What follows belongs to an exercise in optimizing a design on an open flow for small area, a short achievable clock period and few clock cycles; a production flow would make more cautious choices.
The RTL was checked by simulation tests, not by an equivalence proof against the original design.
Not every run is shown, and edits may drop behaviour that the tests do not exercise.

==> flow/design.v <==
module addition_fp (Sum, InA, InB);
	input  [31:0] InA, InB;
	output [31:0] Sum;
	wire        sA = InA[31], sB = InB[31];
	wire [7:0]  eA = InA[30:23], eB = InB[30:23];
	wire [8:0]  dAB = {1'b0, eA} - {1'b0, eB};
	wire [7:0]  dBA = eB - eA;
	wire        swe = dAB[8];                        
	wire        eq  = dAB[7:0] == 8'd0;
	wire        mgt = InB[22:0] > InA[22:0];
	wire [7:0]  d   = swe ? dBA : dAB[7:0];
	wire [23:0] hi0 = swe ? {1'b1, InB[22:0]} : {1'b1, InA[22:0]};
	wire [23:0] lo0 = swe ? {1'b1, InA[22:0]} : {1'b1, InB[22:0]};
	wire [7:0]  E1  = (swe ? eB : eA) + 8'd1;
	wire [23:0] lo_sh = (d > 8'd23) ? 24'd0 : (lo0 >> d[4:0]);
	wire        sw2 = eq & mgt;                      
	wire [23:0] high   = sw2 ? lo_sh : hi0;
	wire [23:0] low_sh = sw2 ? hi0 : lo_sh;
	wire        Sign = (swe | sw2) ? sB : sA;
	wire        sub = sA ^ sB;
	wire [25:0] Rx = {1'b0, high, 1'b1} + {1'b0, low_sh ^ {24{sub}}, sub};
	wire [23:0] F0 = {Rx[25] & ~sub, Rx[24:2]};      
	wire        z16 = ~|F0[23:8];
	wire [23:0] F1 = z16 ? {F0[7:0], 16'd0} : F0;
	wire        z8  = ~|F1[23:16];
	wire [23:0] F2 = z8 ? {F1[15:0], 8'd0} : F1;
	wire        z4  = ~|F2[23:20];
	wire [23:0] F3 = z4 ? {F2[19:0], 4'd0} : F2;
	wire        z2  = ~|F3[23:22];
	wire [23:0] F4 = z2 ? {F3[21:0], 2'd0} : F3;
	wire        z1  = ~F4[23];
	wire [23:0] F5 = z1 ? {F4[22:0], 1'b0} : F4;
	wire        fz  = ~|F0;
	wire [4:0]  n   = fz ? 5'd24 : {z16, z8, z4, z2, z1};
	wire [7:0]  E   = E1 - {3'd0, n};
	wire zero = (InA == 32'd0 && InB == 32'd0) || (InA == 32'h80000000 && InB == 32'd0) ||
	            (InB == 32'h80000000 && InA == 32'd80000000) || (InB == 32'h80000000 && InA == 32'd0);
	assign Sum = zero ? 32'd0 : {Sign, E, F5[22:0]};
endmodule
module addition_fp_s (Sum, InA, InB);
	input  [31:0] InA, InB;
	output [31:0] Sum;
	wire        sA = InA[31], sB = InB[31];
	wire [31:0] gt;
	assign gt[0] = 1'b0;
	genvar k;
	generate for (k = 0; k < 31; k = k + 1) begin: cmp
		assign gt[k+1] = (InB[k] & ~InA[k]) | (~(InB[k] ^ InA[k]) & gt[k]);
	end endgenerate
	wire        swap = gt[31];
	wire [7:0]  eH = swap ? InB[30:23] : InA[30:23];
	wire [7:0]  eL = swap ? InA[30:23] : InB[30:23];
	wire [8:0]  bw;
	wire [7:0]  d;
	assign bw[0] = 1'b0;
	generate for (k = 0; k < 8; k = k + 1) begin: dsub
		assign d[k] = eH[k] ^ eL[k] ^ bw[k];
		assign bw[k+1] = (~eH[k] & eL[k]) | (~(eH[k] ^ eL[k]) & bw[k]);
	end endgenerate
	wire [23:0] high = swap ? {1'b1, InB[22:0]} : {1'b1, InA[22:0]};
	wire [23:0] low  = swap ? {1'b1, InA[22:0]} : {1'b1, InB[22:0]};
	wire        Sign = swap ? sB : sA;
	wire [23:0] low_sh = (d[7:5] != 3'd0 || d[4:3] == 2'b11) ? 24'd0 : (low >> d[4:0]);
	wire        sub = sA ^ sB;
	wire [23:0] op = low_sh ^ {24{sub}};
	wire [24:0] cy;
	wire [23:0] R;
	assign cy[0] = sub;
	generate for (k = 0; k < 24; k = k + 1) begin: radd
		assign R[k] = high[k] ^ op[k] ^ cy[k];
		assign cy[k+1] = (high[k] & op[k]) | (high[k] & cy[k]) | (op[k] & cy[k]);
	end endgenerate
	wire [23:0] F0 = {cy[24] & ~sub, R[23:1]};       
	wire        z16 = ~|F0[23:8];
	wire [23:0] F1 = z16 ? {F0[7:0], 16'd0} : F0;
	wire        z8  = ~|F1[23:16];
	wire [23:0] F2 = z8 ? {F1[15:0], 8'd0} : F1;
	wire        z4  = ~|F2[23:20];
	wire [23:0] F3 = z4 ? {F2[19:0], 4'd0} : F2;
	wire        z2  = ~|F3[23:22];
	wire [23:0] F4 = z2 ? {F3[21:0], 2'd0} : F3;
	wire        z1  = ~F4[23];
	wire [23:0] F5 = z1 ? {F4[22:0], 1'b0} : F4;
	wire        fz  = ~|F0;
	wire [4:0]  n   = fz ? 5'd24 : {z16, z8, z4, z2, z1};
	wire [7:0]  nm1 = {3'd0, n} - 8'd1;
	wire [8:0]  eb;
	wire [7:0]  E;
	assign eb[0] = 1'b0;
	generate for (k = 0; k < 8; k = k + 1) begin: esub
		assign E[k] = eH[k] ^ nm1[k] ^ eb[k];
		assign eb[k+1] = (~eH[k] & nm1[k]) | (~(eH[k] ^ nm1[k]) & eb[k]);
	end endgenerate
	wire zero = (InA == 32'd0 && InB == 32'd0) || (InA == 32'h80000000 && InB == 32'd0) ||
	            (InB == 32'h80000000 && InA == 32'd80000000) || (InB == 32'h80000000 && InA == 32'd0);
	assign Sum = zero ? 32'd0 : {Sign, E, F5[22:0]};
endmodule
module multiple_fp (Out, InA, InB, pad);
	input  [31:0] InA, InB;
	input         pad;           
	output [31:0] Out;
	wire [24:0] p;               
	mul_mant mm (InB[22:0], InA[22:0], p);
	mul_pack pk (Out, InA, InB, pad, p);
endmodule
module multiple_fp_f (Out, InA, InB, pad);
	input  [31:0] InA, InB;
	input         pad;
	output [31:0] Out;
	wire [24:0] p;
	mul_mant_f mm (InB[22:0], InA[22:0], p);
	mul_pack pk (Out, InA, InB, pad, p);
endmodule
module mul_pack (Out, InA, InB, pad, p);
	input  [31:0] InA, InB;
	input         pad;
	input  [24:0] p;
	output [31:0] Out;
	wire [7:0] e0 = InA[30:23] + InB[30:23] + 8'd129;
	wire [7:0] e1 = InA[30:23] + InB[30:23] + 8'd130;
	wire [7:0] Exponent = p[24] ? e1 : e0;
	wire [22:0] Fraction = p[24] ? p[23:1] : p[22:0];
	assign Out = (pad || InA == 32'd0 || InB == 32'd0) ? 32'd0 : {InA[31] ^ InB[31], Exponent, Fraction};
endmodule
module mul_mant (a, b, p);
	input  [22:0] a, b;
	output [24:0] p;
	wire [25:0] y = {2'b01, b, 1'b0};      
	wire [11:0] one, two, ng, nng;
	genvar j;
	generate for (j = 0; j < 12; j = j + 1) begin: enc
		assign one[j] = y[2*j+1] ^ y[2*j];
		assign two[j] = (y[2*j+2] & ~y[2*j+1] & ~y[2*j]) | (~y[2*j+2] & y[2*j+1] & y[2*j]);
		assign ng[j]  = y[2*j+2] & (one[j] | two[j]);    
		assign nng[j] = ~ng[j];
	end endgenerate
	wire pp0_0 = (one[0] & (a[0] ^ ng[0])) | (two[0] & ng[0]);
	wire pp0_1;
	booth_sel u_pp0_1 (a[1] ^ ng[0], a[0] ^ ng[0], one[0], two[0], pp0_1);
	wire pp0_2;
	booth_sel u_pp0_2 (a[2] ^ ng[0], a[1] ^ ng[0], one[0], two[0], pp0_2);
	wire pp0_3;
	booth_sel u_pp0_3 (a[3] ^ ng[0], a[2] ^ ng[0], one[0], two[0], pp0_3);
	wire pp0_4;
	booth_sel u_pp0_4 (a[4] ^ ng[0], a[3] ^ ng[0], one[0], two[0], pp0_4);
	wire pp0_5;
	booth_sel u_pp0_5 (a[5] ^ ng[0], a[4] ^ ng[0], one[0], two[0], pp0_5);
	wire pp0_6;
	booth_sel u_pp0_6 (a[6] ^ ng[0], a[5] ^ ng[0], one[0], two[0], pp0_6);
	wire pp0_7;
	booth_sel u_pp0_7 (a[7] ^ ng[0], a[6] ^ ng[0], one[0], two[0], pp0_7);
	wire pp0_8;
	booth_sel u_pp0_8 (a[8] ^ ng[0], a[7] ^ ng[0], one[0], two[0], pp0_8);
	wire pp0_9;
	booth_sel u_pp0_9 (a[9] ^ ng[0], a[8] ^ ng[0], one[0], two[0], pp0_9);
	wire pp0_10;
	booth_sel u_pp0_10 (a[10] ^ ng[0], a[9] ^ ng[0], one[0], two[0], pp0_10);
	wire pp0_11;
	booth_sel u_pp0_11 (a[11] ^ ng[0], a[10] ^ ng[0], one[0], two[0], pp0_11);
	wire pp0_12;
	booth_sel u_pp0_12 (a[12] ^ ng[0], a[11] ^ ng[0], one[0], two[0], pp0_12);
	wire pp0_13;
	booth_sel u_pp0_13 (a[13] ^ ng[0], a[12] ^ ng[0], one[0], two[0], pp0_13);
	wire pp0_14;
	booth_sel u_pp0_14 (a[14] ^ ng[0], a[13] ^ ng[0], one[0], two[0], pp0_14);
	wire pp0_15;
	booth_sel u_pp0_15 (a[15] ^ ng[0], a[14] ^ ng[0], one[0], two[0], pp0_15);
	wire pp0_16;
	booth_sel u_pp0_16 (a[16] ^ ng[0], a[15] ^ ng[0], one[0], two[0], pp0_16);
	wire pp0_17;
	booth_sel u_pp0_17 (a[17] ^ ng[0], a[16] ^ ng[0], one[0], two[0], pp0_17);
	wire pp0_18;
	booth_sel u_pp0_18 (a[18] ^ ng[0], a[17] ^ ng[0], one[0], two[0], pp0_18);
	wire pp0_19;
	booth_sel u_pp0_19 (a[19] ^ ng[0], a[18] ^ ng[0], one[0], two[0], pp0_19);
	wire pp0_20;
	booth_sel u_pp0_20 (a[20] ^ ng[0], a[19] ^ ng[0], one[0], two[0], pp0_20);
	wire pp0_21;
	booth_sel u_pp0_21 (a[21] ^ ng[0], a[20] ^ ng[0], one[0], two[0], pp0_21);
	wire pp0_22;
	booth_sel u_pp0_22 (a[22] ^ ng[0], a[21] ^ ng[0], one[0], two[0], pp0_22);
	wire pp0_23 = (one[0] & ~ng[0]) | (two[0] & (a[22] ^ ng[0]));
	wire pp0_24 = (one[0] & ng[0]) | (two[0] & ~ng[0]);
	wire pp1_0 = (one[1] & (a[0] ^ ng[1])) | (two[1] & ng[1]);
	wire pp1_1;
	booth_sel u_pp1_1 (a[1] ^ ng[1], a[0] ^ ng[1], one[1], two[1], pp1_1);
	wire pp1_2;
	booth_sel u_pp1_2 (a[2] ^ ng[1], a[1] ^ ng[1], one[1], two[1], pp1_2);
	wire pp1_3;
	booth_sel u_pp1_3 (a[3] ^ ng[1], a[2] ^ ng[1], one[1], two[1], pp1_3);
	wire pp1_4;
	booth_sel u_pp1_4 (a[4] ^ ng[1], a[3] ^ ng[1], one[1], two[1], pp1_4);
	wire pp1_5;
	booth_sel u_pp1_5 (a[5] ^ ng[1], a[4] ^ ng[1], one[1], two[1], pp1_5);
	wire pp1_6;
	booth_sel u_pp1_6 (a[6] ^ ng[1], a[5] ^ ng[1], one[1], two[1], pp1_6);
	wire pp1_7;
	booth_sel u_pp1_7 (a[7] ^ ng[1], a[6] ^ ng[1], one[1], two[1], pp1_7);
	wire pp1_8;
	booth_sel u_pp1_8 (a[8] ^ ng[1], a[7] ^ ng[1], one[1], two[1], pp1_8);
	wire pp1_9;
	booth_sel u_pp1_9 (a[9] ^ ng[1], a[8] ^ ng[1], one[1], two[1], pp1_9);
	wire pp1_10;
	booth_sel u_pp1_10 (a[10] ^ ng[1], a[9] ^ ng[1], one[1], two[1], pp1_10);
	wire pp1_11;
	booth_sel u_pp1_11 (a[11] ^ ng[1], a[10] ^ ng[1], one[1], two[1], pp1_11);
	wire pp1_12;
	booth_sel u_pp1_12 (a[12] ^ ng[1], a[11] ^ ng[1], one[1], two[1], pp1_12);
	wire pp1_13;
	booth_sel u_pp1_13 (a[13] ^ ng[1], a[12] ^ ng[1], one[1], two[1], pp1_13);
	wire pp1_14;
	booth_sel u_pp1_14 (a[14] ^ ng[1], a[13] ^ ng[1], one[1], two[1], pp1_14);
	wire pp1_15;
	booth_sel u_pp1_15 (a[15] ^ ng[1], a[14] ^ ng[1], one[1], two[1], pp1_15);
	wire pp1_16;
	booth_sel u_pp1_16 (a[16] ^ ng[1], a[15] ^ ng[1], one[1], two[1], pp1_16);
	wire pp1_17;
	booth_sel u_pp1_17 (a[17] ^ ng[1], a[16] ^ ng[1], one[1], two[1], pp1_17);
	wire pp1_18;
	booth_sel u_pp1_18 (a[18] ^ ng[1], a[17] ^ ng[1], one[1], two[1], pp1_18);
	wire pp1_19;
	booth_sel u_pp1_19 (a[19] ^ ng[1], a[18] ^ ng[1], one[1], two[1], pp1_19);
	wire pp1_20;
	booth_sel u_pp1_20 (a[20] ^ ng[1], a[19] ^ ng[1], one[1], two[1], pp1_20);
	wire pp1_21;
	booth_sel u_pp1_21 (a[21] ^ ng[1], a[20] ^ ng[1], one[1], two[1], pp1_21);
	wire pp1_22;
	booth_sel u_pp1_22 (a[22] ^ ng[1], a[21] ^ ng[1], one[1], two[1], pp1_22);
	wire pp1_23 = (one[1] & ~ng[1]) | (two[1] & (a[22] ^ ng[1]));
	wire pp1_24 = (one[1] & ng[1]) | (two[1] & ~ng[1]);
	wire pp2_0 = (one[2] & (a[0] ^ ng[2])) | (two[2] & ng[2]);
	wire pp2_1;
	booth_sel u_pp2_1 (a[1] ^ ng[2], a[0] ^ ng[2], one[2], two[2], pp2_1);
	wire pp2_2;
	booth_sel u_pp2_2 (a[2] ^ ng[2], a[1] ^ ng[2], one[2], two[2], pp2_2);
	wire pp2_3;
	booth_sel u_pp2_3 (a[3] ^ ng[2], a[2] ^ ng[2], one[2], two[2], pp2_3);
	wire pp2_4;
	booth_sel u_pp2_4 (a[4] ^ ng[2], a[3] ^ ng[2], one[2], two[2], pp2_4);
	wire pp2_5;
	booth_sel u_pp2_5 (a[5] ^ ng[2], a[4] ^ ng[2], one[2], two[2], pp2_5);
	wire pp2_6;
	booth_sel u_pp2_6 (a[6] ^ ng[2], a[5] ^ ng[2], one[2], two[2], pp2_6);
	wire pp2_7;
	booth_sel u_pp2_7 (a[7] ^ ng[2], a[6] ^ ng[2], one[2], two[2], pp2_7);
	wire pp2_8;
	booth_sel u_pp2_8 (a[8] ^ ng[2], a[7] ^ ng[2], one[2], two[2], pp2_8);
	wire pp2_9;
	booth_sel u_pp2_9 (a[9] ^ ng[2], a[8] ^ ng[2], one[2], two[2], pp2_9);
	wire pp2_10;
	booth_sel u_pp2_10 (a[10] ^ ng[2], a[9] ^ ng[2], one[2], two[2], pp2_10);
	wire pp2_11;
	booth_sel u_pp2_11 (a[11] ^ ng[2], a[10] ^ ng[2], one[2], two[2], pp2_11);
	wire pp2_12;
	booth_sel u_pp2_12 (a[12] ^ ng[2], a[11] ^ ng[2], one[2], two[2], pp2_12);
	wire pp2_13;
	booth_sel u_pp2_13 (a[13] ^ ng[2], a[12] ^ ng[2], one[2], two[2], pp2_13);
	wire pp2_14;
	booth_sel u_pp2_14 (a[14] ^ ng[2], a[13] ^ ng[2], one[2], two[2], pp2_14);
	wire pp2_15;
	booth_sel u_pp2_15 (a[15] ^ ng[2], a[14] ^ ng[2], one[2], two[2], pp2_15);
	wire pp2_16;
	booth_sel u_pp2_16 (a[16] ^ ng[2], a[15] ^ ng[2], one[2], two[2], pp2_16);
	wire pp2_17;
	booth_sel u_pp2_17 (a[17] ^ ng[2], a[16] ^ ng[2], one[2], two[2], pp2_17);
	wire pp2_18;
	booth_sel u_pp2_18 (a[18] ^ ng[2], a[17] ^ ng[2], one[2], two[2], pp2_18);
	wire pp2_19;
	booth_sel u_pp2_19 (a[19] ^ ng[2], a[18] ^ ng[2], one[2], two[2], pp2_19);
	wire pp2_20;
	booth_sel u_pp2_20 (a[20] ^ ng[2], a[19] ^ ng[2], one[2], two[2], pp2_20);
	wire pp2_21;
	booth_sel u_pp2_21 (a[21] ^ ng[2], a[20] ^ ng[2], one[2], two[2], pp2_21);
	wire pp2_22;
	booth_sel u_pp2_22 (a[22] ^ ng[2], a[21] ^ ng[2], one[2], two[2], pp2_22);
	wire pp2_23 = (one[2] & ~ng[2]) | (two[2] & (a[22] ^ ng[2]));
	wire pp2_24 = (one[2] & ng[2]) | (two[2] & ~ng[2]);
	wire pp3_0 = (one[3] & (a[0] ^ ng[3])) | (two[3] & ng[3]);
	wire pp3_1;
	booth_sel u_pp3_1 (a[1] ^ ng[3], a[0] ^ ng[3], one[3], two[3], pp3_1);
	wire pp3_2;
	booth_sel u_pp3_2 (a[2] ^ ng[3], a[1] ^ ng[3], one[3], two[3], pp3_2);
	wire pp3_3;
	booth_sel u_pp3_3 (a[3] ^ ng[3], a[2] ^ ng[3], one[3], two[3], pp3_3);
	wire pp3_4;
	booth_sel u_pp3_4 (a[4] ^ ng[3], a[3] ^ ng[3], one[3], two[3], pp3_4);
	wire pp3_5;
	booth_sel u_pp3_5 (a[5] ^ ng[3], a[4] ^ ng[3], one[3], two[3], pp3_5);
	wire pp3_6;
	booth_sel u_pp3_6 (a[6] ^ ng[3], a[5] ^ ng[3], one[3], two[3], pp3_6);
	wire pp3_7;
	booth_sel u_pp3_7 (a[7] ^ ng[3], a[6] ^ ng[3], one[3], two[3], pp3_7);
	wire pp3_8;
	booth_sel u_pp3_8 (a[8] ^ ng[3], a[7] ^ ng[3], one[3], two[3], pp3_8);
	wire pp3_9;
	booth_sel u_pp3_9 (a[9] ^ ng[3], a[8] ^ ng[3], one[3], two[3], pp3_9);
	wire pp3_10;
	booth_sel u_pp3_10 (a[10] ^ ng[3], a[9] ^ ng[3], one[3], two[3], pp3_10);
	wire pp3_11;
	booth_sel u_pp3_11 (a[11] ^ ng[3], a[10] ^ ng[3], one[3], two[3], pp3_11);
	wire pp3_12;
	booth_sel u_pp3_12 (a[12] ^ ng[3], a[11] ^ ng[3], one[3], two[3], pp3_12);
	wire pp3_13;
	booth_sel u_pp3_13 (a[13] ^ ng[3], a[12] ^ ng[3], one[3], two[3], pp3_13);
	wire pp3_14;
	booth_sel u_pp3_14 (a[14] ^ ng[3], a[13] ^ ng[3], one[3], two[3], pp3_14);
	wire pp3_15;
	booth_sel u_pp3_15 (a[15] ^ ng[3], a[14] ^ ng[3], one[3], two[3], pp3_15);
	wire pp3_16;
	booth_sel u_pp3_16 (a[16] ^ ng[3], a[15] ^ ng[3], one[3], two[3], pp3_16);
	wire pp3_17;
	booth_sel u_pp3_17 (a[17] ^ ng[3], a[16] ^ ng[3], one[3], two[3], pp3_17);
	wire pp3_18;
	booth_sel u_pp3_18 (a[18] ^ ng[3], a[17] ^ ng[3], one[3], two[3], pp3_18);
	wire pp3_19;
	booth_sel u_pp3_19 (a[19] ^ ng[3], a[18] ^ ng[3], one[3], two[3], pp3_19);
	wire pp3_20;
	booth_sel u_pp3_20 (a[20] ^ ng[3], a[19] ^ ng[3], one[3], two[3], pp3_20);
	wire pp3_21;
	booth_sel u_pp3_21 (a[21] ^ ng[3], a[20] ^ ng[3], one[3], two[3], pp3_21);
	wire pp3_22;
	booth_sel u_pp3_22 (a[22] ^ ng[3], a[21] ^ ng[3], one[3], two[3], pp3_22);
	wire pp3_23 = (one[3] & ~ng[3]) | (two[3] & (a[22] ^ ng[3]));
	wire pp3_24 = (one[3] & ng[3]) | (two[3] & ~ng[3]);
	wire pp4_0 = (one[4] & (a[0] ^ ng[4])) | (two[4] & ng[4]);
	wire pp4_1;
	booth_sel u_pp4_1 (a[1] ^ ng[4], a[0] ^ ng[4], one[4], two[4], pp4_1);
	wire pp4_2;
	booth_sel u_pp4_2 (a[2] ^ ng[4], a[1] ^ ng[4], one[4], two[4], pp4_2);
	wire pp4_3;
	booth_sel u_pp4_3 (a[3] ^ ng[4], a[2] ^ ng[4], one[4], two[4], pp4_3);
	wire pp4_4;
	booth_sel u_pp4_4 (a[4] ^ ng[4], a[3] ^ ng[4], one[4], two[4], pp4_4);
	wire pp4_5;
	booth_sel u_pp4_5 (a[5] ^ ng[4], a[4] ^ ng[4], one[4], two[4], pp4_5);
	wire pp4_6;
	booth_sel u_pp4_6 (a[6] ^ ng[4], a[5] ^ ng[4], one[4], two[4], pp4_6);
	wire pp4_7;
	booth_sel u_pp4_7 (a[7] ^ ng[4], a[6] ^ ng[4], one[4], two[4], pp4_7);
	wire pp4_8;
	booth_sel u_pp4_8 (a[8] ^ ng[4], a[7] ^ ng[4], one[4], two[4], pp4_8);
	wire pp4_9;
	booth_sel u_pp4_9 (a[9] ^ ng[4], a[8] ^ ng[4], one[4], two[4], pp4_9);
	wire pp4_10;
	booth_sel u_pp4_10 (a[10] ^ ng[4], a[9] ^ ng[4], one[4], two[4], pp4_10);
	wire pp4_11;
	booth_sel u_pp4_11 (a[11] ^ ng[4], a[10] ^ ng[4], one[4], two[4], pp4_11);
	wire pp4_12;
	booth_sel u_pp4_12 (a[12] ^ ng[4], a[11] ^ ng[4], one[4], two[4], pp4_12);
	wire pp4_13;
	booth_sel u_pp4_13 (a[13] ^ ng[4], a[12] ^ ng[4], one[4], two[4], pp4_13);
	wire pp4_14;
	booth_sel u_pp4_14 (a[14] ^ ng[4], a[13] ^ ng[4], one[4], two[4], pp4_14);
	wire pp4_15;
	booth_sel u_pp4_15 (a[15] ^ ng[4], a[14] ^ ng[4], one[4], two[4], pp4_15);
	wire pp4_16;
	booth_sel u_pp4_16 (a[16] ^ ng[4], a[15] ^ ng[4], one[4], two[4], pp4_16);
	wire pp4_17;
	booth_sel u_pp4_17 (a[17] ^ ng[4], a[16] ^ ng[4], one[4], two[4], pp4_17);
	wire pp4_18;
	booth_sel u_pp4_18 (a[18] ^ ng[4], a[17] ^ ng[4], one[4], two[4], pp4_18);
	wire pp4_19;
	booth_sel u_pp4_19 (a[19] ^ ng[4], a[18] ^ ng[4], one[4], two[4], pp4_19);
	wire pp4_20;
	booth_sel u_pp4_20 (a[20] ^ ng[4], a[19] ^ ng[4], one[4], two[4], pp4_20);
	wire pp4_21;
	booth_sel u_pp4_21 (a[21] ^ ng[4], a[20] ^ ng[4], one[4], two[4], pp4_21);
	wire pp4_22;
	booth_sel u_pp4_22 (a[22] ^ ng[4], a[21] ^ ng[4], one[4], two[4], pp4_22);
	wire pp4_23 = (one[4] & ~ng[4]) | (two[4] & (a[22] ^ ng[4]));
	wire pp4_24 = (one[4] & ng[4]) | (two[4] & ~ng[4]);
	wire pp5_0 = (one[5] & (a[0] ^ ng[5])) | (two[5] & ng[5]);
	wire pp5_1;
	booth_sel u_pp5_1 (a[1] ^ ng[5], a[0] ^ ng[5], one[5], two[5], pp5_1);
	wire pp5_2;
	booth_sel u_pp5_2 (a[2] ^ ng[5], a[1] ^ ng[5], one[5], two[5], pp5_2);
	wire pp5_3;
	booth_sel u_pp5_3 (a[3] ^ ng[5], a[2] ^ ng[5], one[5], two[5], pp5_3);
	wire pp5_4;
	booth_sel u_pp5_4 (a[4] ^ ng[5], a[3] ^ ng[5], one[5], two[5], pp5_4);
	wire pp5_5;
	booth_sel u_pp5_5 (a[5] ^ ng[5], a[4] ^ ng[5], one[5], two[5], pp5_5);
	wire pp5_6;
	booth_sel u_pp5_6 (a[6] ^ ng[5], a[5] ^ ng[5], one[5], two[5], pp5_6);
	wire pp5_7;
	booth_sel u_pp5_7 (a[7] ^ ng[5], a[6] ^ ng[5], one[5], two[5], pp5_7);
	wire pp5_8;
	booth_sel u_pp5_8 (a[8] ^ ng[5], a[7] ^ ng[5], one[5], two[5], pp5_8);
	wire pp5_9;
	booth_sel u_pp5_9 (a[9] ^ ng[5], a[8] ^ ng[5], one[5], two[5], pp5_9);
	wire pp5_10;
	booth_sel u_pp5_10 (a[10] ^ ng[5], a[9] ^ ng[5], one[5], two[5], pp5_10);
	wire pp5_11;
	booth_sel u_pp5_11 (a[11] ^ ng[5], a[10] ^ ng[5], one[5], two[5], pp5_11);
	wire pp5_12;
	booth_sel u_pp5_12 (a[12] ^ ng[5], a[11] ^ ng[5], one[5], two[5], pp5_12);
	wire pp5_13;
	booth_sel u_pp5_13 (a[13] ^ ng[5], a[12] ^ ng[5], one[5], two[5], pp5_13);
	wire pp5_14;
	booth_sel u_pp5_14 (a[14] ^ ng[5], a[13] ^ ng[5], one[5], two[5], pp5_14);
	wire pp5_15;
	booth_sel u_pp5_15 (a[15] ^ ng[5], a[14] ^ ng[5], one[5], two[5], pp5_15);
	wire pp5_16;
	booth_sel u_pp5_16 (a[16] ^ ng[5], a[15] ^ ng[5], one[5], two[5], pp5_16);
	wire pp5_17;
	booth_sel u_pp5_17 (a[17] ^ ng[5], a[16] ^ ng[5], one[5], two[5], pp5_17);
	wire pp5_18;
	booth_sel u_pp5_18 (a[18] ^ ng[5], a[17] ^ ng[5], one[5], two[5], pp5_18);
	wire pp5_19;
	booth_sel u_pp5_19 (a[19] ^ ng[5], a[18] ^ ng[5], one[5], two[5], pp5_19);
	wire pp5_20;
	booth_sel u_pp5_20 (a[20] ^ ng[5], a[19] ^ ng[5], one[5], two[5], pp5_20);
	wire pp5_21;
	booth_sel u_pp5_21 (a[21] ^ ng[5], a[20] ^ ng[5], one[5], two[5], pp5_21);
	wire pp5_22;
	booth_sel u_pp5_22 (a[22] ^ ng[5], a[21] ^ ng[5], one[5], two[5], pp5_22);
	wire pp5_23 = (one[5] & ~ng[5]) | (two[5] & (a[22] ^ ng[5]));
	wire pp5_24 = (one[5] & ng[5]) | (two[5] & ~ng[5]);
	wire pp6_0 = (one[6] & (a[0] ^ ng[6])) | (two[6] & ng[6]);
	wire pp6_1;
	booth_sel u_pp6_1 (a[1] ^ ng[6], a[0] ^ ng[6], one[6], two[6], pp6_1);
	wire pp6_2;
	booth_sel u_pp6_2 (a[2] ^ ng[6], a[1] ^ ng[6], one[6], two[6], pp6_2);
	wire pp6_3;
	booth_sel u_pp6_3 (a[3] ^ ng[6], a[2] ^ ng[6], one[6], two[6], pp6_3);
	wire pp6_4;
	booth_sel u_pp6_4 (a[4] ^ ng[6], a[3] ^ ng[6], one[6], two[6], pp6_4);
	wire pp6_5;
	booth_sel u_pp6_5 (a[5] ^ ng[6], a[4] ^ ng[6], one[6], two[6], pp6_5);
	wire pp6_6;
	booth_sel u_pp6_6 (a[6] ^ ng[6], a[5] ^ ng[6], one[6], two[6], pp6_6);
	wire pp6_7;
	booth_sel u_pp6_7 (a[7] ^ ng[6], a[6] ^ ng[6], one[6], two[6], pp6_7);
	wire pp6_8;
	booth_sel u_pp6_8 (a[8] ^ ng[6], a[7] ^ ng[6], one[6], two[6], pp6_8);
	wire pp6_9;
	booth_sel u_pp6_9 (a[9] ^ ng[6], a[8] ^ ng[6], one[6], two[6], pp6_9);
	wire pp6_10;
	booth_sel u_pp6_10 (a[10] ^ ng[6], a[9] ^ ng[6], one[6], two[6], pp6_10);
	wire pp6_11;
	booth_sel u_pp6_11 (a[11] ^ ng[6], a[10] ^ ng[6], one[6], two[6], pp6_11);
	wire pp6_12;
	booth_sel u_pp6_12 (a[12] ^ ng[6], a[11] ^ ng[6], one[6], two[6], pp6_12);
	wire pp6_13;
	booth_sel u_pp6_13 (a[13] ^ ng[6], a[12] ^ ng[6], one[6], two[6], pp6_13);
	wire pp6_14;
	booth_sel u_pp6_14 (a[14] ^ ng[6], a[13] ^ ng[6], one[6], two[6], pp6_14);
	wire pp6_15;
	booth_sel u_pp6_15 (a[15] ^ ng[6], a[14] ^ ng[6], one[6], two[6], pp6_15);
	wire pp6_16;
	booth_sel u_pp6_16 (a[16] ^ ng[6], a[15] ^ ng[6], one[6], two[6], pp6_16);
	wire pp6_17;
	booth_sel u_pp6_17 (a[17] ^ ng[6], a[16] ^ ng[6], one[6], two[6], pp6_17);
	wire pp6_18;
	booth_sel u_pp6_18 (a[18] ^ ng[6], a[17] ^ ng[6], one[6], two[6], pp6_18);
	wire pp6_19;
	booth_sel u_pp6_19 (a[19] ^ ng[6], a[18] ^ ng[6], one[6], two[6], pp6_19);
	wire pp6_20;
	booth_sel u_pp6_20 (a[20] ^ ng[6], a[19] ^ ng[6], one[6], two[6], pp6_20);
	wire pp6_21;
	booth_sel u_pp6_21 (a[21] ^ ng[6], a[20] ^ ng[6], one[6], two[6], pp6_21);
	wire pp6_22;
	booth_sel u_pp6_22 (a[22] ^ ng[6], a[21] ^ ng[6], one[6], two[6], pp6_22);
	wire pp6_23 = (one[6] & ~ng[6]) | (two[6] & (a[22] ^ ng[6]));
	wire pp6_24 = (one[6] & ng[6]) | (two[6] & ~ng[6]);
	wire pp7_0 = (one[7] & (a[0] ^ ng[7])) | (two[7] & ng[7]);
	wire pp7_1;
	booth_sel u_pp7_1 (a[1] ^ ng[7], a[0] ^ ng[7], one[7], two[7], pp7_1);
	wire pp7_2;
	booth_sel u_pp7_2 (a[2] ^ ng[7], a[1] ^ ng[7], one[7], two[7], pp7_2);
	wire pp7_3;
	booth_sel u_pp7_3 (a[3] ^ ng[7], a[2] ^ ng[7], one[7], two[7], pp7_3);
	wire pp7_4;
	booth_sel u_pp7_4 (a[4] ^ ng[7], a[3] ^ ng[7], one[7], two[7], pp7_4);
	wire pp7_5;
	booth_sel u_pp7_5 (a[5] ^ ng[7], a[4] ^ ng[7], one[7], two[7], pp7_5);
	wire pp7_6;
	booth_sel u_pp7_6 (a[6] ^ ng[7], a[5] ^ ng[7], one[7], two[7], pp7_6);
	wire pp7_7;
	booth_sel u_pp7_7 (a[7] ^ ng[7], a[6] ^ ng[7], one[7], two[7], pp7_7);
	wire pp7_8;
	booth_sel u_pp7_8 (a[8] ^ ng[7], a[7] ^ ng[7], one[7], two[7], pp7_8);
	wire pp7_9;
	booth_sel u_pp7_9 (a[9] ^ ng[7], a[8] ^ ng[7], one[7], two[7], pp7_9);
	wire pp7_10;
	booth_sel u_pp7_10 (a[10] ^ ng[7], a[9] ^ ng[7], one[7], two[7], pp7_10);
	wire pp7_11;
	booth_sel u_pp7_11 (a[11] ^ ng[7], a[10] ^ ng[7], one[7], two[7], pp7_11);
	wire pp7_12;
	booth_sel u_pp7_12 (a[12] ^ ng[7], a[11] ^ ng[7], one[7], two[7], pp7_12);
	wire pp7_13;
	booth_sel u_pp7_13 (a[13] ^ ng[7], a[12] ^ ng[7], one[7], two[7], pp7_13);
	wire pp7_14;
	booth_sel u_pp7_14 (a[14] ^ ng[7], a[13] ^ ng[7], one[7], two[7], pp7_14);
	wire pp7_15;
	booth_sel u_pp7_15 (a[15] ^ ng[7], a[14] ^ ng[7], one[7], two[7], pp7_15);
	wire pp7_16;
	booth_sel u_pp7_16 (a[16] ^ ng[7], a[15] ^ ng[7], one[7], two[7], pp7_16);
	wire pp7_17;
	booth_sel u_pp7_17 (a[17] ^ ng[7], a[16] ^ ng[7], one[7], two[7], pp7_17);
	wire pp7_18;
	booth_sel u_pp7_18 (a[18] ^ ng[7], a[17] ^ ng[7], one[7], two[7], pp7_18);
	wire pp7_19;
	booth_sel u_pp7_19 (a[19] ^ ng[7], a[18] ^ ng[7], one[7], two[7], pp7_19);
	wire pp7_20;
	booth_sel u_pp7_20 (a[20] ^ ng[7], a[19] ^ ng[7], one[7], two[7], pp7_20);
	wire pp7_21;
	booth_sel u_pp7_21 (a[21] ^ ng[7], a[20] ^ ng[7], one[7], two[7], pp7_21);
	wire pp7_22;
	booth_sel u_pp7_22 (a[22] ^ ng[7], a[21] ^ ng[7], one[7], two[7], pp7_22);
	wire pp7_23 = (one[7] & ~ng[7]) | (two[7] & (a[22] ^ ng[7]));
	wire pp7_24 = (one[7] & ng[7]) | (two[7] & ~ng[7]);
	wire pp8_0 = (one[8] & (a[0] ^ ng[8])) | (two[8] & ng[8]);
	wire pp8_1;
	booth_sel u_pp8_1 (a[1] ^ ng[8], a[0] ^ ng[8], one[8], two[8], pp8_1);
	wire pp8_2;
	booth_sel u_pp8_2 (a[2] ^ ng[8], a[1] ^ ng[8], one[8], two[8], pp8_2);
	wire pp8_3;
	booth_sel u_pp8_3 (a[3] ^ ng[8], a[2] ^ ng[8], one[8], two[8], pp8_3);
	wire pp8_4;
	booth_sel u_pp8_4 (a[4] ^ ng[8], a[3] ^ ng[8], one[8], two[8], pp8_4);
	wire pp8_5;
	booth_sel u_pp8_5 (a[5] ^ ng[8], a[4] ^ ng[8], one[8], two[8], pp8_5);
	wire pp8_6;
	booth_sel u_pp8_6 (a[6] ^ ng[8], a[5] ^ ng[8], one[8], two[8], pp8_6);
	wire pp8_7;
	booth_sel u_pp8_7 (a[7] ^ ng[8], a[6] ^ ng[8], one[8], two[8], pp8_7);
	wire pp8_8;
	booth_sel u_pp8_8 (a[8] ^ ng[8], a[7] ^ ng[8], one[8], two[8], pp8_8);
	wire pp8_9;
	booth_sel u_pp8_9 (a[9] ^ ng[8], a[8] ^ ng[8], one[8], two[8], pp8_9);
	wire pp8_10;
	booth_sel u_pp8_10 (a[10] ^ ng[8], a[9] ^ ng[8], one[8], two[8], pp8_10);
	wire pp8_11;
	booth_sel u_pp8_11 (a[11] ^ ng[8], a[10] ^ ng[8], one[8], two[8], pp8_11);
	wire pp8_12;
	booth_sel u_pp8_12 (a[12] ^ ng[8], a[11] ^ ng[8], one[8], two[8], pp8_12);
	wire pp8_13;
	booth_sel u_pp8_13 (a[13] ^ ng[8], a[12] ^ ng[8], one[8], two[8], pp8_13);
	wire pp8_14;
	booth_sel u_pp8_14 (a[14] ^ ng[8], a[13] ^ ng[8], one[8], two[8], pp8_14);
	wire pp8_15;
	booth_sel u_pp8_15 (a[15] ^ ng[8], a[14] ^ ng[8], one[8], two[8], pp8_15);
	wire pp8_16;
	booth_sel u_pp8_16 (a[16] ^ ng[8], a[15] ^ ng[8], one[8], two[8], pp8_16);
	wire pp8_17;
	booth_sel u_pp8_17 (a[17] ^ ng[8], a[16] ^ ng[8], one[8], two[8], pp8_17);
	wire pp8_18;
	booth_sel u_pp8_18 (a[18] ^ ng[8], a[17] ^ ng[8], one[8], two[8], pp8_18);
	wire pp8_19;
	booth_sel u_pp8_19 (a[19] ^ ng[8], a[18] ^ ng[8], one[8], two[8], pp8_19);
	wire pp8_20;
	booth_sel u_pp8_20 (a[20] ^ ng[8], a[19] ^ ng[8], one[8], two[8], pp8_20);
	wire pp8_21;
	booth_sel u_pp8_21 (a[21] ^ ng[8], a[20] ^ ng[8], one[8], two[8], pp8_21);
	wire pp8_22;
	booth_sel u_pp8_22 (a[22] ^ ng[8], a[21] ^ ng[8], one[8], two[8], pp8_22);
	wire pp8_23 = (one[8] & ~ng[8]) | (two[8] & (a[22] ^ ng[8]));
	wire pp8_24 = (one[8] & ng[8]) | (two[8] & ~ng[8]);
	wire pp9_0 = (one[9] & (a[0] ^ ng[9])) | (two[9] & ng[9]);
	wire pp9_1;
	booth_sel u_pp9_1 (a[1] ^ ng[9], a[0] ^ ng[9], one[9], two[9], pp9_1);
	wire pp9_2;
	booth_sel u_pp9_2 (a[2] ^ ng[9], a[1] ^ ng[9], one[9], two[9], pp9_2);
	wire pp9_3;
	booth_sel u_pp9_3 (a[3] ^ ng[9], a[2] ^ ng[9], one[9], two[9], pp9_3);
	wire pp9_4;
	booth_sel u_pp9_4 (a[4] ^ ng[9], a[3] ^ ng[9], one[9], two[9], pp9_4);
	wire pp9_5;
	booth_sel u_pp9_5 (a[5] ^ ng[9], a[4] ^ ng[9], one[9], two[9], pp9_5);
	wire pp9_6;
	booth_sel u_pp9_6 (a[6] ^ ng[9], a[5] ^ ng[9], one[9], two[9], pp9_6);
	wire pp9_7;
	booth_sel u_pp9_7 (a[7] ^ ng[9], a[6] ^ ng[9], one[9], two[9], pp9_7);
	wire pp9_8;
	booth_sel u_pp9_8 (a[8] ^ ng[9], a[7] ^ ng[9], one[9], two[9], pp9_8);
	wire pp9_9;
	booth_sel u_pp9_9 (a[9] ^ ng[9], a[8] ^ ng[9], one[9], two[9], pp9_9);
	wire pp9_10;
	booth_sel u_pp9_10 (a[10] ^ ng[9], a[9] ^ ng[9], one[9], two[9], pp9_10);
	wire pp9_11;
	booth_sel u_pp9_11 (a[11] ^ ng[9], a[10] ^ ng[9], one[9], two[9], pp9_11);
	wire pp9_12;
	booth_sel u_pp9_12 (a[12] ^ ng[9], a[11] ^ ng[9], one[9], two[9], pp9_12);
	wire pp9_13;
	booth_sel u_pp9_13 (a[13] ^ ng[9], a[12] ^ ng[9], one[9], two[9], pp9_13);
	wire pp9_14;
	booth_sel u_pp9_14 (a[14] ^ ng[9], a[13] ^ ng[9], one[9], two[9], pp9_14);
	wire pp9_15;
	booth_sel u_pp9_15 (a[15] ^ ng[9], a[14] ^ ng[9], one[9], two[9], pp9_15);
	wire pp9_16;
	booth_sel u_pp9_16 (a[16] ^ ng[9], a[15] ^ ng[9], one[9], two[9], pp9_16);
	wire pp9_17;
	booth_sel u_pp9_17 (a[17] ^ ng[9], a[16] ^ ng[9], one[9], two[9], pp9_17);
	wire pp9_18;
	booth_sel u_pp9_18 (a[18] ^ ng[9], a[17] ^ ng[9], one[9], two[9], pp9_18);
	wire pp9_19;
	booth_sel u_pp9_19 (a[19] ^ ng[9], a[18] ^ ng[9], one[9], two[9], pp9_19);
	wire pp9_20;
	booth_sel u_pp9_20 (a[20] ^ ng[9], a[19] ^ ng[9], one[9], two[9], pp9_20);
	wire pp9_21;
	booth_sel u_pp9_21 (a[21] ^ ng[9], a[20] ^ ng[9], one[9], two[9], pp9_21);
	wire pp9_22;
	booth_sel u_pp9_22 (a[22] ^ ng[9], a[21] ^ ng[9], one[9], two[9], pp9_22);
	wire pp9_23 = (one[9] & ~ng[9]) | (two[9] & (a[22] ^ ng[9]));
	wire pp9_24 = (one[9] & ng[9]) | (two[9] & ~ng[9]);
	wire pp10_0 = (one[10] & (a[0] ^ ng[10])) | (two[10] & ng[10]);
	wire pp10_1;
	booth_sel u_pp10_1 (a[1] ^ ng[10], a[0] ^ ng[10], one[10], two[10], pp10_1);
	wire pp10_2;
	booth_sel u_pp10_2 (a[2] ^ ng[10], a[1] ^ ng[10], one[10], two[10], pp10_2);
	wire pp10_3;
	booth_sel u_pp10_3 (a[3] ^ ng[10], a[2] ^ ng[10], one[10], two[10], pp10_3);
	wire pp10_4;
	booth_sel u_pp10_4 (a[4] ^ ng[10], a[3] ^ ng[10], one[10], two[10], pp10_4);
	wire pp10_5;
	booth_sel u_pp10_5 (a[5] ^ ng[10], a[4] ^ ng[10], one[10], two[10], pp10_5);
	wire pp10_6;
	booth_sel u_pp10_6 (a[6] ^ ng[10], a[5] ^ ng[10], one[10], two[10], pp10_6);
	wire pp10_7;
	booth_sel u_pp10_7 (a[7] ^ ng[10], a[6] ^ ng[10], one[10], two[10], pp10_7);
	wire pp10_8;
	booth_sel u_pp10_8 (a[8] ^ ng[10], a[7] ^ ng[10], one[10], two[10], pp10_8);
	wire pp10_9;
	booth_sel u_pp10_9 (a[9] ^ ng[10], a[8] ^ ng[10], one[10], two[10], pp10_9);
	wire pp10_10;
	booth_sel u_pp10_10 (a[10] ^ ng[10], a[9] ^ ng[10], one[10], two[10], pp10_10);
	wire pp10_11;
	booth_sel u_pp10_11 (a[11] ^ ng[10], a[10] ^ ng[10], one[10], two[10], pp10_11);
	wire pp10_12;
	booth_sel u_pp10_12 (a[12] ^ ng[10], a[11] ^ ng[10], one[10], two[10], pp10_12);
	wire pp10_13;
	booth_sel u_pp10_13 (a[13] ^ ng[10], a[12] ^ ng[10], one[10], two[10], pp10_13);
	wire pp10_14;
	booth_sel u_pp10_14 (a[14] ^ ng[10], a[13] ^ ng[10], one[10], two[10], pp10_14);
	wire pp10_15;
	booth_sel u_pp10_15 (a[15] ^ ng[10], a[14] ^ ng[10], one[10], two[10], pp10_15);
	wire pp10_16;
	booth_sel u_pp10_16 (a[16] ^ ng[10], a[15] ^ ng[10], one[10], two[10], pp10_16);
	wire pp10_17;
	booth_sel u_pp10_17 (a[17] ^ ng[10], a[16] ^ ng[10], one[10], two[10], pp10_17);
	wire pp10_18;
	booth_sel u_pp10_18 (a[18] ^ ng[10], a[17] ^ ng[10], one[10], two[10], pp10_18);
	wire pp10_19;
	booth_sel u_pp10_19 (a[19] ^ ng[10], a[18] ^ ng[10], one[10], two[10], pp10_19);
	wire pp10_20;
	booth_sel u_pp10_20 (a[20] ^ ng[10], a[19] ^ ng[10], one[10], two[10], pp10_20);
	wire pp10_21;
	booth_sel u_pp10_21 (a[21] ^ ng[10], a[20] ^ ng[10], one[10], two[10], pp10_21);
	wire pp10_22;
	booth_sel u_pp10_22 (a[22] ^ ng[10], a[21] ^ ng[10], one[10], two[10], pp10_22);
	wire pp10_23 = (one[10] & ~ng[10]) | (two[10] & (a[22] ^ ng[10]));
	wire pp10_24 = (one[10] & ng[10]) | (two[10] & ~ng[10]);
	wire pp11_0 = (one[11] & (a[0] ^ ng[11])) | (two[11] & ng[11]);
	wire pp11_1;
	booth_sel u_pp11_1 (a[1] ^ ng[11], a[0] ^ ng[11], one[11], two[11], pp11_1);
	wire pp11_2;
	booth_sel u_pp11_2 (a[2] ^ ng[11], a[1] ^ ng[11], one[11], two[11], pp11_2);
	wire pp11_3;
	booth_sel u_pp11_3 (a[3] ^ ng[11], a[2] ^ ng[11], one[11], two[11], pp11_3);
	wire pp11_4;
	booth_sel u_pp11_4 (a[4] ^ ng[11], a[3] ^ ng[11], one[11], two[11], pp11_4);
	wire pp11_5;
	booth_sel u_pp11_5 (a[5] ^ ng[11], a[4] ^ ng[11], one[11], two[11], pp11_5);
	wire pp11_6;
	booth_sel u_pp11_6 (a[6] ^ ng[11], a[5] ^ ng[11], one[11], two[11], pp11_6);
	wire pp11_7;
	booth_sel u_pp11_7 (a[7] ^ ng[11], a[6] ^ ng[11], one[11], two[11], pp11_7);
	wire pp11_8;
	booth_sel u_pp11_8 (a[8] ^ ng[11], a[7] ^ ng[11], one[11], two[11], pp11_8);
	wire pp11_9;
	booth_sel u_pp11_9 (a[9] ^ ng[11], a[8] ^ ng[11], one[11], two[11], pp11_9);
	wire pp11_10;
	booth_sel u_pp11_10 (a[10] ^ ng[11], a[9] ^ ng[11], one[11], two[11], pp11_10);
	wire pp11_11;
	booth_sel u_pp11_11 (a[11] ^ ng[11], a[10] ^ ng[11], one[11], two[11], pp11_11);
	wire pp11_12;
	booth_sel u_pp11_12 (a[12] ^ ng[11], a[11] ^ ng[11], one[11], two[11], pp11_12);
	wire pp11_13;
	booth_sel u_pp11_13 (a[13] ^ ng[11], a[12] ^ ng[11], one[11], two[11], pp11_13);
	wire pp11_14;
	booth_sel u_pp11_14 (a[14] ^ ng[11], a[13] ^ ng[11], one[11], two[11], pp11_14);
	wire pp11_15;
	booth_sel u_pp11_15 (a[15] ^ ng[11], a[14] ^ ng[11], one[11], two[11], pp11_15);
	wire pp11_16;
	booth_sel u_pp11_16 (a[16] ^ ng[11], a[15] ^ ng[11], one[11], two[11], pp11_16);
	wire pp11_17;
	booth_sel u_pp11_17 (a[17] ^ ng[11], a[16] ^ ng[11], one[11], two[11], pp11_17);
	wire pp11_18;
	booth_sel u_pp11_18 (a[18] ^ ng[11], a[17] ^ ng[11], one[11], two[11], pp11_18);
	wire pp11_19;
	booth_sel u_pp11_19 (a[19] ^ ng[11], a[18] ^ ng[11], one[11], two[11], pp11_19);
	wire pp11_20;
	booth_sel u_pp11_20 (a[20] ^ ng[11], a[19] ^ ng[11], one[11], two[11], pp11_20);
	wire pp11_21;
	booth_sel u_pp11_21 (a[21] ^ ng[11], a[20] ^ ng[11], one[11], two[11], pp11_21);
	wire pp11_22;
	booth_sel u_pp11_22 (a[22] ^ ng[11], a[21] ^ ng[11], one[11], two[11], pp11_22);
	wire pp11_23 = (one[11] & ~ng[11]) | (two[11] & (a[22] ^ ng[11]));
	wire pp11_24 = (one[11] & ng[11]) | (two[11] & ~ng[11]);
	wire n1 = ~nng[0];
	wire n2 = ~pp1_24;
	wire n3 = ~pp2_24;
	wire n4 = ~pp3_24;
	wire n5 = ~pp4_24;
	wire n6 = ~pp5_24;
	wire n7 = ~pp6_24;
	wire n8 = ~pp7_24;
	wire n9 = ~pp8_24;
	wire n10 = ~pp9_24;
	wire n11 = ~pp10_24;
	wire n12 = ~pp11_24;
	wire n13 = ~nng[11];
	wire s14, c15;
	ha_bit u_s14 (pp0_16, pp1_14, s14, c15);
	wire s16, c17;
	ha_bit u_s16 (pp0_17, pp1_15, s16, c17);
	wire s18, c19;
	fa_bit u_s18 (pp0_18, pp1_16, pp2_14, s18, c19);
	wire s20, c21;
	ha_bit u_s20 (pp3_12, pp4_10, s20, c21);
	wire s22, c23;
	fa_bit u_s22 (pp0_19, pp1_17, pp2_15, s22, c23);
	wire s24, c25;
	ha_bit u_s24 (pp3_13, pp4_11, s24, c25);
	wire s26, c27;
	fa_bit u_s26 (pp0_20, pp1_18, pp2_16, s26, c27);
	wire s28, c29;
	fa_bit u_s28 (pp3_14, pp4_12, pp5_10, s28, c29);
	wire s30, c31;
	ha_bit u_s30 (pp6_8, pp7_6, s30, c31);
	wire s32, c33;
	fa_bit u_s32 (pp0_21, pp1_19, pp2_17, s32, c33);
	wire s34, c35;
	fa_bit u_s34 (pp3_15, pp4_13, pp5_11, s34, c35);
	wire s36, c37;
	ha_bit u_s36 (pp6_9, pp7_7, s36, c37);
	wire s38, c39;
	fa_bit u_s38 (pp0_22, pp1_20, pp2_18, s38, c39);
	wire s40, c41;
	fa_bit u_s40 (pp3_16, pp4_14, pp5_12, s40, c41);
	wire s42, c43;
	fa_bit u_s42 (pp6_10, pp7_8, pp8_6, s42, c43);
	wire s44, c45;
	ha_bit u_s44 (pp9_4, pp10_2, s44, c45);
	wire s46, c47;
	fa_bit u_s46 (pp0_23, pp1_21, pp2_19, s46, c47);
	wire s48, c49;
	fa_bit u_s48 (pp3_17, pp4_15, pp5_13, s48, c49);
	wire s50, c51;
	fa_bit u_s50 (pp6_11, pp7_9, pp8_7, s50, c51);
	wire s52, c53;
	ha_bit u_s52 (pp9_5, pp10_3, s52, c53);
	wire s54, c55;
	fa_bit u_s54 (pp0_24, pp1_22, pp2_20, s54, c55);
	wire s56, c57;
	fa_bit u_s56 (pp3_18, pp4_16, pp5_14, s56, c57);
	wire s58, c59;
	fa_bit u_s58 (pp6_12, pp7_10, pp8_8, s58, c59);
	wire s60, c61;
	fa_bit u_s60 (pp9_6, pp10_4, pp11_2, s60, c61);
	wire s62, c63;
	fa_bit u_s62 (pp1_23, pp2_21, pp3_19, s62, c63);
	wire s64, c65;
	fa_bit u_s64 (pp4_17, pp5_15, pp6_13, s64, c65);
	wire s66, c67;
	fa_bit u_s66 (pp7_11, pp8_9, pp9_7, s66, c67);
	wire s68, c69;
	fa_bit u_s68 (pp10_5, pp11_3, a[1], s68, c69);
	wire s70, c71;
	fa_bit u_s70 (pp2_22, pp3_20, pp4_18, s70, c71);
	wire s72, c73;
	fa_bit u_s72 (pp5_16, pp6_14, pp7_12, s72, c73);
	wire s74, c75;
	fa_bit u_s74 (pp8_10, pp9_8, pp10_6, s74, c75);
	wire s76, c77;
	fa_bit u_s76 (pp11_4, a[2], nng[0], s76, c77);
	wire s78, c79;
	fa_bit u_s78 (nng[1], pp2_23, pp3_21, s78, c79);
	wire s80, c81;
	fa_bit u_s80 (pp4_19, pp5_17, pp6_15, s80, c81);
	wire s82, c83;
	fa_bit u_s82 (pp7_13, pp8_11, pp9_9, s82, c83);
	wire s84, c85;
	fa_bit u_s84 (pp10_7, pp11_5, a[3], s84, c85);
	wire s86, c87;
	fa_bit u_s86 (pp3_22, pp4_20, pp5_18, s86, c87);
	wire s88, c89;
	fa_bit u_s88 (pp6_16, pp7_14, pp8_12, s88, c89);
	wire s90, c91;
	fa_bit u_s90 (pp9_10, pp10_8, pp11_6, s90, c91);
	wire s92, c93;
	fa_bit u_s92 (nng[2], pp3_23, pp4_21, s92, c93);
	wire s94, c95;
	fa_bit u_s94 (pp5_19, pp6_17, pp7_15, s94, c95);
	wire s96, c97;
	fa_bit u_s96 (pp8_13, pp9_11, pp10_9, s96, c97);
	wire s98, c99;
	fa_bit u_s98 (pp4_22, pp5_20, pp6_18, s98, c99);
	wire s100, c101;
	fa_bit u_s100 (pp7_16, pp8_14, pp9_12, s100, c101);
	wire s102, c103;
	fa_bit u_s102 (nng[3], pp4_23, pp5_21, s102, c103);
	wire s104, c105;
	fa_bit u_s104 (pp6_19, pp7_17, pp8_15, s104, c105);
	wire s106, c107;
	fa_bit u_s106 (pp5_22, pp6_20, pp7_18, s106, c107);
	wire s108, c109;
	fa_bit u_s108 (nng[4], pp5_23, pp6_21, s108, c109);
	wire s110, c111;
	ha_bit u_s110 (pp0_10, pp1_8, s110, c111);
	wire s112, c113;
	ha_bit u_s112 (pp0_11, pp1_9, s112, c113);
	wire s114, c115;
	fa_bit u_s114 (pp0_12, pp1_10, pp2_8, s114, c115);
	wire s116, c117;
	ha_bit u_s116 (pp3_6, pp4_4, s116, c117);
	wire s118, c119;
	fa_bit u_s118 (pp0_13, pp1_11, pp2_9, s118, c119);
	wire s120, c121;
	ha_bit u_s120 (pp3_7, pp4_5, s120, c121);
	wire s122, c123;
	fa_bit u_s122 (pp0_14, pp1_12, pp2_10, s122, c123);
	wire s124, c125;
	fa_bit u_s124 (pp3_8, pp4_6, pp5_4, s124, c125);
	wire s126, c127;
	ha_bit u_s126 (pp6_2, pp7_0, s126, c127);
	wire s128, c129;
	fa_bit u_s128 (pp0_15, pp1_13, pp2_11, s128, c129);
	wire s130, c131;
	fa_bit u_s130 (pp3_9, pp4_7, pp5_5, s130, c131);
	wire s132, c133;
	ha_bit u_s132 (pp6_3, pp7_1, s132, c133);
	wire s134, c135;
	fa_bit u_s134 (s14, pp2_12, pp3_10, s134, c135);
	wire s136, c137;
	fa_bit u_s136 (pp4_8, pp5_6, pp6_4, s136, c137);
	wire s138, c139;
	fa_bit u_s138 (pp7_2, pp8_0, ng[8], s138, c139);
	wire s140, c141;
	fa_bit u_s140 (s16, pp2_13, pp3_11, s140, c141);
	wire s142, c143;
	fa_bit u_s142 (pp4_9, pp5_7, pp6_5, s142, c143);
	wire s144, c145;
	fa_bit u_s144 (pp7_3, pp8_1, c15, s144, c145);
	wire s146, c147;
	fa_bit u_s146 (s18, s20, pp5_8, s146, c147);
	wire s148, c149;
	fa_bit u_s148 (pp6_6, pp7_4, pp8_2, s148, c149);
	wire s150, c151;
	fa_bit u_s150 (pp9_0, ng[9], c17, s150, c151);
	wire s152, c153;
	fa_bit u_s152 (s22, s24, pp5_9, s152, c153);
	wire s154, c155;
	fa_bit u_s154 (pp6_7, pp7_5, pp8_3, s154, c155);
	wire s156, c157;
	fa_bit u_s156 (pp9_1, c19, c21, s156, c157);
	wire s158, c159;
	fa_bit u_s158 (s26, s28, s30, s158, c159);
	wire s160, c161;
	fa_bit u_s160 (pp8_4, pp9_2, pp10_0, s160, c161);
	wire s162, c163;
	fa_bit u_s162 (ng[10], c23, c25, s162, c163);
	wire s164, c165;
	fa_bit u_s164 (s32, s34, s36, s164, c165);
	wire s166, c167;
	fa_bit u_s166 (pp8_5, pp9_3, pp10_1, s166, c167);
	wire s168, c169;
	fa_bit u_s168 (c27, c29, c31, s168, c169);
	wire s170, c171;
	fa_bit u_s170 (s38, s40, s42, s170, c171);
	wire s172, c173;
	fa_bit u_s172 (s44, pp11_0, ng[11], s172, c173);
	wire s174, c175;
	fa_bit u_s174 (c33, c35, c37, s174, c175);
	wire s176, c177;
	fa_bit u_s176 (s46, s48, s50, s176, c177);
	wire s178, c179;
	fa_bit u_s178 (s52, pp11_1, c39, s178, c179);
	wire s180, c181;
	fa_bit u_s180 (c41, c43, c45, s180, c181);
	wire s182, c183;
	fa_bit u_s182 (s54, s56, s58, s182, c183);
	wire s184, c185;
	fa_bit u_s184 (s60, a[0], c47, s184, c185);
	wire s186, c187;
	fa_bit u_s186 (c49, c51, c53, s186, c187);
	wire s188, c189;
	fa_bit u_s188 (s62, s64, s66, s188, c189);
	wire s190, c191;
	fa_bit u_s190 (s68, n1, c55, s190, c191);
	wire s192, c193;
	fa_bit u_s192 (c57, c59, c61, s192, c193);
	wire s194, c195;
	fa_bit u_s194 (s70, s72, s74, s194, c195);
	wire s196, c197;
	fa_bit u_s196 (s76, n2, c63, s196, c197);
	wire s198, c199;
	fa_bit u_s198 (c65, c67, c69, s198, c199);
	wire s200, c201;
	fa_bit u_s200 (s78, s80, s82, s200, c201);
	wire s202, c203;
	fa_bit u_s202 (s84, pp1_24, c71, s202, c203);
	wire s204, c205;
	fa_bit u_s204 (c73, c75, c77, s204, c205);
	wire s206, c207;
	fa_bit u_s206 (s86, s88, s90, s206, c207);
	wire s208, c209;
	fa_bit u_s208 (a[4], n3, c79, s208, c209);
	wire s210, c211;
	fa_bit u_s210 (c81, c83, c85, s210, c211);
	wire s212, c213;
	fa_bit u_s212 (s92, s94, s96, s212, c213);
	wire s214, c215;
	fa_bit u_s214 (pp11_7, a[5], pp2_24, s214, c215);
	wire s216, c217;
	fa_bit u_s216 (c87, c89, c91, s216, c217);
	wire s218, c219;
	fa_bit u_s218 (s98, s100, pp10_10, s218, c219);
	wire s220, c221;
	fa_bit u_s220 (pp11_8, a[6], n4, s220, c221);
	wire s222, c223;
	fa_bit u_s222 (c93, c95, c97, s222, c223);
	wire s224, c225;
	fa_bit u_s224 (s102, s104, pp9_13, s224, c225);
	wire s226, c227;
	fa_bit u_s226 (pp10_11, pp11_9, a[7], s226, c227);
	wire s228, c229;
	fa_bit u_s228 (pp3_24, c99, c101, s228, c229);
	wire s230, c231;
	fa_bit u_s230 (s106, pp8_16, pp9_14, s230, c231);
	wire s232, c233;
	fa_bit u_s232 (pp10_12, pp11_10, a[8], s232, c233);
	wire s234, c235;
	fa_bit u_s234 (n5, c103, c105, s234, c235);
	wire s236, c237;
	fa_bit u_s236 (s108, pp7_19, pp8_17, s236, c237);
	wire s238, c239;
	fa_bit u_s238 (pp9_15, pp10_13, pp11_11, s238, c239);
	wire s240, c241;
	fa_bit u_s240 (a[9], pp4_24, c107, s240, c241);
	wire s242, c243;
	fa_bit u_s242 (pp6_22, pp7_20, pp8_18, s242, c243);
	wire s244, c245;
	fa_bit u_s244 (pp9_16, pp10_14, pp11_12, s244, c245);
	wire s246, c247;
	fa_bit u_s246 (a[10], n6, c109, s246, c247);
	wire s248, c249;
	fa_bit u_s248 (nng[5], pp6_23, pp7_21, s248, c249);
	wire s250, c251;
	fa_bit u_s250 (pp8_19, pp9_17, pp10_15, s250, c251);
	wire s252, c253;
	fa_bit u_s252 (pp11_13, a[11], pp5_24, s252, c253);
	wire s254, c255;
	fa_bit u_s254 (pp7_22, pp8_20, pp9_18, s254, c255);
	wire s256, c257;
	fa_bit u_s256 (pp10_16, pp11_14, a[12], s256, c257);
	wire s258, c259;
	fa_bit u_s258 (nng[6], pp7_23, pp8_21, s258, c259);
	wire s260, c261;
	fa_bit u_s260 (pp9_19, pp10_17, pp11_15, s260, c261);
	wire s262, c263;
	fa_bit u_s262 (pp8_22, pp9_20, pp10_18, s262, c263);
	wire s264, c265;
	fa_bit u_s264 (nng[7], pp8_23, pp9_21, s264, c265);
	wire s266, c267;
	ha_bit u_s266 (pp0_6, pp1_4, s266, c267);
	wire s268, c269;
	ha_bit u_s268 (pp0_7, pp1_5, s268, c269);
	wire s270, c271;
	fa_bit u_s270 (pp0_8, pp1_6, pp2_4, s270, c271);
	wire s272, c273;
	ha_bit u_s272 (pp3_2, pp4_0, s272, c273);
	wire s274, c275;
	fa_bit u_s274 (pp0_9, pp1_7, pp2_5, s274, c275);
	wire s276, c277;
	ha_bit u_s276 (pp3_3, pp4_1, s276, c277);
	wire s278, c279;
	fa_bit u_s278 (s110, pp2_6, pp3_4, s278, c279);
	wire s280, c281;
	fa_bit u_s280 (pp4_2, pp5_0, ng[5], s280, c281);
	wire s282, c283;
	fa_bit u_s282 (s112, pp2_7, pp3_5, s282, c283);
	wire s284, c285;
	fa_bit u_s284 (pp4_3, pp5_1, c111, s284, c285);
	wire s286, c287;
	fa_bit u_s286 (s114, s116, pp5_2, s286, c287);
	wire s288, c289;
	fa_bit u_s288 (pp6_0, ng[6], c113, s288, c289);
	wire s290, c291;
	fa_bit u_s290 (s118, s120, pp5_3, s290, c291);
	wire s292, c293;
	fa_bit u_s292 (pp6_1, c115, c117, s292, c293);
	wire s294, c295;
	fa_bit u_s294 (s122, s124, s126, s294, c295);
	wire s296, c297;
	fa_bit u_s296 (ng[7], c119, c121, s296, c297);
	wire s298, c299;
	fa_bit u_s298 (s128, s130, s132, s298, c299);
	wire s300, c301;
	fa_bit u_s300 (c123, c125, c127, s300, c301);
	wire s302, c303;
	fa_bit u_s302 (s134, s136, s138, s302, c303);
	wire s304, c305;
	fa_bit u_s304 (c129, c131, c133, s304, c305);
	wire s306, c307;
	fa_bit u_s306 (s140, s142, s144, s306, c307);
	wire s308, c309;
	fa_bit u_s308 (c135, c137, c139, s308, c309);
	wire s310, c311;
	fa_bit u_s310 (s146, s148, s150, s310, c311);
	wire s312, c313;
	fa_bit u_s312 (c141, c143, c145, s312, c313);
	wire s314, c315;
	fa_bit u_s314 (s152, s154, s156, s314, c315);
	wire s316, c317;
	fa_bit u_s316 (c147, c149, c151, s316, c317);
	wire s318, c319;
	fa_bit u_s318 (s158, s160, s162, s318, c319);
	wire s320, c321;
	fa_bit u_s320 (c153, c155, c157, s320, c321);
	wire s322, c323;
	fa_bit u_s322 (s164, s166, s168, s322, c323);
	wire s324, c325;
	fa_bit u_s324 (c159, c161, c163, s324, c325);
	wire s326, c327;
	fa_bit u_s326 (s170, s172, s174, s326, c327);
	wire s328, c329;
	fa_bit u_s328 (c165, c167, c169, s328, c329);
	wire s330, c331;
	fa_bit u_s330 (s176, s178, s180, s330, c331);
	wire s332, c333;
	fa_bit u_s332 (c171, c173, c175, s332, c333);
	wire s334, c335;
	fa_bit u_s334 (s182, s184, s186, s334, c335);
	wire s336, c337;
	fa_bit u_s336 (c177, c179, c181, s336, c337);
	wire s338, c339;
	fa_bit u_s338 (s188, s190, s192, s338, c339);
	wire s340, c341;
	fa_bit u_s340 (c183, c185, c187, s340, c341);
	wire s342, c343;
	fa_bit u_s342 (s194, s196, s198, s342, c343);
	wire s344, c345;
	fa_bit u_s344 (c189, c191, c193, s344, c345);
	wire s346, c347;
	fa_bit u_s346 (s200, s202, s204, s346, c347);
	wire s348, c349;
	fa_bit u_s348 (c195, c197, c199, s348, c349);
	wire s350, c351;
	fa_bit u_s350 (s206, s208, s210, s350, c351);
	wire s352, c353;
	fa_bit u_s352 (c201, c203, c205, s352, c353);
	wire s354, c355;
	fa_bit u_s354 (s212, s214, s216, s354, c355);
	wire s356, c357;
	fa_bit u_s356 (c207, c209, c211, s356, c357);
	wire s358, c359;
	fa_bit u_s358 (s218, s220, s222, s358, c359);
	wire s360, c361;
	fa_bit u_s360 (c213, c215, c217, s360, c361);
	wire s362, c363;
	fa_bit u_s362 (s224, s226, s228, s362, c363);
	wire s364, c365;
	fa_bit u_s364 (c219, c221, c223, s364, c365);
	wire s366, c367;
	fa_bit u_s366 (s230, s232, s234, s366, c367);
	wire s368, c369;
	fa_bit u_s368 (c225, c227, c229, s368, c369);
	wire s370, c371;
	fa_bit u_s370 (s236, s238, s240, s370, c371);
	wire s372, c373;
	fa_bit u_s372 (c231, c233, c235, s372, c373);
	wire s374, c375;
	fa_bit u_s374 (s242, s244, s246, s374, c375);
	wire s376, c377;
	fa_bit u_s376 (c237, c239, c241, s376, c377);
	wire s378, c379;
	fa_bit u_s378 (s248, s250, s252, s378, c379);
	wire s380, c381;
	fa_bit u_s380 (c243, c245, c247, s380, c381);
	wire s382, c383;
	fa_bit u_s382 (s254, s256, n7, s382, c383);
	wire s384, c385;
	fa_bit u_s384 (c249, c251, c253, s384, c385);
	wire s386, c387;
	fa_bit u_s386 (s258, s260, a[13], s386, c387);
	wire s388, c389;
	fa_bit u_s388 (pp6_24, c255, c257, s388, c389);
	wire s390, c391;
	fa_bit u_s390 (s262, pp11_16, a[14], s390, c391);
	wire s392, c393;
	fa_bit u_s392 (n8, c259, c261, s392, c393);
	wire s394, c395;
	fa_bit u_s394 (s264, pp10_19, pp11_17, s394, c395);
	wire s396, c397;
	fa_bit u_s396 (a[15], pp7_24, c263, s396, c397);
	wire s398, c399;
	fa_bit u_s398 (pp9_22, pp10_20, pp11_18, s398, c399);
	wire s400, c401;
	fa_bit u_s400 (a[16], n9, c265, s400, c401);
	wire s402, c403;
	fa_bit u_s402 (nng[8], pp9_23, pp10_21, s402, c403);
	wire s404, c405;
	fa_bit u_s404 (pp11_19, a[17], pp8_24, s404, c405);
	wire s406, c407;
	fa_bit u_s406 (pp10_22, pp11_20, a[18], s406, c407);
	wire s408, c409;
	fa_bit u_s408 (nng[9], pp10_23, pp11_21, s408, c409);
	wire s410, c411;
	ha_bit u_s410 (pp0_4, pp1_2, s410, c411);
	wire s412, c413;
	ha_bit u_s412 (pp0_5, pp1_3, s412, c413);
	wire s414, c415;
	fa_bit u_s414 (s266, pp2_2, pp3_0, s414, c415);
	wire s416, c417;
	fa_bit u_s416 (s268, pp2_3, pp3_1, s416, c417);
	wire s418, c419;
	fa_bit u_s418 (s270, s272, ng[4], s418, c419);
	wire s420, c421;
	fa_bit u_s420 (s274, s276, c271, s420, c421);
	wire s422, c423;
	fa_bit u_s422 (s278, s280, c275, s422, c423);
	wire s424, c425;
	fa_bit u_s424 (s282, s284, c279, s424, c425);
	wire s426, c427;
	fa_bit u_s426 (s286, s288, c283, s426, c427);
	wire s428, c429;
	fa_bit u_s428 (s290, s292, c287, s428, c429);
	wire s430, c431;
	fa_bit u_s430 (s294, s296, c291, s430, c431);
	wire s432, c433;
	fa_bit u_s432 (s298, s300, c295, s432, c433);
	wire s434, c435;
	fa_bit u_s434 (s302, s304, c299, s434, c435);
	wire s436, c437;
	fa_bit u_s436 (s306, s308, c303, s436, c437);
	wire s438, c439;
	fa_bit u_s438 (s310, s312, c307, s438, c439);
	wire s440, c441;
	fa_bit u_s440 (s314, s316, c311, s440, c441);
	wire s442, c443;
	fa_bit u_s442 (s318, s320, c315, s442, c443);
	wire s444, c445;
	fa_bit u_s444 (s322, s324, c319, s444, c445);
	wire s446, c447;
	fa_bit u_s446 (s326, s328, c323, s446, c447);
	wire s448, c449;
	fa_bit u_s448 (s330, s332, c327, s448, c449);
	wire s450, c451;
	fa_bit u_s450 (s334, s336, c331, s450, c451);
	wire s452, c453;
	fa_bit u_s452 (s338, s340, c335, s452, c453);
	wire s454, c455;
	fa_bit u_s454 (s342, s344, c339, s454, c455);
	wire s456, c457;
	fa_bit u_s456 (s346, s348, c343, s456, c457);
	wire s458, c459;
	fa_bit u_s458 (s350, s352, c347, s458, c459);
	wire s460, c461;
	fa_bit u_s460 (s354, s356, c351, s460, c461);
	wire s462, c463;
	fa_bit u_s462 (s358, s360, c355, s462, c463);
	wire s464, c465;
	fa_bit u_s464 (s362, s364, c359, s464, c465);
	wire s466, c467;
	fa_bit u_s466 (s366, s368, c363, s466, c467);
	wire s468, c469;
	fa_bit u_s468 (s370, s372, c367, s468, c469);
	wire s470, c471;
	fa_bit u_s470 (s374, s376, c371, s470, c471);
	wire s472, c473;
	fa_bit u_s472 (s378, s380, c375, s472, c473);
	wire s474, c475;
	fa_bit u_s474 (s382, s384, c379, s474, c475);
	wire s476, c477;
	fa_bit u_s476 (s386, s388, c383, s476, c477);
	wire s478, c479;
	fa_bit u_s478 (s390, s392, c387, s478, c479);
	wire s480, c481;
	fa_bit u_s480 (s394, s396, c391, s480, c481);
	wire s482, c483;
	fa_bit u_s482 (s398, s400, c395, s482, c483);
	wire s484, c485;
	fa_bit u_s484 (s402, s404, c399, s484, c485);
	wire s486, c487;
	fa_bit u_s486 (s406, n10, c403, s486, c487);
	wire s488, c489;
	fa_bit u_s488 (s408, a[19], pp9_24, s488, c489);
	wire s490, c491;
	fa_bit u_s490 (pp11_22, a[20], n11, s490, c491);
	wire s492, c493;
	fa_bit u_s492 (nng[10], pp11_23, a[21], s492, c493);
	wire s494, c495;
	ha_bit u_s494 (pp0_2, pp1_0, s494, c495);
	wire s496, c497;
	ha_bit u_s496 (pp0_3, pp1_1, s496, c497);
	wire s498, c499;
	fa_bit u_s498 (s410, pp2_0, ng[2], s498, c499);
	wire s500, c501;
	fa_bit u_s500 (s412, pp2_1, c411, s500, c501);
	wire s502, c503;
	fa_bit u_s502 (s414, ng[3], c413, s502, c503);
	wire s504, c505;
	fa_bit u_s504 (s416, c267, c415, s504, c505);
	wire s506, c507;
	fa_bit u_s506 (s418, c269, c417, s506, c507);
	wire s508, c509;
	fa_bit u_s508 (s420, c273, c419, s508, c509);
	wire s510, c511;
	fa_bit u_s510 (s422, c277, c421, s510, c511);
	wire s512, c513;
	fa_bit u_s512 (s424, c281, c423, s512, c513);
	wire s514, c515;
	fa_bit u_s514 (s426, c285, c425, s514, c515);
	wire s516, c517;
	fa_bit u_s516 (s428, c289, c427, s516, c517);
	wire s518, c519;
	fa_bit u_s518 (s430, c293, c429, s518, c519);
	wire s520, c521;
	fa_bit u_s520 (s432, c297, c431, s520, c521);
	wire s522, c523;
	fa_bit u_s522 (s434, c301, c433, s522, c523);
	wire s524, c525;
	fa_bit u_s524 (s436, c305, c435, s524, c525);
	wire s526, c527;
	fa_bit u_s526 (s438, c309, c437, s526, c527);
	wire s528, c529;
	fa_bit u_s528 (s440, c313, c439, s528, c529);
	wire s530, c531;
	fa_bit u_s530 (s442, c317, c441, s530, c531);
	wire s532, c533;
	fa_bit u_s532 (s444, c321, c443, s532, c533);
	wire s534, c535;
	fa_bit u_s534 (s446, c325, c445, s534, c535);
	wire s536, c537;
	fa_bit u_s536 (s448, c329, c447, s536, c537);
	wire s538, c539;
	fa_bit u_s538 (s450, c333, c449, s538, c539);
	wire s540, c541;
	fa_bit u_s540 (s452, c337, c451, s540, c541);
	wire s542, c543;
	fa_bit u_s542 (s454, c341, c453, s542, c543);
	wire s544, c545;
	fa_bit u_s544 (s456, c345, c455, s544, c545);
	wire s546, c547;
	fa_bit u_s546 (s458, c349, c457, s546, c547);
	wire s548, c549;
	fa_bit u_s548 (s460, c353, c459, s548, c549);
	wire s550, c551;
	fa_bit u_s550 (s462, c357, c461, s550, c551);
	wire s552, c553;
	fa_bit u_s552 (s464, c361, c463, s552, c553);
	wire s554, c555;
	fa_bit u_s554 (s466, c365, c465, s554, c555);
	wire s556, c557;
	fa_bit u_s556 (s468, c369, c467, s556, c557);
	wire s558, c559;
	fa_bit u_s558 (s470, c373, c469, s558, c559);
	wire s560, c561;
	fa_bit u_s560 (s472, c377, c471, s560, c561);
	wire s562, c563;
	fa_bit u_s562 (s474, c381, c473, s562, c563);
	wire s564, c565;
	fa_bit u_s564 (s476, c385, c475, s564, c565);
	wire s566, c567;
	fa_bit u_s566 (s478, c389, c477, s566, c567);
	wire s568, c569;
	fa_bit u_s568 (s480, c393, c479, s568, c569);
	wire s570, c571;
	fa_bit u_s570 (s482, c397, c481, s570, c571);
	wire s572, c573;
	fa_bit u_s572 (s484, c401, c483, s572, c573);
	wire s574, c575;
	fa_bit u_s574 (s486, c405, c485, s574, c575);
	wire s576, c577;
	fa_bit u_s576 (s488, c407, c487, s576, c577);
	wire s578, c579;
	fa_bit u_s578 (s490, c409, c489, s578, c579);
	wire s580, c581;
	fa_bit u_s580 (s492, pp10_24, c491, s580, c581);
	wire s582, c583;
	fa_bit u_s582 (a[22], n12, c493, s582, c583);
	wire s584, c585;
	ha_bit u_s584 (pp11_24, n13, s584, c585);
	wire [47:0] ra = {s584, s582, s580, s578, s576, s574, s572, s570, s568, s566, s564, s562, s560, s558, s556, s554, s552, s550, s548, s546, s544, s542, s540, s538, s536, s534, s532, s530, s528, s526, s524, s522, s520, s518, s516, s514, s512, s510, s508, s506, s504, s502, s500, s498, s496, s494, pp0_1, pp0_0};
	wire [47:0] rb = {c583, c581, c579, c577, c575, c573, c571, c569, c567, c565, c563, c561, c559, c557, c555, c553, c551, c549, c547, c545, c543, c541, c539, c537, c535, c533, c531, c529, c527, c525, c523, c521, c519, c517, c515, c513, c511, c509, c507, c505, c503, c501, c499, c497, c495, ng[1], 1'b0, ng[0]};
	wire [48:0] cy;
	wire [47:0] sum;
	assign cy[0] = 1'b0;
	genvar k;
	generate for (k = 0; k < 48; k = k + 1) begin: cpa
		assign sum[k] = ra[k] ^ rb[k] ^ cy[k];
		assign cy[k+1] = (ra[k] & rb[k]) | (ra[k] & cy[k]) | (rb[k] & cy[k]);
	end endgenerate
	assign p = sum[47:23];
endmodule
module mul_mant_f (a, b, p);
	input  [22:0] a, b;
	output [24:0] p;
	wire [25:0] y = {2'b01, b, 1'b0};      
	wire [11:0] one, two, ng, nng;
	genvar j;
	generate for (j = 0; j < 12; j = j + 1) begin: enc
		assign one[j] = y[2*j+1] ^ y[2*j];
		assign two[j] = (y[2*j+2] & ~y[2*j+1] & ~y[2*j]) | (~y[2*j+2] & y[2*j+1] & y[2*j]);
		assign ng[j]  = y[2*j+2] & (one[j] | two[j]);    
		assign nng[j] = ~ng[j];
	end endgenerate
	wire pp0_0 = (one[0] & (a[0] ^ ng[0])) | (two[0] & ng[0]);
	wire pp0_1;
	booth_sel u_pp0_1 (a[1] ^ ng[0], a[0] ^ ng[0], one[0], two[0], pp0_1);
	wire pp0_2;
	booth_sel u_pp0_2 (a[2] ^ ng[0], a[1] ^ ng[0], one[0], two[0], pp0_2);
	wire pp0_3;
	booth_sel u_pp0_3 (a[3] ^ ng[0], a[2] ^ ng[0], one[0], two[0], pp0_3);
	wire pp0_4;
	booth_sel u_pp0_4 (a[4] ^ ng[0], a[3] ^ ng[0], one[0], two[0], pp0_4);
	wire pp0_5;
	booth_sel u_pp0_5 (a[5] ^ ng[0], a[4] ^ ng[0], one[0], two[0], pp0_5);
	wire pp0_6;
	booth_sel u_pp0_6 (a[6] ^ ng[0], a[5] ^ ng[0], one[0], two[0], pp0_6);
	wire pp0_7;
	booth_sel u_pp0_7 (a[7] ^ ng[0], a[6] ^ ng[0], one[0], two[0], pp0_7);
	wire pp0_8;
	booth_sel u_pp0_8 (a[8] ^ ng[0], a[7] ^ ng[0], one[0], two[0], pp0_8);
	wire pp0_9;
	booth_sel u_pp0_9 (a[9] ^ ng[0], a[8] ^ ng[0], one[0], two[0], pp0_9);
	wire pp0_10;
	booth_sel u_pp0_10 (a[10] ^ ng[0], a[9] ^ ng[0], one[0], two[0], pp0_10);
	wire pp0_11;
	booth_sel u_pp0_11 (a[11] ^ ng[0], a[10] ^ ng[0], one[0], two[0], pp0_11);
	wire pp0_12;
	booth_sel u_pp0_12 (a[12] ^ ng[0], a[11] ^ ng[0], one[0], two[0], pp0_12);
	wire pp0_13;
	booth_sel u_pp0_13 (a[13] ^ ng[0], a[12] ^ ng[0], one[0], two[0], pp0_13);
	wire pp0_14;
	booth_sel u_pp0_14 (a[14] ^ ng[0], a[13] ^ ng[0], one[0], two[0], pp0_14);
	wire pp0_15;
	booth_sel u_pp0_15 (a[15] ^ ng[0], a[14] ^ ng[0], one[0], two[0], pp0_15);
	wire pp0_16;
	booth_sel u_pp0_16 (a[16] ^ ng[0], a[15] ^ ng[0], one[0], two[0], pp0_16);
	wire pp0_17;
	booth_sel u_pp0_17 (a[17] ^ ng[0], a[16] ^ ng[0], one[0], two[0], pp0_17);
	wire pp0_18;
	booth_sel u_pp0_18 (a[18] ^ ng[0], a[17] ^ ng[0], one[0], two[0], pp0_18);
	wire pp0_19;
	booth_sel u_pp0_19 (a[19] ^ ng[0], a[18] ^ ng[0], one[0], two[0], pp0_19);
	wire pp0_20;
	booth_sel u_pp0_20 (a[20] ^ ng[0], a[19] ^ ng[0], one[0], two[0], pp0_20);
	wire pp0_21;
	booth_sel u_pp0_21 (a[21] ^ ng[0], a[20] ^ ng[0], one[0], two[0], pp0_21);
	wire pp0_22;
	booth_sel u_pp0_22 (a[22] ^ ng[0], a[21] ^ ng[0], one[0], two[0], pp0_22);
	wire pp0_23 = (one[0] & ~ng[0]) | (two[0] & (a[22] ^ ng[0]));
	wire pp0_24 = (one[0] & ng[0]) | (two[0] & ~ng[0]);
	wire pp1_0 = (one[1] & (a[0] ^ ng[1])) | (two[1] & ng[1]);
	wire pp1_1;
	booth_sel u_pp1_1 (a[1] ^ ng[1], a[0] ^ ng[1], one[1], two[1], pp1_1);
	wire pp1_2;
	booth_sel u_pp1_2 (a[2] ^ ng[1], a[1] ^ ng[1], one[1], two[1], pp1_2);
	wire pp1_3;
	booth_sel u_pp1_3 (a[3] ^ ng[1], a[2] ^ ng[1], one[1], two[1], pp1_3);
	wire pp1_4;
	booth_sel u_pp1_4 (a[4] ^ ng[1], a[3] ^ ng[1], one[1], two[1], pp1_4);
	wire pp1_5;
	booth_sel u_pp1_5 (a[5] ^ ng[1], a[4] ^ ng[1], one[1], two[1], pp1_5);
	wire pp1_6;
	booth_sel u_pp1_6 (a[6] ^ ng[1], a[5] ^ ng[1], one[1], two[1], pp1_6);
	wire pp1_7;
	booth_sel u_pp1_7 (a[7] ^ ng[1], a[6] ^ ng[1], one[1], two[1], pp1_7);
	wire pp1_8;
	booth_sel u_pp1_8 (a[8] ^ ng[1], a[7] ^ ng[1], one[1], two[1], pp1_8);
	wire pp1_9;
	booth_sel u_pp1_9 (a[9] ^ ng[1], a[8] ^ ng[1], one[1], two[1], pp1_9);
	wire pp1_10;
	booth_sel u_pp1_10 (a[10] ^ ng[1], a[9] ^ ng[1], one[1], two[1], pp1_10);
	wire pp1_11;
	booth_sel u_pp1_11 (a[11] ^ ng[1], a[10] ^ ng[1], one[1], two[1], pp1_11);
	wire pp1_12;
	booth_sel u_pp1_12 (a[12] ^ ng[1], a[11] ^ ng[1], one[1], two[1], pp1_12);
	wire pp1_13;
	booth_sel u_pp1_13 (a[13] ^ ng[1], a[12] ^ ng[1], one[1], two[1], pp1_13);
	wire pp1_14;
	booth_sel u_pp1_14 (a[14] ^ ng[1], a[13] ^ ng[1], one[1], two[1], pp1_14);
	wire pp1_15;
	booth_sel u_pp1_15 (a[15] ^ ng[1], a[14] ^ ng[1], one[1], two[1], pp1_15);
	wire pp1_16;
	booth_sel u_pp1_16 (a[16] ^ ng[1], a[15] ^ ng[1], one[1], two[1], pp1_16);
	wire pp1_17;
	booth_sel u_pp1_17 (a[17] ^ ng[1], a[16] ^ ng[1], one[1], two[1], pp1_17);
	wire pp1_18;
	booth_sel u_pp1_18 (a[18] ^ ng[1], a[17] ^ ng[1], one[1], two[1], pp1_18);
	wire pp1_19;
	booth_sel u_pp1_19 (a[19] ^ ng[1], a[18] ^ ng[1], one[1], two[1], pp1_19);
	wire pp1_20;
	booth_sel u_pp1_20 (a[20] ^ ng[1], a[19] ^ ng[1], one[1], two[1], pp1_20);
	wire pp1_21;
	booth_sel u_pp1_21 (a[21] ^ ng[1], a[20] ^ ng[1], one[1], two[1], pp1_21);
	wire pp1_22;
	booth_sel u_pp1_22 (a[22] ^ ng[1], a[21] ^ ng[1], one[1], two[1], pp1_22);
	wire pp1_23 = (one[1] & ~ng[1]) | (two[1] & (a[22] ^ ng[1]));
	wire pp1_24 = (one[1] & ng[1]) | (two[1] & ~ng[1]);
	wire pp2_0 = (one[2] & (a[0] ^ ng[2])) | (two[2] & ng[2]);
	wire pp2_1;
	booth_sel u_pp2_1 (a[1] ^ ng[2], a[0] ^ ng[2], one[2], two[2], pp2_1);
	wire pp2_2;
	booth_sel u_pp2_2 (a[2] ^ ng[2], a[1] ^ ng[2], one[2], two[2], pp2_2);
	wire pp2_3;
	booth_sel u_pp2_3 (a[3] ^ ng[2], a[2] ^ ng[2], one[2], two[2], pp2_3);
	wire pp2_4;
	booth_sel u_pp2_4 (a[4] ^ ng[2], a[3] ^ ng[2], one[2], two[2], pp2_4);
	wire pp2_5;
	booth_sel u_pp2_5 (a[5] ^ ng[2], a[4] ^ ng[2], one[2], two[2], pp2_5);
	wire pp2_6;
	booth_sel u_pp2_6 (a[6] ^ ng[2], a[5] ^ ng[2], one[2], two[2], pp2_6);
	wire pp2_7;
	booth_sel u_pp2_7 (a[7] ^ ng[2], a[6] ^ ng[2], one[2], two[2], pp2_7);
	wire pp2_8;
	booth_sel u_pp2_8 (a[8] ^ ng[2], a[7] ^ ng[2], one[2], two[2], pp2_8);
	wire pp2_9;
	booth_sel u_pp2_9 (a[9] ^ ng[2], a[8] ^ ng[2], one[2], two[2], pp2_9);
	wire pp2_10;
	booth_sel u_pp2_10 (a[10] ^ ng[2], a[9] ^ ng[2], one[2], two[2], pp2_10);
	wire pp2_11;
	booth_sel u_pp2_11 (a[11] ^ ng[2], a[10] ^ ng[2], one[2], two[2], pp2_11);
	wire pp2_12;
	booth_sel u_pp2_12 (a[12] ^ ng[2], a[11] ^ ng[2], one[2], two[2], pp2_12);
	wire pp2_13;
	booth_sel u_pp2_13 (a[13] ^ ng[2], a[12] ^ ng[2], one[2], two[2], pp2_13);
	wire pp2_14;
	booth_sel u_pp2_14 (a[14] ^ ng[2], a[13] ^ ng[2], one[2], two[2], pp2_14);
	wire pp2_15;
	booth_sel u_pp2_15 (a[15] ^ ng[2], a[14] ^ ng[2], one[2], two[2], pp2_15);
	wire pp2_16;
	booth_sel u_pp2_16 (a[16] ^ ng[2], a[15] ^ ng[2], one[2], two[2], pp2_16);
	wire pp2_17;
	booth_sel u_pp2_17 (a[17] ^ ng[2], a[16] ^ ng[2], one[2], two[2], pp2_17);
	wire pp2_18;
	booth_sel u_pp2_18 (a[18] ^ ng[2], a[17] ^ ng[2], one[2], two[2], pp2_18);
	wire pp2_19;
	booth_sel u_pp2_19 (a[19] ^ ng[2], a[18] ^ ng[2], one[2], two[2], pp2_19);
	wire pp2_20;
	booth_sel u_pp2_20 (a[20] ^ ng[2], a[19] ^ ng[2], one[2], two[2], pp2_20);
	wire pp2_21;
	booth_sel u_pp2_21 (a[21] ^ ng[2], a[20] ^ ng[2], one[2], two[2], pp2_21);
	wire pp2_22;
	booth_sel u_pp2_22 (a[22] ^ ng[2], a[21] ^ ng[2], one[2], two[2], pp2_22);
	wire pp2_23 = (one[2] & ~ng[2]) | (two[2] & (a[22] ^ ng[2]));
	wire pp2_24 = (one[2] & ng[2]) | (two[2] & ~ng[2]);
	wire pp3_0 = (one[3] & (a[0] ^ ng[3])) | (two[3] & ng[3]);
	wire pp3_1;
	booth_sel u_pp3_1 (a[1] ^ ng[3], a[0] ^ ng[3], one[3], two[3], pp3_1);
	wire pp3_2;
	booth_sel u_pp3_2 (a[2] ^ ng[3], a[1] ^ ng[3], one[3], two[3], pp3_2);
	wire pp3_3;
	booth_sel u_pp3_3 (a[3] ^ ng[3], a[2] ^ ng[3], one[3], two[3], pp3_3);
	wire pp3_4;
	booth_sel u_pp3_4 (a[4] ^ ng[3], a[3] ^ ng[3], one[3], two[3], pp3_4);
	wire pp3_5;
	booth_sel u_pp3_5 (a[5] ^ ng[3], a[4] ^ ng[3], one[3], two[3], pp3_5);
	wire pp3_6;
	booth_sel u_pp3_6 (a[6] ^ ng[3], a[5] ^ ng[3], one[3], two[3], pp3_6);
	wire pp3_7;
	booth_sel u_pp3_7 (a[7] ^ ng[3], a[6] ^ ng[3], one[3], two[3], pp3_7);
	wire pp3_8;
	booth_sel u_pp3_8 (a[8] ^ ng[3], a[7] ^ ng[3], one[3], two[3], pp3_8);
	wire pp3_9;
	booth_sel u_pp3_9 (a[9] ^ ng[3], a[8] ^ ng[3], one[3], two[3], pp3_9);
	wire pp3_10;
	booth_sel u_pp3_10 (a[10] ^ ng[3], a[9] ^ ng[3], one[3], two[3], pp3_10);
	wire pp3_11;
	booth_sel u_pp3_11 (a[11] ^ ng[3], a[10] ^ ng[3], one[3], two[3], pp3_11);
	wire pp3_12;
	booth_sel u_pp3_12 (a[12] ^ ng[3], a[11] ^ ng[3], one[3], two[3], pp3_12);
	wire pp3_13;
	booth_sel u_pp3_13 (a[13] ^ ng[3], a[12] ^ ng[3], one[3], two[3], pp3_13);
	wire pp3_14;
	booth_sel u_pp3_14 (a[14] ^ ng[3], a[13] ^ ng[3], one[3], two[3], pp3_14);
	wire pp3_15;
	booth_sel u_pp3_15 (a[15] ^ ng[3], a[14] ^ ng[3], one[3], two[3], pp3_15);
	wire pp3_16;
	booth_sel u_pp3_16 (a[16] ^ ng[3], a[15] ^ ng[3], one[3], two[3], pp3_16);
	wire pp3_17;
	booth_sel u_pp3_17 (a[17] ^ ng[3], a[16] ^ ng[3], one[3], two[3], pp3_17);
	wire pp3_18;
	booth_sel u_pp3_18 (a[18] ^ ng[3], a[17] ^ ng[3], one[3], two[3], pp3_18);
	wire pp3_19;
	booth_sel u_pp3_19 (a[19] ^ ng[3], a[18] ^ ng[3], one[3], two[3], pp3_19);
	wire pp3_20;
	booth_sel u_pp3_20 (a[20] ^ ng[3], a[19] ^ ng[3], one[3], two[3], pp3_20);
	wire pp3_21;
	booth_sel u_pp3_21 (a[21] ^ ng[3], a[20] ^ ng[3], one[3], two[3], pp3_21);
	wire pp3_22;
	booth_sel u_pp3_22 (a[22] ^ ng[3], a[21] ^ ng[3], one[3], two[3], pp3_22);
	wire pp3_23 = (one[3] & ~ng[3]) | (two[3] & (a[22] ^ ng[3]));
	wire pp3_24 = (one[3] & ng[3]) | (two[3] & ~ng[3]);
	wire pp4_0 = (one[4] & (a[0] ^ ng[4])) | (two[4] & ng[4]);
	wire pp4_1;
	booth_sel u_pp4_1 (a[1] ^ ng[4], a[0] ^ ng[4], one[4], two[4], pp4_1);
	wire pp4_2;
	booth_sel u_pp4_2 (a[2] ^ ng[4], a[1] ^ ng[4], one[4], two[4], pp4_2);
	wire pp4_3;
	booth_sel u_pp4_3 (a[3] ^ ng[4], a[2] ^ ng[4], one[4], two[4], pp4_3);
	wire pp4_4;
	booth_sel u_pp4_4 (a[4] ^ ng[4], a[3] ^ ng[4], one[4], two[4], pp4_4);
	wire pp4_5;
	booth_sel u_pp4_5 (a[5] ^ ng[4], a[4] ^ ng[4], one[4], two[4], pp4_5);
	wire pp4_6;
	booth_sel u_pp4_6 (a[6] ^ ng[4], a[5] ^ ng[4], one[4], two[4], pp4_6);
	wire pp4_7;
	booth_sel u_pp4_7 (a[7] ^ ng[4], a[6] ^ ng[4], one[4], two[4], pp4_7);
	wire pp4_8;
	booth_sel u_pp4_8 (a[8] ^ ng[4], a[7] ^ ng[4], one[4], two[4], pp4_8);
	wire pp4_9;
	booth_sel u_pp4_9 (a[9] ^ ng[4], a[8] ^ ng[4], one[4], two[4], pp4_9);
	wire pp4_10;
	booth_sel u_pp4_10 (a[10] ^ ng[4], a[9] ^ ng[4], one[4], two[4], pp4_10);
	wire pp4_11;
	booth_sel u_pp4_11 (a[11] ^ ng[4], a[10] ^ ng[4], one[4], two[4], pp4_11);
	wire pp4_12;
	booth_sel u_pp4_12 (a[12] ^ ng[4], a[11] ^ ng[4], one[4], two[4], pp4_12);
	wire pp4_13;
	booth_sel u_pp4_13 (a[13] ^ ng[4], a[12] ^ ng[4], one[4], two[4], pp4_13);
	wire pp4_14;
	booth_sel u_pp4_14 (a[14] ^ ng[4], a[13] ^ ng[4], one[4], two[4], pp4_14);
	wire pp4_15;
	booth_sel u_pp4_15 (a[15] ^ ng[4], a[14] ^ ng[4], one[4], two[4], pp4_15);
	wire pp4_16;
	booth_sel u_pp4_16 (a[16] ^ ng[4], a[15] ^ ng[4], one[4], two[4], pp4_16);
	wire pp4_17;
	booth_sel u_pp4_17 (a[17] ^ ng[4], a[16] ^ ng[4], one[4], two[4], pp4_17);
	wire pp4_18;
	booth_sel u_pp4_18 (a[18] ^ ng[4], a[17] ^ ng[4], one[4], two[4], pp4_18);
	wire pp4_19;
	booth_sel u_pp4_19 (a[19] ^ ng[4], a[18] ^ ng[4], one[4], two[4], pp4_19);
	wire pp4_20;
	booth_sel u_pp4_20 (a[20] ^ ng[4], a[19] ^ ng[4], one[4], two[4], pp4_20);
	wire pp4_21;
	booth_sel u_pp4_21 (a[21] ^ ng[4], a[20] ^ ng[4], one[4], two[4], pp4_21);
	wire pp4_22;
	booth_sel u_pp4_22 (a[22] ^ ng[4], a[21] ^ ng[4], one[4], two[4], pp4_22);
	wire pp4_23 = (one[4] & ~ng[4]) | (two[4] & (a[22] ^ ng[4]));
	wire pp4_24 = (one[4] & ng[4]) | (two[4] & ~ng[4]);
	wire pp5_0 = (one[5] & (a[0] ^ ng[5])) | (two[5] & ng[5]);
	wire pp5_1;
	booth_sel u_pp5_1 (a[1] ^ ng[5], a[0] ^ ng[5], one[5], two[5], pp5_1);
	wire pp5_2;
	booth_sel u_pp5_2 (a[2] ^ ng[5], a[1] ^ ng[5], one[5], two[5], pp5_2);
	wire pp5_3;
	booth_sel u_pp5_3 (a[3] ^ ng[5], a[2] ^ ng[5], one[5], two[5], pp5_3);
	wire pp5_4;
	booth_sel u_pp5_4 (a[4] ^ ng[5], a[3] ^ ng[5], one[5], two[5], pp5_4);
	wire pp5_5;
	booth_sel u_pp5_5 (a[5] ^ ng[5], a[4] ^ ng[5], one[5], two[5], pp5_5);
	wire pp5_6;
	booth_sel u_pp5_6 (a[6] ^ ng[5], a[5] ^ ng[5], one[5], two[5], pp5_6);
	wire pp5_7;
	booth_sel u_pp5_7 (a[7] ^ ng[5], a[6] ^ ng[5], one[5], two[5], pp5_7);
	wire pp5_8;
	booth_sel u_pp5_8 (a[8] ^ ng[5], a[7] ^ ng[5], one[5], two[5], pp5_8);
	wire pp5_9;
	booth_sel u_pp5_9 (a[9] ^ ng[5], a[8] ^ ng[5], one[5], two[5], pp5_9);
	wire pp5_10;
	booth_sel u_pp5_10 (a[10] ^ ng[5], a[9] ^ ng[5], one[5], two[5], pp5_10);
	wire pp5_11;
	booth_sel u_pp5_11 (a[11] ^ ng[5], a[10] ^ ng[5], one[5], two[5], pp5_11);
	wire pp5_12;
	booth_sel u_pp5_12 (a[12] ^ ng[5], a[11] ^ ng[5], one[5], two[5], pp5_12);
	wire pp5_13;
	booth_sel u_pp5_13 (a[13] ^ ng[5], a[12] ^ ng[5], one[5], two[5], pp5_13);
	wire pp5_14;
	booth_sel u_pp5_14 (a[14] ^ ng[5], a[13] ^ ng[5], one[5], two[5], pp5_14);
	wire pp5_15;
	booth_sel u_pp5_15 (a[15] ^ ng[5], a[14] ^ ng[5], one[5], two[5], pp5_15);
	wire pp5_16;
	booth_sel u_pp5_16 (a[16] ^ ng[5], a[15] ^ ng[5], one[5], two[5], pp5_16);
	wire pp5_17;
	booth_sel u_pp5_17 (a[17] ^ ng[5], a[16] ^ ng[5], one[5], two[5], pp5_17);
	wire pp5_18;
	booth_sel u_pp5_18 (a[18] ^ ng[5], a[17] ^ ng[5], one[5], two[5], pp5_18);
	wire pp5_19;
	booth_sel u_pp5_19 (a[19] ^ ng[5], a[18] ^ ng[5], one[5], two[5], pp5_19);
	wire pp5_20;
	booth_sel u_pp5_20 (a[20] ^ ng[5], a[19] ^ ng[5], one[5], two[5], pp5_20);
	wire pp5_21;
	booth_sel u_pp5_21 (a[21] ^ ng[5], a[20] ^ ng[5], one[5], two[5], pp5_21);
	wire pp5_22;
	booth_sel u_pp5_22 (a[22] ^ ng[5], a[21] ^ ng[5], one[5], two[5], pp5_22);
	wire pp5_23 = (one[5] & ~ng[5]) | (two[5] & (a[22] ^ ng[5]));
	wire pp5_24 = (one[5] & ng[5]) | (two[5] & ~ng[5]);
	wire pp6_0 = (one[6] & (a[0] ^ ng[6])) | (two[6] & ng[6]);
	wire pp6_1;
	booth_sel u_pp6_1 (a[1] ^ ng[6], a[0] ^ ng[6], one[6], two[6], pp6_1);
	wire pp6_2;
	booth_sel u_pp6_2 (a[2] ^ ng[6], a[1] ^ ng[6], one[6], two[6], pp6_2);
	wire pp6_3;
	booth_sel u_pp6_3 (a[3] ^ ng[6], a[2] ^ ng[6], one[6], two[6], pp6_3);
	wire pp6_4;
	booth_sel u_pp6_4 (a[4] ^ ng[6], a[3] ^ ng[6], one[6], two[6], pp6_4);
	wire pp6_5;
	booth_sel u_pp6_5 (a[5] ^ ng[6], a[4] ^ ng[6], one[6], two[6], pp6_5);
	wire pp6_6;
	booth_sel u_pp6_6 (a[6] ^ ng[6], a[5] ^ ng[6], one[6], two[6], pp6_6);
	wire pp6_7;
	booth_sel u_pp6_7 (a[7] ^ ng[6], a[6] ^ ng[6], one[6], two[6], pp6_7);
	wire pp6_8;
	booth_sel u_pp6_8 (a[8] ^ ng[6], a[7] ^ ng[6], one[6], two[6], pp6_8);
	wire pp6_9;
	booth_sel u_pp6_9 (a[9] ^ ng[6], a[8] ^ ng[6], one[6], two[6], pp6_9);
	wire pp6_10;
	booth_sel u_pp6_10 (a[10] ^ ng[6], a[9] ^ ng[6], one[6], two[6], pp6_10);
	wire pp6_11;
	booth_sel u_pp6_11 (a[11] ^ ng[6], a[10] ^ ng[6], one[6], two[6], pp6_11);
	wire pp6_12;
	booth_sel u_pp6_12 (a[12] ^ ng[6], a[11] ^ ng[6], one[6], two[6], pp6_12);
	wire pp6_13;
	booth_sel u_pp6_13 (a[13] ^ ng[6], a[12] ^ ng[6], one[6], two[6], pp6_13);
	wire pp6_14;
	booth_sel u_pp6_14 (a[14] ^ ng[6], a[13] ^ ng[6], one[6], two[6], pp6_14);
	wire pp6_15;
	booth_sel u_pp6_15 (a[15] ^ ng[6], a[14] ^ ng[6], one[6], two[6], pp6_15);
	wire pp6_16;
	booth_sel u_pp6_16 (a[16] ^ ng[6], a[15] ^ ng[6], one[6], two[6], pp6_16);
	wire pp6_17;
	booth_sel u_pp6_17 (a[17] ^ ng[6], a[16] ^ ng[6], one[6], two[6], pp6_17);
	wire pp6_18;
	booth_sel u_pp6_18 (a[18] ^ ng[6], a[17] ^ ng[6], one[6], two[6], pp6_18);
	wire pp6_19;
	booth_sel u_pp6_19 (a[19] ^ ng[6], a[18] ^ ng[6], one[6], two[6], pp6_19);
	wire pp6_20;
	booth_sel u_pp6_20 (a[20] ^ ng[6], a[19] ^ ng[6], one[6], two[6], pp6_20);
	wire pp6_21;
	booth_sel u_pp6_21 (a[21] ^ ng[6], a[20] ^ ng[6], one[6], two[6], pp6_21);
	wire pp6_22;
	booth_sel u_pp6_22 (a[22] ^ ng[6], a[21] ^ ng[6], one[6], two[6], pp6_22);
	wire pp6_23 = (one[6] & ~ng[6]) | (two[6] & (a[22] ^ ng[6]));
	wire pp6_24 = (one[6] & ng[6]) | (two[6] & ~ng[6]);
	wire pp7_0 = (one[7] & (a[0] ^ ng[7])) | (two[7] & ng[7]);
	wire pp7_1;
	booth_sel u_pp7_1 (a[1] ^ ng[7], a[0] ^ ng[7], one[7], two[7], pp7_1);
	wire pp7_2;
	booth_sel u_pp7_2 (a[2] ^ ng[7], a[1] ^ ng[7], one[7], two[7], pp7_2);
	wire pp7_3;
	booth_sel u_pp7_3 (a[3] ^ ng[7], a[2] ^ ng[7], one[7], two[7], pp7_3);
	wire pp7_4;
	booth_sel u_pp7_4 (a[4] ^ ng[7], a[3] ^ ng[7], one[7], two[7], pp7_4);
	wire pp7_5;
	booth_sel u_pp7_5 (a[5] ^ ng[7], a[4] ^ ng[7], one[7], two[7], pp7_5);
	wire pp7_6;
	booth_sel u_pp7_6 (a[6] ^ ng[7], a[5] ^ ng[7], one[7], two[7], pp7_6);
	wire pp7_7;
	booth_sel u_pp7_7 (a[7] ^ ng[7], a[6] ^ ng[7], one[7], two[7], pp7_7);
	wire pp7_8;
	booth_sel u_pp7_8 (a[8] ^ ng[7], a[7] ^ ng[7], one[7], two[7], pp7_8);
	wire pp7_9;
	booth_sel u_pp7_9 (a[9] ^ ng[7], a[8] ^ ng[7], one[7], two[7], pp7_9);
	wire pp7_10;
	booth_sel u_pp7_10 (a[10] ^ ng[7], a[9] ^ ng[7], one[7], two[7], pp7_10);
	wire pp7_11;
	booth_sel u_pp7_11 (a[11] ^ ng[7], a[10] ^ ng[7], one[7], two[7], pp7_11);
	wire pp7_12;
	booth_sel u_pp7_12 (a[12] ^ ng[7], a[11] ^ ng[7], one[7], two[7], pp7_12);
	wire pp7_13;
	booth_sel u_pp7_13 (a[13] ^ ng[7], a[12] ^ ng[7], one[7], two[7], pp7_13);
	wire pp7_14;
	booth_sel u_pp7_14 (a[14] ^ ng[7], a[13] ^ ng[7], one[7], two[7], pp7_14);
	wire pp7_15;
	booth_sel u_pp7_15 (a[15] ^ ng[7], a[14] ^ ng[7], one[7], two[7], pp7_15);
	wire pp7_16;
	booth_sel u_pp7_16 (a[16] ^ ng[7], a[15] ^ ng[7], one[7], two[7], pp7_16);
	wire pp7_17;
	booth_sel u_pp7_17 (a[17] ^ ng[7], a[16] ^ ng[7], one[7], two[7], pp7_17);
	wire pp7_18;
	booth_sel u_pp7_18 (a[18] ^ ng[7], a[17] ^ ng[7], one[7], two[7], pp7_18);
	wire pp7_19;
	booth_sel u_pp7_19 (a[19] ^ ng[7], a[18] ^ ng[7], one[7], two[7], pp7_19);
	wire pp7_20;
	booth_sel u_pp7_20 (a[20] ^ ng[7], a[19] ^ ng[7], one[7], two[7], pp7_20);
	wire pp7_21;
	booth_sel u_pp7_21 (a[21] ^ ng[7], a[20] ^ ng[7], one[7], two[7], pp7_21);
	wire pp7_22;
	booth_sel u_pp7_22 (a[22] ^ ng[7], a[21] ^ ng[7], one[7], two[7], pp7_22);
	wire pp7_23 = (one[7] & ~ng[7]) | (two[7] & (a[22] ^ ng[7]));
	wire pp7_24 = (one[7] & ng[7]) | (two[7] & ~ng[7]);
	wire pp8_0 = (one[8] & (a[0] ^ ng[8])) | (two[8] & ng[8]);
	wire pp8_1;
	booth_sel u_pp8_1 (a[1] ^ ng[8], a[0] ^ ng[8], one[8], two[8], pp8_1);
	wire pp8_2;
	booth_sel u_pp8_2 (a[2] ^ ng[8], a[1] ^ ng[8], one[8], two[8], pp8_2);
	wire pp8_3;
	booth_sel u_pp8_3 (a[3] ^ ng[8], a[2] ^ ng[8], one[8], two[8], pp8_3);
	wire pp8_4;
	booth_sel u_pp8_4 (a[4] ^ ng[8], a[3] ^ ng[8], one[8], two[8], pp8_4);
	wire pp8_5;
	booth_sel u_pp8_5 (a[5] ^ ng[8], a[4] ^ ng[8], one[8], two[8], pp8_5);
	wire pp8_6;
	booth_sel u_pp8_6 (a[6] ^ ng[8], a[5] ^ ng[8], one[8], two[8], pp8_6);
	wire pp8_7;
	booth_sel u_pp8_7 (a[7] ^ ng[8], a[6] ^ ng[8], one[8], two[8], pp8_7);
	wire pp8_8;
	booth_sel u_pp8_8 (a[8] ^ ng[8], a[7] ^ ng[8], one[8], two[8], pp8_8);
	wire pp8_9;
	booth_sel u_pp8_9 (a[9] ^ ng[8], a[8] ^ ng[8], one[8], two[8], pp8_9);
	wire pp8_10;
	booth_sel u_pp8_10 (a[10] ^ ng[8], a[9] ^ ng[8], one[8], two[8], pp8_10);
	wire pp8_11;
	booth_sel u_pp8_11 (a[11] ^ ng[8], a[10] ^ ng[8], one[8], two[8], pp8_11);
	wire pp8_12;
	booth_sel u_pp8_12 (a[12] ^ ng[8], a[11] ^ ng[8], one[8], two[8], pp8_12);
	wire pp8_13;
	booth_sel u_pp8_13 (a[13] ^ ng[8], a[12] ^ ng[8], one[8], two[8], pp8_13);
	wire pp8_14;
	booth_sel u_pp8_14 (a[14] ^ ng[8], a[13] ^ ng[8], one[8], two[8], pp8_14);
	wire pp8_15;
	booth_sel u_pp8_15 (a[15] ^ ng[8], a[14] ^ ng[8], one[8], two[8], pp8_15);
	wire pp8_16;
	booth_sel u_pp8_16 (a[16] ^ ng[8], a[15] ^ ng[8], one[8], two[8], pp8_16);
	wire pp8_17;
	booth_sel u_pp8_17 (a[17] ^ ng[8], a[16] ^ ng[8], one[8], two[8], pp8_17);
	wire pp8_18;
	booth_sel u_pp8_18 (a[18] ^ ng[8], a[17] ^ ng[8], one[8], two[8], pp8_18);
	wire pp8_19;
	booth_sel u_pp8_19 (a[19] ^ ng[8], a[18] ^ ng[8], one[8], two[8], pp8_19);
	wire pp8_20;
	booth_sel u_pp8_20 (a[20] ^ ng[8], a[19] ^ ng[8], one[8], two[8], pp8_20);
	wire pp8_21;
	booth_sel u_pp8_21 (a[21] ^ ng[8], a[20] ^ ng[8], one[8], two[8], pp8_21);
	wire pp8_22;
	booth_sel u_pp8_22 (a[22] ^ ng[8], a[21] ^ ng[8], one[8], two[8], pp8_22);
	wire pp8_23 = (one[8] & ~ng[8]) | (two[8] & (a[22] ^ ng[8]));
	wire pp8_24 = (one[8] & ng[8]) | (two[8] & ~ng[8]);
	wire pp9_0 = (one[9] & (a[0] ^ ng[9])) | (two[9] & ng[9]);
	wire pp9_1;
	booth_sel u_pp9_1 (a[1] ^ ng[9], a[0] ^ ng[9], one[9], two[9], pp9_1);
	wire pp9_2;
	booth_sel u_pp9_2 (a[2] ^ ng[9], a[1] ^ ng[9], one[9], two[9], pp9_2);
	wire pp9_3;
	booth_sel u_pp9_3 (a[3] ^ ng[9], a[2] ^ ng[9], one[9], two[9], pp9_3);
	wire pp9_4;
	booth_sel u_pp9_4 (a[4] ^ ng[9], a[3] ^ ng[9], one[9], two[9], pp9_4);
	wire pp9_5;
	booth_sel u_pp9_5 (a[5] ^ ng[9], a[4] ^ ng[9], one[9], two[9], pp9_5);
	wire pp9_6;
	booth_sel u_pp9_6 (a[6] ^ ng[9], a[5] ^ ng[9], one[9], two[9], pp9_6);
	wire pp9_7;
	booth_sel u_pp9_7 (a[7] ^ ng[9], a[6] ^ ng[9], one[9], two[9], pp9_7);
	wire pp9_8;
	booth_sel u_pp9_8 (a[8] ^ ng[9], a[7] ^ ng[9], one[9], two[9], pp9_8);
	wire pp9_9;
	booth_sel u_pp9_9 (a[9] ^ ng[9], a[8] ^ ng[9], one[9], two[9], pp9_9);
	wire pp9_10;
	booth_sel u_pp9_10 (a[10] ^ ng[9], a[9] ^ ng[9], one[9], two[9], pp9_10);
	wire pp9_11;
	booth_sel u_pp9_11 (a[11] ^ ng[9], a[10] ^ ng[9], one[9], two[9], pp9_11);
	wire pp9_12;
	booth_sel u_pp9_12 (a[12] ^ ng[9], a[11] ^ ng[9], one[9], two[9], pp9_12);
	wire pp9_13;
	booth_sel u_pp9_13 (a[13] ^ ng[9], a[12] ^ ng[9], one[9], two[9], pp9_13);
	wire pp9_14;
	booth_sel u_pp9_14 (a[14] ^ ng[9], a[13] ^ ng[9], one[9], two[9], pp9_14);
	wire pp9_15;
	booth_sel u_pp9_15 (a[15] ^ ng[9], a[14] ^ ng[9], one[9], two[9], pp9_15);
	wire pp9_16;
	booth_sel u_pp9_16 (a[16] ^ ng[9], a[15] ^ ng[9], one[9], two[9], pp9_16);
	wire pp9_17;
	booth_sel u_pp9_17 (a[17] ^ ng[9], a[16] ^ ng[9], one[9], two[9], pp9_17);
	wire pp9_18;
	booth_sel u_pp9_18 (a[18] ^ ng[9], a[17] ^ ng[9], one[9], two[9], pp9_18);
	wire pp9_19;
	booth_sel u_pp9_19 (a[19] ^ ng[9], a[18] ^ ng[9], one[9], two[9], pp9_19);
	wire pp9_20;
	booth_sel u_pp9_20 (a[20] ^ ng[9], a[19] ^ ng[9], one[9], two[9], pp9_20);
	wire pp9_21;
	booth_sel u_pp9_21 (a[21] ^ ng[9], a[20] ^ ng[9], one[9], two[9], pp9_21);
	wire pp9_22;
	booth_sel u_pp9_22 (a[22] ^ ng[9], a[21] ^ ng[9], one[9], two[9], pp9_22);
	wire pp9_23 = (one[9] & ~ng[9]) | (two[9] & (a[22] ^ ng[9]));
	wire pp9_24 = (one[9] & ng[9]) | (two[9] & ~ng[9]);
	wire pp10_0 = (one[10] & (a[0] ^ ng[10])) | (two[10] & ng[10]);
	wire pp10_1;
	booth_sel u_pp10_1 (a[1] ^ ng[10], a[0] ^ ng[10], one[10], two[10], pp10_1);
	wire pp10_2;
	booth_sel u_pp10_2 (a[2] ^ ng[10], a[1] ^ ng[10], one[10], two[10], pp10_2);
	wire pp10_3;
	booth_sel u_pp10_3 (a[3] ^ ng[10], a[2] ^ ng[10], one[10], two[10], pp10_3);
	wire pp10_4;
	booth_sel u_pp10_4 (a[4] ^ ng[10], a[3] ^ ng[10], one[10], two[10], pp10_4);
	wire pp10_5;
	booth_sel u_pp10_5 (a[5] ^ ng[10], a[4] ^ ng[10], one[10], two[10], pp10_5);
	wire pp10_6;
	booth_sel u_pp10_6 (a[6] ^ ng[10], a[5] ^ ng[10], one[10], two[10], pp10_6);
	wire pp10_7;
	booth_sel u_pp10_7 (a[7] ^ ng[10], a[6] ^ ng[10], one[10], two[10], pp10_7);
	wire pp10_8;
	booth_sel u_pp10_8 (a[8] ^ ng[10], a[7] ^ ng[10], one[10], two[10], pp10_8);
	wire pp10_9;
	booth_sel u_pp10_9 (a[9] ^ ng[10], a[8] ^ ng[10], one[10], two[10], pp10_9);
	wire pp10_10;
	booth_sel u_pp10_10 (a[10] ^ ng[10], a[9] ^ ng[10], one[10], two[10], pp10_10);
	wire pp10_11;
	booth_sel u_pp10_11 (a[11] ^ ng[10], a[10] ^ ng[10], one[10], two[10], pp10_11);
	wire pp10_12;
	booth_sel u_pp10_12 (a[12] ^ ng[10], a[11] ^ ng[10], one[10], two[10], pp10_12);
	wire pp10_13;
	booth_sel u_pp10_13 (a[13] ^ ng[10], a[12] ^ ng[10], one[10], two[10], pp10_13);
	wire pp10_14;
	booth_sel u_pp10_14 (a[14] ^ ng[10], a[13] ^ ng[10], one[10], two[10], pp10_14);
	wire pp10_15;
	booth_sel u_pp10_15 (a[15] ^ ng[10], a[14] ^ ng[10], one[10], two[10], pp10_15);
	wire pp10_16;
	booth_sel u_pp10_16 (a[16] ^ ng[10], a[15] ^ ng[10], one[10], two[10], pp10_16);
	wire pp10_17;
	booth_sel u_pp10_17 (a[17] ^ ng[10], a[16] ^ ng[10], one[10], two[10], pp10_17);
	wire pp10_18;
	booth_sel u_pp10_18 (a[18] ^ ng[10], a[17] ^ ng[10], one[10], two[10], pp10_18);
	wire pp10_19;
	booth_sel u_pp10_19 (a[19] ^ ng[10], a[18] ^ ng[10], one[10], two[10], pp10_19);
	wire pp10_20;
	booth_sel u_pp10_20 (a[20] ^ ng[10], a[19] ^ ng[10], one[10], two[10], pp10_20);
	wire pp10_21;
	booth_sel u_pp10_21 (a[21] ^ ng[10], a[20] ^ ng[10], one[10], two[10], pp10_21);
	wire pp10_22;
	booth_sel u_pp10_22 (a[22] ^ ng[10], a[21] ^ ng[10], one[10], two[10], pp10_22);
	wire pp10_23 = (one[10] & ~ng[10]) | (two[10] & (a[22] ^ ng[10]));
	wire pp10_24 = (one[10] & ng[10]) | (two[10] & ~ng[10]);
	wire pp11_0 = (one[11] & (a[0] ^ ng[11])) | (two[11] & ng[11]);
	wire pp11_1;
	booth_sel u_pp11_1 (a[1] ^ ng[11], a[0] ^ ng[11], one[11], two[11], pp11_1);
	wire pp11_2;
	booth_sel u_pp11_2 (a[2] ^ ng[11], a[1] ^ ng[11], one[11], two[11], pp11_2);
	wire pp11_3;
	booth_sel u_pp11_3 (a[3] ^ ng[11], a[2] ^ ng[11], one[11], two[11], pp11_3);
	wire pp11_4;
	booth_sel u_pp11_4 (a[4] ^ ng[11], a[3] ^ ng[11], one[11], two[11], pp11_4);
	wire pp11_5;
	booth_sel u_pp11_5 (a[5] ^ ng[11], a[4] ^ ng[11], one[11], two[11], pp11_5);
	wire pp11_6;
	booth_sel u_pp11_6 (a[6] ^ ng[11], a[5] ^ ng[11], one[11], two[11], pp11_6);
	wire pp11_7;
	booth_sel u_pp11_7 (a[7] ^ ng[11], a[6] ^ ng[11], one[11], two[11], pp11_7);
	wire pp11_8;
	booth_sel u_pp11_8 (a[8] ^ ng[11], a[7] ^ ng[11], one[11], two[11], pp11_8);
	wire pp11_9;
	booth_sel u_pp11_9 (a[9] ^ ng[11], a[8] ^ ng[11], one[11], two[11], pp11_9);
	wire pp11_10;
	booth_sel u_pp11_10 (a[10] ^ ng[11], a[9] ^ ng[11], one[11], two[11], pp11_10);
	wire pp11_11;
	booth_sel u_pp11_11 (a[11] ^ ng[11], a[10] ^ ng[11], one[11], two[11], pp11_11);
	wire pp11_12;
	booth_sel u_pp11_12 (a[12] ^ ng[11], a[11] ^ ng[11], one[11], two[11], pp11_12);
	wire pp11_13;
	booth_sel u_pp11_13 (a[13] ^ ng[11], a[12] ^ ng[11], one[11], two[11], pp11_13);
	wire pp11_14;
	booth_sel u_pp11_14 (a[14] ^ ng[11], a[13] ^ ng[11], one[11], two[11], pp11_14);
	wire pp11_15;
	booth_sel u_pp11_15 (a[15] ^ ng[11], a[14] ^ ng[11], one[11], two[11], pp11_15);
	wire pp11_16;
	booth_sel u_pp11_16 (a[16] ^ ng[11], a[15] ^ ng[11], one[11], two[11], pp11_16);
	wire pp11_17;
	booth_sel u_pp11_17 (a[17] ^ ng[11], a[16] ^ ng[11], one[11], two[11], pp11_17);
	wire pp11_18;
	booth_sel u_pp11_18 (a[18] ^ ng[11], a[17] ^ ng[11], one[11], two[11], pp11_18);
	wire pp11_19;
	booth_sel u_pp11_19 (a[19] ^ ng[11], a[18] ^ ng[11], one[11], two[11], pp11_19);
	wire pp11_20;
	booth_sel u_pp11_20 (a[20] ^ ng[11], a[19] ^ ng[11], one[11], two[11], pp11_20);
	wire pp11_21;
	booth_sel u_pp11_21 (a[21] ^ ng[11], a[20] ^ ng[11], one[11], two[11], pp11_21);
	wire pp11_22;
	booth_sel u_pp11_22 (a[22] ^ ng[11], a[21] ^ ng[11], one[11], two[11], pp11_22);
	wire pp11_23 = (one[11] & ~ng[11]) | (two[11] & (a[22] ^ ng[11]));
	wire pp11_24 = (one[11] & ng[11]) | (two[11] & ~ng[11]);
	wire n1 = ~nng[0];
	wire n2 = ~pp1_24;
	wire n3 = ~pp2_24;
	wire n4 = ~pp3_24;
	wire n5 = ~pp4_24;
	wire n6 = ~pp5_24;
	wire n7 = ~pp6_24;
	wire n8 = ~pp7_24;
	wire n9 = ~pp8_24;
	wire n10 = ~pp9_24;
	wire n11 = ~pp10_24;
	wire n12 = ~pp11_24;
	wire n13 = ~nng[11];
	wire s14, c15;
	ha_bit u_s14 (pp0_16, pp1_14, s14, c15);
	wire s16, c17;
	ha_bit u_s16 (pp0_17, pp1_15, s16, c17);
	wire s18, c19;
	fa_bit u_s18 (pp0_18, pp1_16, pp2_14, s18, c19);
	wire s20, c21;
	ha_bit u_s20 (pp3_12, pp4_10, s20, c21);
	wire s22, c23;
	fa_bit u_s22 (pp0_19, pp1_17, pp2_15, s22, c23);
	wire s24, c25;
	ha_bit u_s24 (pp3_13, pp4_11, s24, c25);
	wire s26, c27;
	fa_bit u_s26 (pp0_20, pp1_18, pp2_16, s26, c27);
	wire s28, c29;
	fa_bit u_s28 (pp3_14, pp4_12, pp5_10, s28, c29);
	wire s30, c31;
	ha_bit u_s30 (pp6_8, pp7_6, s30, c31);
	wire s32, c33;
	fa_bit u_s32 (pp0_21, pp1_19, pp2_17, s32, c33);
	wire s34, c35;
	fa_bit u_s34 (pp3_15, pp4_13, pp5_11, s34, c35);
	wire s36, c37;
	ha_bit u_s36 (pp6_9, pp7_7, s36, c37);
	wire s38, c39;
	fa_bit u_s38 (pp0_22, pp1_20, pp2_18, s38, c39);
	wire s40, c41;
	fa_bit u_s40 (pp3_16, pp4_14, pp5_12, s40, c41);
	wire s42, c43;
	fa_bit u_s42 (pp6_10, pp7_8, pp8_6, s42, c43);
	wire s44, c45;
	ha_bit u_s44 (pp9_4, pp10_2, s44, c45);
	wire s46, c47;
	fa_bit u_s46 (pp0_23, pp1_21, pp2_19, s46, c47);
	wire s48, c49;
	fa_bit u_s48 (pp3_17, pp4_15, pp5_13, s48, c49);
	wire s50, c51;
	fa_bit u_s50 (pp6_11, pp7_9, pp8_7, s50, c51);
	wire s52, c53;
	ha_bit u_s52 (pp9_5, pp10_3, s52, c53);
	wire s54, c55;
	fa_bit u_s54 (pp0_24, pp1_22, pp2_20, s54, c55);
	wire s56, c57;
	fa_bit u_s56 (pp3_18, pp4_16, pp5_14, s56, c57);
	wire s58, c59;
	fa_bit u_s58 (pp6_12, pp7_10, pp8_8, s58, c59);
	wire s60, c61;
	fa_bit u_s60 (pp9_6, pp10_4, pp11_2, s60, c61);
	wire s62, c63;
	fa_bit u_s62 (pp1_23, pp2_21, pp3_19, s62, c63);
	wire s64, c65;
	fa_bit u_s64 (pp4_17, pp5_15, pp6_13, s64, c65);
	wire s66, c67;
	fa_bit u_s66 (pp7_11, pp8_9, pp9_7, s66, c67);
	wire s68, c69;
	fa_bit u_s68 (pp10_5, pp11_3, a[1], s68, c69);
	wire s70, c71;
	fa_bit u_s70 (pp2_22, pp3_20, pp4_18, s70, c71);
	wire s72, c73;
	fa_bit u_s72 (pp5_16, pp6_14, pp7_12, s72, c73);
	wire s74, c75;
	fa_bit u_s74 (pp8_10, pp9_8, pp10_6, s74, c75);
	wire s76, c77;
	fa_bit u_s76 (pp11_4, a[2], nng[0], s76, c77);
	wire s78, c79;
	fa_bit u_s78 (nng[1], pp2_23, pp3_21, s78, c79);
	wire s80, c81;
	fa_bit u_s80 (pp4_19, pp5_17, pp6_15, s80, c81);
	wire s82, c83;
	fa_bit u_s82 (pp7_13, pp8_11, pp9_9, s82, c83);
	wire s84, c85;
	fa_bit u_s84 (pp10_7, pp11_5, a[3], s84, c85);
	wire s86, c87;
	fa_bit u_s86 (pp3_22, pp4_20, pp5_18, s86, c87);
	wire s88, c89;
	fa_bit u_s88 (pp6_16, pp7_14, pp8_12, s88, c89);
	wire s90, c91;
	fa_bit u_s90 (pp9_10, pp10_8, pp11_6, s90, c91);
	wire s92, c93;
	fa_bit u_s92 (nng[2], pp3_23, pp4_21, s92, c93);
	wire s94, c95;
	fa_bit u_s94 (pp5_19, pp6_17, pp7_15, s94, c95);
	wire s96, c97;
	fa_bit u_s96 (pp8_13, pp9_11, pp10_9, s96, c97);
	wire s98, c99;
	fa_bit u_s98 (pp4_22, pp5_20, pp6_18, s98, c99);
	wire s100, c101;
	fa_bit u_s100 (pp7_16, pp8_14, pp9_12, s100, c101);
	wire s102, c103;
	fa_bit u_s102 (nng[3], pp4_23, pp5_21, s102, c103);
	wire s104, c105;
	fa_bit u_s104 (pp6_19, pp7_17, pp8_15, s104, c105);
	wire s106, c107;
	fa_bit u_s106 (pp5_22, pp6_20, pp7_18, s106, c107);
	wire s108, c109;
	fa_bit u_s108 (nng[4], pp5_23, pp6_21, s108, c109);
	wire s110, c111;
	ha_bit u_s110 (pp0_10, pp1_8, s110, c111);
	wire s112, c113;
	ha_bit u_s112 (pp0_11, pp1_9, s112, c113);
	wire s114, c115;
	fa_bit u_s114 (pp0_12, pp1_10, pp2_8, s114, c115);
	wire s116, c117;
	ha_bit u_s116 (pp3_6, pp4_4, s116, c117);
	wire s118, c119;
	fa_bit u_s118 (pp0_13, pp1_11, pp2_9, s118, c119);
	wire s120, c121;
	ha_bit u_s120 (pp3_7, pp4_5, s120, c121);
	wire s122, c123;
	fa_bit u_s122 (pp0_14, pp1_12, pp2_10, s122, c123);
	wire s124, c125;
	fa_bit u_s124 (pp3_8, pp4_6, pp5_4, s124, c125);
	wire s126, c127;
	ha_bit u_s126 (pp6_2, pp7_0, s126, c127);
	wire s128, c129;
	fa_bit u_s128 (pp0_15, pp1_13, pp2_11, s128, c129);
	wire s130, c131;
	fa_bit u_s130 (pp3_9, pp4_7, pp5_5, s130, c131);
	wire s132, c133;
	ha_bit u_s132 (pp6_3, pp7_1, s132, c133);
	wire s134, c135;
	fa_bit u_s134 (s14, pp2_12, pp3_10, s134, c135);
	wire s136, c137;
	fa_bit u_s136 (pp4_8, pp5_6, pp6_4, s136, c137);
	wire s138, c139;
	fa_bit u_s138 (pp7_2, pp8_0, ng[8], s138, c139);
	wire s140, c141;
	fa_bit u_s140 (s16, pp2_13, pp3_11, s140, c141);
	wire s142, c143;
	fa_bit u_s142 (pp4_9, pp5_7, pp6_5, s142, c143);
	wire s144, c145;
	fa_bit u_s144 (pp7_3, pp8_1, c15, s144, c145);
	wire s146, c147;
	fa_bit u_s146 (s18, s20, pp5_8, s146, c147);
	wire s148, c149;
	fa_bit u_s148 (pp6_6, pp7_4, pp8_2, s148, c149);
	wire s150, c151;
	fa_bit u_s150 (pp9_0, ng[9], c17, s150, c151);
	wire s152, c153;
	fa_bit u_s152 (s22, s24, pp5_9, s152, c153);
	wire s154, c155;
	fa_bit u_s154 (pp6_7, pp7_5, pp8_3, s154, c155);
	wire s156, c157;
	fa_bit u_s156 (pp9_1, c19, c21, s156, c157);
	wire s158, c159;
	fa_bit u_s158 (s26, s28, s30, s158, c159);
	wire s160, c161;
	fa_bit u_s160 (pp8_4, pp9_2, pp10_0, s160, c161);
	wire s162, c163;
	fa_bit u_s162 (ng[10], c23, c25, s162, c163);
	wire s164, c165;
	fa_bit u_s164 (s32, s34, s36, s164, c165);
	wire s166, c167;
	fa_bit u_s166 (pp8_5, pp9_3, pp10_1, s166, c167);
	wire s168, c169;
	fa_bit u_s168 (c27, c29, c31, s168, c169);
	wire s170, c171;
	fa_bit u_s170 (s38, s40, s42, s170, c171);
	wire s172, c173;
	fa_bit u_s172 (s44, pp11_0, ng[11], s172, c173);
	wire s174, c175;
	fa_bit u_s174 (c33, c35, c37, s174, c175);
	wire s176, c177;
	fa_bit u_s176 (s46, s48, s50, s176, c177);
	wire s178, c179;
	fa_bit u_s178 (s52, pp11_1, c39, s178, c179);
	wire s180, c181;
	fa_bit u_s180 (c41, c43, c45, s180, c181);
	wire s182, c183;
	fa_bit u_s182 (s54, s56, s58, s182, c183);
	wire s184, c185;
	fa_bit u_s184 (s60, a[0], c47, s184, c185);
	wire s186, c187;
	fa_bit u_s186 (c49, c51, c53, s186, c187);
	wire s188, c189;
	fa_bit u_s188 (s62, s64, s66, s188, c189);
	wire s190, c191;
	fa_bit u_s190 (s68, n1, c55, s190, c191);
	wire s192, c193;
	fa_bit u_s192 (c57, c59, c61, s192, c193);
	wire s194, c195;
	fa_bit u_s194 (s70, s72, s74, s194, c195);
	wire s196, c197;
	fa_bit u_s196 (s76, n2, c63, s196, c197);
	wire s198, c199;
	fa_bit u_s198 (c65, c67, c69, s198, c199);
	wire s200, c201;
	fa_bit u_s200 (s78, s80, s82, s200, c201);
	wire s202, c203;
	fa_bit u_s202 (s84, pp1_24, c71, s202, c203);
	wire s204, c205;
	fa_bit u_s204 (c73, c75, c77, s204, c205);
	wire s206, c207;
	fa_bit u_s206 (s86, s88, s90, s206, c207);
	wire s208, c209;
	fa_bit u_s208 (a[4], n3, c79, s208, c209);
	wire s210, c211;
	fa_bit u_s210 (c81, c83, c85, s210, c211);
	wire s212, c213;
	fa_bit u_s212 (s92, s94, s96, s212, c213);
	wire s214, c215;
	fa_bit u_s214 (pp11_7, a[5], pp2_24, s214, c215);
	wire s216, c217;
	fa_bit u_s216 (c87, c89, c91, s216, c217);
	wire s218, c219;
	fa_bit u_s218 (s98, s100, pp10_10, s218, c219);
	wire s220, c221;
	fa_bit u_s220 (pp11_8, a[6], n4, s220, c221);
	wire s222, c223;
	fa_bit u_s222 (c93, c95, c97, s222, c223);
	wire s224, c225;
	fa_bit u_s224 (s102, s104, pp9_13, s224, c225);
	wire s226, c227;
	fa_bit u_s226 (pp10_11, pp11_9, a[7], s226, c227);
	wire s228, c229;
	fa_bit u_s228 (pp3_24, c99, c101, s228, c229);
	wire s230, c231;
	fa_bit u_s230 (s106, pp8_16, pp9_14, s230, c231);
	wire s232, c233;
	fa_bit u_s232 (pp10_12, pp11_10, a[8], s232, c233);
	wire s234, c235;
	fa_bit u_s234 (n5, c103, c105, s234, c235);
	wire s236, c237;
	fa_bit u_s236 (s108, pp7_19, pp8_17, s236, c237);
	wire s238, c239;
	fa_bit u_s238 (pp9_15, pp10_13, pp11_11, s238, c239);
	wire s240, c241;
	fa_bit u_s240 (a[9], pp4_24, c107, s240, c241);
	wire s242, c243;
	fa_bit u_s242 (pp6_22, pp7_20, pp8_18, s242, c243);
	wire s244, c245;
	fa_bit u_s244 (pp9_16, pp10_14, pp11_12, s244, c245);
	wire s246, c247;
	fa_bit u_s246 (a[10], n6, c109, s246, c247);
	wire s248, c249;
	fa_bit u_s248 (nng[5], pp6_23, pp7_21, s248, c249);
	wire s250, c251;
	fa_bit u_s250 (pp8_19, pp9_17, pp10_15, s250, c251);
	wire s252, c253;
	fa_bit u_s252 (pp11_13, a[11], pp5_24, s252, c253);
	wire s254, c255;
	fa_bit u_s254 (pp7_22, pp8_20, pp9_18, s254, c255);
	wire s256, c257;
	fa_bit u_s256 (pp10_16, pp11_14, a[12], s256, c257);
	wire s258, c259;
	fa_bit u_s258 (nng[6], pp7_23, pp8_21, s258, c259);
	wire s260, c261;
	fa_bit u_s260 (pp9_19, pp10_17, pp11_15, s260, c261);
	wire s262, c263;
	fa_bit u_s262 (pp8_22, pp9_20, pp10_18, s262, c263);
	wire s264, c265;
	fa_bit u_s264 (nng[7], pp8_23, pp9_21, s264, c265);
	wire s266, c267;
	ha_bit u_s266 (pp0_6, pp1_4, s266, c267);
	wire s268, c269;
	ha_bit u_s268 (pp0_7, pp1_5, s268, c269);
	wire s270, c271;
	fa_bit u_s270 (pp0_8, pp1_6, pp2_4, s270, c271);
	wire s272, c273;
	ha_bit u_s272 (pp3_2, pp4_0, s272, c273);
	wire s274, c275;
	fa_bit u_s274 (pp0_9, pp1_7, pp2_5, s274, c275);
	wire s276, c277;
	ha_bit u_s276 (pp3_3, pp4_1, s276, c277);
	wire s278, c279;
	fa_bit u_s278 (s110, pp2_6, pp3_4, s278, c279);
	wire s280, c281;
	fa_bit u_s280 (pp4_2, pp5_0, ng[5], s280, c281);
	wire s282, c283;
	fa_bit u_s282 (s112, pp2_7, pp3_5, s282, c283);
	wire s284, c285;
	fa_bit u_s284 (pp4_3, pp5_1, c111, s284, c285);
	wire s286, c287;
	fa_bit u_s286 (s114, s116, pp5_2, s286, c287);
	wire s288, c289;
	fa_bit u_s288 (pp6_0, ng[6], c113, s288, c289);
	wire s290, c291;
	fa_bit u_s290 (s118, s120, pp5_3, s290, c291);
	wire s292, c293;
	fa_bit u_s292 (pp6_1, c115, c117, s292, c293);
	wire s294, c295;
	fa_bit u_s294 (s122, s124, s126, s294, c295);
	wire s296, c297;
	fa_bit u_s296 (ng[7], c119, c121, s296, c297);
	wire s298, c299;
	fa_bit u_s298 (s128, s130, s132, s298, c299);
	wire s300, c301;
	fa_bit u_s300 (c123, c125, c127, s300, c301);
	wire s302, c303;
	fa_bit u_s302 (s134, s136, s138, s302, c303);
	wire s304, c305;
	fa_bit u_s304 (c129, c131, c133, s304, c305);
	wire s306, c307;
	fa_bit u_s306 (s140, s142, s144, s306, c307);
	wire s308, c309;
	fa_bit u_s308 (c135, c137, c139, s308, c309);
	wire s310, c311;
	fa_bit u_s310 (s146, s148, s150, s310, c311);
	wire s312, c313;
	fa_bit u_s312 (c141, c143, c145, s312, c313);
	wire s314, c315;
	fa_bit u_s314 (s152, s154, s156, s314, c315);
	wire s316, c317;
	fa_bit u_s316 (c147, c149, c151, s316, c317);
	wire s318, c319;
	fa_bit u_s318 (s158, s160, s162, s318, c319);
	wire s320, c321;
	fa_bit u_s320 (c153, c155, c157, s320, c321);
	wire s322, c323;
	fa_bit u_s322 (s164, s166, s168, s322, c323);
	wire s324, c325;
	fa_bit u_s324 (c159, c161, c163, s324, c325);
	wire s326, c327;
	fa_bit u_s326 (s170, s172, s174, s326, c327);
	wire s328, c329;
	fa_bit u_s328 (c165, c167, c169, s328, c329);
	wire s330, c331;
	fa_bit u_s330 (s176, s178, s180, s330, c331);
	wire s332, c333;
	fa_bit u_s332 (c171, c173, c175, s332, c333);
	wire s334, c335;
	fa_bit u_s334 (s182, s184, s186, s334, c335);
	wire s336, c337;
	fa_bit u_s336 (c177, c179, c181, s336, c337);
	wire s338, c339;
	fa_bit u_s338 (s188, s190, s192, s338, c339);
	wire s340, c341;
	fa_bit u_s340 (c183, c185, c187, s340, c341);
	wire s342, c343;
	fa_bit u_s342 (s194, s196, s198, s342, c343);
	wire s344, c345;
	fa_bit u_s344 (c189, c191, c193, s344, c345);
	wire s346, c347;
	fa_bit u_s346 (s200, s202, s204, s346, c347);
	wire s348, c349;
	fa_bit u_s348 (c195, c197, c199, s348, c349);
	wire s350, c351;
	fa_bit u_s350 (s206, s208, s210, s350, c351);
	wire s352, c353;
	fa_bit u_s352 (c201, c203, c205, s352, c353);
	wire s354, c355;
	fa_bit u_s354 (s212, s214, s216, s354, c355);
	wire s356, c357;
	fa_bit u_s356 (c207, c209, c211, s356, c357);
	wire s358, c359;
	fa_bit u_s358 (s218, s220, s222, s358, c359);
	wire s360, c361;
	fa_bit u_s360 (c213, c215, c217, s360, c361);
	wire s362, c363;
	fa_bit u_s362 (s224, s226, s228, s362, c363);
	wire s364, c365;
	fa_bit u_s364 (c219, c221, c223, s364, c365);
	wire s366, c367;
	fa_bit u_s366 (s230, s232, s234, s366, c367);
	wire s368, c369;
	fa_bit u_s368 (c225, c227, c229, s368, c369);
	wire s370, c371;
	fa_bit u_s370 (s236, s238, s240, s370, c371);
	wire s372, c373;
	fa_bit u_s372 (c231, c233, c235, s372, c373);
	wire s374, c375;
	fa_bit u_s374 (s242, s244, s246, s374, c375);
	wire s376, c377;
	fa_bit u_s376 (c237, c239, c241, s376, c377);
	wire s378, c379;
	fa_bit u_s378 (s248, s250, s252, s378, c379);
	wire s380, c381;
	fa_bit u_s380 (c243, c245, c247, s380, c381);
	wire s382, c383;
	fa_bit u_s382 (s254, s256, n7, s382, c383);
	wire s384, c385;
	fa_bit u_s384 (c249, c251, c253, s384, c385);
	wire s386, c387;
	fa_bit u_s386 (s258, s260, a[13], s386, c387);
	wire s388, c389;
	fa_bit u_s388 (pp6_24, c255, c257, s388, c389);
	wire s390, c391;
	fa_bit u_s390 (s262, pp11_16, a[14], s390, c391);
	wire s392, c393;
	fa_bit u_s392 (n8, c259, c261, s392, c393);
	wire s394, c395;
	fa_bit u_s394 (s264, pp10_19, pp11_17, s394, c395);
	wire s396, c397;
	fa_bit u_s396 (a[15], pp7_24, c263, s396, c397);
	wire s398, c399;
	fa_bit u_s398 (pp9_22, pp10_20, pp11_18, s398, c399);
	wire s400, c401;
	fa_bit u_s400 (a[16], n9, c265, s400, c401);
	wire s402, c403;
	fa_bit u_s402 (nng[8], pp9_23, pp10_21, s402, c403);
	wire s404, c405;
	fa_bit u_s404 (pp11_19, a[17], pp8_24, s404, c405);
	wire s406, c407;
	fa_bit u_s406 (pp10_22, pp11_20, a[18], s406, c407);
	wire s408, c409;
	fa_bit u_s408 (nng[9], pp10_23, pp11_21, s408, c409);
	wire s410, c411;
	ha_bit u_s410 (pp0_4, pp1_2, s410, c411);
	wire s412, c413;
	ha_bit u_s412 (pp0_5, pp1_3, s412, c413);
	wire s414, c415;
	fa_bit u_s414 (s266, pp2_2, pp3_0, s414, c415);
	wire s416, c417;
	fa_bit u_s416 (s268, pp2_3, pp3_1, s416, c417);
	wire s418, c419;
	fa_bit u_s418 (s270, s272, ng[4], s418, c419);
	wire s420, c421;
	fa_bit u_s420 (s274, s276, c271, s420, c421);
	wire s422, c423;
	fa_bit u_s422 (s278, s280, c275, s422, c423);
	wire s424, c425;
	fa_bit u_s424 (s282, s284, c279, s424, c425);
	wire s426, c427;
	fa_bit u_s426 (s286, s288, c283, s426, c427);
	wire s428, c429;
	fa_bit u_s428 (s290, s292, c287, s428, c429);
	wire s430, c431;
	fa_bit u_s430 (s294, s296, c291, s430, c431);
	wire s432, c433;
	fa_bit u_s432 (s298, s300, c295, s432, c433);
	wire s434, c435;
	fa_bit u_s434 (s302, s304, c299, s434, c435);
	wire s436, c437;
	fa_bit u_s436 (s306, s308, c303, s436, c437);
	wire s438, c439;
	fa_bit u_s438 (s310, s312, c307, s438, c439);
	wire s440, c441;
	fa_bit u_s440 (s314, s316, c311, s440, c441);
	wire s442, c443;
	fa_bit u_s442 (s318, s320, c315, s442, c443);
	wire s444, c445;
	fa_bit u_s444 (s322, s324, c319, s444, c445);
	wire s446, c447;
	fa_bit u_s446 (s326, s328, c323, s446, c447);
	wire s448, c449;
	fa_bit u_s448 (s330, s332, c327, s448, c449);
	wire s450, c451;
	fa_bit u_s450 (s334, s336, c331, s450, c451);
	wire s452, c453;
	fa_bit u_s452 (s338, s340, c335, s452, c453);
	wire s454, c455;
	fa_bit u_s454 (s342, s344, c339, s454, c455);
	wire s456, c457;
	fa_bit u_s456 (s346, s348, c343, s456, c457);
	wire s458, c459;
	fa_bit u_s458 (s350, s352, c347, s458, c459);
	wire s460, c461;
	fa_bit u_s460 (s354, s356, c351, s460, c461);
	wire s462, c463;
	fa_bit u_s462 (s358, s360, c355, s462, c463);
	wire s464, c465;
	fa_bit u_s464 (s362, s364, c359, s464, c465);
	wire s466, c467;
	fa_bit u_s466 (s366, s368, c363, s466, c467);
	wire s468, c469;
	fa_bit u_s468 (s370, s372, c367, s468, c469);
	wire s470, c471;
	fa_bit u_s470 (s374, s376, c371, s470, c471);
	wire s472, c473;
	fa_bit u_s472 (s378, s380, c375, s472, c473);
	wire s474, c475;
	fa_bit u_s474 (s382, s384, c379, s474, c475);
	wire s476, c477;
	fa_bit u_s476 (s386, s388, c383, s476, c477);
	wire s478, c479;
	fa_bit u_s478 (s390, s392, c387, s478, c479);
	wire s480, c481;
	fa_bit u_s480 (s394, s396, c391, s480, c481);
	wire s482, c483;
	fa_bit u_s482 (s398, s400, c395, s482, c483);
	wire s484, c485;
	fa_bit u_s484 (s402, s404, c399, s484, c485);
	wire s486, c487;
	fa_bit u_s486 (s406, n10, c403, s486, c487);
	wire s488, c489;
	fa_bit u_s488 (s408, a[19], pp9_24, s488, c489);
	wire s490, c491;
	fa_bit u_s490 (pp11_22, a[20], n11, s490, c491);
	wire s492, c493;
	fa_bit u_s492 (nng[10], pp11_23, a[21], s492, c493);
	wire s494, c495;
	ha_bit u_s494 (pp0_2, pp1_0, s494, c495);
	wire s496, c497;
	ha_bit u_s496 (pp0_3, pp1_1, s496, c497);
	wire s498, c499;
	fa_bit u_s498 (s410, pp2_0, ng[2], s498, c499);
	wire s500, c501;
	fa_bit u_s500 (s412, pp2_1, c411, s500, c501);
	wire s502, c503;
	fa_bit u_s502 (s414, ng[3], c413, s502, c503);
	wire s504, c505;
	fa_bit u_s504 (s416, c267, c415, s504, c505);
	wire s506, c507;
	fa_bit u_s506 (s418, c269, c417, s506, c507);
	wire s508, c509;
	fa_bit u_s508 (s420, c273, c419, s508, c509);
	wire s510, c511;
	fa_bit u_s510 (s422, c277, c421, s510, c511);
	wire s512, c513;
	fa_bit u_s512 (s424, c281, c423, s512, c513);
	wire s514, c515;
	fa_bit u_s514 (s426, c285, c425, s514, c515);
	wire s516, c517;
	fa_bit u_s516 (s428, c289, c427, s516, c517);
	wire s518, c519;
	fa_bit u_s518 (s430, c293, c429, s518, c519);
	wire s520, c521;
	fa_bit u_s520 (s432, c297, c431, s520, c521);
	wire s522, c523;
	fa_bit u_s522 (s434, c301, c433, s522, c523);
	wire s524, c525;
	fa_bit u_s524 (s436, c305, c435, s524, c525);
	wire s526, c527;
	fa_bit u_s526 (s438, c309, c437, s526, c527);
	wire s528, c529;
	fa_bit u_s528 (s440, c313, c439, s528, c529);
	wire s530, c531;
	fa_bit u_s530 (s442, c317, c441, s530, c531);
	wire s532, c533;
	fa_bit u_s532 (s444, c321, c443, s532, c533);
	wire s534, c535;
	fa_bit u_s534 (s446, c325, c445, s534, c535);
	wire s536, c537;
	fa_bit u_s536 (s448, c329, c447, s536, c537);
	wire s538, c539;
	fa_bit u_s538 (s450, c333, c449, s538, c539);
	wire s540, c541;
	fa_bit u_s540 (s452, c337, c451, s540, c541);
	wire s542, c543;
	fa_bit u_s542 (s454, c341, c453, s542, c543);
	wire s544, c545;
	fa_bit u_s544 (s456, c345, c455, s544, c545);
	wire s546, c547;
	fa_bit u_s546 (s458, c349, c457, s546, c547);
	wire s548, c549;
	fa_bit u_s548 (s460, c353, c459, s548, c549);
	wire s550, c551;
	fa_bit u_s550 (s462, c357, c461, s550, c551);
	wire s552, c553;
	fa_bit u_s552 (s464, c361, c463, s552, c553);
	wire s554, c555;
	fa_bit u_s554 (s466, c365, c465, s554, c555);
	wire s556, c557;
	fa_bit u_s556 (s468, c369, c467, s556, c557);
	wire s558, c559;
	fa_bit u_s558 (s470, c373, c469, s558, c559);
	wire s560, c561;
	fa_bit u_s560 (s472, c377, c471, s560, c561);
	wire s562, c563;
	fa_bit u_s562 (s474, c381, c473, s562, c563);
	wire s564, c565;
	fa_bit u_s564 (s476, c385, c475, s564, c565);
	wire s566, c567;
	fa_bit u_s566 (s478, c389, c477, s566, c567);
	wire s568, c569;
	fa_bit u_s568 (s480, c393, c479, s568, c569);
	wire s570, c571;
	fa_bit u_s570 (s482, c397, c481, s570, c571);
	wire s572, c573;
	fa_bit u_s572 (s484, c401, c483, s572, c573);
	wire s574, c575;
	fa_bit u_s574 (s486, c405, c485, s574, c575);
	wire s576, c577;
	fa_bit u_s576 (s488, c407, c487, s576, c577);
	wire s578, c579;
	fa_bit u_s578 (s490, c409, c489, s578, c579);
	wire s580, c581;
	fa_bit u_s580 (s492, pp10_24, c491, s580, c581);
	wire s582, c583;
	fa_bit u_s582 (a[22], n12, c493, s582, c583);
	wire s584, c585;
	ha_bit u_s584 (pp11_24, n13, s584, c585);
	wire [47:0] ra = {s584, s582, s580, s578, s576, s574, s572, s570, s568, s566, s564, s562, s560, s558, s556, s554, s552, s550, s548, s546, s544, s542, s540, s538, s536, s534, s532, s530, s528, s526, s524, s522, s520, s518, s516, s514, s512, s510, s508, s506, s504, s502, s500, s498, s496, s494, pp0_1, pp0_0};
	wire [47:0] rb = {c583, c581, c579, c577, c575, c573, c571, c569, c567, c565, c563, c561, c559, c557, c555, c553, c551, c549, c547, c545, c543, c541, c539, c537, c535, c533, c531, c529, c527, c525, c523, c521, c519, c517, c515, c513, c511, c509, c507, c505, c503, c501, c499, c497, c495, ng[1], 1'b0, ng[0]};
	wire [47:0] sum = ra + rb;
	assign p = sum[47:23];
endmodule
module booth_sel (x1, x0, one, two, pp);
	input  x1, x0, one, two;
	output pp;
	assign pp = (one & x1) | (two & x0);
endmodule
module fa_bit (x, y, z, s, c);
	input  x, y, z;
	output s, c;
	assign s = x ^ y ^ z;
	assign c = (x & y) | (x & z) | (y & z);
endmodule
module ha_bit (x, y, s, c);
	input  x, y;
	output s, c;
	assign s = x ^ y;
	assign c = x & y;
endmodule
module fifo_padding_image
	#(	parameter IMAGE_WIDTH = 5)
	(	input 				clk,
		input 				rst_n,
		input 				i_valid,
		output reg 			o_valid,
		output 		[3:0]	pad_4,
		output 		[3:0]	pad_5,
		output 		[3:0]	pad_6,
		output 		[3:0]	pad_7
	);
localparam NPIX  = IMAGE_WIDTH * IMAGE_WIDTH;
localparam LAST  = NPIX + 7;				 
reg [5:0] cnt;								 
function [3:0] edges;
	input [5:0] c;
	input [5:0] off;
	integer k;
	begin
		edges = 4'd0;
		for (k = 0; k < NPIX; k = k + 1)
			if (c == k + off)
				edges = {(k % IMAGE_WIDTH) == IMAGE_WIDTH-1, (k % IMAGE_WIDTH) == 0,
				         (k / IMAGE_WIDTH) == IMAGE_WIDTH-1, (k / IMAGE_WIDTH) == 0};
	end
endfunction
assign pad_4 = edges(cnt, 6'd4);
assign pad_5 = edges(cnt, 6'd5);
assign pad_6 = edges(cnt, 6'd6);
assign pad_7 = edges(cnt, 6'd7);
always @(posedge clk or negedge rst_n) begin
	if (!rst_n) begin
		cnt <= 6'd0;
		o_valid <= 1'b0;
	end
	else begin
		if (cnt == 6'd0)
			cnt <= i_valid ? 6'd1 : 6'd0;
		else if (cnt == LAST)
			cnt <= 6'd0;
		else
			cnt <= cnt + 6'd1;
		o_valid <= (cnt >= 6'd7) && (cnt < LAST);
	end
end
endmodule
module lines_buffer_conv
	#(	parameter DATA_WIDTH = 32,
		parameter DEPTH = 12)
	(	input 							clk,
		input 	[DATA_WIDTH-1:0] 		i_data,
		output 	[DATA_WIDTH*DEPTH-1:0] 	o_taps
	);
reg [DATA_WIDTH-1:0] register [0:DEPTH-1];
integer j;
always @(posedge clk) begin
	register[0] <= i_data;
	for (j = 1; j < DEPTH; j = j + 1)
		register[j] <= register[j-1];
end
genvar g;
generate
	for (g = 0; g < DEPTH; g = g + 1) begin: taps
		assign o_taps[DATA_WIDTH*g +: DATA_WIDTH] = register[g];
	end
endgenerate
endmodule
module conv3x3_2D
	#(	parameter DATA_WIDTH = 32,
		parameter IMAGE_WIDTH = 5)
	(	clk,
		rst_n,
		i_valid,
		i_data,
		i_kernel,
		o_data,
		o_valid
	);
input 								clk;
input 								rst_n;
input 								i_valid;
input 	[DATA_WIDTH-1:0] 		i_data;
input 	[DATA_WIDTH*9-1:0] 	i_kernel;
output 	[DATA_WIDTH-1:0] 		o_data;
output 								o_valid;
reg [DATA_WIDTH*9-1:0] kernel_r;
always @(posedge clk) kernel_r <= i_kernel;
wire [DATA_WIDTH-1:0] K [0:8];
genvar g;
generate
	for (g = 0; g < 9; g = g + 1) begin: kw
		assign K[g] = kernel_r[DATA_WIDTH*g +: DATA_WIDTH];
	end
endgenerate
localparam DEPTH = 2*IMAGE_WIDTH + 1;
wire [DATA_WIDTH*DEPTH-1:0] taps;
lines_buffer_conv #(.DATA_WIDTH(DATA_WIDTH), .DEPTH(DEPTH)) LinesBuffer (
	.clk(clk), .i_data(i_data), .o_taps(taps));
wire [DATA_WIDTH-1:0] P [0:DEPTH-1];
generate
	for (g = 0; g < DEPTH; g = g + 1) begin: px
		assign P[g] = taps[DATA_WIDTH*g +: DATA_WIDTH];
	end
endgenerate
wire [3:0] pad4, pad5, pad6, pad7;		 
fifo_padding_image #(.IMAGE_WIDTH(IMAGE_WIDTH)) fifo_padding (
	.clk(clk), .rst_n(rst_n), .i_valid(i_valid), .o_valid(o_valid),
	.pad_4(pad4), .pad_5(pad5), .pad_6(pad6), .pad_7(pad7));
wire [DATA_WIDTH-1:0] m5, m2, m4, m3;
multiple_fp mul5 (m5, K[5], P[2], pad4[3]);
multiple_fp mul2 (m2, K[2], P[7], pad4[0] | pad4[3]);
multiple_fp mul4 (m4, K[4], P[3], 1'b0);
multiple_fp mul3 (m3, K[3], P[4], pad4[2]);
reg [DATA_WIDTH-1:0] m5_r, m2_r, m4_r, m3_r;
always @(posedge clk) begin
	m5_r <= m5;
	m2_r <= m2;
	m4_r <= m4;
	m3_r <= m3;
end
wire [DATA_WIDTH-1:0] m6, m1, m0, s1, s2, s3;
multiple_fp mul6 (m6, K[6], P[0], pad5[1] | pad5[2]);
multiple_fp mul1 (m1, K[1], P[9], pad5[0]);
multiple_fp mul0 (m0, K[0], P[10], pad5[0] | pad5[2]);
addition_fp   add1 (s1, m6, m1);
addition_fp_s add2 (s2, m5_r, m2_r);
addition_fp_s add3 (s3, m4_r, m3_r);
reg [DATA_WIDTH-1:0] m0_r, s1_r, s2_r, s3_r;
always @(posedge clk) begin
	m0_r <= m0;
	s1_r <= s1;
	s2_r <= s2;
	s3_r <= s3;
end
wire [DATA_WIDTH-1:0] m7, s0, s4, s5;
multiple_fp_f mul7 (m7, K[7], P[0], pad6[1]);
addition_fp   add0 (s0, m7, m0_r);
addition_fp   add4 (s4, s3_r, s0);
addition_fp_s add5 (s5, s2_r, s1_r);
reg [DATA_WIDTH-1:0] s4_r, s5_r;
always @(posedge clk) begin
	s4_r <= s4;
	s5_r <= s5;
end
wire [DATA_WIDTH-1:0] m8, s6, result;
multiple_fp mul8 (m8, K[8], P[0], pad7[1] | pad7[3]);
addition_fp add6 (s6, s5_r, s4_r);
addition_fp add7 (result, s6, m8);
reg [DATA_WIDTH-1:0] result_r;
always @(posedge clk) result_r <= result;
assign o_data = result_r;
endmodule
==> flow/run.sh <==
#!/bin/bash
# synth_recipe.tcl (not shown) runs the flow's synth.tcl, then flattens the netlist and writes it again
# the make line also repeats each setting of config.mk as NAME=value (left out here)
make -C /OpenROAD-flow-scripts/flow DESIGN_CONFIG=/design/flow/config.mk WORK_HOME=/design/flow/orfs CLKGATE_MAP_FILE= SYNTH_SCRIPT=/design/flow/synth_recipe.tcl finish
==> flow/config.mk <==
export PLATFORM = sky130hd
export DESIGN_NAME = conv3x3_2D
export DESIGN_NICKNAME = conv3x3_2D
export VERILOG_FILES = /design/flow/design.v
export SDC_FILE = /design/flow/constraint.sdc
export NUM_CORES = 8
export LEC_CHECK = 0
export CAP_MARGIN = 20
export CORE_MARGIN = 2
export CORE_UTILIZATION = 40
export CTS_CLUSTER_DIAMETER = 120
export CTS_CLUSTER_SIZE = 30
export SLEW_MARGIN = 20
export SYNTH_HIERARCHICAL = 1
==> flow/constraint.sdc <==
create_clock -name core_clock -period 180.0 [get_ports {clk}]
set_input_delay 36.0000 -clock core_clock [delete_from_list [all_inputs] [get_ports {clk}]]
set_output_delay 36.0000 -clock core_clock [all_outputs]
set_load 0.01 [all_outputs]
run_1/metal_stack.png
Only two layers are drawn.
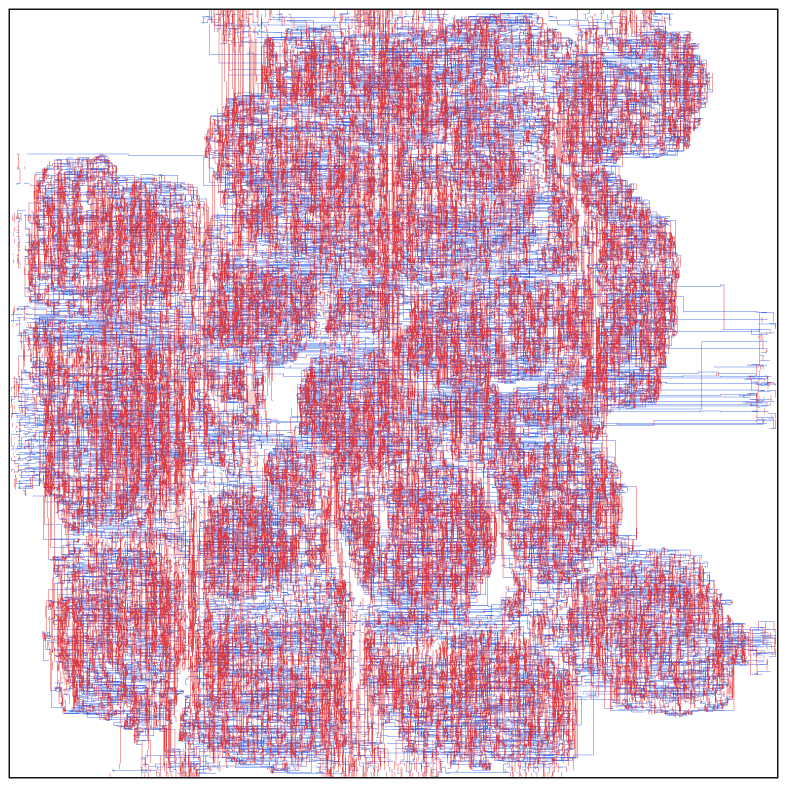
blue -> met1  # wire length 312 mm
red -> met2  # wire length 326 mm
overall routed net length: 745000 microns
number of vias after detailed routing: 174592
all-layer global routing usage: 0.283

run_1/zoom.png
Scale bar: 5 microns. Window x 169 to 189, y 169 to 189 microns. Cells in gray, sequential cells in the stronger gray; small squares are vias.
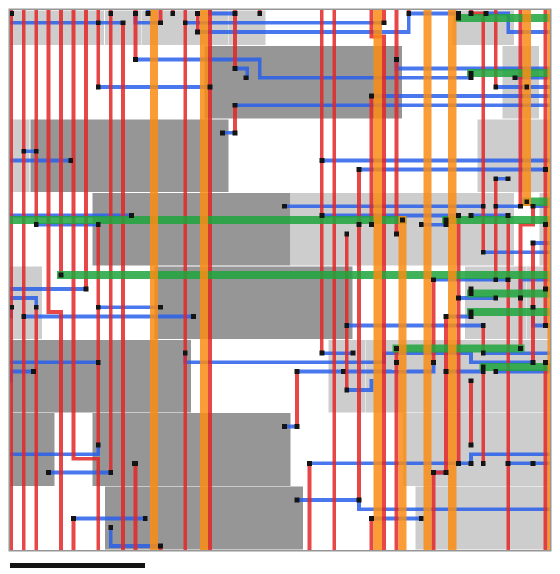
blue -> met1
green -> met3
orange -> met4
red -> met2
netlist names of flops here include = m5_r (7)
sequential cells in the window = 7
cells with their middle in the window = 15
most frequent = dfxtp_1 (7), mux4_2 (3), inv_1 (2)

run_1/met2.png
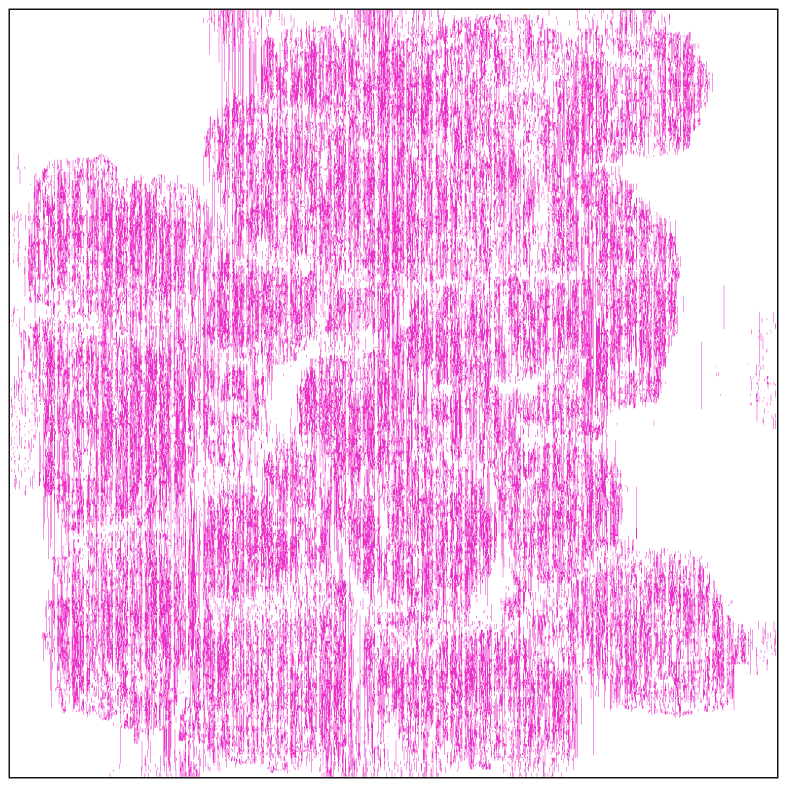
main direction = vertical
nets with wire on the layer = 21264
longest straight run = 140 microns
share of all routed wire = 44%
wire length on this layer = 326 mm
met2 capacity usage during global routing: 0.438

run_1/layout.png
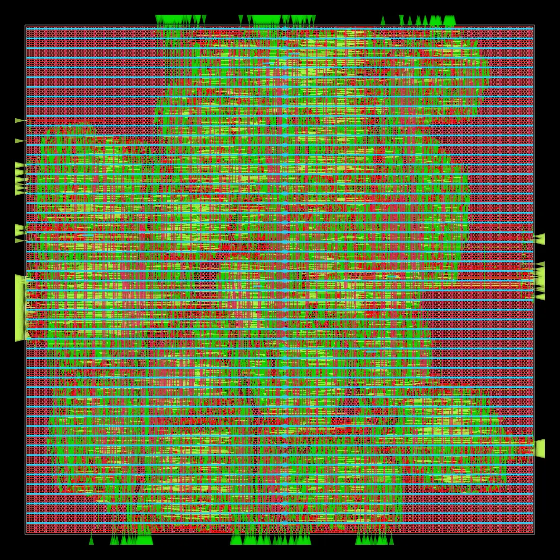
count of placed standard cells in the final layout, fillers left out: 27926
count of boundary I/O pins: 356
number of standard-cell rows in the floorplan: 261
area of the die: 512000 sq um

==> impl_summary.log, run 1 <==
[metrics] slowest cell delay on critical path: 0.56 ns
[metrics] type of the worst setup path: flop to primary output
[metrics] headroom to the max-slew limit: 0.181
[metrics] HP Class: flop to flop
[metrics] placeable core area: 505000 sq um
[metrics] final-stage net count: 24986
[metrics] overflow left after global routing: 0
[metrics] number of buffers added on ports: 355
[metrics] clock skew after layout: 0.0865 ns
[metrics] synth warn: 10
[metrics] Hold Buf Count CTS: 0
[metrics] layout cell share with drive strength beyond 1: 0.0713
[metrics] antenna violations before repair: 23
[metrics] routability congestion estimate: 1.00
[metrics] # H-tree levels: 2
[metrics] post-synthesis average cell area: 9.43 sq um
[metrics] minimum clock period after layout: 37.78 ns
[metrics] vias in the first global route: 173417
[metrics] Critical-path top delay cell: sky130_fd_sc_hd__clkdlybuf4s50_1
[metrics] final count of negative-setup-slack endpoints: 0
[metrics] Worst Path Buf+Inv: 1
[metrics] launching element type of the critical path: flop
[metrics] maximum root-to-sink buffer count: 3
[metrics] origin of the critical flop-to-flop path: kernel_r[238]$_DFF_P_
[metrics] Setup crit start: result_r[18]$_DFF_P_
[metrics] Worst Path Max Fanout: 1
[metrics] remaining number of nets flagged by the antenna check after routing: 0
[metrics] clock insertion delay at the later pin of the skew report: 0.93 ns
[metrics] final cycle utilization of the critical path: 0.210
[metrics] clock root buffer: sky130_fd_sc_hd__clkbuf_16
[metrics] syn_nets: 25297
[metrics] CTS tree: done
[metrics] post-detail-place hpwl: 589000 microns
[metrics] effective utilization at floorplan: 0.401
[metrics] area delta synth->final: 6.96%
[metrics] average vias per placed instance: 6.25
[metrics] cell class contributing the biggest share of worst-path delay: buffers and inverters
[metrics] Final Max Tran Viols: 0
[metrics] RSZ-0062 raised after global routing: no
[metrics] post-CTS setup buffer count: 0
[metrics] fmax: 26.5 MHz
[metrics] fill cell total of the finished layout: 49165
[metrics] Gates resized, CTS repair: 0
[metrics] number of sinks driven by the clock tree: 999
[metrics] die span in y: 715 microns
[metrics] number of max-capacitance violations reported: 0
[metrics] clock transition at the register clock pins on the worst setup and hold paths after CTS: 0.11 ns
[metrics] worst endpoint data arrival time: 1.78 ns
[metrics] Worst Tran Pin Value: 1.21 ns
[metrics] DRC violation total after the first TritonRoute iteration: 17718
[metrics] outcome: timing/DRC/antenna clean
[metrics] Cells after DPL: 27799
[metrics] area of the multi-input gates: 174000 sq um
[metrics] required time of the worst setup path: 144.00 ns
[metrics] first-pass GRT wire length: 1120000 microns
[metrics] sum of negative setup slack: 0 ns
[metrics] number of buffers added by the clock tree synthesis step: 60
[metrics] hold violation total from the final report: 0
[metrics] detailed-router iteration count before antenna repair: 9
[metrics] element type at the critical path end: primary output
[metrics] DRC violation count after routing: 0
[metrics] largest net degree at the start of global routing: 94
[metrics] die boundary width: 715 microns
[metrics] per-cell routed wire length: 26.7 microns
[metrics] total standard cell area after synthesis: 202000 sq um
[metrics] cell count after synthesis: 21467
[metrics] Storage cell area: 20200 sq um
[metrics] Critical Path, Cell by Cell: clkdlybuf4s50_1
[metrics] hold_sp: LinesBuffer.register[5][23]$_DFF_P_
Testbench counts for the RTL of run 1, summed over its fixed seeds: cycles 26,400.
==> run 1: placed cells by master, fill, tap and decap left out, types with 726 or more instances in the layout <==
| master | count |
|---|---|
| sky130_fd_sc_hd__xor2_1 | 1740 |
| sky130_fd_sc_hd__dfxtp_1 | 943 |
| sky130_fd_sc_hd__fa_1 | 2667 |
| sky130_fd_sc_hd__nand2_1 | 1093 |
| sky130_fd_sc_hd__nor2_1 | 1105 |
| sky130_fd_sc_hd__a22o_1 | 2469 |
| sky130_fd_sc_hd__ha_1 | 840 |
| sky130_fd_sc_hd__a21oi_1 | 1156 |
| sky130_fd_sc_hd__xnor2_1 | 1377 |
| sky130_fd_sc_hd__mux2i_1 | 726 |
| sky130_fd_sc_hd__inv_1 | 731 |
==> run 1: layer usage <==
layer  global-route usage  up-vias  part of all wire
li1                     -    77572                 -
met1                0.382    87270              0.42
met2                0.438     8269              0.44
met3               0.0548     1469             0.090
met4                0.132       12             0.054
met5                    0        -          0.000098
==> run 1: metrics by stage <==
stage	instance area (sq um)	hold WS (ns)	utilization	setup WS (ns)
floorplan	202000	0.310	-	143.62
detailed placement	214000	0.312	0.424	143.14
global placement	214000	0.310	0.424	143.15
finish	216000	0.310	0.429	142.22
global route	216000	0.292	0.429	142.17
CTS	216000	0.293	0.429	142.15
==> run 1: registers in the layout (all words and copies together) (netlist names) <==
signal                count
fifo_padding.o_valid      1
m5_r                     32
kernel_r                288
s1_r                     32
m0_r                     32
LinesBuffer.register    352
s4_r                     32
s5_r                     32
fifo_padding.cnt          6
s3_r                     32
m3_r                     32
s2_r                     32
m4_r                     32
m2_r                     32
result_r                 32
==> run 1: path summary, 6_finish.rpt <==
path,slack (ns),cells after the start,end
worst min-delay path,0.31,0,LinesBuffer.register[6][23]$_DFF_P_
worst max register to register,148.28,101,s4_r[30]$_DFF_P_
worst min register to register,0.31,0,LinesBuffer.register[6][23]$_DFF_P_
max in group asynchronous,144.07,1,fifo_padding.cnt[0]$_DFF_PN0_
min in group asynchronous,35.52,1,fifo_padding.cnt[5]$_DFF_PN0_
worst max-delay path,142.22,1,o_data[18]
==> run 1: layout make-up <==
cell class                 instances  area share
antenna                           22    0.000254
clock buffer                      62     0.00707
clock inverter                    42     0.00399
inverter                         734      0.0128
multi-input combinational      18361       0.805
sequential                       999      0.0931
tap                             6706      0.0388
timing repair buffer            1000      0.0389
## Run 2: what changed since run 1
--- a/flow/config.mk
+++ b/flow/config.mk
@@ -9,6 +9,4 @@
 export CORE_MARGIN = 2
 export CORE_UTILIZATION = 40
-export CTS_CLUSTER_DIAMETER = 120
-export CTS_CLUSTER_SIZE = 30
 export SLEW_MARGIN = 20
 export SYNTH_HIERARCHICAL = 1
run_2/met2.png
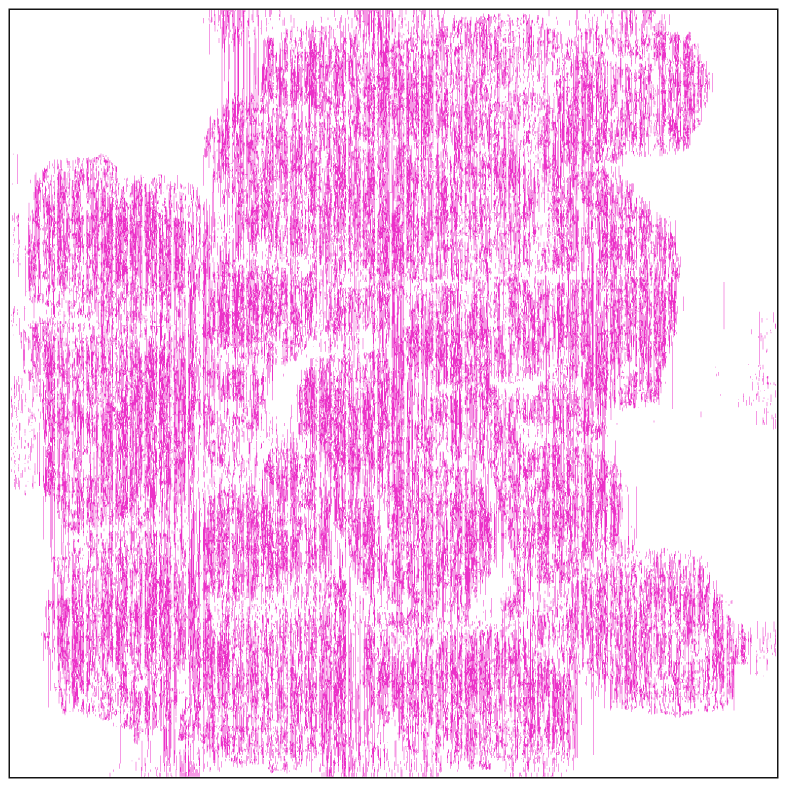
share of all routed wire = 44%
wire length on this layer = 326 mm
longest straight run = 207 microns

run_2/layout.png
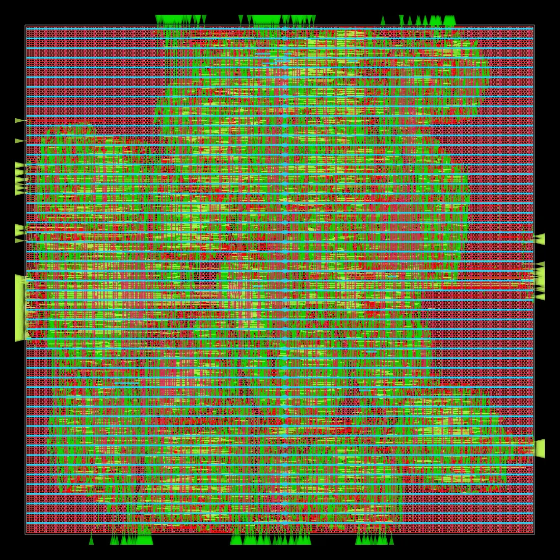
overall routed net length: 747000 microns
die boundary width: 715 microns

==> run 2 against run 1 <==
Net effect: area after synthesis stayed put; setup slack worse by 0.11 ns; sequential share of layout area is 0.072 points lower.
==> impl_summary.log, run 2 <==
[metrics] outcome: timing/DRC/antenna clean (unchanged)
[metrics] Critical Path, Cell by Cell: clkdlybuf4s50_1 (unchanged)
[metrics] post-CTS setup buffer count: 0 (unchanged)
[metrics] Largest register FFs: 352 (unchanged)
[metrics] DRC violation total after the first TritonRoute iteration: 17940 (was 17718)
[metrics] slowest cell delay on critical path: 0.54 ns (was 0.56 ns)
[metrics] placeable core area: 505000 sq um (unchanged)
[metrics] Hold Buf Count CTS: 0 (unchanged)
[metrics] synth warn: 10 (unchanged)
[metrics] routability congestion estimate: 1.00 (unchanged)
[metrics] clock insertion delay at the later pin of the skew report: 1.01 ns (was 0.93 ns)
[metrics] minimum clock period after layout: 37.89 ns (was 37.78 ns)
[metrics] syn_nets: 25297 (unchanged)
[metrics] clock transition at the register clock pins on the worst setup and hold paths after CTS: 0.07 ns (was 0.11 ns)
[metrics] worst endpoint data arrival time: 1.89 ns (was 1.78 ns)
[metrics] final count of negative-setup-slack endpoints: 0 (unchanged)
[metrics] first-pass GRT wire length: 1120000 microns (about the same)
[metrics] total standard cell area after synthesis: 202000 sq um (unchanged)
[metrics] per-cell routed wire length: 26.7 microns (about the same)
[metrics] Worst Path Buf+Inv: 1 (unchanged)
[metrics] element type at the critical path end: primary output (unchanged)
[metrics] effective utilization at floorplan: 0.401 (unchanged)
[metrics] largest net degree at the start of global routing: 94 (unchanged)
[metrics] Levels on crit path: 1 (unchanged)
[metrics] most flop-heavy register: LinesBuffer.register (unchanged)
[metrics] Worst Path Max Fanout: 1 (unchanged)
[metrics] headroom to the max-slew limit: 0.198 (was 0.181)
[metrics] number of max-capacitance violations reported: 0 (unchanged)
[metrics] number of vias after detailed routing: 174949 (was 174592)
[metrics] area of all placed cells without fillers: 218000 sq um (was 216000 sq um)
[metrics] sum of negative setup slack: 0 ns (unchanged)
[metrics] overflow left after global routing: 0 (unchanged)
[metrics] depth of the worst hold-timing path: 0 (unchanged)
[metrics] Final Max Tran Viols: 0 (unchanged)
[metrics] cell count after synthesis: 21467 (unchanged)
[metrics] worst hold margin: 0.284 ns (was 0.310 ns)
[metrics] cell class contributing the biggest share of worst-path delay: buffers and inverters (unchanged)
[metrics] antenna violations before repair: 23 (unchanged)
[metrics] number of standard-cell rows in the floorplan: 261 (unchanged)
[metrics] number of cell instances on the worst register-to-register path: 102 (was 101)
[metrics] DRC violation count after routing: 0 (unchanged)
[metrics] Critical-path top delay cell: sky130_fd_sc_hd__clkdlybuf4s50_1 (unchanged)
[metrics] HP Class: flop to flop (unchanged)
[metrics] number of buffers added by the clock tree synthesis step: 120 (was 60)
[metrics] layout cell share with drive strength beyond 1: 0.0759 (was 0.0713)
[metrics] most frequent cells in the layout: sky130_fd_sc_hd__fa_1, sky130_fd_sc_hd__a22o_1, sky130_fd_sc_hd__xor2_1 (unchanged)
[metrics] final-stage net count: 25046 (was 24986)
[metrics] all-layer global routing usage: 0.284 (was 0.283)
[metrics] most common cell after layout, fill and taps aside: sky130_fd_sc_hd__fa_1 (unchanged)
[metrics] remaining number of nets flagged by the antenna check after routing: 0 (unchanged)
[metrics] area delta synth->final: 7.79% (was 6.96%)
[metrics] hold violation total from the final report: 0 (unchanged)
[metrics] detailed-router iteration count before antenna repair: 6 (was 9)
[metrics] post-detail-place hpwl: 589000 microns (unchanged)
[metrics] clock skew after layout: 0.136 ns (was 0.0865 ns)
[metrics] count of boundary I/O pins: 356 (unchanged)
[metrics] type of the worst setup path: flop to primary output (unchanged)
[metrics] biggest regs: LinesBuffer.register (352), kernel_r (288) (unchanged)
[metrics] clock root buffer: sky130_fd_sc_hd__clkbuf_16 (unchanged)
[metrics] vias in the first global route: 174094 (was 173417)
[metrics] Placed Instance Area: 214000 sq um (unchanged)
[metrics] average vias per placed instance: 6.24 (was 6.25)
[metrics] maximum root-to-sink buffer count: 4 (was 3)
[metrics] area of the die: 512000 sq um (unchanged)
[metrics] area of the multi-input gates: 174000 sq um (about the same)
[metrics] # H-tree levels: 3 (was 2)
[metrics] number of buffers added on ports: 355 (unchanged)
[metrics] number of sinks driven by the clock tree: 999 (unchanged)
## run 2: layer usage
metal  share of wire  vias to the layer above  GRT usage
met3           0.090                     1549     0.0569
met2            0.44                     8170      0.437
li1                -                    77767          -
met4           0.056                       20      0.139
met1            0.42                    87443      0.381
met5         0.00021                        -          0
## run 2: layout make-up
cell class | instances | share of cell area
Tap cell | 6706 | 0.0385
Multi-Input combinational cell | 18361 | 0.799
Sequential cell | 999 | 0.0924
Timing Repair Buffer | 1000 | 0.0386
Clock inverter | 78 | 0.00410
Antenna cell | 20 | 0.000229
Inverter | 734 | 0.0127
Clock buffer | 142 | 0.0147
## run 2: final timing paths
kind | start | endpoint | slack (ns)
worst max-delay path | fifo_padding.o_valid$_DFF_PN0_ | o_valid | 142.11
worst min-delay path | LinesBuffer.register[1][2]$_DFF_P_ | LinesBuffer.register[2][2]$_DFF_P_ | 0.28
worst max register to register | kernel_r[238]$_DFF_P_ | s4_r[30]$_DFF_P_ | 148.28
worst min register to register | LinesBuffer.register[1][2]$_DFF_P_ | LinesBuffer.register[2][2]$_DFF_P_ | 0.28
max in group asynchronous | rst_n | fifo_padding.cnt[3]$_DFF_PN0_ | 144.17
min in group asynchronous | rst_n | fifo_padding.o_valid$_DFF_PN0_ | 35.37
## run 2: stage by stage
stage / worst slack (ns) / cells / utilization
2_1_floorplan: 143.62 / 21467 / -
3_3_place_gp: 143.15 / 27798 / 0.424
3_5_place_dp: 143.14 / 27799 / 0.424
4_1_cts: 142.07 / 28019 / 0.432
5_1_grt: 142.07 / 28026 / 0.432
6_report: 142.11 / 28040 / 0.432
run_2/metal_stack.png
Only two layers are drawn.
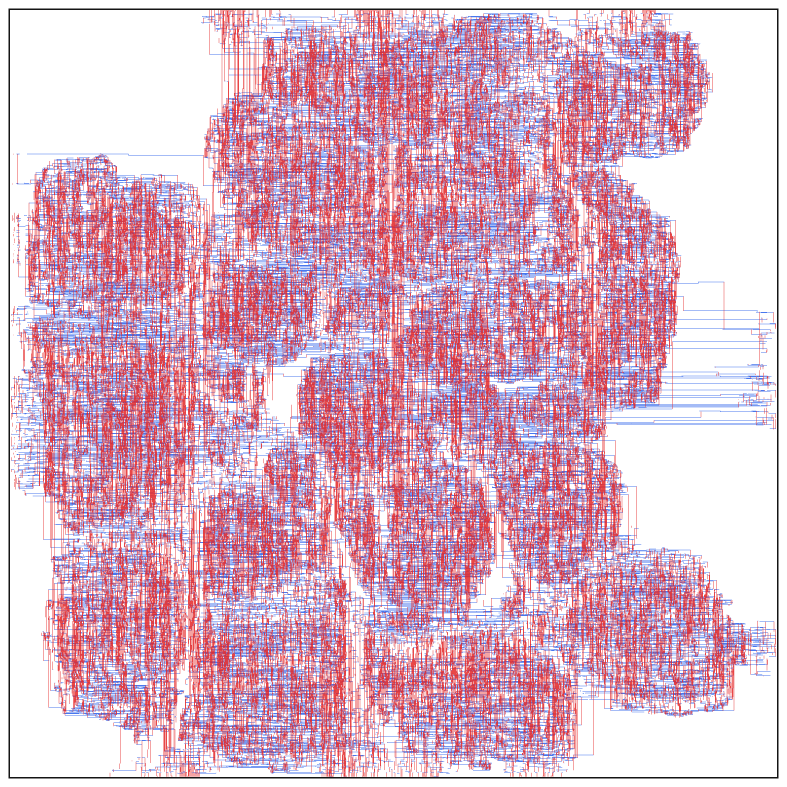

--- run 3: outline of the changes from run 2 ---
flow/design.v: 2632 -> 30693 lines; modules unchanged: 5
  addition_fp: edited, 39 -> 5789 lines
  addition_fp_s: edited, 58 -> 4848 lines
  addition_fp_c: new, 39 lines
  mul_pack: edited, 11 -> 959 lines
  mul_mant: edited, 1173 -> 8891 lines
  mul_mant_f: edited, 1166 -> 9775 lines
  c_a2111o: new, 5 lines
  c_a211o: new, 5 lines
  c_a21o: new, 5 lines
  c_a221o: new, 5 lines
  c_a222oi: new, 5 lines
  c_a22o: new, 5 lines
  c_a311oi: new, 5 lines
  c_a31o: new, 5 lines
  c_a31oi: new, 5 lines
  c_a32o: new, 5 lines
  c_a32oi: new, 5 lines
  c_and2: new, 5 lines
  c_and3: new, 5 lines
  c_and3b: new, 5 lines
  c_and4: new, 5 lines
  c_fa: new, 6 lines
  c_ha: new, 6 lines
  c_inv: new, 5 lines
  c_mux2i: new, 5 lines
  c_nand2: new, 5 lines
  c_nand2b: new, 5 lines
  c_nand3: new, 5 lines
  c_nand3b: new, 5 lines
  c_nand4: new, 5 lines
  and 22 more new or edited modules
  removed: booth_sel
==> module c_nand3b as of run 3 <==
module c_nand3b (A_N, B, C, Y);
	input  A_N, B, C;
	output Y;
	assign Y = (A_N) | (~B) | (~C);
endmodule
==> module fifo_padding_image as of run 3 <==
module fifo_padding_image
	#(	parameter IMAGE_WIDTH = 5)
	(	input 				clk,
		input 				rst_n,
		input 				i_valid,
		output reg 			o_valid,
		output 		[3:0]	pad_5,
		output 		[3:0]	pad_6,
		output 		[3:0]	pad_7
	);
localparam NPIX  = IMAGE_WIDTH * IMAGE_WIDTH;
localparam LAST  = NPIX + 7;				 
reg [5:0] cnt;								 
function [3:0] edges;
	input [5:0] c;
	input [5:0] off;
	integer k;
	begin
		edges = 4'd0;
		for (k = 0; k < NPIX; k = k + 1)
			if (c == k + off)
				edges = {(k % IMAGE_WIDTH) == IMAGE_WIDTH-1, (k % IMAGE_WIDTH) == 0,
				         (k / IMAGE_WIDTH) == IMAGE_WIDTH-1, (k / IMAGE_WIDTH) == 0};
	end
endfunction
assign pad_5 = edges(cnt, 6'd5);
assign pad_6 = edges(cnt, 6'd6);
assign pad_7 = edges(cnt, 6'd7);
always @(posedge clk or negedge rst_n) begin
	if (!rst_n) begin
		cnt <= 6'd0;
		o_valid <= 1'b0;
	end
	else begin
		if (cnt == 6'd0)
			cnt <= i_valid ? 6'd1 : 6'd0;
		else if (cnt == LAST)
			cnt <= 6'd0;
		else
			cnt <= cnt + 6'd1;
		o_valid <= (cnt >= 6'd7) && (cnt < LAST);
	end
end
endmodule
==> module c_xnor2 as of run 3 <==
module c_xnor2 (A, B, Y);
	input  A, B;
	output Y;
	assign Y = (~A&~B) | (A&B);
endmodule
==> module c_and4 as of run 3 <==
module c_and4 (A, B, C, D, X);
	input  A, B, C, D;
	output X;
	assign X = (A&B&C&D);
endmodule
==> module c_o41a as of run 3 <==
module c_o41a (A1, A2, A3, A4, B1, X);
	input  A1, A2, A3, A4, B1;
	output X;
	assign X = (A1&B1) | (A2&B1) | (A3&B1) | (A4&B1);
endmodule
==> module c_fa as of run 3 <==
module c_fa (A, B, CIN, COUT, SUM);
	input  A, B, CIN;
	output COUT, SUM;
	assign COUT = (A&B) | (A&CIN) | (B&CIN);
	assign SUM = (A&~B&~CIN) | (~A&B&~CIN) | (~A&~B&CIN) | (A&B&CIN);
endmodule
==> module c_a2111o as of run 3 <==
module c_a2111o (A1, A2, B1, C1, D1, X);
	input  A1, A2, B1, C1, D1;
	output X;
	assign X = (A1&A2) | (B1) | (C1) | (D1);
endmodule
==> module c_a211o as of run 3 <==
module c_a211o (A1, A2, B1, C1, X);
	input  A1, A2, B1, C1;
	output X;
	assign X = (A1&A2) | (B1) | (C1);
endmodule
==> module c_a311oi as of run 3 <==
module c_a311oi (A1, A2, A3, B1, C1, Y);
	input  A1, A2, A3, B1, C1;
	output Y;
	assign Y = (~A1&~B1&~C1) | (~A2&~B1&~C1) | (~A3&~B1&~C1);
endmodule
==> module c_nor2 as of run 3 <==
module c_nor2 (A, B, Y);
	input  A, B;
	output Y;
	assign Y = (~A&~B);
endmodule
==> module c_a32o as of run 3 <==
module c_a32o (A1, A2, A3, B1, B2, X);
	input  A1, A2, A3, B1, B2;
	output X;
	assign X = (A1&A2&A3) | (B1&B2);
endmodule
==> module c_o221a as of run 3 <==
module c_o221a (A1, A2, B1, B2, C1, X);
	input  A1, A2, B1, B2, C1;
	output X;
	assign X = (A1&B1&C1) | (A2&B1&C1) | (A1&B2&C1) | (A2&B2&C1);
endmodule
==> module c_and3 as of run 3 <==
module c_and3 (A, B, C, X);
	input  A, B, C;
	output X;
	assign X = (A&B&C);
endmodule
==> module c_a21o as of run 3 <==
module c_a21o (A1, A2, B1, X);
	input  A1, A2, B1;
	output X;
	assign X = (A1&A2) | (B1);
endmodule
==> module c_and3b as of run 3 <==
module c_and3b (A_N, B, C, X);
	input  A_N, B, C;
	output X;
	assign X = (~A_N&B&C);
endmodule
==> module c_a32oi as of run 3 <==
module c_a32oi (A1, A2, A3, B1, B2, Y);
	input  A1, A2, A3, B1, B2;
	output Y;
	assign Y = (~A1&~B1) | (~A1&~B2) | (~A2&~B1) | (~A3&~B1) | (~A2&~B2) | (~A3&~B2);
endmodule
==> module c_o22a as of run 3 <==
module c_o22a (A1, A2, B1, B2, X);
	input  A1, A2, B1, B2;
	output X;
	assign X = (A1&B1) | (A2&B1) | (A1&B2) | (A2&B2);
endmodule
==> module c_o2111a as of run 3 <==
module c_o2111a (A1, A2, B1, C1, D1, X);
	input  A1, A2, B1, C1, D1;
	output X;
	assign X = (A1&B1&C1&D1) | (A2&B1&C1&D1);
endmodule
==> module addition_fp_c as of run 3 <==
module addition_fp_c (Sum, InA, InB);
	input  [31:0] InA, InB;
	output [31:0] Sum;
	wire        sA = InA[31], sB = InB[31];
	wire [7:0]  eA = InA[30:23], eB = InB[30:23];
	wire [8:0]  dAB = {1'b0, eA} - {1'b0, eB};
	wire [7:0]  dBA = eB - eA;
	wire        swe = dAB[8];                        
	wire        eq  = dAB[7:0] == 8'd0;
	wire        mgt = InB[22:0] > InA[22:0];
	wire [7:0]  d   = swe ? dBA : dAB[7:0];
	wire [23:0] hi0 = swe ? {1'b1, InB[22:0]} : {1'b1, InA[22:0]};
	wire [23:0] lo0 = swe ? {1'b1, InA[22:0]} : {1'b1, InB[22:0]};
	wire [7:0]  E1  = (swe ? eB : eA) + 8'd1;
	wire [23:0] lo_sh = (d > 8'd23) ? 24'd0 : (lo0 >> d[4:0]);
	wire        sw2 = eq & mgt;                      
	wire [23:0] high   = sw2 ? lo_sh : hi0;
	wire [23:0] low_sh = sw2 ? hi0 : lo_sh;
	wire        Sign = (swe | sw2) ? sB : sA;
	wire        sub = sA ^ sB;
	wire [25:0] Rx = {1'b0, high, 1'b1} + {1'b0, low_sh ^ {24{sub}}, sub};
	wire [23:0] F0 = {Rx[25] & ~sub, Rx[24:2]};      
	wire        z16 = ~|F0[23:8];
	wire [23:0] F1 = z16 ? {F0[7:0], 16'd0} : F0;
	wire        z8  = ~|F1[23:16];
	wire [23:0] F2 = z8 ? {F1[15:0], 8'd0} : F1;
	wire        z4  = ~|F2[23:20];
	wire [23:0] F3 = z4 ? {F2[19:0], 4'd0} : F2;
	wire        z2  = ~|F3[23:22];
	wire [23:0] F4 = z2 ? {F3[21:0], 2'd0} : F3;
	wire        z1  = ~F4[23];
	wire [23:0] F5 = z1 ? {F4[22:0], 1'b0} : F4;
	wire        fz  = ~|F0;
	wire [4:0]  n   = fz ? 5'd24 : {z16, z8, z4, z2, z1};
	wire [7:0]  E   = E1 - {3'd0, n};
	wire zero = (InA == 32'd0 && InB == 32'd0) || (InA == 32'h80000000 && InB == 32'd0) ||
	            (InB == 32'h80000000 && InA == 32'd80000000) || (InB == 32'h80000000 && InA == 32'd0);
	assign Sum = zero ? 32'd0 : {Sign, E, F5[22:0]};
endmodule
==> module c_a31oi as of run 3 <==
module c_a31oi (A1, A2, A3, B1, Y);
	input  A1, A2, A3, B1;
	output Y;
	assign Y = (~A1&~B1) | (~A2&~B1) | (~A3&~B1);
endmodule
==> module c_o21a as of run 3 <==
module c_o21a (A1, A2, B1, X);
	input  A1, A2, B1;
	output X;
	assign X = (A1&B1) | (A2&B1);
endmodule
==> module c_a222oi as of run 3 <==
module c_a222oi (A1, A2, B1, B2, C1, C2, Y);
	input  A1, A2, B1, B2, C1, C2;
	output Y;
	assign Y = (~A1&~B1&~C1) | (~A1&~B1&~C2) | (~A1&~B2&~C1) | (~A2&~B1&~C1) | (~A1&~B2&~C2) | (~A2&~B1&~C2) | (~A2&~B2&~C1) | (~A2&~B2&~C2);
endmodule
==> module c_nand2b as of run 3 <==
module c_nand2b (A_N, B, Y);
	input  A_N, B;
	output Y;
	assign Y = (A_N) | (~B);
endmodule
==> module c_o21ai as of run 3 <==
module c_o21ai (A1, A2, B1, Y);
	input  A1, A2, B1;
	output Y;
	assign Y = (~A1&~A2) | (~B1);
endmodule
==> module c_a221o as of run 3 <==
module c_a221o (A1, A2, B1, B2, C1, X);
	input  A1, A2, B1, B2, C1;
	output X;
	assign X = (B1&B2) | (A1&A2) | (C1);
endmodule
==> module c_nand3 as of run 3 <==
module c_nand3 (A, B, C, Y);
	input  A, B, C;
	output Y;
	assign Y = (~A) | (~B) | (~C);
endmodule
==> module c_nand4 as of run 3 <==
module c_nand4 (A, B, C, D, Y);
	input  A, B, C, D;
	output Y;
	assign Y = (~A) | (~B) | (~C) | (~D);
endmodule
==> module conv3x3_2D as of run 3 <==
module conv3x3_2D
	#(	parameter DATA_WIDTH = 32,
		parameter IMAGE_WIDTH = 5)
	(	clk,
		rst_n,
		i_valid,
		i_data,
		i_kernel,
		o_data,
		o_valid
	);
input 								clk;
input 								rst_n;
input 								i_valid;
input 	[DATA_WIDTH-1:0] 		i_data;
input 	[DATA_WIDTH*9-1:0] 	i_kernel;
output 	[DATA_WIDTH-1:0] 		o_data;
output 								o_valid;
reg [DATA_WIDTH*9-1:0] kernel_r;
always @(posedge clk) kernel_r <= i_kernel;
wire [DATA_WIDTH-1:0] K [0:8];
genvar g;
generate
	for (g = 0; g < 9; g = g + 1) begin: kw
		assign K[g] = kernel_r[DATA_WIDTH*g +: DATA_WIDTH];
	end
endgenerate
localparam DEPTH = 2*IMAGE_WIDTH + 1;
wire [DATA_WIDTH*DEPTH-1:0] taps;
lines_buffer_conv #(.DATA_WIDTH(DATA_WIDTH), .DEPTH(DEPTH)) LinesBuffer (
	.clk(clk), .i_data(i_data), .o_taps(taps));
wire [DATA_WIDTH-1:0] P [0:DEPTH-1];
generate
	for (g = 0; g < DEPTH; g = g + 1) begin: px
		assign P[g] = taps[DATA_WIDTH*g +: DATA_WIDTH];
	end
endgenerate
wire [3:0] pad5, pad6, pad7;			 
fifo_padding_image #(.IMAGE_WIDTH(IMAGE_WIDTH)) fifo_padding (
	.clk(clk), .rst_n(rst_n), .i_valid(i_valid), .o_valid(o_valid),
	.pad_5(pad5), .pad_6(pad6), .pad_7(pad7));
wire [DATA_WIDTH-1:0] m6, m1, m5, m2, m4, m3, m0, s1, s2, s3;
multiple_fp mul6 (m6, K[6], P[0], pad5[1] | pad5[2]);
multiple_fp mul1 (m1, K[1], P[9], pad5[0]);
multiple_fp mul5 (m5, K[5], P[3], pad5[3]);
multiple_fp mul2 (m2, K[2], P[8], pad5[0] | pad5[3]);
multiple_fp mul4 (m4, K[4], P[4], 1'b0);
multiple_fp mul3 (m3, K[3], P[5], pad5[2]);
multiple_fp mul0 (m0, K[0], P[10], pad5[0] | pad5[2]);
addition_fp add1 (s1, m6, m1);
addition_fp add2 (s2, m5, m2);
addition_fp add3 (s3, m4, m3);
reg [DATA_WIDTH-1:0] m0_r, s1_r, s2_r, s3_r;
always @(posedge clk) begin
	m0_r <= m0;
	s1_r <= s1;
	s2_r <= s2;
	s3_r <= s3;
end
wire [DATA_WIDTH-1:0] m7, s0, s4, s5;
multiple_fp_f mul7 (m7, K[7], P[0], pad6[1]);
addition_fp_c add0 (s0, m7, m0_r);
addition_fp_c add4 (s4, s3_r, s0);
addition_fp_s add5 (s5, s2_r, s1_r);
reg [DATA_WIDTH-1:0] s4_r, s5_r;
always @(posedge clk) begin
	s4_r <= s4;
	s5_r <= s5;
end
wire [DATA_WIDTH-1:0] m8, s6, result;
multiple_fp mul8 (m8, K[8], P[0], pad7[1] | pad7[3]);
addition_fp add6 (s6, s5_r, s4_r);
addition_fp add7 (result, s6, m8);
reg [DATA_WIDTH-1:0] result_r;
always @(posedge clk) result_r <= result;
assign o_data = result_r;
endmodule
==> module c_nand4b as of run 3 <==
module c_nand4b (A_N, B, C, D, Y);
	input  A_N, B, C, D;
	output Y;
	assign Y = (A_N) | (~B) | (~C) | (~D);
endmodule
==> module c_or2 as of run 3 <==
module c_or2 (A, B, X);
	input  A, B;
	output X;
	assign X = (A) | (B);
endmodule
==> module c_o32a as of run 3 <==
module c_o32a (A1, A2, A3, B1, B2, X);
	input  A1, A2, A3, B1, B2;
	output X;
	assign X = (A1&B1) | (A1&B2) | (A2&B1) | (A3&B1) | (A2&B2) | (A3&B2);
endmodule
==> module c_inv as of run 3 <==
module c_inv (A, Y);
	input  A;
	output Y;
	assign Y = (~A);
endmodule
==> module c_ha as of run 3 <==
module c_ha (A, B, COUT, SUM);
	input  A, B;
	output COUT, SUM;
	assign COUT = (A&B);
	assign SUM = (A&~B) | (~A&B);
endmodule
==> module c_o211a as of run 3 <==
module c_o211a (A1, A2, B1, C1, X);
	input  A1, A2, B1, C1;
	output X;
	assign X = (A1&B1&C1) | (A2&B1&C1);
endmodule
==> module c_a22o as of run 3 <==
module c_a22o (A1, A2, B1, B2, X);
	input  A1, A2, B1, B2;
	output X;
	assign X = (B1&B2) | (A1&A2);
endmodule
==> module c_xor2 as of run 3 <==
module c_xor2 (A, B, X);
	input  A, B;
	output X;
	assign X = (A&~B) | (~A&B);
endmodule
==> module c_o21bai as of run 3 <==
module c_o21bai (A1, A2, B1_N, Y);
	input  A1, A2, B1_N;
	output Y;
	assign Y = (~A1&~A2) | (B1_N);
endmodule
==> flow/flow/run.sh (new file) <==
#!/bin/bash
# The standard layout (standard.sh, standard synthesis included), except
# that the port buffers are buf_2 cells instead of the weak delay buffers
# buffer_ports picks by default.  make's full output goes to flow_make.log;
# ORFS's per-step logs are under orfs/logs.
set -euo pipefail
bash standard.sh "BUFFER_PORTS_ARGS=-buffer_cell sky130_fd_sc_hd__buf_2" finish > flow_make.log 2>&1
==> flow/standard.sh (new file) <==
#!/bin/bash
# synth_recipe.tcl (not shown) runs the flow's synth.tcl, then flattens the netlist and writes it again
# the make line also repeats each setting of config.mk as NAME=value (left out here)
make -C /OpenROAD-flow-scripts/flow DESIGN_CONFIG=/design/flow/config.mk WORK_HOME=/design/flow/orfs CLKGATE_MAP_FILE= SYNTH_SCRIPT=/design/flow/synth_recipe.tcl "${@:-finish}"
--- a/flow/config.mk
+++ b/flow/config.mk
@@ -9,4 +9,6 @@
 export CORE_MARGIN = 2
 export CORE_UTILIZATION = 40
+export CTS_CLUSTER_DIAMETER = 100
+export CTS_CLUSTER_SIZE = 24
 export SLEW_MARGIN = 20
 export SYNTH_HIERARCHICAL = 1
removed: flow/run.sh
run_3/metal_stack.png
Only two layers are drawn.
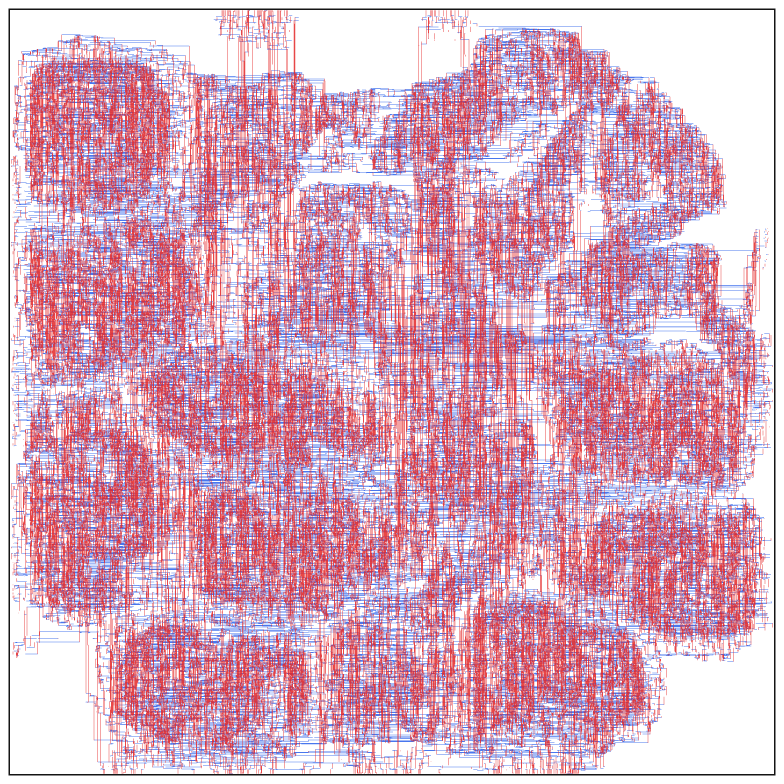
blue -> met1  # wire length 300 mm
red -> met2  # wire length 327 mm
per-cell routed wire length: 30.6 microns
overall routed net length: 791000 microns
number of vias after detailed routing: 180397
all-layer global routing usage: 0.358

==> run 3 against run 2 <==
Net effect: cell count shrank 7.8%; fmax grew 1.3%; via count grew 3.1%; highest routed layer unchanged.
==> impl_summary.log, run 3 <==
[metrics] maximum root-to-sink buffer count: 4 (unchanged)
[metrics] RSZ-0062 raised after global routing: no (unchanged)
[metrics] post-CTS setup buffer count: 0 (unchanged)
[metrics] fill cell total of the finished layout: 42547 (was 49058)
[metrics] number of max-capacitance violations reported: 0 (unchanged)
[metrics] DRC violation total after the first TritonRoute iteration: 24743 (was 17940)
[metrics] first-pass GRT wire length: 1160000 microns (was 1120000 microns)
[metrics] Hold Buf Count CTS: 0 (unchanged)
[metrics] hold violation total from the final report: 0 (unchanged)
[metrics] vias in the first global route: 176387 (was 174094)
[metrics] largest net degree at the start of global routing: 72 (was 94)
[metrics] die boundary width: 654 microns (was 715 microns)
[metrics] Critical Path, Cell by Cell: buf_2 (was clkdlybuf4s50_1)
[metrics] placeable core area: 420000 sq um (was 505000 sq um)
[metrics] biggest regs: LinesBuffer.register (352), kernel_r (288) (unchanged)
[metrics] most common cell after layout, fill and taps aside: sky130_fd_sc_hd__o22ai_1 (was sky130_fd_sc_hd__fa_1)
[metrics] number of cell instances on the worst register-to-register path: 137 (was 102)
[metrics] slowest cell delay on critical path: 0.37 ns (was 0.54 ns)
[metrics] count of placed standard cells in the final layout, fillers left out: 25847 (was 28040)
[metrics] antenna violations before repair: 51 (was 23)
[metrics] post-detail-place hpwl: 606000 microns (was 589000 microns)
[metrics] CTS tree: done (unchanged)
[metrics] clock insertion delay at the later pin of the skew report: 0.87 ns (was 1.01 ns)
[metrics] DRC violation count after routing: 0 (unchanged)
[metrics] number of standard-cell rows in the floorplan: 238 (was 261)
[metrics] clock skew after layout: 0.0833 ns (was 0.136 ns)
[metrics] Gates resized, CTS repair: 0 (unchanged)
[metrics] outcome: timing/DRC/antenna clean (unchanged)
[metrics] clock root buffer: sky130_fd_sc_hd__clkbuf_16 (unchanged)
[metrics] cell count after synthesis: 19250 (was 21467)
[metrics] final count of negative-setup-slack endpoints: 0 (unchanged)
[metrics] Cells after DPL: 25683 (was 27799)
[metrics] final cycle utilization of the critical path: 0.208 (was 0.210)
[metrics] headroom to the max-slew limit: 0.170 (was 0.198)
[metrics] number of buffers added by the clock tree synthesis step: 71 (was 120)
[metrics] minimum clock period after layout: 37.39 ns (was 37.89 ns)
[metrics] Critical-path top delay cell: sky130_fd_sc_hd__dfrtp_1 (was sky130_fd_sc_hd__clkdlybuf4s50_1)
[metrics] post-synthesis average cell area: 8.78 sq um (was 9.43 sq um)
[metrics] overflow left after global routing: 0 (unchanged)
[metrics] remaining number of nets flagged by the antenna check after routing: 0 (unchanged)
[metrics] layout cell share with drive strength beyond 1: 0.0628 (was 0.0759)
[metrics] total standard cell area after synthesis: 169000 sq um (was 202000 sq um)
[metrics] detailed-router iteration count before antenna repair: 14 (was 6)
[metrics] # H-tree levels: 3 (unchanged)
[metrics] Worst Path Buf+Inv: 1 (unchanged)
[metrics] number of buffers added on ports: 355 (unchanged)
[metrics] type of the worst setup path: flop to primary output (unchanged)
[metrics] clock transition at the register clock pins on the worst setup and hold paths after CTS: 0.09 ns (was 0.07 ns)
[metrics] syn_nets: 23050 (was 25297)
[metrics] sum of negative setup slack: 0 ns (unchanged)
[metrics] depth of the worst hold-timing path: 0 (unchanged)
[metrics] Levels on crit path: 1 (unchanged)
[metrics] Storage cell area: 17500 sq um (was 20200 sq um)
[metrics] effective utilization at floorplan: 0.402 (was 0.401)
[metrics] average vias per placed instance: 6.98 (was 6.24)
[metrics] die span in y: 654 microns (was 715 microns)
[metrics] final-stage net count: 23917 (was 25046)
[metrics] routability congestion estimate: 1.07 (was 1.00)
[metrics] number of sinks driven by the clock tree: 871 (was 999)
[metrics] most frequent cells in the layout: sky130_fd_sc_hd__o22ai_1, sky130_fd_sc_hd__fa_1, sky130_fd_sc_hd__nand2_1 (was sky130_fd_sc_hd__fa_1, sky130_fd_sc_hd__a22o_1, sky130_fd_sc_hd__xor2_1)
[metrics] Worst Path Max Fanout: 1 (unchanged)
[metrics] Final Max Tran Viols: 0 (unchanged)
[metrics] worst endpoint data arrival time: 1.39 ns (was 1.89 ns)
[metrics] Largest register FFs: 352 (unchanged)
[metrics] required time of the worst setup path: 144.00 ns (about the same)
Testbench counts for the RTL of run 3, summed over its fixed seeds: cycles 26,400.
run_3/met2.png
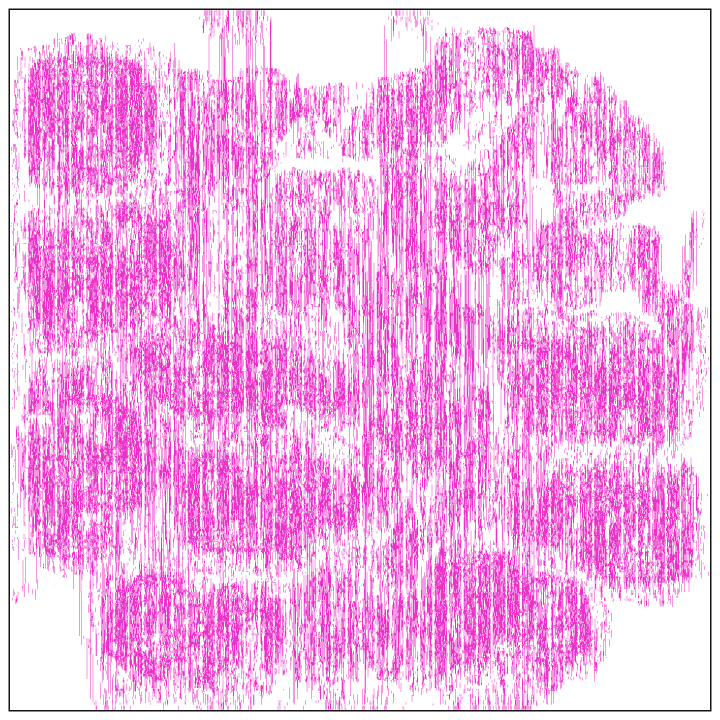
main direction = vertical
nets with wire on the layer = 20438
met2 capacity usage during global routing: 0.525

run 3: area by class of cell:
class,instances,share of cell area
antenna,49,0.000665
tap,5640,0.0382
clock buffer,77,0.00998
timing repair buffer,959,0.0342
clock inverter,37,0.00340
sequential,871,0.0949
multi-input combinational,16798,0.790
inverter,1416,0.0288
run 3: stage by stage:
| step | hold WS (ns) | instance area [sq um] | util | worst slack [ns] |
|---|---|---|---|---|
| after floorplan | 0.310 | 169000 | - | 143.61 |
| after global placement | 0.310 | 182000 | 0.432 | 143.53 |
| after detailed placement | 0.312 | 182000 | 0.433 | 143.54 |
| after CTS | 0.294 | 184000 | 0.438 | 142.54 |
| after global routing | 0.310 | 184000 | 0.439 | 141.62 |
| final | 0.306 | 184000 | 0.439 | 142.61 |
run 3: path summary, 6_finish.rpt:
check / from / endpoint / slack, ns
max: fifo_padding.o_valid$_DFF_PN0_ / o_valid / 142.61
min reg2reg: LinesBuffer.register[7][22]$_DFF_P_ / LinesBuffer.register[8][22]$_DFF_P_ / 0.31
max in group asynchronous: rst_n / fifo_padding.cnt[5]$_DFF_PN0_ / 144.85
min in group asynchronous: rst_n / fifo_padding.cnt[2]$_DFF_PN0_ / 34.95
min: LinesBuffer.register[7][22]$_DFF_P_ / LinesBuffer.register[8][22]$_DFF_P_ / 0.31
max reg2reg: kernel_r[257]$_DFF_P_ / result_r[30]$_DFF_P_ / 144.04
run 3: metal layers:
layer | track usage | vias up | share of wire
li1 | - | 76984 | -
met1 | 0.452 | 86650 | 0.38
met2 | 0.525 | 13365 | 0.41
met3 | 0.115 | 3348 | 0.13
met4 | 0.229 | 50 | 0.081
met5 | 0.00374 | - | 0.00064
run_3/zoom.png
Scale bar: 5 microns. Window x 154 to 174, y 154 to 174 microns. Cells in gray, sequential cells in the stronger gray; small squares are vias.
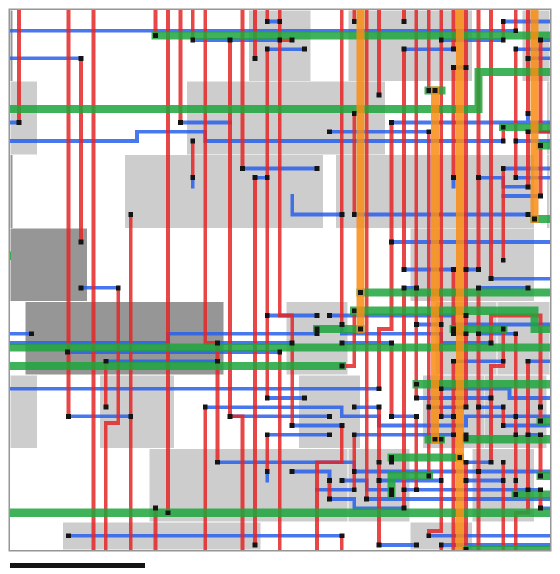

==> run 4: too many edits to list; what changed since run 3 <==
flow/design.v: 30693 -> 37228 lines; modules unchanged: 49
  addition_fp: edited, 5789 -> 5590 lines
  addition_fp_s: edited, 4848 -> 4798 lines
  addition_fp_c: edited, 39 -> 6398 lines
  mul_mant: edited, 8891 -> 8881 lines
  mul_mant_f: edited, 9775 -> 10215 lines
  c_and4b: new, 5 lines
  c_or3b: new, 5 lines
  removed: c_o2111a, c_o32a, c_o41a
==> module c_and4b as of run 4 <==
module c_and4b (A_N, B, C, D, X);
	input  A_N, B, C, D;
	output X;
	assign X = (~A_N&B&C&D);
endmodule
==> module c_or3b as of run 4 <==
module c_or3b (A, B, C_N, X);
	input  A, B, C_N;
	output X;
	assign X = (A) | (B) | (~C_N);
endmodule
run_4/zoom.png
Scale bar: 5 microns. Window x 152 to 172, y 152 to 172 microns. Cells in gray, sequential cells in the stronger gray; small squares are vias.
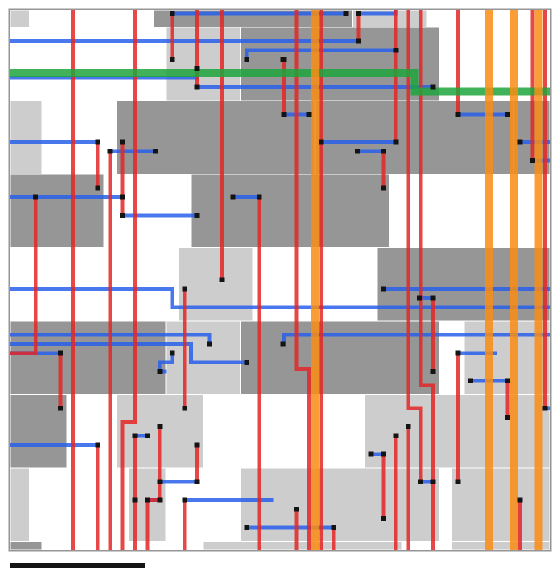
orange -> met4
green -> met3
red -> met2
blue -> met1
netlist names of flops here include = LinesBuffer.register (7)
most frequent = dfxtp_1 (7), buf_4 (3), fa_1 (2)
cells with their middle in the window = 14
sequential cells in the window = 7

==> run 4 against run 3 <==
Net effect: synthesized cell count decreased by 2.3%; final area decreased by 1.6%; critical path depth unchanged; setup slack improved by 0.050 ns; via count decreased by 4.5%; routed wire length decreased by 10%; cell count decreased by 1.9%; global-route usage decreased by 2.9 points; first-iteration DRC count decreased by 5.6%; area after synthesis decreased by 2.1%.
==> impl_summary.log, run 4 <==
[metrics] type of the worst setup path: flop to primary output (unchanged)
[metrics] Cells after DPL: 25194 (was 25683)
[metrics] number of cell instances on the worst register-to-register path: 157 (was 137)
[metrics] DRC violation count after routing: 0 (unchanged)
[metrics] average vias per placed instance: 6.79 (was 6.98)
[metrics] remaining number of nets flagged by the antenna check after routing: 0 (unchanged)
[metrics] final cycle utilization of the critical path: 0.207 (was 0.208)
[metrics] most frequent cells in the layout: sky130_fd_sc_hd__o22ai_1, sky130_fd_sc_hd__fa_1, sky130_fd_sc_hd__nand2_1 (unchanged)
[metrics] clock insertion delay at the later pin of the skew report: 0.87 ns (about the same)
[metrics] Placed Instance Area: 179000 sq um (was 182000 sq um)
[metrics] syn_nets: 22615 (was 23050)
[metrics] area delta synth->final: 9.65% (was 9.10%)
[metrics] synth warn: 10 (unchanged)
[metrics] depth of the worst hold-timing path: 0 (unchanged)
[metrics] sum of negative setup slack: 0 ns (unchanged)
[metrics] layout cell share with drive strength beyond 1: 0.0591 (was 0.0628)
[metrics] maximum root-to-sink buffer count: 4 (unchanged)
[metrics] number of sinks driven by the clock tree: 871 (unchanged)
[metrics] final count of negative-setup-slack endpoints: 0 (unchanged)
[metrics] most flop-heavy register: LinesBuffer.register (unchanged)
[metrics] clock transition at the register clock pins on the worst setup and hold paths after CTS: 0.09 ns (about the same)
[metrics] fmax: 26.8 MHz (was 26.7 MHz)
[metrics] post-CTS setup buffer count: 0 (unchanged)
[metrics] Hold Buf Count CTS: 0 (unchanged)
[metrics] largest net degree at the start of global routing: 90 (was 72)
[metrics] post-synthesis average cell area: 8.80 sq um (was 8.78 sq um)
[metrics] headroom to the max-slew limit: 0.217 (was 0.170)
[metrics] Storage cell area: 17500 sq um (about the same)
[metrics] slowest cell delay on critical path: 0.37 ns (about the same)
[metrics] overall routed net length: 710000 microns (was 791000 microns)
[metrics] DRC violation total after the first TritonRoute iteration: 23358 (was 24743)
[metrics] antenna violations before repair: 36 (was 51)
[metrics] Worst Path Max Fanout: 1 (unchanged)
[metrics] RSZ-0062 raised after global routing: no (unchanged)
[metrics] Critical-path top delay cell: sky130_fd_sc_hd__dfrtp_1 (unchanged)
[metrics] Levels on crit path: 1 (unchanged)
[metrics] first-pass GRT wire length: 1060000 microns (was 1160000 microns)
[metrics] utilization after layout: 0.440 (was 0.439)
[metrics] area of all placed cells without fillers: 182000 sq um (was 184000 sq um)
[metrics] Worst Path Buf+Inv: 1 (unchanged)
[metrics] biggest regs: LinesBuffer.register (352), kernel_r (288) (unchanged)
[metrics] Gates resized, CTS repair: 0 (unchanged)
[metrics] area of the multi-input gates: 144000 sq um (was 146000 sq um)
[metrics] worst endpoint data arrival time: 1.34 ns (was 1.39 ns)
[metrics] # H-tree levels: 3 (unchanged)
[metrics] number of buffers added on ports: 355 (unchanged)
[metrics] post-detail-place hpwl: 541000 microns (was 606000 microns)
[metrics] outcome: timing/DRC/antenna clean (unchanged)
[metrics] detailed-router iteration count before antenna repair: 12 (was 14)
[metrics] Final Max Tran Viols: 0 (unchanged)
[metrics] placeable core area: 413000 sq um (was 420000 sq um)
[metrics] die span in y: 647 microns (was 654 microns)
[metrics] clock skew after layout: 0.0549 ns (was 0.0833 ns)
[metrics] required time of the worst setup path: 144.00 ns (about the same)
[metrics] cell count after synthesis: 18815 (was 19250)
[metrics] total standard cell area after synthesis: 166000 sq um (was 169000 sq um)
[metrics] cell class contributing the biggest share of worst-path delay: flip-flops (unchanged)
[metrics] number of buffers added by the clock tree synthesis step: 70 (was 71)
[metrics] Largest register FFs: 352 (unchanged)
[metrics] overflow left after global routing: 0 (unchanged)
[metrics] effective utilization at floorplan: 0.401 (was 0.402)
[metrics] launching element type of the critical path: flop (unchanged)
[metrics] number of max-capacitance violations reported: 0 (unchanged)
[metrics] clock root buffer: sky130_fd_sc_hd__clkbuf_16 (unchanged)
[metrics] CTS tree: done (unchanged)
[metrics] count of boundary I/O pins: 356 (unchanged)
[metrics] number of standard-cell rows in the floorplan: 236 (was 238)
[metrics] fill cell total of the finished layout: 41270 (was 42547)
[metrics] area of the die: 419000 sq um (was 428000 sq um)
[metrics] element type at the critical path end: primary output (unchanged)
[metrics] vias in the first global route: 167604 (was 176387)
[metrics] count of placed standard cells in the final layout, fillers left out: 25355 (was 25847)
[metrics] most common cell after layout, fill and taps aside: sky130_fd_sc_hd__o22ai_1 (unchanged)
[metrics] minimum clock period after layout: 37.34 ns (was 37.39 ns)
[metrics] HP Class: flop to flop (unchanged)
[metrics] hold violation total from the final report: 0 (unchanged)
[metrics] Critical Path, Cell by Cell: buf_2 (unchanged)
[metrics] routability congestion estimate: 1.02 (was 1.07)
[metrics] Worst Tran Pin Value: 1.17 ns (was 1.24 ns)
[metrics] die boundary width: 647 microns (was 654 microns)
[metrics] final-stage net count: 23597 (was 23917)
Testbench counts for the RTL of run 4, summed over its fixed seeds: cycles 26,400.
run_4/metal_stack.png
Only two layers are drawn.
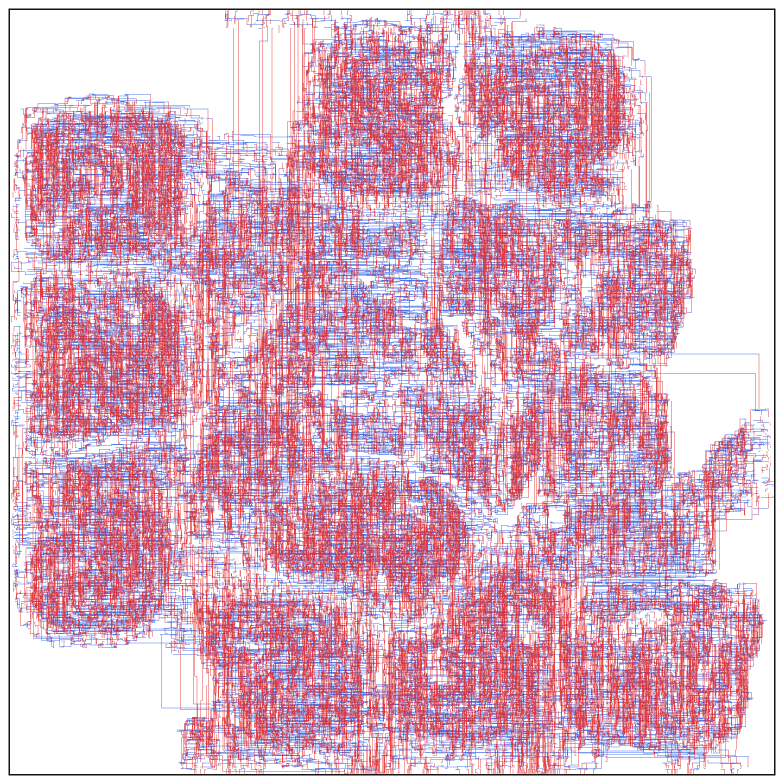
red -> met2  # wire length 296 mm
blue -> met1  # wire length 273 mm
per-cell routed wire length: 28.0 microns
all-layer global routing usage: 0.329
number of vias after detailed routing: 172258

run 4: routing by layer:
layer	vias up	track usage	routed length [microns]
li1	74570	-	-
met1	82818	0.417	273000
met2	12167	0.484	296000
met3	2681	0.108	88600
met4	22	0.200	52800
met5	-	0.00162	283
run 4: final cells by class:
type | instances | share of cell area
tap | 5474 | 0.0377
sequential | 871 | 0.0964
timing repair buffer | 923 | 0.0334
clock buffer | 77 | 0.00997
inverter | 1257 | 0.0260
multi-input combinational | 16674 | 0.792
clock inverter | 38 | 0.00354
antenna | 41 | 0.000565
run 4: per-stage QoR:
stage / hold WS [ns] / setup WS, ns
2_1_floorplan: 0.310 / 139.19
3_3_place_gp: 0.310 / 143.53
3_5_place_dp: 0.312 / 143.53
4_1_cts: 0.316 / 142.61
5_1_grt: 0.312 / 141.53
6_report: 0.313 / 142.66
run 4: final timing paths:
| kind | startpoint | end | slack (ns) |
|---|---|---|---|
| setup / recovery | fifo_padding.o_valid$_DFF_PN0_ | o_valid | 142.66 |
| max in group asynchronous | rst_n | fifo_padding.cnt[1]$_DFF_PN0_ | 144.73 |
| min in group asynchronous | rst_n | fifo_padding.o_valid$_DFF_PN0_ | 35.02 |
| hold / removal | LinesBuffer.register[6][5]$_DFF_P_ | LinesBuffer.register[7][5]$_DFF_P_ | 0.31 |
| hold reg to reg | LinesBuffer.register[6][5]$_DFF_P_ | LinesBuffer.register[7][5]$_DFF_P_ | 0.31 |
| setup reg to reg | kernel_r[257]$_DFF_P_ | result_r[30]$_DFF_P_ | 144.08 |

-- afterwards: timing with drivers on the ports --
The flow's constraints put no driver on any port. The routed layouts listed below were extracted and timed again, unchanged, in two steps. Step 1 (the two cells are an assumption about what drives the block):
set clk [get_ports {clk}]
set_driving_cell -lib_cell sky130_fd_sc_hd__clkbuf_16 $clk
set_driving_cell -lib_cell sky130_fd_sc_hd__buf_2 [delete_from_list [all_inputs] $clk]
Step 2, shift: input delay + t, output delay - t, t = (earliest + latest rising clock arrival at the registers) / 2. This alone moves slack from input paths to output paths. Slacks: ideal / step 1 / step 2; pairs: ideal / step 1.
run | shift t [ns] | setup slack, ns | clock arrival spread, ns | slew at the worst register clock pin (ns) | pins driven straight from the clock port
run 1 | 1.004 | 142.222 / 142.107 / 143.111 | 0.092 / 0.092 | 0.12 / 0.12 | 1
run 2 | 1.040 | 142.110 / 142.018 / 143.058 | 0.146 / 0.145 | 0.08 / 0.08 | 1
run 3 | 0.954 | 142.613 / 142.497 / 143.451 | 0.093 / 0.093 | 0.10 / 0.10 | 1
run 4 | 0.967 | 142.663 / 142.545 / 143.511 | 0.067 / 0.067 | 0.09 / 0.09 | 1
After both steps setup and hold are still met in every run listed.
